This is an optimization exercise on Yosys and OpenROAD, whose aim is small area, a short achievable clock period and few clock cycles per item, not a production implementation.
Where RTL was checked, it was by simulation tests only, not by an equivalence proof against the original.
The series may have gaps, and a smaller design here may also do less where the tests do not look.
No functional check of the RTL was part of runs 2 and 4.

**flow/design.v**
```verilog
    module CLA_8(
        input  wire        Cin,
        input  wire [7:0]  A,
        input  wire [7:0]  B,
        output wire [8:0]  result
    );
        reg [7:0] G, P, S;
        reg [8:0] C;  
        integer i;
        assign result = {C[8], S};
        always @(*) begin
            C[1] = G[0] | (P[0] & C[0]);
            C[2] = G[1] | (P[1] & G[0]) | (P[1] & P[0] & C[0]);
            C[3] = G[2] | (P[2] & G[1]) | (P[2] & P[1] & G[0]) | (P[2] & P[1] & P[0] & C[0]);
            C[4] = G[3] | (P[3] & G[2]) | (P[3] & P[2] & G[1]) | (P[3] & P[2] & P[1] & G[0]) | (P[3] & P[2] & P[1] & P[0] & C[0]);
            C[5] = G[4] | (P[4] & G[3]) | (P[4] & P[3] & G[2]) | (P[4] & P[3] & P[2] & G[1]) | (P[4] & P[3] & P[2] & P[1] & G[0]) | (P[4] & P[3] & P[2] & P[1] & P[0] & C[0]);
            C[6] = G[5] | (P[5] & G[4]) | (P[5] & P[4] & G[3]) | (P[5] & P[4] & P[3] & G[2]) | (P[5] & P[4] & P[3] & P[2] & G[1]) | (P[5] & P[4] & P[3] & P[2] & P[1] & G[0]) | (P[5] & P[4] & P[3] & P[2] & P[1] & P[0] & C[0]);
            C[7] = G[6] | (P[6] & G[5]) | (P[6] & P[5] & G[4]) | (P[6] & P[5] & P[4] & G[3]) | (P[6] & P[5] & P[4] & P[3] & G[2]) | (P[6] & P[5] & P[4] & P[3] & P[2] & G[1]) | (P[6] & P[5] & P[4] & P[3] & P[2] & P[1] & G[0]) | (P[6] & P[5] & P[4] & P[3] & P[2] & P[1] & P[0] & C[0]);
            C[8] = G[7] | (P[7] & G[6]) | (P[7] & P[6] & G[5]) | (P[7] & P[6] & P[5] & G[4]) | (P[7] & P[6] & P[5] & P[4] & G[3]) | (P[7] & P[6] & P[5] & P[4] & P[3] & G[2]) | (P[7] & P[6] & P[5] & P[4] & P[3] & P[2] & G[1]) | (P[7] & P[6] & P[5] & P[4] & P[3] & P[2] & P[1] & G[0]) | (P[7] & P[6] & P[5] & P[4] & P[3] & P[2] & P[1] & P[0] & C[0]);
        end
        always @(*)begin
            C[0] = Cin;
        end
        always @(*) begin
            for (i = 0; i < 8; i = i + 1) begin
                G[i] = A[i] & B[i];
                P[i] = A[i] ^ B[i];
            end
        end
        always @(*) begin
            for (i = 0; i < 8; i = i + 1)begin
                S[i] = P[i] ^ C[i];
            end
        end
    endmodule
module LOD_64 #(
    parameter pDATA_WIDTH    = 64,
    parameter pCOUNTER_WIDTH = 12
)(
    input [(pDATA_WIDTH-1)   :0] A,
    output[(pCOUNTER_WIDTH-1):0] position
);
localparam pSECOND_WIDTH  = pDATA_WIDTH  /2;    
localparam pTHIRD_WIDTH   = pSECOND_WIDTH/2;    
localparam pFOURTH_WIDTH  = pTHIRD_WIDTH /2;    
localparam pFIFTH_WIDTH   = pFOURTH_WIDTH/2;    
localparam pSIXTH_WIDTH   = pFIFTH_WIDTH/2 ;    
wire [5:0]                  data_chk;
wire [(pSECOND_WIDTH-1):0]  part_1;
wire [(pTHIRD_WIDTH-1):0]   part_2;
wire [(pFOURTH_WIDTH-1):0]  part_3;
wire [(pFIFTH_WIDTH-1):0]   part_4;
wire [(pSIXTH_WIDTH-1):0]   part_5;
assign data_chk[5] = |A     [(pDATA_WIDTH-1):pSECOND_WIDTH];   
assign data_chk[4] = |part_1[(pSECOND_WIDTH-1): pTHIRD_WIDTH];
assign data_chk[3] = |part_2[(pTHIRD_WIDTH-1) : pFOURTH_WIDTH];
assign data_chk[2] = |part_3[(pFOURTH_WIDTH-1): pFIFTH_WIDTH ];
assign data_chk[1] = |part_4[(pFIFTH_WIDTH-1) : pSIXTH_WIDTH ];
assign data_chk[0] = |part_5[(pSIXTH_WIDTH-1) ];
assign	part_1	 = (data_chk[5]) ?      A[(pDATA_WIDTH-1):pSECOND_WIDTH]    :      A[(pSECOND_WIDTH-1):0]; 
assign	part_2 	 = (data_chk[4]) ? part_1[(pSECOND_WIDTH-1):pTHIRD_WIDTH]   : part_1[(pTHIRD_WIDTH-1):0];		
assign	part_3 	 = (data_chk[3]) ? part_2[(pTHIRD_WIDTH-1) :pFOURTH_WIDTH]  : part_2[(pFOURTH_WIDTH-1):0];		
assign	part_4 	 = (data_chk[2]) ? part_3[(pFOURTH_WIDTH-1):pFIFTH_WIDTH]   : part_3[(pFIFTH_WIDTH-1 ):0];		
assign  part_5   = (data_chk[1]) ? part_4[(pFIFTH_WIDTH-1 ):pSIXTH_WIDTH]   : part_4[(pSIXTH_WIDTH-1):0];		
assign 	position = (|A) ? {{(pCOUNTER_WIDTH-6){1'b0}}, ~data_chk} : {{(pCOUNTER_WIDTH-8){1'b0}} , 8'd64} ;
endmodule
    module add_11_overflow (
        input [10:0] in_A,
        input [10:0] in_B,
        output[11:0] result
    );
    wire[15:0]      result_expand;
    wire[15:0]      in_A_expand;
    wire[15:0]      in_B_expand;
    wire[7:0]       part_A[0:1];
    wire[7:0]       part_B[0:1];
    wire[8:0]       result_predict_zero[0:1];
    wire[8:0]       result_predict_one [0:1];
    wire            logic_one;
    wire            logic_zero;
    wire[8:0]       r[0:1];            
    assign logic_one   = 1'b1;
    assign logic_zero  = 1'b0;
    assign in_A_expand = {5'd0 ,in_A};
    assign in_B_expand = {5'd0 ,in_B};
    genvar i;
    generate
        for(i=0 ; i<2 ; i=i+1)begin : GEN_PART
            assign part_A[i] = in_A_expand[(8*i+7):(8*i)] ;
            assign part_B[i] = in_B_expand[(8*i+7):(8*i)] ;
        end
    endgenerate
        CLA_8 CLA8_zero(
            .Cin(logic_zero),
            .A( part_A[0] ),
            .B( part_B[0] ),
            .result(result_predict_zero[0])
        );
    genvar j;
    generate
        for(j=1 ; j<2 ; j=j+1)begin : GEN_CLA8
            CLA_8 CLA8_0(
                    .Cin(logic_zero),
                    .A( part_A[j] ),
                    .B( part_B[j] ),
                    .result(result_predict_zero[j])
            );
            CLA_8 CLA8_1(
                    .Cin(logic_one),
                    .A( part_A[j] ),
                    .B( part_B[j] ),
                    .result(result_predict_one[j])
            );
        end
    endgenerate
    assign r[0] = result_predict_zero[0];
    genvar k ;
    generate 
        for(k=1 ; k<2 ; k=k+1)begin : GEN_result
            assign r[k] = (r[k-1][8])? result_predict_one[k] : result_predict_zero[k];
        end
    endgenerate
    assign result_expand    = { r[1][7:0]  , r[0][7:0]  };
    assign result           = result_expand[11:0];
    endmodule
    module add_13 (
        input [12:0] in_A,
        input [12:0] in_B,
        output[12:0] result
    );
    wire[15:0]      result_expand;
    wire[15:0]      in_A_expand;
    wire[15:0]      in_B_expand;
    wire[7:0]       part_A[0:1];
    wire[7:0]       part_B[0:1];
    wire[8:0]       result_predict_zero[0:1];
    wire[8:0]       result_predict_one [0:1];
    wire            logic_one;
    wire            logic_zero;
    wire[8:0]       r[0:1];            
    assign logic_one   = 1'b1;
    assign logic_zero  = 1'b0;
    assign in_A_expand = {3'd0 ,in_A};
    assign in_B_expand = {3'd0 ,in_B};
    genvar i;
    generate
        for(i=0 ; i<2 ; i=i+1)begin : GEN_PART
            assign part_A[i] = in_A_expand[(8*i+7):(8*i)] ;
            assign part_B[i] = in_B_expand[(8*i+7):(8*i)] ;
        end
    endgenerate
        CLA_8 CLA8_zero(
            .Cin(logic_zero),
            .A( part_A[0] ),
            .B( part_B[0] ),
            .result(result_predict_zero[0])
        );
    genvar j;
    generate
        for(j=1 ; j<2 ; j=j+1)begin : GEN_CLA8
            CLA_8 CLA8_0(
                    .Cin(logic_zero),
                    .A( part_A[j] ),
                    .B( part_B[j] ),
                    .result(result_predict_zero[j])
            );
            CLA_8 CLA8_1(
                    .Cin(logic_one),
                    .A( part_A[j] ),
                    .B( part_B[j] ),
                    .result(result_predict_one[j])
            );
        end
    endgenerate
    assign r[0] = result_predict_zero[0];
    genvar k ;
    generate 
        for(k=1 ; k<2 ; k=k+1)begin : GEN_result
            assign r[k] = (r[k-1][8])? result_predict_one[k] : result_predict_zero[k];
        end
    endgenerate
    assign result_expand    = { r[1][7:0]  , r[0][7:0]  };
    assign result           = result_expand[12:0];
    endmodule
    module add_13_overflow (
        input [12:0] in_A,
        input [12:0] in_B,
        output[13:0] result
    );
    wire[15:0]      result_expand;
    wire[15:0]      in_A_expand;
    wire[15:0]      in_B_expand;
    wire[7:0]       part_A[0:1];
    wire[7:0]       part_B[0:1];
    wire[8:0]       result_predict_zero[0:1];
    wire[8:0]       result_predict_one [0:1];
    wire            logic_one;
    wire            logic_zero;
    wire[8:0]       r[0:1];            
    assign logic_one   = 1'b1;
    assign logic_zero  = 1'b0;
    assign in_A_expand = {3'd0 ,in_A};
    assign in_B_expand = {3'd0 ,in_B};
    genvar i;
    generate
        for(i=0 ; i<2 ; i=i+1)begin : GEN_PART
            assign part_A[i] = in_A_expand[(8*i+7):(8*i)] ;
            assign part_B[i] = in_B_expand[(8*i+7):(8*i)] ;
        end
    endgenerate
        CLA_8 CLA8_zero(
            .Cin(logic_zero),
            .A( part_A[0] ),
            .B( part_B[0] ),
            .result(result_predict_zero[0])
        );
    genvar j;
    generate
        for(j=1 ; j<2 ; j=j+1)begin : GEN_CLA8
            CLA_8 CLA8_0(
                    .Cin(logic_zero),
                    .A( part_A[j] ),
                    .B( part_B[j] ),
                    .result(result_predict_zero[j])
            );
            CLA_8 CLA8_1(
                    .Cin(logic_one),
                    .A( part_A[j] ),
                    .B( part_B[j] ),
                    .result(result_predict_one[j])
            );
        end
    endgenerate
    assign r[0] = result_predict_zero[0];
    genvar k ;
    generate 
        for(k=1 ; k<2 ; k=k+1)begin : GEN_result
            assign r[k] = (r[k-1][8])? result_predict_one[k] : result_predict_zero[k];
        end
    endgenerate
    assign result_expand    = { r[1][7:0]  , r[0][7:0]  };
    assign result           = result_expand[13:0];
    endmodule
    module add_53_overflow (
        input [52:0] in_A,
        input [52:0] in_B,
        output[53:0] result
    );
    wire[55:0]     result_expand;
    wire[55:0]     in_A_expand;
    wire[55:0]     in_B_expand;
    wire[7:0]       part_A[0:6];
    wire[7:0]       part_B[0:6];
    wire[8:0]       result_predict_zero[0:6];
    wire[8:0]       result_predict_one [0:6];
    wire            logic_one;
    wire            logic_zero;
    wire[8:0]       r[0:6];            
    assign logic_one   = 1'b1;
    assign logic_zero  = 1'b0;
    assign in_A_expand = {3'd0 ,in_A};
    assign in_B_expand = {3'd0 ,in_B};
    genvar i;
    generate
        for(i=0 ; i<7 ; i=i+1)begin : GEN_PART
            assign part_A[i] = in_A_expand[(8*i+7):(8*i)] ;
            assign part_B[i] = in_B_expand[(8*i+7):(8*i)] ;
        end
    endgenerate
        CLA_8 CLA8_zero(
            .Cin(logic_zero),
            .A( part_A[0] ),
            .B( part_B[0] ),
            .result(result_predict_zero[0])
        );
    genvar j;
    generate
        for(j=1 ; j<7 ; j=j+1)begin : GEN_CLA8
            CLA_8 CLA8_0(
                    .Cin(logic_zero),
                    .A( part_A[j] ),
                    .B( part_B[j] ),
                    .result(result_predict_zero[j])
            );
            CLA_8 CLA8_1(
                    .Cin(logic_one),
                    .A( part_A[j] ),
                    .B( part_B[j] ),
                    .result(result_predict_one[j])
            );
        end
    endgenerate
    assign r[0] = result_predict_zero[0];
    genvar k ;
    generate 
        for(k=1 ; k<7 ; k=k+1)begin : GEN_result
            assign r[k] = (r[k-1][8])? result_predict_one[k] : result_predict_zero[k];
        end
    endgenerate
    assign result_expand    = { r[6][7:0], r[5][7:0]  , r[4][7:0]  , r[3][7:0]  , r[2][7:0], r[1][7:0]  , r[0][7:0]  };
    assign result           = result_expand[53:0];
    endmodule
    module sub_13 (
        input [12:0] in_A,
        input [12:0] in_B,
        output[12:0] result
    );
    wire[12:0]      in_B_inv     ;
    wire[15:0]      result_expand;
    wire[15:0]      in_A_expand;
    wire[15:0]      in_B_expand;
    wire[7:0]       part_A[0:1];
    wire[7:0]       part_B[0:1];
    wire[8:0]       result_predict_zero[0:1];
    wire[8:0]       result_predict_one [0:1];
    wire            logic_one;
    wire            logic_zero;
    wire[8:0]       r[0:1];            
    assign in_B_inv    = ~in_B;
    assign logic_one   = 1'b1;
    assign logic_zero  = 1'b0;
    assign in_A_expand = {3'd0 ,in_A};
    assign in_B_expand = {3'd0 ,in_B_inv};
    genvar i;
    generate
        for(i=0 ; i<2 ; i=i+1)begin : GEN_PART
            assign part_A[i] = in_A_expand[(8*i+7):(8*i)] ;
            assign part_B[i] = in_B_expand[(8*i+7):(8*i)] ;
        end
    endgenerate
        CLA_8 CLA8_zero(
            .Cin(logic_one),
            .A( part_A[0] ),
            .B( part_B[0] ),
            .result(result_predict_zero[0])
        );
    genvar j;
    generate
        for(j=1 ; j<2 ; j=j+1)begin : GEN_CLA8
            CLA_8 CLA8_0(
                    .Cin(logic_zero),
                    .A( part_A[j] ),
                    .B( part_B[j] ),
                    .result(result_predict_zero[j])
            );
            CLA_8 CLA8_1(
                    .Cin(logic_one),
                    .A( part_A[j] ),
                    .B( part_B[j] ),
                    .result(result_predict_one[j])
            );
        end
    endgenerate
    assign r[0] = result_predict_zero[0];
    genvar k ;
    generate 
        for(k=1 ; k<2 ; k=k+1)begin : GEN_result
            assign r[k] = (r[k-1][8])? result_predict_one[k] : result_predict_zero[k];
        end
    endgenerate
    assign result_expand    = { r[1][7:0]  , r[0][7:0]  };
    assign result           = result_expand[12:0];
    endmodule
module fmul_exp #(
    parameter pEXP_WIDTH = 11
)(
    input                      clk,
    input                      rst_n,
    input                      in_valid,
    input  [(pEXP_WIDTH-1):0]  exp_A,
    input  [(pEXP_WIDTH-1):0]  exp_B,
    output [(pEXP_WIDTH+1):0]  exp_o,
    output                     out_inf,    
    output                     out_valid
);
    localparam LATENCY      = 7;     
    localparam  INF_EXP      = 11'b111_1111_1111 ;       
    localparam EXP_BIAS      = 13'd1023;                 
    localparam EXP_BIAS_sub  = 13'b1_1100_0000_0001;     
    localparam EXP_BIAS_sub2 = 13'b1_1000_0000_0010;
    reg                                     pip1_v;
    reg [(pEXP_WIDTH-1):0]                  pip1_exp_a;
    reg [(pEXP_WIDTH-1):0]                  pip1_exp_b;
    reg                                     pip2_v;
    reg                                     pip2_inf;
    reg [(pEXP_WIDTH):0]                    pip2_exp;
    reg [1:0]                               pip2_sub_norm ;
    wire                                    zero_a;
    wire                                    zero_b;
    wire                                    inf_a;
    wire                                    inf_b;
    wire[1:0]                               subnorm_add;
    wire[(pEXP_WIDTH):0]                    exp_add;
    wire[(pEXP_WIDTH):0]                    exp_result;
    wire[(pEXP_WIDTH+1):0]                  exp_real;
    wire[(pEXP_WIDTH+1):0]                  exp_expand;
    wire[(pEXP_WIDTH+1):0]                  exp_real_value;
    reg                                     pip3_v ;
    reg [1:0]                               pip3_sub_norm;  
    reg                                     pip3_inf;
    reg [(pEXP_WIDTH+1):0]                  pip3_exp;
    reg                                     pip_v  [0:LATENCY];
    reg                                     pip_inf[0:LATENCY];
    reg [(pEXP_WIDTH+1):0]                  pip_exp[0:LATENCY];
always @(posedge clk or negedge rst_n) begin
    if(!rst_n)begin
        pip1_v         <= 1'b0;
        pip1_exp_a     <= {(pEXP_WIDTH){1'b0}};
        pip1_exp_b     <= {(pEXP_WIDTH){1'b0}};
    end else begin
        pip1_v         <= in_valid;
        pip1_exp_a     <= exp_A;
        pip1_exp_b     <= exp_B;
    end
end
assign inf_a       = &(pip1_exp_a);
assign inf_b       = &(pip1_exp_b);
assign zero_a      = ~(|pip1_exp_a) ;
assign zero_b      = ~(|pip1_exp_b) ;
assign subnorm_add = zero_a + zero_b;
add_11_overflow add_11_0( .in_A( pip1_exp_a ) , .in_B( pip1_exp_b ) , .result( exp_add ));
always @(posedge clk or negedge rst_n) begin
    if(!rst_n)begin
        pip2_v          <= 1'b0;
        pip2_inf        <= 1'b0;
        pip2_exp        <= {(pEXP_WIDTH+1){1'b0}};
        pip2_sub_norm   <= 2'd0 ;
    end else begin
        pip2_v          <= pip1_v;
        pip2_inf        <= (inf_a | inf_b);
        pip2_exp        <= exp_add[(pEXP_WIDTH):0];
        pip2_sub_norm   <= subnorm_add ;
    end
end
assign exp_expand      = {1'b0 , pip2_exp};  
assign exp_real_value  =  exp_real[(pEXP_WIDTH+1): 0];
add_13 add_13_0( .in_A( exp_expand ) , .in_B( EXP_BIAS_sub ) , .result( exp_real ));
integer i;
always @(posedge clk or negedge rst_n) begin
    if(!rst_n)begin
        pip3_v          <= 1'b0 ;
        pip3_inf        <= 1'b0 ;
        pip3_exp        <= {(pEXP_WIDTH+2){1'b0}};
        pip3_sub_norm   <= 2'd0;
    end else begin 
        pip3_v          <= pip2_v ;
        pip3_inf        <= pip2_inf ;
        pip3_exp        <= exp_real_value ;
        pip3_sub_norm   <= pip2_sub_norm ;
    end
end
always @(posedge clk or negedge rst_n) begin
    if(!rst_n)begin
        for(i=4 ; i<=LATENCY ; i=i+1)begin
            pip_v[i]   <= 1'b0;
            pip_inf[i] <= 1'b0;
            pip_exp[i] <= {(pEXP_WIDTH+1){1'b0}};
        end
    end else begin
        pip_v  [4] <= pip3_v;
        pip_inf[4] <= pip3_inf;
        pip_exp[4] <= (pip3_exp + { {(pEXP_WIDTH){1'b0}} , pip3_sub_norm });
        for(i=5 ; i<=LATENCY ; i=i+1)begin
            pip_v[i]   <= pip_v[i-1];
            pip_inf[i] <= pip_inf[i-1];
            pip_exp[i] <= pip_exp[i-1];
        end
    end
end
assign exp_o     = pip_exp[LATENCY];
assign out_valid = pip_v  [LATENCY];
assign out_inf   = pip_inf[LATENCY];
endmodule
module fmul_rounder#(
    parameter pDIN_WIDTH   = 106 ,
    parameter pFRAC_WIDTH  = 52  ,
    parameter pEXP_WIDTH   = 11
)
(
    input [(pDIN_WIDTH-1) :0]    frac_i    ,
    input [(pEXP_WIDTH+1) :0]    exp_i     ,
    output[(pFRAC_WIDTH-1):0]    frac_o    ,
    output[(pEXP_WIDTH-1) :0]    exp_o     ,
    input                        inf_case  ,
    input                        in_valid  ,
    output                       out_valid ,
    input                        clk       ,
    input                        rst_n
);
localparam pLOD_WIDTH = 64 ;
wire [(pEXP_WIDTH+1) :0]                exp          ;
wire [(pFRAC_WIDTH)  :0]                frac         ;
wire [(pFRAC_WIDTH+1):0]                frac_add     ;
wire [(pFRAC_WIDTH+1):0]                frac_rounded ;
wire [(pDIN_WIDTH-1) :0]                logic_one ;
wire [(pEXP_WIDTH+2) :0]                exp_add   ;
wire                                    lsb       ;
wire                                    guard_bit ;
wire                                    round_bit ;
wire                                    sticky    ;
reg [(pFRAC_WIDTH+1):0]                 pip1_frac ;
reg [(pEXP_WIDTH+1) :0]                 pip1_exp  ;
reg                                     pip1_v    ;
reg                                     pip1_inf  ;
wire [(pFRAC_WIDTH) :0]                 frac_shift_0      ;
wire [(pFRAC_WIDTH) :0]                 frac_normalized_0 ;
wire [(pEXP_WIDTH+1):0]                 exp_norm          ;
wire [(pEXP_WIDTH+1):0]                 exp_abs           ;
wire [(pEXP_WIDTH+1):0]                 logic_norm_0      ;
wire [(pEXP_WIDTH  ):0]                 exp_normalized_0  ;
reg                                     pip2_v     ;
reg                                     pip2_inf   ;
reg  [(pFRAC_WIDTH) :0]                 pip2_frac  ;
reg  [(pEXP_WIDTH)  :0]                 pip2_exp   ;
wire [(pLOD_WIDTH-1):0]                 frac_expand       ;
wire [(pEXP_WIDTH+1):0]                 exp_expand        ;
wire [(pEXP_WIDTH  ):0]                 shift             ;
wire [(pEXP_WIDTH  ):0]                 shift_amount      ;
wire [(pEXP_WIDTH+1):0]                 shift_expand      ;
wire [(pEXP_WIDTH+1):0]                 exp_sub           ;
wire [(pEXP_WIDTH)  :0]                 exp_normalized_1  ;
wire [(pFRAC_WIDTH) :0]                 frac_normalized_1 ; 
reg                                     pip3_v      ;
reg                                     pip3_inf    ;
reg  [(pEXP_WIDTH) :0]                  pip3_exp    ;
reg  [(pFRAC_WIDTH):0]                  pip3_frac   ;
reg  [(pFRAC_WIDTH-1):0]                frac_result ;
reg  [(pEXP_WIDTH-1) :0]                exp_result  ;
reg                                     pip4_v      ;
reg [(pEXP_WIDTH-1): 0]                 pip4_exp    ;
reg [(pFRAC_WIDTH-1):0]                 pip4_frac   ;
assign exp          = ( frac_i[pDIN_WIDTH-1] )?   exp_add[(pEXP_WIDTH+1):0] : exp_i ;
assign frac         = ( frac_i[pDIN_WIDTH-1] )?   frac_i[(pDIN_WIDTH-1) : (pDIN_WIDTH-pFRAC_WIDTH-1)]  :  frac_i[(pDIN_WIDTH-2) : (pDIN_WIDTH-pFRAC_WIDTH-2)] ;
assign lsb          = ( frac_i[pDIN_WIDTH-1] )?   frac_i[pDIN_WIDTH-pFRAC_WIDTH-1]         : frac_i[pDIN_WIDTH-pFRAC_WIDTH-2] ;
assign guard_bit    = ( frac_i[pDIN_WIDTH-1] )?   frac_i[pDIN_WIDTH-pFRAC_WIDTH-2]         : frac_i[pDIN_WIDTH-pFRAC_WIDTH-3] ;
assign round_bit    = ( frac_i[pDIN_WIDTH-1] )?   frac_i[pDIN_WIDTH-pFRAC_WIDTH-3]         : frac_i[pDIN_WIDTH-pFRAC_WIDTH-4] ;
assign sticky       = ( frac_i[pDIN_WIDTH-1] )?   (|frac_i[(pDIN_WIDTH-pFRAC_WIDTH-4):0])  : (|frac_i[(pDIN_WIDTH-pFRAC_WIDTH-5):0] );
assign frac_rounded = (guard_bit && (lsb | round_bit | sticky))?  frac_add : {1'b0 , frac}  ;
assign logic_one    = {{(pDIN_WIDTH-1){1'b0}} , 1'b1};
add_13_overflow add_13_00 ( .in_A( exp_i ) , .in_B( logic_one[(pEXP_WIDTH+1):0] ) , .result( exp_add  ) ) ;
add_53_overflow add_53_00 ( .in_A( frac  ) , .in_B( logic_one[(pFRAC_WIDTH) :0] ) , .result( frac_add ) ) ;
always @(posedge clk or negedge rst_n) begin
    if(!rst_n)begin
        pip1_v     <= 1'b0;
        pip1_inf   <= 1'b0;
        pip1_frac  <= {(pFRAC_WIDTH+2){1'b0}};
        pip1_exp   <= {(pEXP_WIDTH+2){1'b0}};
    end else begin
        pip1_v     <= in_valid ;
        pip1_inf   <= inf_case ;
        pip1_frac  <= frac_rounded ;
        pip1_exp   <= exp          ;
    end
end
assign frac_shift_0      = ( pip1_frac[pFRAC_WIDTH+1] )? pip1_frac[(pFRAC_WIDTH+1):1] : pip1_frac[(pFRAC_WIDTH):0] ;
assign exp_normalized_0  = ( pip1_frac[pFRAC_WIDTH+1] )? (( exp_norm[pEXP_WIDTH+1] )? {(pEXP_WIDTH+1){1'b0}}   : exp_norm[(pEXP_WIDTH):0] ) : (( pip1_exp [pEXP_WIDTH+1]  )? {(pEXP_WIDTH+1){1'b0}} : pip1_exp[(pEXP_WIDTH):0]);
assign frac_normalized_0 = ( pip1_frac[pFRAC_WIDTH+1] )? (( exp_norm[pEXP_WIDTH+1] )? (frac_shift_0 >> exp_abs) : frac_shift_0 )            : (( pip1_exp [pEXP_WIDTH+1 ] )? ( frac_shift_0 >> exp_abs ) : frac_shift_0 );
assign logic_norm_0      = ( pip1_frac[pFRAC_WIDTH+1] )?  {(pEXP_WIDTH+2){1'b0}} : {{(pEXP_WIDTH+1){1'b0}} , 1'b1};   
add_13 add_13_01 ( .in_A( pip1_exp  ) , .in_B( logic_one   [(pEXP_WIDTH+1):0] ) , .result( exp_norm ) );
add_13 add_13_02 ( .in_A( ~pip1_exp ) , .in_B( logic_norm_0[(pEXP_WIDTH+1):0] ) , .result( exp_abs )  );
always @(posedge clk or negedge rst_n) begin
    if(!rst_n)begin
        pip2_v     <= 1'b0;
        pip2_inf   <= 1'b0;
        pip2_frac  <= {(pFRAC_WIDTH+1){1'b0}};
        pip2_exp   <= {(pEXP_WIDTH+1){1'b0}};
    end else begin
        pip2_v     <= pip1_v   ;
        pip2_inf   <= pip1_inf ;
        pip2_frac  <= frac_normalized_0 ;
        pip2_exp   <= exp_normalized_0  ;
    end
end
assign frac_expand       = { pip2_frac , {(pLOD_WIDTH-pFRAC_WIDTH-1){1'b1}} } ;
assign exp_expand        = { 1'b0      , pip2_exp } ;     
assign shift_expand      = { 1'b0      , shift    } ;     
assign shift_amount      = ( exp_sub[pEXP_WIDTH+1] )? pip2_exp : shift      ;
assign exp_normalized_1  = ( exp_sub[pEXP_WIDTH+1] )? {(pEXP_WIDTH+1){1'b0}} : exp_sub[(pEXP_WIDTH) : 0] ;
assign frac_normalized_1 = pip2_frac << shift_amount ;
LOD_64 LOD_00    ( .A( frac_expand   ) ,  .position( shift ));
sub_13 sub_13_00 ( .in_A( exp_expand ) ,  .in_B( shift_expand ) , .result( exp_sub )  );
always @(posedge clk or negedge rst_n) begin
    if(!rst_n)begin
        pip3_v     <= 1'b0;
        pip3_inf   <= 1'b0;
        pip3_frac  <= {(pFRAC_WIDTH+1){1'b0}};
        pip3_exp   <= {(pEXP_WIDTH+1 ){1'b0}};
    end else begin
        pip3_v     <= pip2_v   ;
        pip3_inf   <= pip2_inf ;
        pip3_frac  <= frac_normalized_1 ;
        pip3_exp   <= exp_normalized_1  ;
    end
end
localparam EXP_INF   = 11'd2047 ;
localparam FRAC_ZERO = 52'd0    ;
always @(*) begin
    if(pip3_exp[pEXP_WIDTH] || pip3_inf || (& pip3_exp[(pEXP_WIDTH-1):0]))begin
        frac_result = FRAC_ZERO ;
    end else if (|pip3_exp)  begin
        frac_result = pip3_frac[(pFRAC_WIDTH-1):0] ;
    end else begin
        frac_result = pip3_frac[(pFRAC_WIDTH) :1]  ;
    end
end
always @(*) begin
    if(pip3_exp[pEXP_WIDTH] || pip3_inf || (& pip3_exp[(pEXP_WIDTH-1):0]))begin
        exp_result = EXP_INF ;
    end else begin
        exp_result = pip3_exp[(pEXP_WIDTH-1):0] ;
    end
end
always @(posedge clk or negedge rst_n) begin
    if(!rst_n)begin
        pip4_v     <= 1'b0                  ;
        pip4_frac  <= {(pFRAC_WIDTH){1'b0}} ;
        pip4_exp   <= {(pEXP_WIDTH ){1'b0}} ;
    end else begin
        pip4_v     <= pip3_v      ;
        pip4_frac  <= frac_result ;
        pip4_exp   <= exp_result  ;
    end
end
assign exp_o     = pip4_exp  ;
assign frac_o    = pip4_frac ;
assign out_valid = pip4_v    ;   
endmodule
module mul_16 (      
    in_a,
    in_b,
    in_valid,
    out_valid,
    result,
    clk,
    rst_n
);
    localparam pDATA_WIDTH = 16;
    localparam zero = 0;
    input [15:0]                            in_a;
    input [15:0]                            in_b;
    input                                   in_valid;
    input                                   clk;
    input                                   rst_n;
    output                                  out_valid;
    output[31:0]                            result;
    reg [(pDATA_WIDTH-1) : 0]   product[0 : (pDATA_WIDTH-1)] ;
    wire[10:0]                  wallace_lv1[0 : (pDATA_WIDTH*2-2)];
    wire[7:0]                   wallace_lv2[0 : (pDATA_WIDTH*2-1)];
    wire[5:0]                   wallace_lv3[0 : (pDATA_WIDTH*2-1)];
    wire[3:0]                   wallace_lv4[0 : (pDATA_WIDTH*2)];
    wire[2:0]                   wallace_lv5[0 : (pDATA_WIDTH*2)];
    wire[1:0]                   wallace_lv6[0 : (pDATA_WIDTH*2 + 1)];
    wire[33:0]                  last_lv_A;
    wire[33:0]                  last_lv_B;
    wire                        logic_one;
    wire                        logic_zero;
    wire[8:0]                   result_15_7;
    wire[8:0]                   result_23_15_one;
    wire[8:0]                   result_23_15_zero;
    wire[8:0]                   result_31_23_one;
    wire[8:0]                   result_31_23_zero;
    wire[1:0]                   result_32_31_zero ;
    wire[1:0]                   result_32_31_one ; 
    wire[6:0]                   r0;
    wire[8:0]                   r1;
    wire[8:0]                   r2;
    wire[8:0]                   r3;
    wire[1:0]                   r4;
    reg                         stage_1_0;
    reg                         stage_1_1;
    reg                         stage_1_2;
    reg [1:0]                   stage_1_3;
    reg [1:0]                   stage_1_4;
    reg [2:0]                   stage_1_5;
    reg [2:0]                   stage_1_6;
    reg [3:0]                   stage_1_7;
    reg [3:0]                   stage_1_8;
    reg [4:0]                   stage_1_9;
    reg [4:0]                   stage_1_10;
    reg [4:0]                   stage_1_11;
    reg [5:0]                   stage_1_12;
    reg [5:0]                   stage_1_13;
    reg [6:0]                   stage_1_14;
    reg [6:0]                   stage_1_15;
    reg [7:0]                   stage_1_16;
    reg [6:0]                   stage_1_17;
    reg [6:0]                   stage_1_18;
    reg [5:0]                   stage_1_19;
    reg [5:0]                   stage_1_20;
    reg [5:0]                   stage_1_21;
    reg [4:0]                   stage_1_22;
    reg [3:0]                   stage_1_23;
    reg [3:0]                   stage_1_24;
    reg [3:0]                   stage_1_25;
    reg [2:0]                   stage_1_26;
    reg [2:0]                   stage_1_27;
    reg [1:0]                   stage_1_28;
    reg [1:0]                   stage_1_29;
    reg [1:0]                   stage_1_30;
    reg                         stage_1_31;
    reg                         stage_1_v;
    wire[7:0]                   stage_1_array[0:(pDATA_WIDTH*2 - 1)];
    reg                         stage_2_0;
    reg                         stage_2_1;
    reg                         stage_2_2;
    reg                         stage_2_3;
    reg                         stage_2_4;
    reg [1:0]                   stage_2_5;
    reg [1:0]                   stage_2_6;
    reg [1:0]                   stage_2_7;
    reg [1:0]                   stage_2_8;
    reg [1:0]                   stage_2_9;
    reg [2:0]                   stage_2_10;
    reg [2:0]                   stage_2_11;
    reg [2:0]                   stage_2_12;
    reg [2:0]                   stage_2_13;
    reg [2:0]                   stage_2_14;
    reg [3:0]                   stage_2_15;
    reg [3:0]                   stage_2_16;
    reg [3:0]                   stage_2_17;
    reg [3:0]                   stage_2_18;
    reg [3:0]                   stage_2_19;
    reg [2:0]                   stage_2_20;
    reg [2:0]                   stage_2_21;
    reg [2:0]                   stage_2_22;
    reg [2:0]                   stage_2_23;
    reg [1:0]                   stage_2_24;
    reg [1:0]                   stage_2_25;
    reg [1:0]                   stage_2_26;
    reg [1:0]                   stage_2_27;
    reg [1:0]                   stage_2_28;
    reg [1:0]                   stage_2_29;
    reg [1:0]                   stage_2_30;
    reg [1:0]                   stage_2_31;
    reg                         stage_2_32;
    reg                         stage_2_v; 
    wire[3:0]                   stage_2_array[0 : (pDATA_WIDTH*2)];
    reg                         stage_3_0 ;
    reg                         stage_3_1 ;
    reg                         stage_3_2 ;
    reg                         stage_3_3 ;
    reg                         stage_3_4 ;
    reg                         stage_3_5 ;
    reg                         stage_3_6 ;
    reg[1:0]                    stage_3_7 ;
    reg[1:0]                    stage_3_8 ;
    reg[1:0]                    stage_3_9 ;
    reg[1:0]                    stage_3_10 ;
    reg[1:0]                    stage_3_11 ;
    reg[1:0]                    stage_3_12 ;
    reg[1:0]                    stage_3_13 ;
    reg[1:0]                    stage_3_14 ;
    reg[1:0]                    stage_3_15 ;
    reg[1:0]                    stage_3_16 ;
    reg[1:0]                    stage_3_17 ;
    reg[1:0]                    stage_3_18 ;
    reg[1:0]                    stage_3_19 ;
    reg[1:0]                    stage_3_20 ;
    reg[1:0]                    stage_3_21 ;
    reg[1:0]                    stage_3_22 ;
    reg[1:0]                    stage_3_23 ;
    reg[1:0]                    stage_3_24 ;
    reg[1:0]                    stage_3_25 ;
    reg[1:0]                    stage_3_26 ;
    reg[1:0]                    stage_3_27 ;
    reg[1:0]                    stage_3_28 ;
    reg[1:0]                    stage_3_29 ;
    reg[1:0]                    stage_3_30 ;
    reg[1:0]                    stage_3_31 ;
    reg[1:0]                    stage_3_32 ;
    reg                         stage_3_33 ;
    reg                         stage_3_v;
    reg [6:0]                   stage_4_0      ;
    reg [8:0]                   stage_4_1      ;
    reg [8:0]                   stage_4_2_zero ;
    reg [8:0]                   stage_4_2_one  ;
    reg [8:0]                   stage_4_3_zero ;
    reg [8:0]                   stage_4_3_one  ;
    reg [1:0]                   stage_4_4_zero ;
    reg [1:0]                   stage_4_4_one  ;
    reg                         stage_4_v;
    integer i,j;
    always @(*) begin
        for(i=0 ; i<pDATA_WIDTH ; i=i+1)begin
            for(j=0 ; j<pDATA_WIDTH ; j=j+1)begin
                product[i][j] = (in_a[j] & in_b[i]) ;
            end
        end
    end
    genvar a ,b;
    generate
        for(a=0 ; a < 14 ; a=a+1)begin : gen_wallace_tree_lv1_FA_0
            if(a > 10)begin : gen_wallace_lv1_00
                FA FA_lv1_00 (.A(product[0][a+2]) , .B(product[1][a+1] )  , .Cin(product[2][a] ) , .Cout( wallace_lv1[a+3][0] ) , .Sum( wallace_lv1[a+2][1] ));            
            end else if(a > 7) begin : gen_wallace_lv1_01
                FA FA_lv1_01 (.A(product[0][a+2]) , .B(product[1][a+1] )  , .Cin(product[2][a] ) , .Cout( wallace_lv1[a+3][0] ) , .Sum( wallace_lv1[a+2][1] ));
                FA FA_lv1_03 (.A(product[3][a+2]) , .B(product[4][a+1] )  , .Cin(product[5][a] ) , .Cout( wallace_lv1[a+6][2] ) , .Sum( wallace_lv1[a+5][3] ));
            end else if(a > 4)begin : gen_wallace_lv1_02
                FA FA_lv1_02 (.A(product[0][a+2]) , .B(product[1][a+1] )  , .Cin(product[2][a] ) , .Cout( wallace_lv1[a+3][0] ) , .Sum( wallace_lv1[a+2][1] ));
                FA FA_lv1_1 (.A(product[3][a+2]) , .B(product[4][a+1] )  , .Cin(product[5][a] ) , .Cout( wallace_lv1[a+6][2] ) , .Sum( wallace_lv1[a+5][3] ));
                FA FA_lv1_2 (.A(product[6][a+2]) , .B(product[7][a+1] )  , .Cin(product[8][a] ) , .Cout( wallace_lv1[a+9][4] ) , .Sum( wallace_lv1[a+8][5] ));
            end else if(a > 1)begin : gen_wallace_lv1_03
                FA FA_lv1_3 (.A(product[0][a+2]) , .B(product[1][a+1] )  , .Cin(product[2][a] ) , .Cout( wallace_lv1[a+3][0] ) , .Sum( wallace_lv1[a+2][1] ));
                FA FA_lv1_4 (.A(product[3][a+2]) , .B(product[4][a+1] )  , .Cin(product[5][a] ) , .Cout( wallace_lv1[a+6][2] ) , .Sum( wallace_lv1[a+5][3] ));
                FA FA_lv1_5 (.A(product[6][a+2]) , .B(product[7][a+1] )  , .Cin(product[8][a] ) , .Cout( wallace_lv1[a+9][4] ) , .Sum( wallace_lv1[a+8][5] ));
                FA FA_lv1_6 (.A(product[9][a+2]) , .B(product[10][a+1] )  , .Cin(product[11][a] ) , .Cout( wallace_lv1[a+12][6] ) , .Sum( wallace_lv1[a+11][7] ));
            end else begin : gen_wallace_lv1_03
                FA FA_lv1_7 (.A(product[0][a+2]) , .B(product[1][a+1] )  , .Cin(product[2][a] ) , .Cout( wallace_lv1[a+3][0] ) , .Sum( wallace_lv1[a+2][1] ));
                FA FA_lv1_8 (.A(product[3][a+2]) , .B(product[4][a+1] )  , .Cin(product[5][a] ) , .Cout( wallace_lv1[a+6][2] ) , .Sum( wallace_lv1[a+5][3] ));
                FA FA_lv1_9 (.A(product[6][a+2]) , .B(product[7][a+1] )  , .Cin(product[8][a] ) , .Cout( wallace_lv1[a+9][4] ) , .Sum( wallace_lv1[a+8][5] ));
                FA FA_lv1_10 (.A(product[9][a+2]) , .B(product[10][a+1] )  , .Cin(product[11][a] ) , .Cout( wallace_lv1[a+12][6] ) , .Sum( wallace_lv1[a+11][7] ));
                FA FA_lv1_11 (.A(product[12][a+2]) , .B(product[13][a+1] ) , .Cin(product[14][a] ) , .Cout( wallace_lv1[a+15][8] ) , .Sum( wallace_lv1[a+14][9] ));
            end
        end
    endgenerate
    generate
        for(b=1 ; b <14  ; b=b+1)begin : gen_wallace_tree_lv1_FA_1
            if(b < 4)begin : gen_wallace_lv1_04
                FA FA_lv1_12 (.A(product[13][b+2]) , .B(product[14][b+1] )  , .Cin(product[15][b] ) , .Cout( wallace_lv1[b+16][0] ) , .Sum( wallace_lv1[b+15][1] ));
            end else if(b < 7) begin : gen_wallace_lv1_05
                FA FA_lv1_13 (.A(product[10][b+2]) , .B(product[11][b+1] )  , .Cin(product[12][b] ) , .Cout( wallace_lv1[b+13][2] ) , .Sum( wallace_lv1[b+12][3] ));
                FA FA_lv1_14 (.A(product[13][b+2]) , .B(product[14][b+1] )  , .Cin(product[15][b] ) , .Cout( wallace_lv1[b+16][0] ) , .Sum( wallace_lv1[b+15][1] ));
            end else if (b <10)begin : gen_wallace_lv1_06
                FA FA_lv1_15 (.A(product[7][b+2]) , .B(product[8][b+1] )  , .Cin(product[9][b] ) , .Cout( wallace_lv1[b+10][4] )    , .Sum( wallace_lv1[b+9][5] ));
                FA FA_lv1_16 (.A(product[10][b+2]) , .B(product[11][b+1] )  , .Cin(product[12][b] ) , .Cout( wallace_lv1[b+13][2] ) , .Sum( wallace_lv1[b+12][3] ));
                FA FA_lv1_17 (.A(product[13][b+2]) , .B(product[14][b+1] )  , .Cin(product[15][b] ) , .Cout( wallace_lv1[b+16][0] ) , .Sum( wallace_lv1[b+15][1] ));
            end else if(b < 13)begin : gen_wallace_lv1_07
                FA FA_lv1_18 (.A(product[4][b+2]) , .B(product[5][b+1] )  , .Cin(product[6][b] ) , .Cout( wallace_lv1[b+7][6] )    , .Sum( wallace_lv1[b+6][7] ));
                FA FA_lv1_19 (.A(product[7][b+2]) , .B(product[8][b+1] )  , .Cin(product[9][b] ) , .Cout( wallace_lv1[b+10][4] )    , .Sum( wallace_lv1[b+9][5] ));
                FA FA_lv1_20 (.A(product[10][b+2]) , .B(product[11][b+1] )  , .Cin(product[12][b] ) , .Cout( wallace_lv1[b+13][2] ) , .Sum( wallace_lv1[b+12][3] ));
                FA FA_lv1_21 (.A(product[13][b+2]) , .B(product[14][b+1] )  , .Cin(product[15][b] ) , .Cout( wallace_lv1[b+16][0] ) , .Sum( wallace_lv1[b+15][1] ));
            end else begin  : gen_wallace_lv1_08
                FA FA_lv1_22 (.A(product[1][b+2]) , .B(product[2][b+1] )  , .Cin(product[3][b] ) , .Cout( wallace_lv1[b+4][8] )    , .Sum( wallace_lv1[b+3][9] ));
                FA FA_lv1_23 (.A(product[4][b+2]) , .B(product[5][b+1] )  , .Cin(product[6][b] ) , .Cout( wallace_lv1[b+7][6] )    , .Sum( wallace_lv1[b+6][7] ));
                FA FA_lv1_24 (.A(product[7][b+2]) , .B(product[8][b+1] )  , .Cin(product[9][b] ) , .Cout( wallace_lv1[b+10][4] )    , .Sum( wallace_lv1[b+9][5] ));
                FA FA_lv1_25 (.A(product[10][b+2]) , .B(product[11][b+1] )  , .Cin(product[12][b] ) , .Cout( wallace_lv1[b+13][2] ) , .Sum( wallace_lv1[b+12][3] ));
                FA FA_lv1_26 (.A(product[13][b+2]) , .B(product[14][b+1] )  , .Cin(product[15][b] ) , .Cout( wallace_lv1[b+16][0] ) , .Sum( wallace_lv1[b+15][1] ));
            end
        end
    endgenerate
    HA HA_lv1_0 (.A(product[0][1] ) , .B( product[1][0] )  , .Cout( wallace_lv1[2][0] ) , .Sum( wallace_lv1[1][0] ));
    HA HA_lv1_1 (.A(product[3][1] ) , .B( product[4][0] )  , .Cout( wallace_lv1[5][2] ) , .Sum( wallace_lv1[4][2] ));
    HA HA_lv1_2 (.A(product[6][1] ) , .B( product[7][0] )  , .Cout( wallace_lv1[8][4] ) , .Sum( wallace_lv1[7][4] ));
    HA HA_lv1_3 (.A(product[9][1] ) , .B( product[10][0] ) , .Cout( wallace_lv1[11][6] ) , .Sum( wallace_lv1[10][6] ));
    HA HA_lv1_4 (.A(product[12][1] ) , .B( product[13][0] ) , .Cout( wallace_lv1[14][8] ) , .Sum( wallace_lv1[13][8] ));
    HA HA_lv1_5 (.A(product[2][15] ) , .B( product[3][14] ) , .Cout( wallace_lv1[18][8] ) , .Sum( wallace_lv1[17][9] ));
    HA HA_lv1_6 (.A(product[5][15] ) , .B( product[6][14] ) , .Cout( wallace_lv1[21][6] ) , .Sum( wallace_lv1[20][7] ));
    HA HA_lv1_7 (.A(product[8][15] ) , .B( product[9][14] ) , .Cout( wallace_lv1[24][4] ) , .Sum( wallace_lv1[23][5] ));
    HA HA_lv1_8 (.A(product[11][15] ) , .B( product[12][14] ) , .Cout( wallace_lv1[27][2] ) , .Sum( wallace_lv1[26][3] ));
    HA HA_lv1_9 (.A(product[14][15] ) , .B( product[15][14] ) , .Cout( wallace_lv1[30][0] ) , .Sum( wallace_lv1[29][1] ));
    assign wallace_lv1[0][0]   = product[0][0];
    assign wallace_lv1[3][2]   = product[3][0];
    assign wallace_lv1[6][4]   = product[6][0];
    assign wallace_lv1[9][6]   = product[9][0];
    assign wallace_lv1[12][8]  = product[12][0]; 
    assign wallace_lv1[15][10] = product[15][0];
    assign wallace_lv1[18][9]  = product[3][15];
    assign wallace_lv1[21][7]  = product[6][15];
    assign wallace_lv1[24][5]  = product[9][15];
    assign wallace_lv1[27][3]  = product[12][15];
    assign wallace_lv1[30][1]  = product[15][15];
    genvar c,d,e;
    generate
        for(c=3 ; c < 28 ; c = c+1)begin : gen_wallace_tree_lv2_FA_0
            FA FA_lv2_0(.A(wallace_lv1[c][0]) , .B(wallace_lv1[c][1] )  , .Cin(wallace_lv1[c][2] ) , .Cout( wallace_lv2[c+1][0] )    , .Sum( wallace_lv2[c][1] ));
        end
    endgenerate
    generate
        for(d=8 ; d < 25 ; d = d+1)begin : gen_wallace_tree_lv2_FA_1
            FA FA_lv2_1(.A(wallace_lv1[d][3]) , .B(wallace_lv1[d][4] )  , .Cin(wallace_lv1[d][5] ) , .Cout( wallace_lv2[d+1][2] )    , .Sum( wallace_lv2[d][3] ));
        end
    endgenerate
    generate
        for(e=12 ; e < 19 ; e = e+1)begin : gen_wallace_tree_lv2_FA_2
            FA FA_lv2_2(.A(wallace_lv1[e][6]) , .B(wallace_lv1[e][7] )  , .Cin(wallace_lv1[e][8] ) , .Cout( wallace_lv2[e+1][4] )    , .Sum( wallace_lv2[e][5] ));
        end
    endgenerate
    HA HA_lv2_0 (.A(wallace_lv1[2][0] ) , .B( wallace_lv1[2][1] )  , .Cout( wallace_lv2[3][0] ) , .Sum( wallace_lv2[2][0] ));
    HA HA_lv2_1 (.A(wallace_lv1[6][3] ) , .B( wallace_lv1[6][4] )  , .Cout( wallace_lv2[7][2] ) , .Sum( wallace_lv2[6][2] ));
    HA HA_lv2_2 (.A(wallace_lv1[7][3] ) , .B( wallace_lv1[7][4] )  , .Cout( wallace_lv2[8][2] ) , .Sum( wallace_lv2[7][3] ));
    HA HA_lv2_3 (.A(wallace_lv1[11][6] ) , .B( wallace_lv1[11][7] )  , .Cout( wallace_lv2[12][4] ) , .Sum( wallace_lv2[11][4] ));
    HA HA_lv2_4 (.A(wallace_lv1[15][9] ) , .B( wallace_lv1[15][10] )  , .Cout( wallace_lv2[16][6] ) , .Sum( wallace_lv2[15][6] ));
    HA HA_lv2_5 (.A(wallace_lv1[19][6] ) , .B( wallace_lv1[19][7] )  , .Cout( wallace_lv2[20][4] ) , .Sum( wallace_lv2[19][5] ));
    HA HA_lv2_6 (.A(wallace_lv1[20][6] ) , .B( wallace_lv1[20][7] )  , .Cout( wallace_lv2[21][4] ) , .Sum( wallace_lv2[20][5] ));
    HA HA_lv2_7 (.A(wallace_lv1[21][6] ) , .B( wallace_lv1[21][7] )  , .Cout( wallace_lv2[22][4] ) , .Sum( wallace_lv2[21][5] ));
    HA HA_lv2_8 (.A(wallace_lv1[28][0] ) , .B( wallace_lv1[28][1] )  , .Cout( wallace_lv2[29][0] ) , .Sum( wallace_lv2[28][1] ));
    HA HA_lv2_9 (.A(wallace_lv1[29][0] ) , .B( wallace_lv1[29][1] )  , .Cout( wallace_lv2[30][0] ) , .Sum( wallace_lv2[29][1] ));
    HA HA_lv2_10(.A(wallace_lv1[30][0] ) , .B( wallace_lv1[30][1] )  , .Cout( wallace_lv2[31][0] ) , .Sum( wallace_lv2[30][1] ));
    assign wallace_lv2[0][0]  = wallace_lv1[0][0];
    assign wallace_lv2[1][0]  = wallace_lv1[1][0];
    assign wallace_lv2[5][2]  = wallace_lv1[5][3];
    assign wallace_lv2[9][4]  = wallace_lv1[9][6];
    assign wallace_lv2[10][4] = wallace_lv1[10][6];
    assign wallace_lv2[14][6] = wallace_lv1[14][9];
    assign wallace_lv2[16][7] = wallace_lv1[16][9];
    assign wallace_lv2[17][6] = wallace_lv1[17][9];
    assign wallace_lv2[18][6] = wallace_lv1[18][9];
    assign wallace_lv2[25][3] = wallace_lv1[25][3];
    assign wallace_lv2[26][2] = wallace_lv1[26][3];
    assign wallace_lv2[27][2] = wallace_lv1[27][3];
    always @(posedge clk or negedge rst_n)begin
        if(!rst_n)begin
            stage_1_0  <=  zero;
            stage_1_1  <=  zero;
            stage_1_2  <=  zero;
            stage_1_3  <=  zero;
            stage_1_4  <=  zero;
            stage_1_5  <=  zero;
            stage_1_6  <=  zero;
            stage_1_7  <=  zero;
            stage_1_8  <=  zero;
            stage_1_9  <=  zero;
            stage_1_10  <=  zero;
            stage_1_11  <=  zero;
            stage_1_12  <=  zero;
            stage_1_13  <=  zero;
            stage_1_14  <=  zero;
            stage_1_15  <=  zero;
            stage_1_16  <=  zero;
            stage_1_17  <=  zero;
            stage_1_18  <=  zero;
            stage_1_19  <=  zero;
            stage_1_20  <=  zero;
            stage_1_21  <=  zero;
            stage_1_22  <=  zero;
            stage_1_23  <=  zero;
            stage_1_24  <=  zero;
            stage_1_25  <=  zero;
            stage_1_26  <=  zero;
            stage_1_27  <=  zero;
            stage_1_28  <=  zero;
            stage_1_29  <=  zero;
            stage_1_30  <=  zero;
            stage_1_31  <=  zero;
            stage_1_v   <=  zero;
        end else begin
            stage_1_0  <=  wallace_lv2[0][0];
            stage_1_1  <=  wallace_lv2[1][0];
            stage_1_2  <=  wallace_lv2[2][0];
            stage_1_3  <=  wallace_lv2[3][1:0];
            stage_1_4  <=  wallace_lv2[4][1:0];
            stage_1_5  <=  wallace_lv2[5][2:0];
            stage_1_6  <=  wallace_lv2[6][2:0];
            stage_1_7  <=  wallace_lv2[7][3:0];
            stage_1_8  <=  wallace_lv2[8][3:0];
            stage_1_9  <=  wallace_lv2[9][4:0];
            stage_1_10  <=  wallace_lv2[10][4:0];
            stage_1_11  <=  wallace_lv2[11][4:0];
            stage_1_12  <=  wallace_lv2[12][5:0];
            stage_1_13  <=  wallace_lv2[13][5:0];
            stage_1_14  <=  wallace_lv2[14][6:0];
            stage_1_15  <=  wallace_lv2[15][6:0];
            stage_1_16  <=  wallace_lv2[16][7:0];
            stage_1_17  <=  wallace_lv2[17][6:0];
            stage_1_18  <=  wallace_lv2[18][6:0];
            stage_1_19  <=  wallace_lv2[19][5:0];
            stage_1_20  <=  wallace_lv2[20][5:0];
            stage_1_21  <=  wallace_lv2[21][5:0];
            stage_1_22  <=  wallace_lv2[22][4:0];
            stage_1_23  <=  wallace_lv2[23][3:0];
            stage_1_24  <=  wallace_lv2[24][3:0];
            stage_1_25  <=  wallace_lv2[25][3:0];
            stage_1_26  <=  wallace_lv2[26][2:0];
            stage_1_27  <=  wallace_lv2[27][2:0];
            stage_1_28  <=  wallace_lv2[28][1:0];
            stage_1_29  <=  wallace_lv2[29][1:0];
            stage_1_30  <=  wallace_lv2[30][1:0];
            stage_1_31  <=  wallace_lv2[31][0];
            stage_1_v   <=  in_valid;
        end 
    end 
    assign stage_1_array[0][0]    = stage_1_0;
    assign stage_1_array[1][0]    = stage_1_1;
    assign stage_1_array[2][0]    = stage_1_2;
    assign stage_1_array[3][1:0]  = stage_1_3;
    assign stage_1_array[4][1:0]  = stage_1_4;
    assign stage_1_array[5][2:0]  = stage_1_5;
    assign stage_1_array[6][2:0]  = stage_1_6;
    assign stage_1_array[7][3:0]  = stage_1_7;
    assign stage_1_array[8][3:0]  = stage_1_8;
    assign stage_1_array[9][4:0]  = stage_1_9;
    assign stage_1_array[10][4:0] = stage_1_10;
    assign stage_1_array[11][4:0] = stage_1_11;
    assign stage_1_array[12][5:0] = stage_1_12;
    assign stage_1_array[13][5:0] = stage_1_13;
    assign stage_1_array[14][6:0] = stage_1_14;
    assign stage_1_array[15][6:0] = stage_1_15;
    assign stage_1_array[16][7:0] = stage_1_16;
    assign stage_1_array[17][6:0] = stage_1_17;
    assign stage_1_array[18][6:0] = stage_1_18;
    assign stage_1_array[19][5:0] = stage_1_19;
    assign stage_1_array[20][5:0] = stage_1_20;
    assign stage_1_array[21][5:0] = stage_1_21;
    assign stage_1_array[22][4:0] = stage_1_22;
    assign stage_1_array[23][3:0] = stage_1_23;
    assign stage_1_array[24][3:0] = stage_1_24;
    assign stage_1_array[25][3:0] = stage_1_25;
    assign stage_1_array[26][2:0] = stage_1_26;
    assign stage_1_array[27][2:0] = stage_1_27;
    assign stage_1_array[28][1:0] = stage_1_28;
    assign stage_1_array[29][1:0] = stage_1_29;
    assign stage_1_array[30][1:0] = stage_1_30;
    assign stage_1_array[31][0]   = stage_1_31;
    genvar f , g , h , k;    
    generate
        for(f = 5 ; f < 28 ; f = f+1)begin : gen_wallace_tree_lv3_FA_0
            FA FA_lv3_0(.A( stage_1_array[f][0] ) , .B( stage_1_array[f][1] ) , .Cin( stage_1_array[f][2] ) , .Cout( wallace_lv3[f+1][0] ) , .Sum( wallace_lv3[f][1]));
        end
    endgenerate
    generate
        for(g = 12 ; g < 22 ; g = g+1)begin : gen_wallace_tree_lv3_FA_1
            FA FA_lv3_1(.A( stage_1_array[g][3] ) , .B( stage_1_array[g][4] ) , .Cin( stage_1_array[g][5] ) , .Cout( wallace_lv3[g+1][2] ) , .Sum( wallace_lv3[g][3]));
        end
    endgenerate
    generate
        for(h = 10 ; h < 12 ; h = h+1)begin : gen_wallace_tree_lv3_HA_0
            HA HA_lv3_0(.A( stage_1_array[h][3] ) , .B( stage_1_array[h][4] ) , .Cout(wallace_lv3[h+1][2] ) , .Sum( wallace_lv3[h][3] ) );
        end
    endgenerate
    generate
        for(k = 28 ; k < 31 ; k = k+1)begin : gen_wallace_tree_lv3_HA_1
            HA HA_lv3_1(.A( stage_1_array[k][0] ) , .B( stage_1_array[k][1] ) , .Cout(wallace_lv3[k+1][0] ) , .Sum( wallace_lv3[k][1] ) );
        end
    endgenerate
    HA HA_lv3_2(.A( stage_1_array[9][3] ) , .B( stage_1_array[9][4] ) , .Cout(wallace_lv3[10][2]) , .Sum( wallace_lv3[9][2] ));
    HA HA_lv3_3(.A( stage_1_array[22][3]) , .B( stage_1_array[22][4]) , .Cout(wallace_lv3[23][2]) , .Sum( wallace_lv3[22][3] ));
    HA HA_lv3_4(.A( stage_1_array[4][0] ) , .B( stage_1_array[4][1] ) , .Cout(wallace_lv3[5][0] ) , .Sum( wallace_lv3[4][1] ));
    HA HA_lv3_5(.A( stage_1_array[3][0] ) , .B( stage_1_array[3][1] ) , .Cout(wallace_lv3[4][0] ) , .Sum( wallace_lv3[3][0] ));
    HA HA_lv3_6(.A( stage_1_array[16][6]) , .B( stage_1_array[16][7]) , .Cout(wallace_lv3[17][4] ) , .Sum( wallace_lv3[16][4] ));
    assign wallace_lv3[0][0] = stage_1_array[0][0];
    assign wallace_lv3[1][0] = stage_1_array[1][0];
    assign wallace_lv3[2][0] = stage_1_array[2][0];
    assign wallace_lv3[7][2]  = stage_1_array[7][3];
    assign wallace_lv3[8][2]  = stage_1_array[8][3];
    assign wallace_lv3[14][4] = stage_1_array[14][6];
    assign wallace_lv3[15][4] = stage_1_array[15][6];
    assign wallace_lv3[17][5] = stage_1_array[17][6];
    assign wallace_lv3[18][4] = stage_1_array[18][6];
    assign wallace_lv3[23][3] = stage_1_array[23][3];
    assign wallace_lv3[24][2] = stage_1_array[24][3];
    assign wallace_lv3[25][2] = stage_1_array[25][3];
    assign wallace_lv3[31][1] = stage_1_array[31][0];
    genvar L , m , n;
    generate
        for(L=7 ; L<26 ; L = L+1 )begin : gen_wallace_tree_lv4_FA_0
            FA FA_lv4_0(.A(wallace_lv3[L][0] ) , .B(wallace_lv3[L][1] ) , .Cin(wallace_lv3[L][2] ) , .Cout( wallace_lv4[L+1][0] ) , .Sum( wallace_lv4[L][1] ));
        end
    endgenerate
    generate
        for(m=26 ; m < 32 ; m = m+1)begin : gen_wallace_tree_lv4_HA_0
            HA HA_lv4_0(.A(wallace_lv3[m][0]) , .B(wallace_lv3[m][1] ) , .Cout(wallace_lv4[m+1][0] ) , .Sum(wallace_lv4[m][1]));
        end
    endgenerate
    FA FA_lv4_1(.A(wallace_lv3[17][3] ) , .B(wallace_lv3[17][4] ) , .Cin(wallace_lv3[17][5] ) , .Cout( wallace_lv4[18][2] ) , .Sum( wallace_lv4[17][3] ));
    HA HA_lv4_1(.A(wallace_lv3[4][0]) , .B(wallace_lv3[4][1] ) , .Cout(wallace_lv4[5][0] ) , .Sum(wallace_lv4[4][0]));
    HA HA_lv4_2(.A(wallace_lv3[5][0]) , .B(wallace_lv3[5][1] ) , .Cout(wallace_lv4[6][0] ) , .Sum(wallace_lv4[5][1]));
    HA HA_lv4_3(.A(wallace_lv3[6][0]) , .B(wallace_lv3[6][1] ) , .Cout(wallace_lv4[7][0] ) , .Sum(wallace_lv4[6][1]));
    HA HA_lv4_4(.A(wallace_lv3[14][3]) , .B(wallace_lv3[14][4] ) , .Cout(wallace_lv4[15][2] ) , .Sum(wallace_lv4[14][2]));
    HA HA_lv4_5(.A(wallace_lv3[15][3]) , .B(wallace_lv3[15][4] ) , .Cout(wallace_lv4[16][2] ) , .Sum(wallace_lv4[15][3]));
    HA HA_lv4_6(.A(wallace_lv3[16][3]) , .B(wallace_lv3[16][4] ) , .Cout(wallace_lv4[17][2] ) , .Sum(wallace_lv4[16][3]));
    HA HA_lv4_7(.A(wallace_lv3[18][3]) , .B(wallace_lv3[18][4] ) , .Cout(wallace_lv4[19][2] ) , .Sum(wallace_lv4[18][3]));
    assign wallace_lv4[0][0]  = wallace_lv3[0][0];
    assign wallace_lv4[1][0]  = wallace_lv3[1][0];
    assign wallace_lv4[2][0]  = wallace_lv3[2][0];
    assign wallace_lv4[3][0]  = wallace_lv3[3][0];
    assign wallace_lv4[10][2] = wallace_lv3[10][3];
    assign wallace_lv4[11][2] = wallace_lv3[11][3];
    assign wallace_lv4[12][2] = wallace_lv3[12][3];
    assign wallace_lv4[13][2] = wallace_lv3[13][3];
    assign wallace_lv4[19][3] = wallace_lv3[19][3];
    assign wallace_lv4[20][2] = wallace_lv3[20][3];
    assign wallace_lv4[21][2] = wallace_lv3[21][3];
    assign wallace_lv4[22][2] = wallace_lv3[22][3];
    assign wallace_lv4[23][2] = wallace_lv3[23][3];
    assign stage_2_array[0][0]    = stage_2_0 ;
    assign stage_2_array[1][0]    = stage_2_1 ;
    assign stage_2_array[2][0]    = stage_2_2 ;
    assign stage_2_array[3][0]    = stage_2_3 ;
    assign stage_2_array[4][0]    = stage_2_4 ;
    assign stage_2_array[5][1:0]  = stage_2_5[1:0] ;
    assign stage_2_array[6][1:0]  = stage_2_6[1:0] ;
    assign stage_2_array[7][1:0]  = stage_2_7[1:0] ;
    assign stage_2_array[8][1:0]  = stage_2_8[1:0] ;
    assign stage_2_array[9][1:0]  = stage_2_9[1:0] ;
    assign stage_2_array[10][2:0] = stage_2_10[2:0] ;
    assign stage_2_array[11][2:0] = stage_2_11[2:0] ;
    assign stage_2_array[12][2:0] = stage_2_12[2:0] ;
    assign stage_2_array[13][2:0] = stage_2_13[2:0] ;
    assign stage_2_array[14][2:0] = stage_2_14[2:0] ;
    assign stage_2_array[15][3:0] = stage_2_15[3:0] ;
    assign stage_2_array[16][3:0] = stage_2_16[3:0] ;
    assign stage_2_array[17][3:0] = stage_2_17[3:0] ;
    assign stage_2_array[18][3:0] = stage_2_18[3:0] ;
    assign stage_2_array[19][3:0] = stage_2_19[3:0] ;
    assign stage_2_array[20][2:0] = stage_2_20[2:0] ;
    assign stage_2_array[21][2:0] = stage_2_21[2:0] ;
    assign stage_2_array[22][2:0] = stage_2_22[2:0] ;
    assign stage_2_array[23][2:0] = stage_2_23[2:0] ;
    assign stage_2_array[24][1:0] = stage_2_24[1:0] ;
    assign stage_2_array[25][1:0] = stage_2_25[1:0] ;
    assign stage_2_array[26][1:0] = stage_2_26[1:0] ;
    assign stage_2_array[27][1:0] = stage_2_27[1:0] ;
    assign stage_2_array[28][1:0] = stage_2_28[1:0] ;
    assign stage_2_array[29][1:0] = stage_2_29[1:0] ;
    assign stage_2_array[30][1:0] = stage_2_30[1:0] ;
    assign stage_2_array[31][1:0] = stage_2_31[1:0] ;
    assign stage_2_array[32][0]   = stage_2_32 ;
    always @(posedge clk or negedge rst_n)begin
        if(!rst_n)begin
            stage_2_0    <=  zero;
            stage_2_1    <=  zero;
            stage_2_2    <=  zero;
            stage_2_3    <=  zero;
            stage_2_4    <=  zero;
            stage_2_5    <=  zero;
            stage_2_6    <=  zero;
            stage_2_7    <=  zero;
            stage_2_8    <=  zero;
            stage_2_9    <=  zero;
            stage_2_10   <=  zero;
            stage_2_11   <=  zero;
            stage_2_12   <=  zero;
            stage_2_13   <=  zero;
            stage_2_14   <=  zero;
            stage_2_15   <=  zero;
            stage_2_16   <=  zero;
            stage_2_17   <=  zero;
            stage_2_18   <=  zero;
            stage_2_19   <=  zero;
            stage_2_20   <=  zero;
            stage_2_21   <=  zero;
            stage_2_22   <=  zero;
            stage_2_23   <=  zero;
            stage_2_24   <=  zero;
            stage_2_25   <=  zero;
            stage_2_26   <=  zero;
            stage_2_27   <=  zero;
            stage_2_28   <=  zero;
            stage_2_29   <=  zero;
            stage_2_30   <=  zero;
            stage_2_31   <=  zero;
            stage_2_32   <=  zero;
            stage_2_v    <=  zero;
        end else begin
            stage_2_0    <=  wallace_lv4[0][0];
            stage_2_1    <=  wallace_lv4[1][0];
            stage_2_2    <=  wallace_lv4[2][0];
            stage_2_3    <=  wallace_lv4[3][0];
            stage_2_4    <=  wallace_lv4[4][0];
            stage_2_5    <=  wallace_lv4[5][1:0];
            stage_2_6    <=  wallace_lv4[6][1:0];
            stage_2_7    <=  wallace_lv4[7][1:0];
            stage_2_8    <=  wallace_lv4[8][1:0];
            stage_2_9    <=  wallace_lv4[9][1:0];
            stage_2_10   <=  wallace_lv4[10][2:0];
            stage_2_11   <=  wallace_lv4[11][2:0];
            stage_2_12   <=  wallace_lv4[12][2:0];
            stage_2_13   <=  wallace_lv4[13][2:0];
            stage_2_14   <=  wallace_lv4[14][2:0];
            stage_2_15   <=  wallace_lv4[15][3:0];
            stage_2_16   <=  wallace_lv4[16][3:0];
            stage_2_17   <=  wallace_lv4[17][3:0];
            stage_2_18   <=  wallace_lv4[18][3:0];
            stage_2_19   <=  wallace_lv4[19][3:0];
            stage_2_20   <=  wallace_lv4[20][2:0];
            stage_2_21   <=  wallace_lv4[21][2:0];
            stage_2_22   <=  wallace_lv4[22][2:0];
            stage_2_23   <=  wallace_lv4[23][2:0];
            stage_2_24   <=  wallace_lv4[24][1:0];
            stage_2_25   <=  wallace_lv4[25][1:0];
            stage_2_26   <=  wallace_lv4[26][1:0];
            stage_2_27   <=  wallace_lv4[27][1:0];
            stage_2_28   <=  wallace_lv4[28][1:0];
            stage_2_29   <=  wallace_lv4[29][1:0];
            stage_2_30   <=  wallace_lv4[30][1:0];
            stage_2_31   <=  wallace_lv4[31][1:0];
            stage_2_32   <=  wallace_lv4[32][0];
            stage_2_v    <=  stage_1_v;
        end
    end
    genvar x , y , z;
    generate
        for(x=10 ; x < 24 ; x=x+1)begin : gen_wallace_tree_lv5_FA_0
            FA FA_lv5(.A(stage_2_array[x][0]) , .B(stage_2_array[x][1]) , .Cin(stage_2_array[x][2]) , .Cout(wallace_lv5[x+1][0]) , .Sum(wallace_lv5[x][1]));
        end
    endgenerate
    generate
        for(y=6 ; y<10 ; y=y+1)begin : gen_wallace_tree_lv5_HA_0
            HA HA_lv5_0(.A(stage_2_array[y][0]) , .B(stage_2_array[y][1]) , .Cout(wallace_lv5[y+1][0] ) , .Sum(wallace_lv5[y][1]));
        end
    endgenerate
    generate
        for(z=24 ; z<32 ; z=z+1)begin : gen_wallace_tree_lv5_HA_1
            HA HA_lv5_1(.A(stage_2_array[z][0]) , .B(stage_2_array[z][1]) , .Cout(wallace_lv5[z+1][0] ) , .Sum(wallace_lv5[z][1]));
        end
    endgenerate
    HA HA_lv5_2(.A(stage_2_array[5][0]) , .B(stage_2_array[5][1]) , .Cout(wallace_lv5[6][0] ) , .Sum(wallace_lv5[5][0]));
    assign wallace_lv5[32][1] = stage_2_array[32][0];
    assign wallace_lv5[19][2] = stage_2_array[19][3];
    assign wallace_lv5[18][2] = stage_2_array[18][3];
    assign wallace_lv5[17][2] = stage_2_array[17][3];
    assign wallace_lv5[16][2] = stage_2_array[16][3];
    assign wallace_lv5[15][2] = stage_2_array[15][3];
    assign wallace_lv5[0][0] = stage_2_array[0][0];
    assign wallace_lv5[1][0] = stage_2_array[1][0];
    assign wallace_lv5[2][0] = stage_2_array[2][0];
    assign wallace_lv5[3][0] = stage_2_array[3][0];
    assign wallace_lv5[4][0] = stage_2_array[4][0];
    genvar  Q , P ,T;    
    generate
        for(Q=6 ; Q <15 ; Q = Q+1)begin : gen_wallace_tree_lv6_HA_0
            HA HA_lv6_0( .A(wallace_lv5[Q][0] ) , .B(wallace_lv5[Q][1] ) , .Cout( wallace_lv6[Q+1][0]) , .Sum( wallace_lv6[Q][1]));
        end
    endgenerate
    generate
        for(P=15 ; P<20 ; P=P+1)begin : gen_wallace_tree_lv6_FA_0
            FA FA_lv6_0(.A(wallace_lv5[P][0]) , .B(wallace_lv5[P][1]) , .Cin(wallace_lv5[P][2]) , .Cout(wallace_lv6[P+1][0]) , .Sum(wallace_lv6[P][1]));
        end
    endgenerate
    generate
        for(T=20 ; T<33 ; T=T+1)begin : gen_wallace_tree_lv6_HA_1
            HA HA_lv6_1(.A(wallace_lv5[T][0]) , .B(wallace_lv5[T][1]) ,  .Cout(wallace_lv6[T+1][0]) , .Sum(wallace_lv6[T][1]));
        end
    endgenerate
    assign wallace_lv6[0][0] = wallace_lv5[0][0] ;
    assign wallace_lv6[1][0] = wallace_lv5[1][0] ;
    assign wallace_lv6[2][0] = wallace_lv5[2][0] ;
    assign wallace_lv6[3][0] = wallace_lv5[3][0] ;
    assign wallace_lv6[4][0] = wallace_lv5[4][0] ;
    assign wallace_lv6[5][0] = wallace_lv5[5][0] ;
    assign wallace_lv6[6][0] = wallace_lv6[6][1];
    always @(posedge clk or negedge rst_n)begin
        if(!rst_n)begin
            stage_3_0   <=  zero;
            stage_3_1   <=  zero;
            stage_3_2   <=  zero;
            stage_3_3   <=  zero;
            stage_3_4   <=  zero;
            stage_3_5   <=  zero;
            stage_3_6   <=  zero;
            stage_3_7   <=  zero;
            stage_3_8   <=  zero;
            stage_3_9   <=  zero;
            stage_3_10  <=  zero;
            stage_3_11  <=  zero;
            stage_3_12  <=  zero;
            stage_3_13  <=  zero;
            stage_3_14  <=  zero;
            stage_3_15  <=  zero;
            stage_3_16  <=  zero;
            stage_3_17  <=  zero;
            stage_3_18  <=  zero;
            stage_3_19  <=  zero;
            stage_3_20  <=  zero;
            stage_3_21  <=  zero;
            stage_3_22  <=  zero;
            stage_3_23  <=  zero;
            stage_3_24  <=  zero;
            stage_3_25  <=  zero;
            stage_3_26  <=  zero;
            stage_3_27  <=  zero;
            stage_3_28  <=  zero;
            stage_3_29  <=  zero;
            stage_3_30  <=  zero;
            stage_3_31  <=  zero;
            stage_3_32  <=  zero;
            stage_3_33  <=  zero;
            stage_3_v   <=  zero;
        end else begin
            stage_3_0   <=  wallace_lv6[0][0];
            stage_3_1   <=  wallace_lv6[1][0];
            stage_3_2   <=  wallace_lv6[2][0];
            stage_3_3   <=  wallace_lv6[3][0];
            stage_3_4   <=  wallace_lv6[4][0];
            stage_3_5   <=  wallace_lv6[5][0];
            stage_3_6   <=  wallace_lv6[6][1];
            stage_3_7   <=  wallace_lv6[7][1:0];
            stage_3_8   <=  wallace_lv6[8][1:0];
            stage_3_9   <=  wallace_lv6[9][1:0];
            stage_3_10  <=  wallace_lv6[10][1:0];
            stage_3_11  <=  wallace_lv6[11][1:0];
            stage_3_12  <=  wallace_lv6[12][1:0];
            stage_3_13  <=  wallace_lv6[13][1:0];
            stage_3_14  <=  wallace_lv6[14][1:0];
            stage_3_15  <=  wallace_lv6[15][1:0];
            stage_3_16  <=  wallace_lv6[16][1:0];
            stage_3_17  <=  wallace_lv6[17][1:0];
            stage_3_18  <=  wallace_lv6[18][1:0];
            stage_3_19  <=  wallace_lv6[19][1:0];
            stage_3_20  <=  wallace_lv6[20][1:0];
            stage_3_21  <=  wallace_lv6[21][1:0];
            stage_3_22  <=  wallace_lv6[22][1:0];
            stage_3_23  <=  wallace_lv6[23][1:0];
            stage_3_24  <=  wallace_lv6[24][1:0];
            stage_3_25  <=  wallace_lv6[25][1:0];
            stage_3_26  <=  wallace_lv6[26][1:0];
            stage_3_27  <=  wallace_lv6[27][1:0];
            stage_3_28  <=  wallace_lv6[28][1:0];
            stage_3_29  <=  wallace_lv6[29][1:0];
            stage_3_30  <=  wallace_lv6[30][1:0];
            stage_3_31  <=  wallace_lv6[31][1:0];
            stage_3_32  <=  wallace_lv6[32][1:0];
            stage_3_33  <=  wallace_lv6[33][0];
            stage_3_v   <=  stage_2_v;
        end
    end
    assign logic_one       = 1'b1;
    assign logic_zero      = 1'b0;
    assign last_lv_A = { stage_3_33,
                stage_3_32[0],
                stage_3_31[0],
                stage_3_30[0],
                stage_3_29[0],
                stage_3_28[0],
                stage_3_27[0],
                stage_3_26[0],
                stage_3_25[0],
                stage_3_24[0],
                stage_3_23[0],
                stage_3_22[0],
                stage_3_21[0],
                stage_3_20[0],
                stage_3_19[0],
                stage_3_18[0],
                stage_3_17[0],
                stage_3_16[0],
                stage_3_15[0],
                stage_3_14[0],
                stage_3_13[0],
                stage_3_12[0],
                stage_3_11[0],
                stage_3_10[0],
                stage_3_9[0],
                stage_3_8[0],
                stage_3_7[0],
                stage_3_6,
                stage_3_5,
                stage_3_4,
                stage_3_3,
                stage_3_2,
                stage_3_1,
                stage_3_0
                };
    assign last_lv_B ={ 1'b0,
                stage_3_32[1],
                stage_3_31[1],
                stage_3_30[1],
                stage_3_29[1],
                stage_3_28[1],
                stage_3_27[1],
                stage_3_26[1],
                stage_3_25[1],
                stage_3_24[1],
                stage_3_23[1],
                stage_3_22[1],
                stage_3_21[1],
                stage_3_20[1],
                stage_3_19[1],
                stage_3_18[1],
                stage_3_17[1],
                stage_3_16[1],
                stage_3_15[1],
                stage_3_14[1],
                stage_3_13[1],
                stage_3_12[1],
                stage_3_11[1],
                stage_3_10[1],
                stage_3_9[1],
                stage_3_8[1],
                stage_3_7[1],
                7'd0
                };
        CLA_8 CLA1(
                    .Cin(logic_zero),
                    .A  (last_lv_A[14:7]),
                    .B  (last_lv_B[14:7]),
                    .result(result_15_7));
        CLA_8 CLA2(
                    .Cin(logic_zero),
                    .A  (last_lv_A[22:15]),
                    .B  (last_lv_B[22:15]),
                    .result(result_23_15_zero));
        CLA_8 CLA3(
                    .Cin(logic_one),
                    .A  (last_lv_A[22:15]),
                    .B  (last_lv_B[22:15]),
                    .result(result_23_15_one));
        CLA_8 CLA4(
                    .Cin(logic_zero),
                    .A  (last_lv_A[30:23]),
                    .B  (last_lv_B[30:23]),
                    .result(result_31_23_zero));
        CLA_8 CLA5(
                    .Cin(logic_one),
                    .A  (last_lv_A[30:23]),
                    .B  (last_lv_B[30:23]),
                    .result(result_31_23_one));
        assign result_32_31_one  = last_lv_A[32:31] + last_lv_B[32:31] + 2'd1;
        assign result_32_31_zero = last_lv_A[32:31] + last_lv_B[32:31] + 2'd0;
        always @(posedge clk or negedge rst_n) begin
            if(!rst_n)begin
                stage_4_0       <= 7'd0;
                stage_4_1       <= 9'd0;
                stage_4_2_zero  <= 9'd0;
                stage_4_2_one   <= 9'd0;
                stage_4_3_zero  <= 9'd0;
                stage_4_3_one   <= 9'd0;
                stage_4_4_zero  <= 2'd0;
                stage_4_4_one   <= 2'd0;
                stage_4_v       <= zero;
            end else begin
                stage_4_0       <= last_lv_A[6:0];
                stage_4_1       <= result_15_7;
                stage_4_2_zero  <= result_23_15_zero;
                stage_4_2_one   <= result_23_15_one;
                stage_4_3_zero  <= result_31_23_zero;
                stage_4_3_one   <= result_31_23_one;
                stage_4_4_zero  <= result_32_31_zero;
                stage_4_4_one   <= result_32_31_one;
                stage_4_v       <= stage_3_v;
            end
        end                                      
        assign r0         = stage_4_0[6:0];                                      
        assign r1         = stage_4_1[8:0];                                      
        assign r2         = (r1[8])?          stage_4_2_one : stage_4_2_zero;    
        assign r3         = (r2[8])?          stage_4_3_one : stage_4_3_zero;    
        assign r4         = (r3[8])?          stage_4_4_one : stage_4_4_zero;    
        assign result     = {r4[1:0] , r3[7:0] , r2[7:0] , r1[7:0] , r0[6:0]};
        assign out_valid  = stage_4_v;
endmodule
module FA  (
    input  wire A,    
    input  wire B,     
    input  wire Cin,   
    output wire Sum,  
    output wire Cout   
);
    assign {Cout ,Sum } = A + B + Cin;
endmodule
module HA  (
    input  wire A,    
    input  wire B,        
    output wire Sum,  
    output wire Cout   
);
    assign {Cout ,Sum } = A + B ;
endmodule
module mul16_array #(
    parameter pDi_WIDTH = 64 ,
    parameter pDo_WIDTH = 32 
)
( 
    input[(pDi_WIDTH-1):0]    in_A,   
    input[(pDi_WIDTH-1):0]    in_B,   
    input                     clk,
    input                     rst_n,
    input                     in_valid,
    output                    out_valid,
    output[(pDo_WIDTH-1):0]     result_00,
    output[(pDo_WIDTH-1):0]     result_01,
    output[(pDo_WIDTH-1):0]     result_02,
    output[(pDo_WIDTH-1):0]     result_03,
    output[(pDo_WIDTH-1):0]     result_10,
    output[(pDo_WIDTH-1):0]     result_11,
    output[(pDo_WIDTH-1):0]     result_12,
    output[(pDo_WIDTH-1):0]     result_13,
    output[(pDo_WIDTH-1):0]     result_20,
    output[(pDo_WIDTH-1):0]     result_21,
    output[(pDo_WIDTH-1):0]     result_22,
    output[(pDo_WIDTH-1):0]     result_23,
    output[(pDo_WIDTH-1):0]     result_30,
    output[(pDo_WIDTH-1):0]     result_31,
    output[(pDo_WIDTH-1):0]     result_32,
    output[(pDo_WIDTH-1):0]     result_33
);
localparam pMUL_WIDTH = 16;
    wire [(pMUL_WIDTH-1):0]  partA[0:3];
    wire [(pMUL_WIDTH-1):0]  partB[0:3];
    wire                     o_valid[0:15];
    wire [(pDo_WIDTH-1):0]   result_0[0:3];
    wire [(pDo_WIDTH-1):0]   result_1[0:3];
    wire [(pDo_WIDTH-1):0]   result_2[0:3];
    wire [(pDo_WIDTH-1):0]   result_3[0:3];
genvar a;
generate
    for(a=0 ; a<4 ; a=a+1)begin : GEN_PART_DAT
        assign partA[a] = in_A[(a*pMUL_WIDTH + 15) :(a*pMUL_WIDTH)];
        assign partB[a] = in_B[(a*pMUL_WIDTH + 15) :(a*pMUL_WIDTH)];
    end
endgenerate
generate
    for(a=0 ; a<4 ; a=a+1)begin : GEN_MUL16
        mul_16 u_mul16_0 (.in_a( partA[a] ), .in_b( partB[0] ), .in_valid( in_valid ), .out_valid( o_valid[a] ),    .result( result_0[a] ), .clk(clk), .rst_n(rst_n));
        mul_16 u_mul16_1 (.in_a( partA[a] ), .in_b( partB[1] ), .in_valid( in_valid ), .out_valid( o_valid[a+4] ),  .result( result_1[a] ), .clk(clk), .rst_n(rst_n));
        mul_16 u_mul16_2 (.in_a( partA[a] ), .in_b( partB[2] ), .in_valid( in_valid ), .out_valid( o_valid[a+8] ),  .result( result_2[a] ), .clk(clk), .rst_n(rst_n));
        mul_16 u_mul16_3 (.in_a( partA[a] ), .in_b( partB[3] ), .in_valid( in_valid ), .out_valid( o_valid[a+12] ), .result( result_3[a] ), .clk(clk), .rst_n(rst_n));
    end
endgenerate
assign result_00 = result_0[0];
assign result_01 = result_0[1];
assign result_02 = result_0[2];
assign result_03 = result_0[3];
assign result_10 = result_1[0];
assign result_11 = result_1[1];
assign result_12 = result_1[2];
assign result_13 = result_1[3];
assign result_20 = result_2[0];
assign result_21 = result_2[1];
assign result_22 = result_2[2];
assign result_23 = result_2[3];
assign result_30 = result_3[0];
assign result_31 = result_3[1];
assign result_32 = result_3[2];
assign result_33 = result_3[3];
assign out_valid = o_valid[0];
endmodule
module wallace_131 
(
    input                       clk,
    input                       rst_n,
    input                       mode ,      
    input                       in_valid,
    output                      out_valid,
    output[130:0]               result,  
    input[31 : 0]  mul_result_00 ,
    input[31 : 0]  mul_result_01 ,
    input[31 : 0]  mul_result_10 ,
    input[31 : 0]  mul_result_02 ,
    input[31 : 0]  mul_result_20 ,
    input[31 : 0]  mul_result_11 ,
    input[31 : 0]  mul_result_03 ,
    input[31 : 0]  mul_result_30 ,
    input[31 : 0]  mul_result_21 ,
    input[31 : 0]  mul_result_12 ,
    input[31 : 0]  mul_result_31 ,
    input[31 : 0]  mul_result_22 ,
    input[31 : 0]  mul_result_13 ,
    input[31 : 0]  mul_result_32 ,
    input[31 : 0]  mul_result_23 ,  
    input[31 : 0]  mul_result_33 ,  
    input[130 : 0]  in_A,            
    input[130 : 0]  in_B           
);
    localparam pMUL_WIDTH = 32 ;
    localparam pADD_WIDTH = 131;
    wire[(pADD_WIDTH-1):0]      wallace_lv0[0:6];    
    reg                         stage_0_v;
    reg [(pADD_WIDTH-1):0]      stage_0_0 ;
    reg [(pADD_WIDTH-1):0]      stage_0_1 ;
    reg [95:0]                  stage_0_2 ;
    reg [63:0]                  stage_0_3 ;
    reg [63:0]                  stage_0_4 ;
    reg [31:0]                  stage_0_5 ;
    reg [31:0]                  stage_0_6 ;
    wire[(pADD_WIDTH-1): 0]     stage_0[0:6];
    reg                         stage_1_v;
    reg                         stage_1_0;
    reg                         stage_1_1;
    reg                         stage_1_2;
    reg                         stage_1_3;
    reg [1:0]                   stage_1[4:(pADD_WIDTH-1)];    
    wire[4:0]                   wallace_lv1[0 : pADD_WIDTH];
    wire[3:0]                   wallace_lv2[0 : pADD_WIDTH];
    wire[2:0]                   wallace_lv3[0 : pADD_WIDTH];
    wire[1:0]                   wallace_lv4[0 : pADD_WIDTH];
    wire[(pADD_WIDTH):0]        last_lv_A;
    wire[(pADD_WIDTH):0]        last_lv_B;
    wire[15:0]                  logic_one;
    wire[15:0]                  logic_zero;
    wire[8:0]                   CLA_result_one [0:15];
    wire[8:0]                   CLA_result_zero[0:15];
    wire[8:0]                   sel_result[0:15];
    wire[pADD_WIDTH:0]          last_result;
    reg                         stage_2_v;
    reg [(pADD_WIDTH-1):0]      stage_2;
    assign wallace_lv0[0]  = (!mode)? {3'd0 , mul_result_33 , mul_result_31 , mul_result_02 , mul_result_00}          : in_A ;
    assign wallace_lv0[1]  = (!mode)? {3'd0 , 16'd0         , mul_result_32 , mul_result_03 , mul_result_01 , 16'd0 } : in_B ;
    assign wallace_lv0[2]  = (!mode)? {3'd0 , 16'd0         , mul_result_23 , mul_result_30 , mul_result_10 , 16'd0 } : 131'd0;
    assign wallace_lv0[3]  = (!mode)? {3'd0 , 32'd0         , mul_result_22 , mul_result_20 ,  32'd0 }                : 131'd0 ;
    assign wallace_lv0[4]  = (!mode)? {3'd0 , 32'd0         , mul_result_13 , mul_result_11 ,  32'd0 }                : 131'd0 ;
    assign wallace_lv0[5]  = (!mode)? {3'd0 , 48'd0         , mul_result_21 ,  48'd0 }                                : 131'd0;
    assign wallace_lv0[6]  = (!mode)? {3'd0 , 48'd0         , mul_result_12 ,  48'd0 }                                : 131'd0;
    always @(posedge clk or negedge rst_n) begin
        if(!rst_n)begin
            stage_0_v  <= 1'b0;
            stage_0_0  <= {(pADD_WIDTH){1'b0}};
            stage_0_1  <= {(pADD_WIDTH){1'b0}};
            stage_0_2  <= 96'd0;
            stage_0_3  <= 64'd0;
            stage_0_4  <= 64'd0;
            stage_0_5  <= 32'd0;
            stage_0_6  <= 32'd0;
        end else begin
            stage_0_v  <= in_valid;
            stage_0_0  <= wallace_lv0[0];
            stage_0_1  <= wallace_lv0[1];
            stage_0_2  <= wallace_lv0[2][111:16];
            stage_0_3  <= wallace_lv0[3][95:32] ;
            stage_0_4  <= wallace_lv0[4][95:32] ;
            stage_0_5  <= wallace_lv0[5][79:48] ;
            stage_0_6  <= wallace_lv0[6][79:48] ;
        end
    end
    assign stage_0[0]           = stage_0_0;
    assign stage_0[1]           = stage_0_1;
    assign stage_0[2][111: 16]  = stage_0_2;
    assign stage_0[3][95 : 32]  = stage_0_3;
    assign stage_0[4][95 : 32]  = stage_0_4;
    assign stage_0[5][79 : 48]  = stage_0_5;
    assign stage_0[6][79 : 48]  = stage_0_6;
genvar a;
generate
    for(a=1 ; a < 16 ; a = a+1)begin : GEN_WALLACE_LV1_HA0
        HA HA_lv1_0( .A(stage_0[0][a] ) , .B( stage_0[1][a] ) , .Cout( wallace_lv1[a+1][0] ) , .Sum( wallace_lv1[a][1]));
    end
endgenerate
generate
    for(a=16 ; a < 112 ; a = a+1)begin : GEN_WALLACE_LV1_FA0
        FA FA_lv1_0( .A( stage_0[0][a] ) , .B( stage_0[1][a] ) , .Cin( stage_0[2][a] ) , .Cout( wallace_lv1[a+1][0] ) , .Sum( wallace_lv1[a][1] ));
    end
endgenerate
generate
    for (a =112 ; a < 131 ; a = a+1) begin : GEN_WALLACE_LV1_HA1
        HA HA_lv1_1 ( .A(stage_0[0][a] ) , .B( stage_0[1][a] ) , .Cout( wallace_lv1[a+1][0] ) , .Sum( wallace_lv1[a][1]));
    end
endgenerate
generate
    for (a =33 ; a < 48 ; a = a+1) begin : GEN_WALLACE_LV1_HA2
        HA HA_lv1_2 ( .A(stage_0[3][a] ) , .B( stage_0[4][a] ) , .Cout( wallace_lv1[a+1][2] ) , .Sum( wallace_lv1[a][3]));
    end
endgenerate
generate
    for (a =80 ; a < 96 ; a = a+1) begin : GEN_WALLACE_LV1_HA3
        HA HA_lv1_3 ( .A(stage_0[3][a] ) , .B( stage_0[4][a] ) , .Cout( wallace_lv1[a+1][2] ) , .Sum( wallace_lv1[a][3]));
    end
endgenerate
generate
    for(a=48 ; a < 80 ; a = a+1)begin : GEN_WALLACE_LV1_FA1
        FA FA_lv1_1( .A( stage_0[3][a] ) , .B( stage_0[4][a] ) , .Cin( stage_0[5][a] ) , .Cout( wallace_lv1[a+1][2] ) , .Sum( wallace_lv1[a][3] ));
        assign wallace_lv1[a][4] = stage_0[6][a] ;
    end
endgenerate
HA HA_lv1_4( .A(stage_0[0][0] ) , .B( stage_0[1][0] ) , .Cout( wallace_lv1[1][0] ) , .Sum( wallace_lv1[0][0] ));
HA HA_lv1_5( .A(stage_0[3][32] ) , .B( stage_0[4][32] ) , .Cout( wallace_lv1[33][2] ) , .Sum( wallace_lv1[32][2]));
generate
    for(a=2 ; a < 32 ; a = a+1)begin : GEN_WALLACE_LV2_HA0
        HA HA_lv2_0( .A( wallace_lv1[a][0] ) , .B( wallace_lv1[a][1] ) , .Cout( wallace_lv2[a+1][0] ) , .Sum( wallace_lv2[a][1] ));
    end
endgenerate
generate
    for(a=32 ; a < 97 ; a = a+1)begin : GEN_WALLACE_LV2_FA0
        FA FA_lv2_0( .A( wallace_lv1[a][0] ) , .B( wallace_lv1[a][1] ) , .Cin( wallace_lv1[a][2] ) , .Cout( wallace_lv2[a+1][0] ) , .Sum( wallace_lv2[a][1] ));
    end
endgenerate
generate
    for(a=97 ; a < 131 ; a = a+1)begin : GEN_WALLACE_LV2_HA1
        HA HA_lv2_1( .A( wallace_lv1[a][0] ) , .B( wallace_lv1[a][1] ) , .Cout( wallace_lv2[a+1][0] ) , .Sum( wallace_lv2[a][1] ));
    end
endgenerate
generate
    for(a=49 ; a < 80 ; a = a+1)begin : GEN_WALLACE_LV2_HA2
        HA HA_lv2_2( .A( wallace_lv1[a][3] ) , .B( wallace_lv1[a][4] ) , .Cout( wallace_lv2[a+1][2] ) , .Sum( wallace_lv2[a][3] ));
    end
endgenerate
HA HA_lv2_3( .A( wallace_lv1[1][0] )  , .B( wallace_lv1[1][1] )  , .Cout( wallace_lv2[2][0] )  , .Sum( wallace_lv2[1][0] ));
HA HA_lv2_4( .A( wallace_lv1[48][3] ) , .B( wallace_lv1[48][4] ) , .Cout( wallace_lv2[49][2] ) , .Sum( wallace_lv2[48][2] ));
generate
    for (a = 81 ; a<96 ; a=a+1) begin : GEN_WALLACE_LV2_PASS0
        assign wallace_lv2[a][2] = wallace_lv1[a][3];
    end
endgenerate
generate
    for(a=33 ; a<48 ; a=a+1)begin : GEN_WALLACE_LV2_PASS1
        assign wallace_lv2[a][2] = wallace_lv1[a][3];
    end
endgenerate
assign wallace_lv2[0][0]  =  wallace_lv1[0][0];
assign wallace_lv2[80][3] =  wallace_lv1[80][3];
generate
    for(a=3 ; a<33 ; a=a+1)begin : GEN_WALLACE_LV3_HA0
        HA HA_lv3_0( .A( wallace_lv2[a][0] ) , .B( wallace_lv2[a][1] ) , .Cout( wallace_lv3[a+1][0] ) , .Sum( wallace_lv3[a][1] ));
    end
endgenerate
generate
    for(a=33 ; a<96 ; a=a+1)begin : GEN_WALLACE_LV3_FA0
        FA FA_lv3_0( .A( wallace_lv2[a][0] ) , .B( wallace_lv2[a][1] ) , .Cin( wallace_lv2[a][2] ) , .Cout( wallace_lv3[a+1][0] ) , .Sum( wallace_lv3[a][1] ));
    end
endgenerate
generate
    for(a=96 ; a<131 ; a=a+1)begin: GEN_WALLACE_LV3_HA1
        HA HA_lv3_0( .A( wallace_lv2[a][0] ) , .B( wallace_lv2[a][1] ) , .Cout( wallace_lv3[a+1][0] ) , .Sum( wallace_lv3[a][1] ));
    end
endgenerate
HA HA_lv3_2( .A( wallace_lv2[2][0] ) , .B( wallace_lv2[2][1] ) , .Cout( wallace_lv3[3][0] ) , .Sum( wallace_lv3[2][0] ));
generate
    for(a=49 ; a<81 ; a=a+1)begin : GEN_WALLACE_LV3_PASS
        assign wallace_lv3[a][2] = wallace_lv2[a][3];
    end
endgenerate
assign wallace_lv3[0][0] = wallace_lv2[0][0];
assign wallace_lv3[1][0] = wallace_lv2[1][0];
generate
    for(a=4 ; a<49 ; a=a+1)begin : GEN_WALLACE_LV4_HA0
        HA HA_lv4_0( .A( wallace_lv3[a][0] ) , .B( wallace_lv3[a][1] ) , .Cout( wallace_lv4[a+1][0] ) , .Sum( wallace_lv4[a][1] ));
    end
endgenerate
generate
    for(a=81 ; a<131 ; a=a+1)begin : GEN_WALLACE_LV4_HA1
        HA HA_lv4_1( .A( wallace_lv3[a][0] ) , .B( wallace_lv3[a][1] ) , .Cout( wallace_lv4[a+1][0] ) , .Sum( wallace_lv4[a][1] ));
    end
endgenerate
generate
    for(a=49 ; a<81 ; a=a+1)begin : GEN_WALLACE_LV4_FA0
        FA FA_lv4_0( .A( wallace_lv3[a][0] ) , .B( wallace_lv3[a][1] ) , .Cin( wallace_lv3[a][2] ) , .Cout( wallace_lv4[a+1][0] ) , .Sum( wallace_lv4[a][1] ));
    end
endgenerate
HA HA_lv4_2( .A( wallace_lv3[3][0] ) , .B( wallace_lv3[3][1] ) , .Cout( wallace_lv4[4][0] ) , .Sum( wallace_lv4[3][0] ));
assign wallace_lv4[0][0] = wallace_lv3[0][0];
assign wallace_lv4[1][0] = wallace_lv3[1][0];
assign wallace_lv4[2][0] = wallace_lv3[2][0];
integer i;
always @(posedge clk or negedge rst_n)begin
    if(!rst_n)begin
        stage_1_v  <= 1'b0;
        stage_1_0  <= 1'b0;
        stage_1_1  <= 1'b0;
        stage_1_2  <= 1'b0;
        stage_1_3  <= 1'b0;
        for(i=4 ; i<pADD_WIDTH ; i=i+1)begin
            stage_1[i] <= 2'd0;
        end
    end else begin
        stage_1_v  <= stage_0_v ;
        stage_1_0  <= wallace_lv4[0][0];
        stage_1_1  <= wallace_lv4[1][0];
        stage_1_2  <= wallace_lv4[2][0];
        stage_1_3  <= wallace_lv4[3][0];
        for(i=4 ; i<pADD_WIDTH ; i=i+1)begin
            stage_1[i] <= wallace_lv4[i][1:0];
        end
    end
end
assign last_lv_A[3:0]        = {stage_1_3 , stage_1_2 , stage_1_1 , stage_1_0}; 
assign last_lv_A[pADD_WIDTH] = 1'b0;
assign last_lv_B[3:0]        = 3'd0; 
assign last_lv_B[pADD_WIDTH] = 1'b0;
assign logic_one             = 16'b1111_1111_1111_1111;      
assign logic_zero            = 16'd0;
generate
    for(a=4 ; a<pADD_WIDTH ; a=a+1)begin : GEN_LAST_LV
       assign last_lv_A[a] = stage_1[a][0];
       assign last_lv_B[a] = stage_1[a][1];
    end
endgenerate
generate
    for(a=1 ; a<16 ; a=a+1)begin : GEN_CLA8
        CLA_8 CLA_one  (.A( last_lv_A[ a*8+11 : a*8+4 ] ) , .B( last_lv_B[a*8+11 : a*8+4] ) , .Cin( logic_one [a]  ) , .result( CLA_result_one [a] ));
        CLA_8 CLA_zero (.A( last_lv_A[ a*8+11 : a*8+4 ] ) , .B( last_lv_B[a*8+11 : a*8+4] ) , .Cin( logic_zero[a]  ) , .result( CLA_result_zero[a] ));
    end
endgenerate
CLA_8 CLA_0 (.A( last_lv_A[ 11 : 4 ] ) , .B( last_lv_B[ 11 : 4] ) , .Cin( logic_zero[0]  ) , .result( CLA_result_zero[0] ));
assign sel_result[0]      = CLA_result_zero[0];
assign last_result[3:0]   = last_lv_A[3:0];
generate
    for(a=1 ; a<16 ; a=a+1)begin : GEN_RESULT_SEL
        assign sel_result[a] = (sel_result[a-1][8])? CLA_result_one[a] : CLA_result_zero[a] ;
    end
endgenerate
generate
    for(a=0 ; a<16 ; a=a+1)begin : GEN_RESULT_LAST
        assign last_result[a*8+11 : a*8+4] = sel_result[a][7:0];
    end
endgenerate
always @(posedge clk or negedge rst_n) begin
    if(!rst_n)begin
        stage_2_v <= 1'b0;
        stage_2   <= 131'd0;
    end else begin
        stage_2_v <= stage_1_v;
        stage_2   <= last_result[(pADD_WIDTH-1):0];
    end
end
assign result       = stage_2;
assign out_valid    = stage_2_v;
endmodule
module fmul #(
    parameter pDATA_WIDTH = 64
) (
    input  [(pDATA_WIDTH-1):0]  in_A,
    input  [(pDATA_WIDTH-1):0]  in_B,
    input                       clk,
    input                       rst_n,
    input                       in_valid,
    output [(pDATA_WIDTH-1):0]  result,
    output                      out_valid
);
localparam NaN_num              = 64'h7FF0_0000_0000_0001;
localparam pFP_WIDTH            = 64 ;
localparam pMANTISSA_WIDTH      = 52 ;
localparam pEXP_WIDTH           = 11 ;
localparam pNTT_WIDTH           = 16 ;
localparam pWALLACE_WIDTH       = 131;
localparam pROUNDER_FRAC_WIDTH  = 106 ;
localparam pROUNDER_EXP_WIDTH   = 13  ;
localparam EXP_OP_LATENCY       = 7 ;
localparam ROUNDER_LATENCY      = 4 ;
wire [(pNTT_WIDTH*2-1):0]           mul_16_result_0[0:3];
wire [(pNTT_WIDTH*2-1):0]           mul_16_result_1[0:3];
wire [(pNTT_WIDTH*2-1):0]           mul_16_result_2[0:3];
wire [(pNTT_WIDTH*2-1):0]           mul_16_result_3[0:3];
wire                                array_out_valid;
wire                                wallace_out_valid;
wire [(pWALLACE_WIDTH-1):0]         wallace_out;
wire [(pWALLACE_WIDTH-1):0]         wallace_in;
wire [(pFP_WIDTH-1):0]              array_in_0;
wire [(pFP_WIDTH-1):0]              array_in_1;
wire                                hidden_a;
wire                                hidden_b;
wire [(pEXP_WIDTH-1):0]             exp_a;
wire [(pEXP_WIDTH-1):0]             exp_b;
wire [(pROUNDER_EXP_WIDTH-1):0]     exp_out;
wire                                inf_flag;
wire                                exp_ready;
wire [(pMANTISSA_WIDTH-1):0]        frac_rounded;
wire [(pEXP_WIDTH-1):0]             exp_rounded;
wire                                rounder_ready;
wire                                sign_ab;
wire                                NaN_ab;
reg                                 sign_reg [0:(EXP_OP_LATENCY + ROUNDER_LATENCY-1)];
reg                                 NaN_reg  [0:(EXP_OP_LATENCY + ROUNDER_LATENCY-1)];
integer i;
assign exp_a      = in_A[(pFP_WIDTH-2) : pMANTISSA_WIDTH];
assign exp_b      = in_B[(pFP_WIDTH-2) : pMANTISSA_WIDTH];
assign hidden_a   = |exp_a;
assign hidden_b   = |exp_b;
assign array_in_0 = {{(pFP_WIDTH - pMANTISSA_WIDTH -1 ){1'b0}} , hidden_a , in_A[(pMANTISSA_WIDTH-1):0]};
assign array_in_1 = {{(pFP_WIDTH - pMANTISSA_WIDTH -1 ){1'b0}} , hidden_b , in_B[(pMANTISSA_WIDTH-1):0]};
mul16_array mul16_array_0(
    .in_A( array_in_0 ),  .in_B( array_in_1 ),  .clk( clk ),  .rst_n( rst_n ),  .in_valid( in_valid ),  .out_valid( array_out_valid ),
    .result_00( mul_16_result_0[0] ) , .result_01( mul_16_result_0[1] ) , .result_02( mul_16_result_0[2] ) , .result_03( mul_16_result_0[3] ),
    .result_10( mul_16_result_1[0] ) , .result_11( mul_16_result_1[1] ) , .result_12( mul_16_result_1[2] ) , .result_13( mul_16_result_1[3] ),
    .result_20( mul_16_result_2[0] ) , .result_21( mul_16_result_2[1] ) , .result_22( mul_16_result_2[2] ) , .result_23( mul_16_result_2[3] ),
    .result_30( mul_16_result_3[0] ) , .result_31( mul_16_result_3[1] ) , .result_32( mul_16_result_3[2] ) , .result_33( mul_16_result_3[3] ));
assign wallace_in = {(pWALLACE_WIDTH){1'b0}};
wallace_131 wallace_tree_0(
    .clk( clk ) , .rst_n( rst_n ) , .mode( 1'b0 ) ,
    .in_valid( array_out_valid ) , .out_valid( wallace_out_valid ) , .result( wallace_out ),
    .mul_result_00( mul_16_result_0[0] ) , .mul_result_01( mul_16_result_0[1] ) , .mul_result_02( mul_16_result_0[2] ) , .mul_result_03( mul_16_result_0[3] ) ,
    .mul_result_10( mul_16_result_1[0] ) , .mul_result_11( mul_16_result_1[1] ) , .mul_result_12( mul_16_result_1[2] ) , .mul_result_13( mul_16_result_1[3] ) ,
    .mul_result_20( mul_16_result_2[0] ) , .mul_result_21( mul_16_result_2[1] ) , .mul_result_22( mul_16_result_2[2] ) , .mul_result_23( mul_16_result_2[3] ) ,
    .mul_result_30( mul_16_result_3[0] ) , .mul_result_31( mul_16_result_3[1] ) , .mul_result_32( mul_16_result_3[2] ) , .mul_result_33( mul_16_result_3[3] ) ,
    .in_A( wallace_in ) , .in_B( wallace_in )
);
fmul_exp exponent_op( .clk( clk ) , .rst_n( rst_n ), .in_valid( in_valid ), .exp_A( exp_a ), .exp_B( exp_b ), .exp_o( exp_out ), .out_inf( inf_flag ) , .out_valid( exp_ready ));
assign sign_ab = in_A[pFP_WIDTH-1] ^ in_B[pFP_WIDTH-1];
assign NaN_ab  = ((& exp_a) & (|in_A[(pMANTISSA_WIDTH-1):0])) | ((& exp_b) & (|in_B[(pMANTISSA_WIDTH-1):0]));
always @(posedge clk or negedge rst_n) begin
    if(!rst_n)begin
        for(i=0 ; i< (EXP_OP_LATENCY + ROUNDER_LATENCY) ; i=i+1)begin
            sign_reg[i] <= 1'b0;
            NaN_reg [i] <= 1'b0;
        end
    end else begin
        sign_reg[0] <= sign_ab;
        NaN_reg [0] <= NaN_ab;
        for(i=1 ; i< (EXP_OP_LATENCY + ROUNDER_LATENCY) ; i=i+1)begin
            sign_reg[i] <= sign_reg[i-1];
            NaN_reg [i] <= NaN_reg [i-1];
        end
    end
end
fmul_rounder rounder_0 ( .frac_i( wallace_out[(pROUNDER_FRAC_WIDTH-1):0] ) , .exp_i( exp_out ) , .frac_o( frac_rounded ) , .exp_o( exp_rounded ) , .inf_case( inf_flag ) , .in_valid( exp_ready ) , .out_valid( rounder_ready ) , .clk( clk ) , .rst_n( rst_n ));
assign result    = (NaN_reg[EXP_OP_LATENCY + ROUNDER_LATENCY -1])? NaN_num : {sign_reg[EXP_OP_LATENCY + ROUNDER_LATENCY -1] , exp_rounded , frac_rounded };
assign out_valid = rounder_ready;
endmodule
```
**flow/config.mk**
```make
export PLATFORM = sky130hd
export DESIGN_NAME = fmul
export DESIGN_NICKNAME = fmul
export VERILOG_FILES = /design/flow/design.v
export SDC_FILE = /design/flow/constraint.sdc
export NUM_CORES = 8
export LEC_CHECK = 0
export CAP_MARGIN = 20
export CORE_MARGIN = 2
export CORE_UTILIZATION = 40
export SLEW_MARGIN = 20
```
**flow/run.sh**
```bash
#!/bin/bash
# synth_recipe.tcl (not shown) runs the flow's synth.tcl, then flattens the netlist and writes it again
# the make line also repeats each setting of config.mk as NAME=value (left out here)
make -C /OpenROAD-flow-scripts/flow DESIGN_CONFIG=/design/flow/config.mk WORK_HOME=/design/flow/orfs CLKGATE_MAP_FILE= SYNTH_SCRIPT=/design/flow/synth_recipe.tcl finish
```
**flow/constraint.sdc**
```tcl
create_clock -name core_clock -period 10.0 [get_ports {clk}]
set_input_delay 2.0000 -clock core_clock [delete_from_list [all_inputs] [get_ports {clk}]]
set_output_delay 2.0000 -clock core_clock [all_outputs]
set_load 0.01 [all_outputs]
```
==> results.toml, run 1 <==
[cells_and_area]
area_delta_synth_final_pct = 11.9
layout-drive-gt1-share_pct = 7.78
nNetsFinal = 23900
top_register = "wallace_tree_0.stage_1"
largest_reg_flops = 188
top_regs = "wallace_tree_0.stage_1 (188), wallace_tree_0.stage_2 (106), wallace_tree_0.stage_0_0 (97)"

[floorplan]
initial_core_util_pct = 40.1
io_pins = 196
die_w_um = 796
die_area_um2 = 634000
placementRows = 291
core_area_um2 = 627000
dieHeight_um = 796

[global_route]
overflow = 0
grt_start_max_net_pins = 191
antenna_found_initial = 100
grt_pass1_vias = 150000
grt_pass1_wl_mm = 921

[cts]
post_cts_buffers = 0
cts_resized = 0
clk_path_buf_depth = 4
clock-root-buffer = "clkbuf_16"
htreeDepth = 6
cts_buffers = 552
cts_hold_buffers = 0
clock_latency_ns = 1.08
numClockSinks = 5098
tritoncts = "built"
clk_pin_slew_worst_paths_ns = 0.06

[detailed_routing]
viasPerCell = 4.84
postRouteAntennaNets = 0
via_count = 138000
drc_errors = 0
wirelength_mm = 591
dr.pass1.iters = 7
drtIter0Drc = 9523

[logic_synthesis]
synth_edf_count = 0
ys.flop_type = "dfrtp_1"
yosysUniqueCellTypes = 90
netlist_top_cells_count = "dfrtp_1 (5098), inv_1 (2807), fa_1 (2324), and2_1 (2136), ha_1 (1737)"
yosysWarnings = 23
ys_seq_elements = 5098
synth_cells = 19600
synth_top_area_share_pct = 50.8
syn_area_per_cell_um2 = 12.8
syn_area_um2 = 251000
synth.most_common_cell = "dfrtp_1"
synth_top_area_cell = "dfrtp_1"
synth_nets = 23700
synth_top_cells_by_area = "dfrtp_1 (51%), fa_1 (19%), ha_1 (8.7%), and2_1 (5.3%), inv_1 (4.2%)"
seq_area_frac_synth_pct = 50.8
synthArstFlopShare_pct = 100

[critical_path]
crit_type = "flop to flop"
required_ns = 10.90
worstPathMaxFanout = 15
end_kind = "flop"
crit_arrival_ns = 9.19
cp-start-kind = "flop"

[timing]
tns_ns = 0
max_freq_mhz = 121
worst_slack_ns = 1.72
skew_ns = 0.0552
worstMarginPinSlew_ns = 1.13
slew_violations = 0
hold_viol_final = 0
fin_crit_sh_pct = 82.8
slew_headroom_pct = 24.0
period_needed_ns = 8.28
setup_violations = 0
rsz0062_at_grt = "false"

[place]
gp_congestion = 0.829
post-place-ws_ns = 1.81
io_buffers = 195
place_hpwl_mm = 412

[flow_run]
drv_cap = 0

[run_status]
status = "timing/DRC/antenna clean"

[worst_hold_path]
hold_class = "flop to flop"
Testbench counts for the RTL of run 1, summed over its fixed seeds: cycles 36,066, items 36,000.
## run 1: cell type report
| class | count | area [µm²] |
|---|---|---|
| Clock buffer | 790 | 16100 |
| Multi-Input combinational cell | 10800 | 110000 |
| Sequential cell | 5098 | 128000 |
| Clock inverter | 177 | 2340 |
| Tap cell | 8350 | 10400 |
| Timing Repair Buffer | 446 | 3830 |
| Antenna cell | 66 | 165 |
| Fill cell | 56500 | 346000 |
| Inverter | 2809 | 10500 |
## run 1: critical path, cell delays in order (launching register included)
cell and delay [ns]:
dfrtp_1 0.45, or4_1 0.54, nor3_2 0.24, nand3_1 0.19
o21ai_2 0.65, o21ai_0 0.32, a2111oi_0 0.70, a21boi_2 0.29
nand3b_1 0.26, ha_1 0.34, o21a_1 0.13, o21ai_1 0.16
nand2b_1 0.11, a21o_1 0.23, a221oi_2 0.40, nor4b_2 0.31
buf_4 0.28, nand3b_1 0.36, o21a_1 0.55, buf_4 0.32
nor2_1 0.18, buf_4 0.19, a22o_1 0.20, a211oi_1 0.42
buf_4 0.21, a221oi_1 0.08
## run 1: placed cells by master, fill, tap and decap left out, drive strengths merged, types with 24 or more instances in the layout
cell | synthesis | layout
mux2 | 257 | 257
dfrtp | 5098 | 5098
a221o | 30 | 30
or2 | 30 | 30
xor2 | 160 | 160
nand2 | 1297 | 1297
o221ai | 29 | 29
xnor2 | 373 | 373
o211ai | 93 | 93
buf | 59 | 356
a31oi | 37 | 37
diode | 0 | 66
a21oi | 414 | 414
a22o | 24 | 24
nand3 | 131 | 131
nor2b | 150 | 150
clkbuf | 768 | 790
nor4 | 64 | 64
nor2 | 413 | 413
fa | 2324 | 2324
inv | 2807 | 2839
nand4 | 40 | 40
nor3 | 185 | 185
o21bai | 25 | 25
ha | 1737 | 1737
o21a | 108 | 108
clkinv | 2 | 103
and3 | 39 | 39
clkdlybuf4s50 | 0 | 90
and2 | 2139 | 2139
nand2b | 40 | 40
a211oi | 34 | 34
a21o | 87 | 87
bufinv | 0 | 32
o21ai | 153 | 153
mux2i | 206 | 206
## run 1: routing by layer
metal | GRT usage (%) | up-vias | part of all wire [%]
li1 | - | 60800 | -
met1 | 27.1 | 73100 | 45
met2 | 30.1 | 3221 | 46
met3 | 3.42 | 951 | 5.7
met4 | 5.13 | 14 | 2.9
met5 | 0 | - | 0.014
## run 1: worst paths after layout
| kind | start | end | slack [ns] | cells after the start |
|---|---|---|---|---|
| worst max-delay path | rounder_0.pip2_frac[24] | rounder_0.pip3_frac[48] | 1.72 | 25 |
| worst min-delay path | mul16_array_0.GEN_MUL16[1].u_mul16_0.stage_4_1[5] | wallace_tree_0.stage_0_1[28] | 0.33 | 0 |
| worst max register to register | rounder_0.pip2_frac[24] | rounder_0.pip3_frac[48] | 1.72 | 25 |
| worst min register to register | mul16_array_0.GEN_MUL16[1].u_mul16_0.stage_4_1[5] | wallace_tree_0.stage_0_1[28] | 0.33 | 0 |
| max in group asynchronous | rst_n | mul16_array_0.GEN_MUL16[2].u_mul16_2.stage_1_16[3] | 6.42 | 4 |
| min in group asynchronous | rst_n | wallace_tree_0.stage_1[14][1] | 0.86 | 1 |
## run 1: cell families (layout without fill, tap and decap cells)
logic type | count (synthesis) | count (layout) | share of synthesized area, %
other | 1 | 67 | 0.00149
AO/OA/AOI/OAI | 1182 | 1182 | 3.10
adder cells (fa/ha/maj) | 4061 | 4061 | 27.2
flip-flops | 5098 | 5098 | 50.8
buffers and inverters | 3636 | 4222 | 5.47
AND/OR/NAND/NOR | 4566 | 4566 | 9.54
multiplexers | 475 | 475 | 2.08
XOR/XNOR | 533 | 533 | 1.86
## run 1: through the flow
stage	cells	hold WS, ns	utilization [%]	cell area (µm²)
4_1_cts	28500	0.329	44.8	281000
5_1_grt	28500	0.336	44.8	281000
2_1_floorplan	19600	0.331	-	251000
6_report	28600	0.329	44.8	281000
3_5_place_dp	27500	0.335	41.9	263000
3_3_place_gp	27500	0.332	41.9	262000
Figure 1. Routing view (run 1).
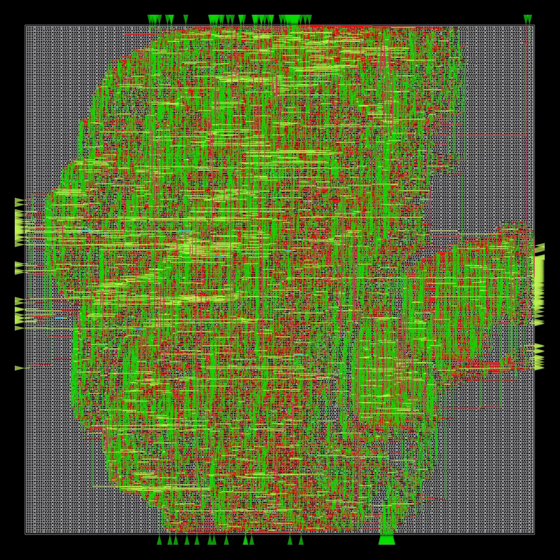
total track usage: 19.0%
top sig layer: met5
wire per inst: 20.7 µm

Figure 2. A small window of the routed layout (run 1).
Window x 388 to 408, y 388 to 408 µm. Cells in gray, sequential cells in the stronger gray; small squares are vias.
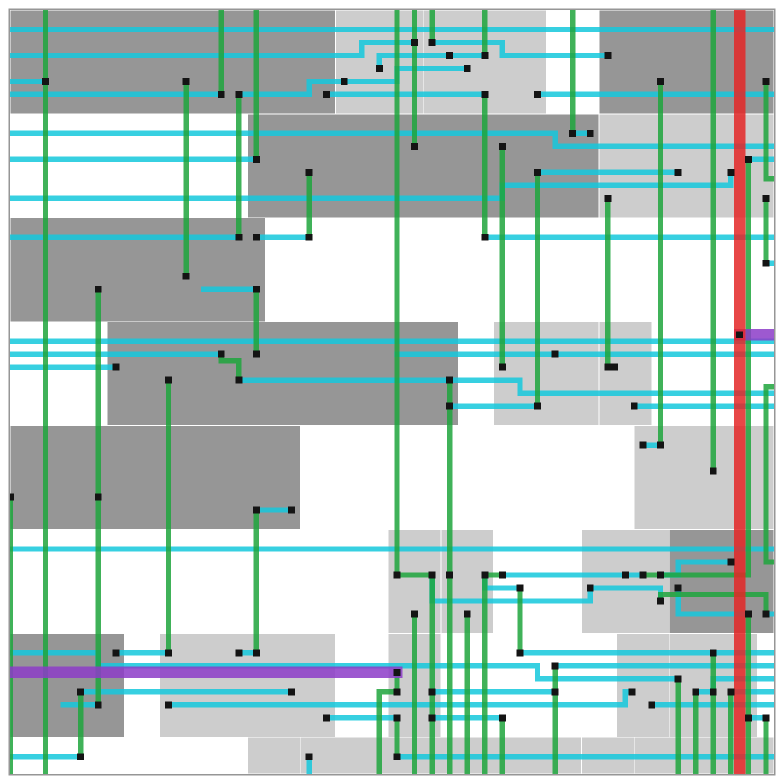
- M3: purple
- M4: red
- M2: green
- M1: cyan
- sequential cells in the window: 5
- most frequent: dfrtp_1 (5), nand2_1 (3)
- cells with their middle in the window: 17
- netlist names of flops here include: wallace_tree_0.stage_0_6 (3)

Figure 3. Flops by top-level scope (run 1).
(1 px per µm)
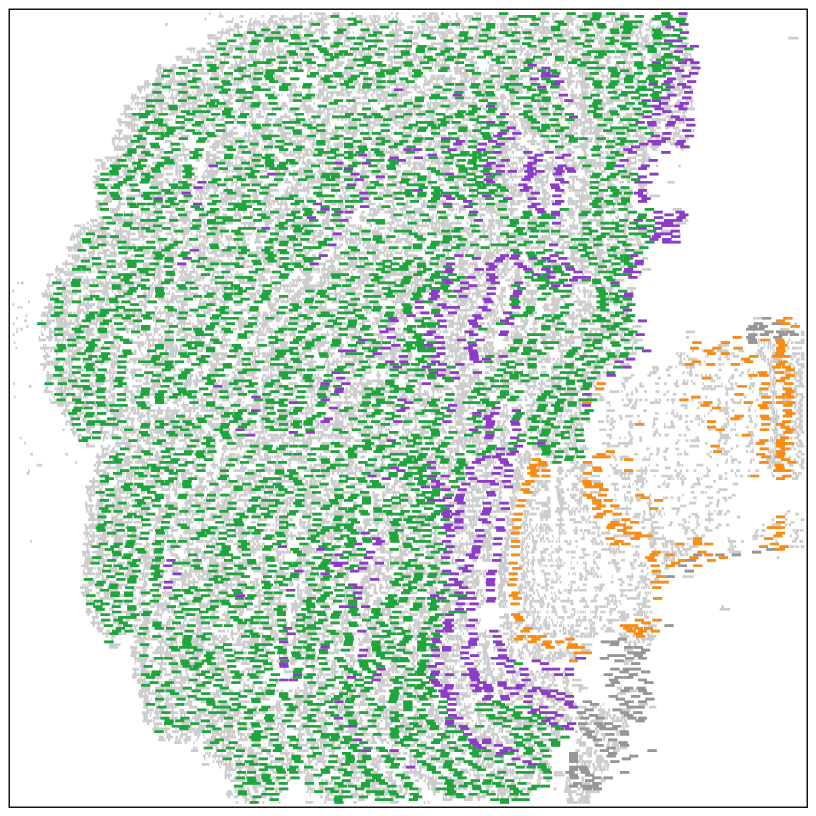
- rounder_0: orange (placed flops 267)
- mul16_array_0: green (placed flops 3956)
- wallace_tree_0: purple (placed flops 737)

Figure 4. The clock tree on the layout (run 1).
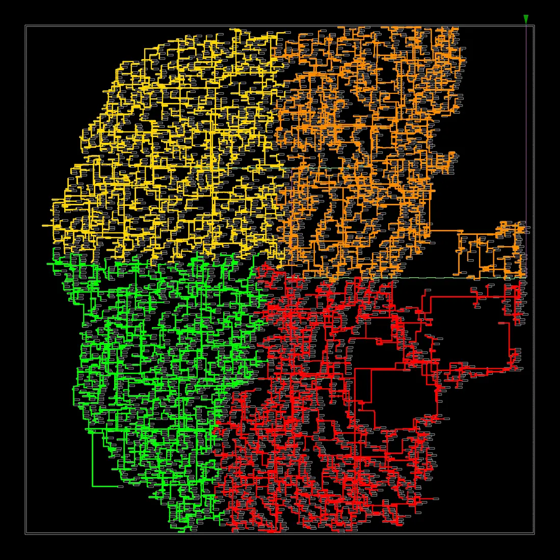

==> run 2: too many edits to list; what changed since run 1 <==
flow/design.v: 1875 -> 7440 lines; modules unchanged: 0
  fmul: edited, 90 -> 7429 lines
  bpp: new, 3 lines
  fa3: new, 4 lines
  ha2: new, 4 lines
  removed: CLA_8, LOD_64, add_11_overflow, add_13, add_13_overflow, add_53_overflow, sub_13, fmul_exp, fmul_rounder, mul_16, FA, HA, mul16_array, wallace_131
==> module fa3 as of run 2 <==
module fa3 (input a, input b, input ci, output s, output co);
assign s  = a ^ b ^ ci;
assign co = (a & b) | (a & ci) | (b & ci);
endmodule
==> module ha2 as of run 2 <==
module ha2 (input a, input b, output s, output co);
assign s  = a ^ b;
assign co = a & b;
endmodule
==> module bpp as of run 2 <==
module bpp (input one, input two, input neg, input x1, input x0, output pp);
assign pp = ((one & x1) | (two & x0)) ^ neg;
endmodule
--- a/flow/config.mk
+++ b/flow/config.mk
@@ -6,6 +6,8 @@
 export NUM_CORES = 8
 export LEC_CHECK = 0
+export ABC_AREA = 1
 export CAP_MARGIN = 20
 export CORE_MARGIN = 2
-export CORE_UTILIZATION = 40
+export CORE_UTILIZATION = 50
 export SLEW_MARGIN = 20
+export SYNTH_HIERARCHICAL = 1
Figure 5. The clock tree on the layout (run 2).
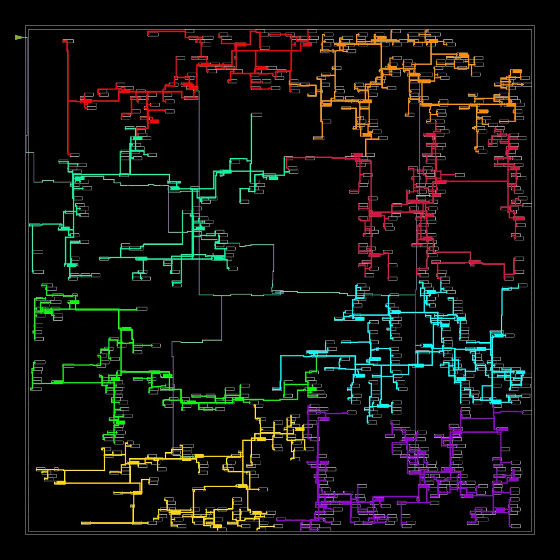
Sink Count: 840
seq_cells: 840
# H-tree levels: 3

Figure 6. Pin map (run 2).
(1 px per µm) Pins as bars across the die edge, other pins in gray.
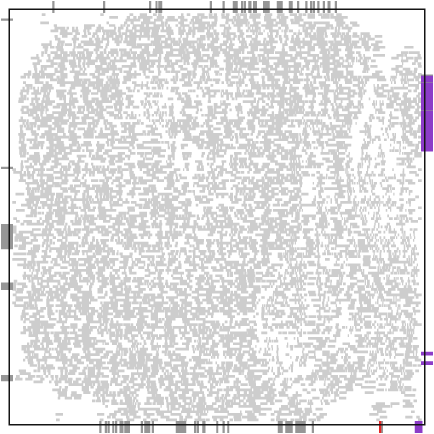
- result: purple (pins 64; direction output; edge 57 right, 7 bottom)
- rst_n: red (pins 1; direction input; edge bottom)
- all pins by edge: 66 bottom, 60 right, 41 top, 29 left

==> results.toml, run 2 <==
[detailed_routing]
postRouteAntennaNets = 0
via_count = 74300
viasPerCell = 6.83
drt-wirelength-per-cell_um = 33.0
dr.pass1.iters = 11
drc_errors = 0

[logic_synthesis]
syn_area_per_cell_um2 = 9.48
yosysWarnings = 7
synth_edf_count = 0
synth_top_area_cell = "fa_1"
synth_top_cells_by_area = "fa_1 (31%), dfxtp_1 (20%), xor2_1 (15%), o22ai_1 (10%), ha_1 (3.7%)"
netlist_top_cells_count = "xor2_1 (1475), o22ai_1 (1406), fa_1 (1308), dfxtp_1 (834), nand2_1 (762)"
seq_area_frac_synth_pct = 20.0
syn_area_um2 = 84000
synth_top_area_share_pct = 31.2
ys.flop_type = "dfxtp_1"

[cells_and_area]
area_delta_synth_final_pct = 8.72
nNetsFinal = 10300
final_common_cell = "xor2_1"
largest_reg_flops = 408
layout-drive-gt1-share_pct = 6.84
final_cell_mix = "xor2_1 (1475), o22ai_1 (1406), fa_1 (1308)"
nFillCells = 15000

[global_route]
overflow = 0
antenna_found_initial = 18

[timing]
worst_slack_ns = 3.16
hold-worst-slack_ns = 0.325
max_freq_mhz = 146
slew_headroom_pct = 14.0
worstMarginPinSlew_ns = 1.26
tns_ns = 0
slew_violations = 0

[place]
dp_cells = 10700
gp_congestion = 1.01
io_buffers = 195
post-place-ws_ns = 3.36
place_hpwl_mm = 236

[critical_path]
required_ns = 10.65
cp_top_family = "compound AO/OA/AOI/OAI gates"
crit_arrival_ns = 7.49
max_stage_delay_ns = 0.65
cp_num_buf_inv = 1
cp-start-kind = "flop"
crit_type = "flop to flop"
r2r_slack_ns = 3.16
r2r_start = "q2[23]"
cpMostUsedCell = "nand2_1"

[floorplan]
core_area_um2 = 167000
die_w_um = 414
die_area_um2 = 171000
initial_core_util_pct = 50.3
io_pins = 196

[cts]
cts_resized = 0
clock_latency_ns = 0.80
cts_hold_buffers = 0
clk_pin_slew_worst_paths_ns = 0.06

[run_status]
status = "timing/DRC/antenna clean"

[flow_run]
drv_cap = 0

[worst_hold_path]
worstHoldStart = "sgn2"
hold_path_end = "sgn3"
run 2: cell count changes after synthesis, moves of 535 or more:
| cell | previous run | this run |
|---|---|---|
| fa_1 | 2324 | 1308 |
| nand2_1 | 1297 | 762 |
| dfrtp_1 | 5098 | 6 |
| o22ai_1 | 13 | 1406 |
| ha_1 | 1737 | 247 |
| dfxtp_1 | 0 | 834 |
| xor2_1 | 160 | 1475 |
| inv_1 | 2807 | 460 |
| and2_1 | 2136 | 2 |
run 2: worst max path at each step:
stage / startpoint / to / slack, ns / cells past startpoint
final: q2[23] / p3[45] / 3.16 / 33
after global routing: p3[55] / e4[12] / 2.65 / 40
after CTS: q2[23] / p3[45] / 3.32 / 33
after detailed placement: q2[23] / p3[45] / 3.36 / 33
after global placement: q2[23] / p3[45] / 3.34 / 33
after floorplan: f4[1] / big5 / 4.67 / 74
run 2: modules after synthesis (local to each module, per instance):
module	times used	cells inside	flip-flops and latches	area (µm²)
fmul	1	7494	840	57000
fa3	1305	1	0	20.0
ha2	70	1	0	12.5
run 2: area by class of cell:
class	count	area [µm²]	share of cell area, %
multi-input combinational	6705	62600	68.5
sequential	840	16900	18.5
timing repair buffer	380	3350	3.67
clock buffer	129	2790	3.06
tap	2204	2760	3.02
inverter	544	2060	2.25
clock inverter	60	858	0.939
antenna	12	30.0	0.0329
run 2: metrics by stage:
step,util (%),instance area [µm²]
4_1_cts,54.7,91300
5_1_grt,54.7,91300
3_5_place_dp,52.5,87700
3_3_place_gp,52.5,87700
6_report,54.7,91400
2_1_floorplan,-,84000
run 2: routing by layer:
metal,track usage [%],vias up,part of all wire [%]
li1,-,29400,-
met1,49.3,36300,35
met2,61.0,6552,42
met3,17.3,1973,15
met4,26.4,22,7.8
met5,0.862,-,0.063
run 2: cells by family (layout without fill, tap and decap cells):
kind of cell | count (synthesis) | count (layout) | share of synthesized area [%]
AO/OA/AOI/OAI | 2139 | 2139 | 15.4
adder cells (fa/ha/maj) | 1555 | 1555 | 34.8
XOR/XNOR | 1519 | 1519 | 15.8
AND/OR/NAND/NOR | 1450 | 1450 | 7.43
buffers and inverters | 1324 | 1113 | 5.95
flip-flops | 840 | 840 | 20.0
multiplexers | 42 | 42 | 0.500
other | 0 | 12 | 0
Figure 7. Signal wires on met1 (run 2).
(1 px per µm)
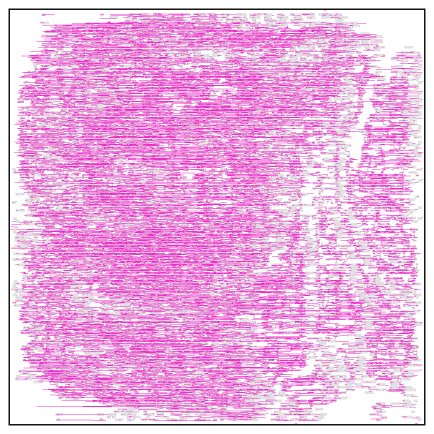

==> run 3: changes to the inputs <==
--- a/flow/design.v
+++ b/flow/design.v
@@ -7393,10 +7393,10 @@
     for (k = 0; k <= 52; k = k + 1)
         if (f4[k]) lz = 6'd52 - k[5:0];
 end
-wire signed [13:0] t_a = 14'sd52 - $signed({8'd0, lz});
-wire signed [13:0] t_b = 14'sd53 - $signed({e4[12], e4});
-wire signed [13:0] t_s = (t_a > t_b) ? t_a : t_b;
-wire        t_big = (t_s > 14'sd104);
+wire [13:0] t_a   = 14'd8244 - {8'd0, lz};                  
+wire [13:0] t_b   = 14'd8245 - {e4[12], e4};                
+wire [13:0] t_s   = (t_a > t_b) ? t_a : t_b;
+wire        t_big = (t_s > 14'd8296);                        
 wire [6:0]  t7    = t_s[6:0];
 wire        e_pos = ~e4[12] & (|e4);
 wire [12:0] e_sub = e4 - {7'd0, lz};
Figure 8. Signal wires on met1 (run 3).
(1 px per µm)
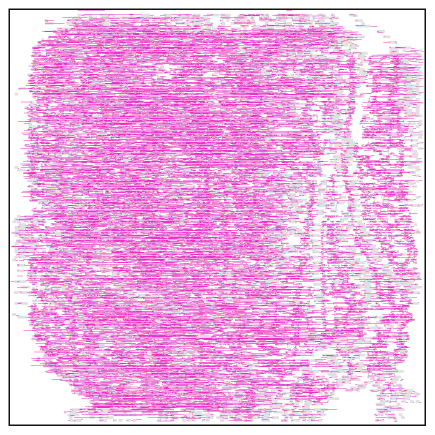
- wire length on this layer: 125 mm
- nets with wire on the layer: 9646
- share of all routed wire: 35%
- main direction: horizontal

Figure 9. Wiring heat map (run 3).
(1 px per µm) 21 x 21 tiles, from dark blue (low) to red (high), scaled to the fullest tile. Values are wire area over tile area, all layers added.
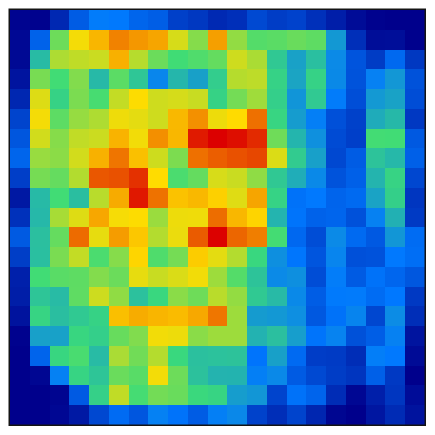
- densest ninth of the die: center
- fullest tile: 0.92
- emptiest ninth of the die: lower right

==> results.toml, run 3 <==
[timing]
hold_viol_final = 0
max_freq_mhz = 137
worst_slack_ns = 2.71
skew_ns = 0.0536
tns_ns = 0
slew_violations = 0
worstMarginPinSlew_ns = 1.37
setup_violations = 0
slew_headroom_pct = 8.35

[logic_synthesis]
seq_area_frac_synth_pct = 20.0
synth.most_common_cell = "xor2_1"
synth_cells = 8949
syn_area_um2 = 84300
syn_area_per_cell_um2 = 9.42
synth_top_area_cell = "fa_1"
synth_top_cells_by_area = "fa_1 (31%), dfxtp_1 (20%), xor2_1 (15%), o22ai_1 (10%), ha_1 (3.7%)"
yosysWarnings = 7
ys.flop_type = "dfxtp_1"
netlist_top_cells_count = "xor2_1 (1485), o22ai_1 (1409), fa_1 (1308), dfxtp_1 (834), nand2_1 (816)"
yosysUniqueCellTypes = 64
synth_top_area_share_pct = 31.1
synthArstFlopShare_pct = 0.714
ys_seq_elements = 840
synth_edf_count = 0

[cts]
clk_pin_slew_worst_paths_ns = 0.06
clock-root-buffer = "clkbuf_16"
htreeDepth = 3
clock_latency_ns = 0.80
tritoncts = "built"
cts_resized = 0
numClockSinks = 840
cts_hold_buffers = 0
clk_path_buf_depth = 3

[detailed_routing]
drt-wirelength-per-cell_um = 32.9
viasPerCell = 6.83
postRouteAntennaNets = 0
dr.pass1.iters = 12
wirelength_mm = 360
via_count = 74800
drc_errors = 0

[cells_and_area]
final_cell_mix = "xor2_1 (1485), o22ai_1 (1409), fa_1 (1308)"
nNetsFinal = 10300
area_delta_synth_final_pct = 8.67
multi_input_area_um2 = 62700
layout-drive-gt1-share_pct = 6.57
final_common_cell = "xor2_1"
regArea_um2 = 16900
largest_reg_flops = 408
nFillCells = 14900

[critical_path]
cp_slowest_cell = "inv_1"
crit_type = "flop to flop"
worstPathMaxFanout = 56
end_kind = "flop"
crit_arrival_ns = 7.94
cpMostUsedCell = "nor2_1"
max_stage_delay_ns = 0.57
required_ns = 10.65
cp-start-kind = "flop"

[place]
gp_congestion = 1.04
io_buffers = 195
place_hpwl_mm = 239
post-place-ws_ns = 2.74

[global_route]
grt_pass1_wl_mm = 516
overflow = 0
grt_util_all_layers_pct = 40.8
antenna_found_initial = 11
grt_start_max_net_pins = 66
grt_pass1_vias = 77200

[floorplan]
io_pins = 196
core_area_um2 = 167000
die_w_um = 415
dieHeight_um = 415
die_area_um2 = 172000
initial_core_util_pct = 50.4

[flow_run]
drv_cap = 0

[run_status]
status = "timing/DRC/antenna clean"
Testbench counts for the RTL of run 3, summed over its fixed seeds: cycles 36,036, items 36,000.
run 3: cell count changes in the layout (fill, tap and decap cells not counted), moves of 9 or more:
| cell | delta |
|---|---|
| nand2_1 | +55 |
| nor2_1 | +44 |
| inv_1 | +25 |
| inv_2 | -25 |
| o21ai_1 | -24 |
| o21ai_0 | +20 |
| a21oi_1 | +17 |
| clkinv_2 | +13 |
| a21boi_1 | -10 |
| xor2_1 | +10 |
| nand3_1 | -9 |
run 3: cell type report:
| type | instances | share of cell area, % |
|---|---|---|
| clock buffers | 132 | 3.10 |
| multi-input cells | 6775 | 68.5 |
| clock inverters | 55 | 0.853 |
| diodes | 4 | 0.0109 |
| repair buffers | 388 | 3.72 |
| well taps | 2204 | 3.01 |
| inverters | 557 | 2.32 |
| flip-flops and latches | 840 | 18.5 |
run 3: worst max-delay path: cells and delay by family (launching register included):
family | cells | cell delay (ns)
XOR/XNOR | 1 | 0.14
flip-flops | 1 | 0.31
buffers and inverters | 9 | 1.45
adder cells (fa/ha/maj) | 2 | 0.61
AND/OR/NAND/NOR | 30 | 4.54
AO/OA/AOI/OAI | 1 | 0.10
run 3: cell families after synthesis:
family	count (synthesis)	synth area share, %
compound gates	2119	15.1
fa+ha+maj	1556	34.8
xor+xnor	1536	16.0
simple gates	1521	7.66
buf+inv	1334	6.03
flops	840	20.0
mux	43	0.515
run 3: stage by stage:
step / utilization [%] / instance area (µm²) / cells / hold WS [ns]
after global placement: 52.6 / 87900 / 10800 / 0.311
after CTS: 54.7 / 91600 / 11000 / 0.322
after detailed placement: 52.6 / 87900 / 10800 / 0.312
after global routing: 54.8 / 91600 / 11000 / 0.329
final: 54.8 / 91600 / 11000 / 0.317
after floorplan: - / 84300 / 8949 / 0.310
run 3: routing by layer:
| metal | vias to the layer above | wire length, µm | share of wire, % | track usage [%] |
|---|---|---|---|---|
| met5 | - | 386 | 0.11 | 1.22 |
| met4 | 24 | 28700 | 8.0 | 26.7 |
| met3 | 1996 | 56000 | 16 | 18.5 |
| met2 | 6707 | 150000 | 42 | 59.9 |
| met1 | 36500 | 125000 | 35 | 47.9 |
| li1 | 29500 | - | - | - |
run 3: path summary, 6_finish.rpt:
kind                       cells after the start    from  slack [ns]      to
setup reg to reg                              43  p3[55]        2.71  e4[12]
hold reg to reg                                0    nan4        0.32    nan5
hold / removal                                 0    nan4        0.32    nan5
max in group asynchronous                      1   rst_n        8.33  vld[5]
min in group asynchronous                      1   rst_n        1.47  vld[1]
setup / recovery                              43  p3[55]        2.71  e4[12]
run 3: Yosys stat by module (local to each module, per instance):
module  copies in the design  cell area [µm²]  flops+latches
ha2                       70             12.5              0
fa3                     1305             20.0              0
fmul                       1            57300            840
Figure 10. A small window of the routed layout (run 3).
Window x 197 to 217, y 197 to 217 µm. Cells in gray, sequential cells in the stronger gray; small squares are vias.
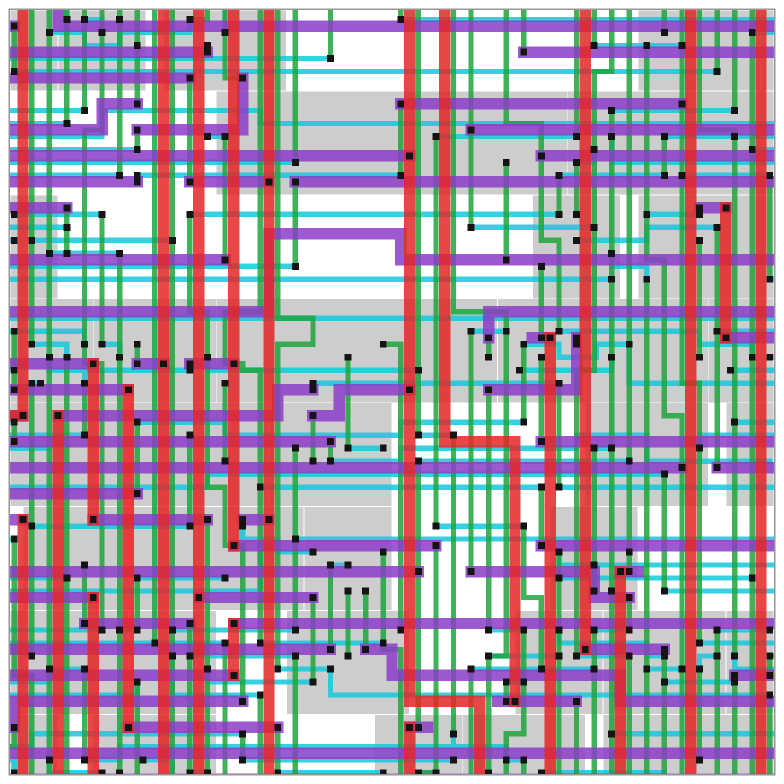

## Run 4: large edit since run 3, in outline
flow/design.v: 7440 -> 9383 lines; modules unchanged: 2
  fmul: edited, 7429 -> 9375 lines
  removed: bpp
--- a/flow/config.mk
+++ b/flow/config.mk
@@ -6,5 +6,4 @@
 export NUM_CORES = 8
 export LEC_CHECK = 0
-export ABC_AREA = 1
 export CAP_MARGIN = 20
 export CORE_MARGIN = 2
Figure 11. A small window of the routed layout (run 4).
Window x 208 to 228, y 208 to 228 µm. Cells in gray, sequential cells in the stronger gray; small squares are vias.
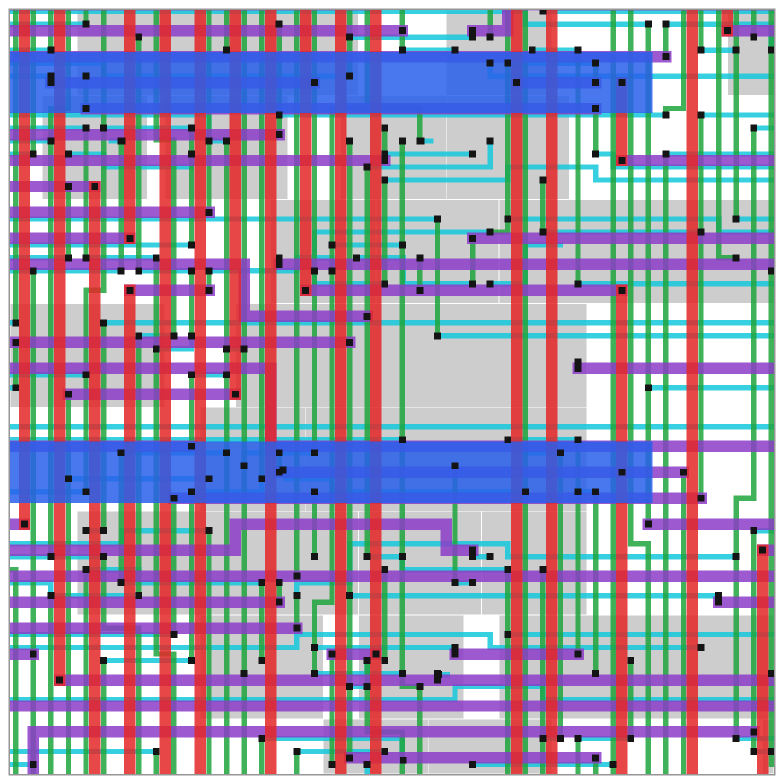
- M2: green
- M1: cyan
- M3: purple
- M5: blue
- M4: red
- most frequent: a22oi_1 (7), xnor2_1 (6), fa_1 (6)
- sequential cells in the window: 0
- cells with their middle in the window: 21

Figure 12. Routing view (run 4).
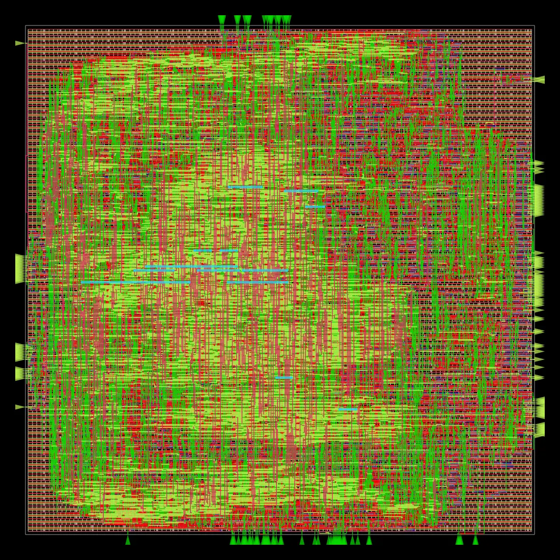
vias post-DR: 73500
total length of routed wires: 379 mm
met3 WL: 57.7 mm
wire per inst: 35.4 µm
total track usage: 39.2%

==> results.toml, run 4 <==
[run_status]
status = "timing/DRC/antenna clean"

[logic_synthesis]
synth_cells = 8507
ys_seq_elements = 1217
netlist_top_cells_count = "xnor2_1 (1510), a22oi_1 (1373), fa_1 (1306), dfxtp_1 (1210), clkbuf_1 (808)"
syn_area_um2 = 93200
yosysWarnings = 7
synth_top_cells_by_area = "fa_1 (28%), dfxtp_1 (26%), xnor2_1 (14%), a22oi_1 (11%), ha_1 (4.0%)"
synth_top_area_cell = "fa_1"
synthArstFlopShare_pct = 0.575
ys.flop_type = "dfxtp_1"
synth_edf_count = 0
synth.most_common_cell = "xnor2_1"
seq_area_frac_synth_pct = 26.2
syn_area_per_cell_um2 = 11.0
synth_top_area_share_pct = 28.0

[detailed_routing]
drc_errors = 0
postRouteAntennaNets = 0
dr.pass1.iters = 13

[timing]
hold-worst-slack_ns = 0.311
tns_ns = 0
worstMarginPinSlew_ns = 1.38
slew_violations = 0
hold_viol_final = 0
setup_violations = 0
skew_ns = 0.0373

[cells_and_area]
final_common_cell = "xnor2_1"
final_cell_mix = "xnor2_1 (1510), a22oi_1 (1373), fa_1 (1306)"
nNetsFinal = 9823
layout-drive-gt1-share_pct = 7.55
area_delta_synth_final_pct = 8.92
largest_reg_flops = 531

[floorplan]
io_pins = 196
dieHeight_um = 436
initial_core_util_pct = 50.3

[global_route]
grt_pass1_vias = 76300
globalRouteMet2Util_pct = 57.0
use_met3_pct = 17.9
grt_start_max_net_pins = 69
overflow = 0
grt_pass1_wl_mm = 539
antenna_found_initial = 14
grt_util_met1_pct = 47.6

[critical_path]
crit_type = "flop to flop"
worstPathMaxFanout = 12
required_ns = 10.70
crit_arrival_ns = 6.11

[flow_run]
drv_cap = 0

[cts]
clock-root-buffer = "clkbuf_16"
numClockSinks = 1217
cts_resized = 0
clk_path_buf_depth = 3
clock_latency_ns = 0.82
clk_pin_slew_worst_paths_ns = 0.06
htreeDepth = 4
tritoncts = "built"

[place]
io_buffers = 195
place_hpwl_mm = 220
gp_congestion = 0.966
## run 4: cell count changes after synthesis, sizes merged, moves of 62 or more
cell,before,now
xnor2,51,1510
o22ai,1409,26
a22oi,3,1373
xor2,1485,121
nand2,827,223
dfxtp,834,1210
inv,541,258
nor2,412,193
o21ai,303,123
a21oi,281,140
clkbuf,705,808
mux2i,43,112
nand3,119,57
## run 4: cells by family after synthesis
| logic type | count (synthesis) | synth area share [%] |
|---|---|---|
| AO/OA/AOI/OAI | 1913 | 14.9 |
| XOR/XNOR | 1631 | 15.3 |
| adder cells (fa/ha/maj) | 1603 | 32.0 |
| flip-flops | 1217 | 26.2 |
| buffers and inverters | 1146 | 4.62 |
| AND/OR/NAND/NOR | 809 | 4.35 |
| multiplexers | 188 | 2.64 |
## run 4: worst paths after layout
kind	from	end	slack, ns	cells past startpoint
max	f5[9]	t6[4]	4.60	17
min	e3[5]	e4[5]	0.31	0
max reg2reg	f5[9]	t6[4]	4.60	17
min reg2reg	e3[5]	e4[5]	0.31	0
max in group asynchronous	rst_n	vld[3]	8.34	1
min in group asynchronous	rst_n	vld[5]	1.44	1
## run 4: final cells by class
type | count | area, µm²
Antenna cell | 11 | 27.5
Clock buffer | 209 | 4240
Clock inverter | 54 | 678
Fill cell | 15900 | 83700
Inverter | 258 | 968
Multi-Input combinational cell | 6144 | 64600
Sequential cell | 1217 | 24800
Tap cell | 2480 | 3100
Timing Repair Buffer | 326 | 3100
## run 4: through the flow
| step | cell area [µm²] | util [%] | setup WS [ns] | cells |
|---|---|---|---|---|
| floorplan | 93200 | - | 6.13 | 8507 |
| global placement | 96300 | 52.0 | 4.52 | 10400 |
| detailed placement | 96300 | 52.0 | 4.61 | 10400 |
| CTS | 101000 | 54.7 | 4.59 | 10700 |
| global route | 102000 | 54.8 | 4.02 | 10700 |
| finish | 102000 | 54.8 | 4.60 | 10700 |
## run 4: layer usage
layer | share of wire [%] | up-vias
li1 | - | 28300
met1 | 36 | 36600
met2 | 41 | 6565
met3 | 15 | 2060
met4 | 7.6 | 27
met5 | 0.12 | -
## run 4: critical path, stage by stage (launching register included)
cell,delay [ns]
dfxtp_1,0.33
nor4_1,0.49
o21ai_0,0.22
a31oi_1,0.29
o2111ai_1,0.15
a21o_1,0.20
a21boi_0,0.83
a21boi_2,0.48
o21a_1,0.25
ha_1,0.15
inv_1,0.05
ha_1,0.28
nand4_1,0.12
o211ai_1,0.21
a21oi_1,0.09
a21oi_1,0.61
inv_1,0.24
o31a_1,0.28
## run 4: per-module statistics from Yosys (local to each module, per instance)
module	area [µm²]	cells
ha2	12.5	1
fmul	66200	7132
fa3	20.0	1

==> gallery <==
Wiring heat map.
picture 1
(1 px per µm) 21 x 21 tiles, from dark blue (low) to red (high), scaled to the fullest tile. Values are wire area over tile area, all layers added.
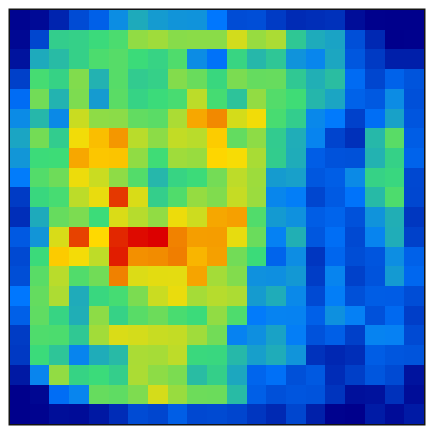
picture 2
22 x 22 tiles, from dark blue (low) to red (high), scaled to the fullest tile. Values are wire area over tile area, all layers added.
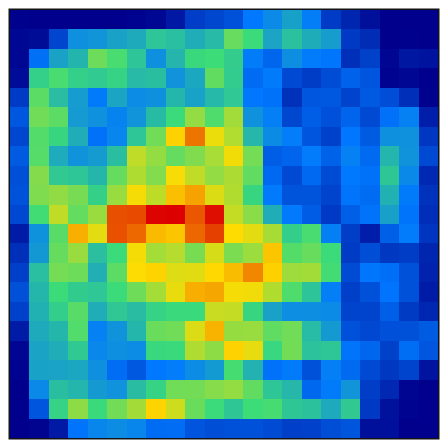
picture 3
(0.5 px per µm) 40 x 40 tiles, from dark blue (low) to red (high), scaled to the fullest tile. Values are wire area over tile area, all layers added.
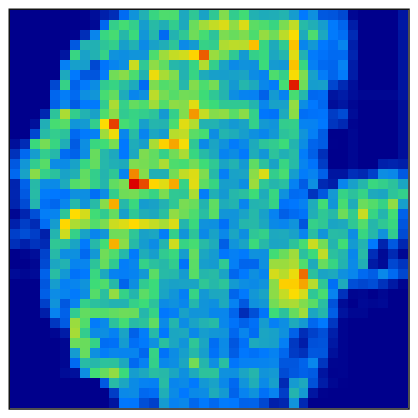
picture 2 -> run 4
picture 3 -> run 1
picture 1 -> run 2
Of these, largest die: picture 3

[what the ideal ports hide]
Ports are ideal in the flow. The routed layouts listed here were re-timed in OpenROAD.
Step 1 assumes that a clkbuf_16 drives the clock port and a buf_2 every other input.
Step 2 adds t to the input delays and takes it off the output delays; t is the mean of the earliest and latest rising clock arrival at the registers after step 1. Input paths then give back, and output paths get back, about the clock's delay inside the block.
Three values: ideal ports, drivers, drivers and shift; two values: the first two.
| run | t (ns) | setup WS [ns] | latest minus earliest clock arrival (ns) | worst data-port slew with drivers (ns) |
|---|---|---|---|---|
| run 1 | 1.188 | 1.717 / 1.717 / 1.717 | 0.065 / 0.065 | 0.23 |
| run 2 | 0.872 | 3.165 / 3.165 / 3.165 | 0.054 / 0.054 | 0.07 |
| run 3 | 0.859 | 2.715 / 2.715 / 2.715 | 0.056 / 0.057 | 0.14 |
| run 4 | 0.894 | 4.597 / 4.597 / 4.597 | 0.042 / 0.042 | 0.11 |
After both steps setup and hold are still met in every run listed.
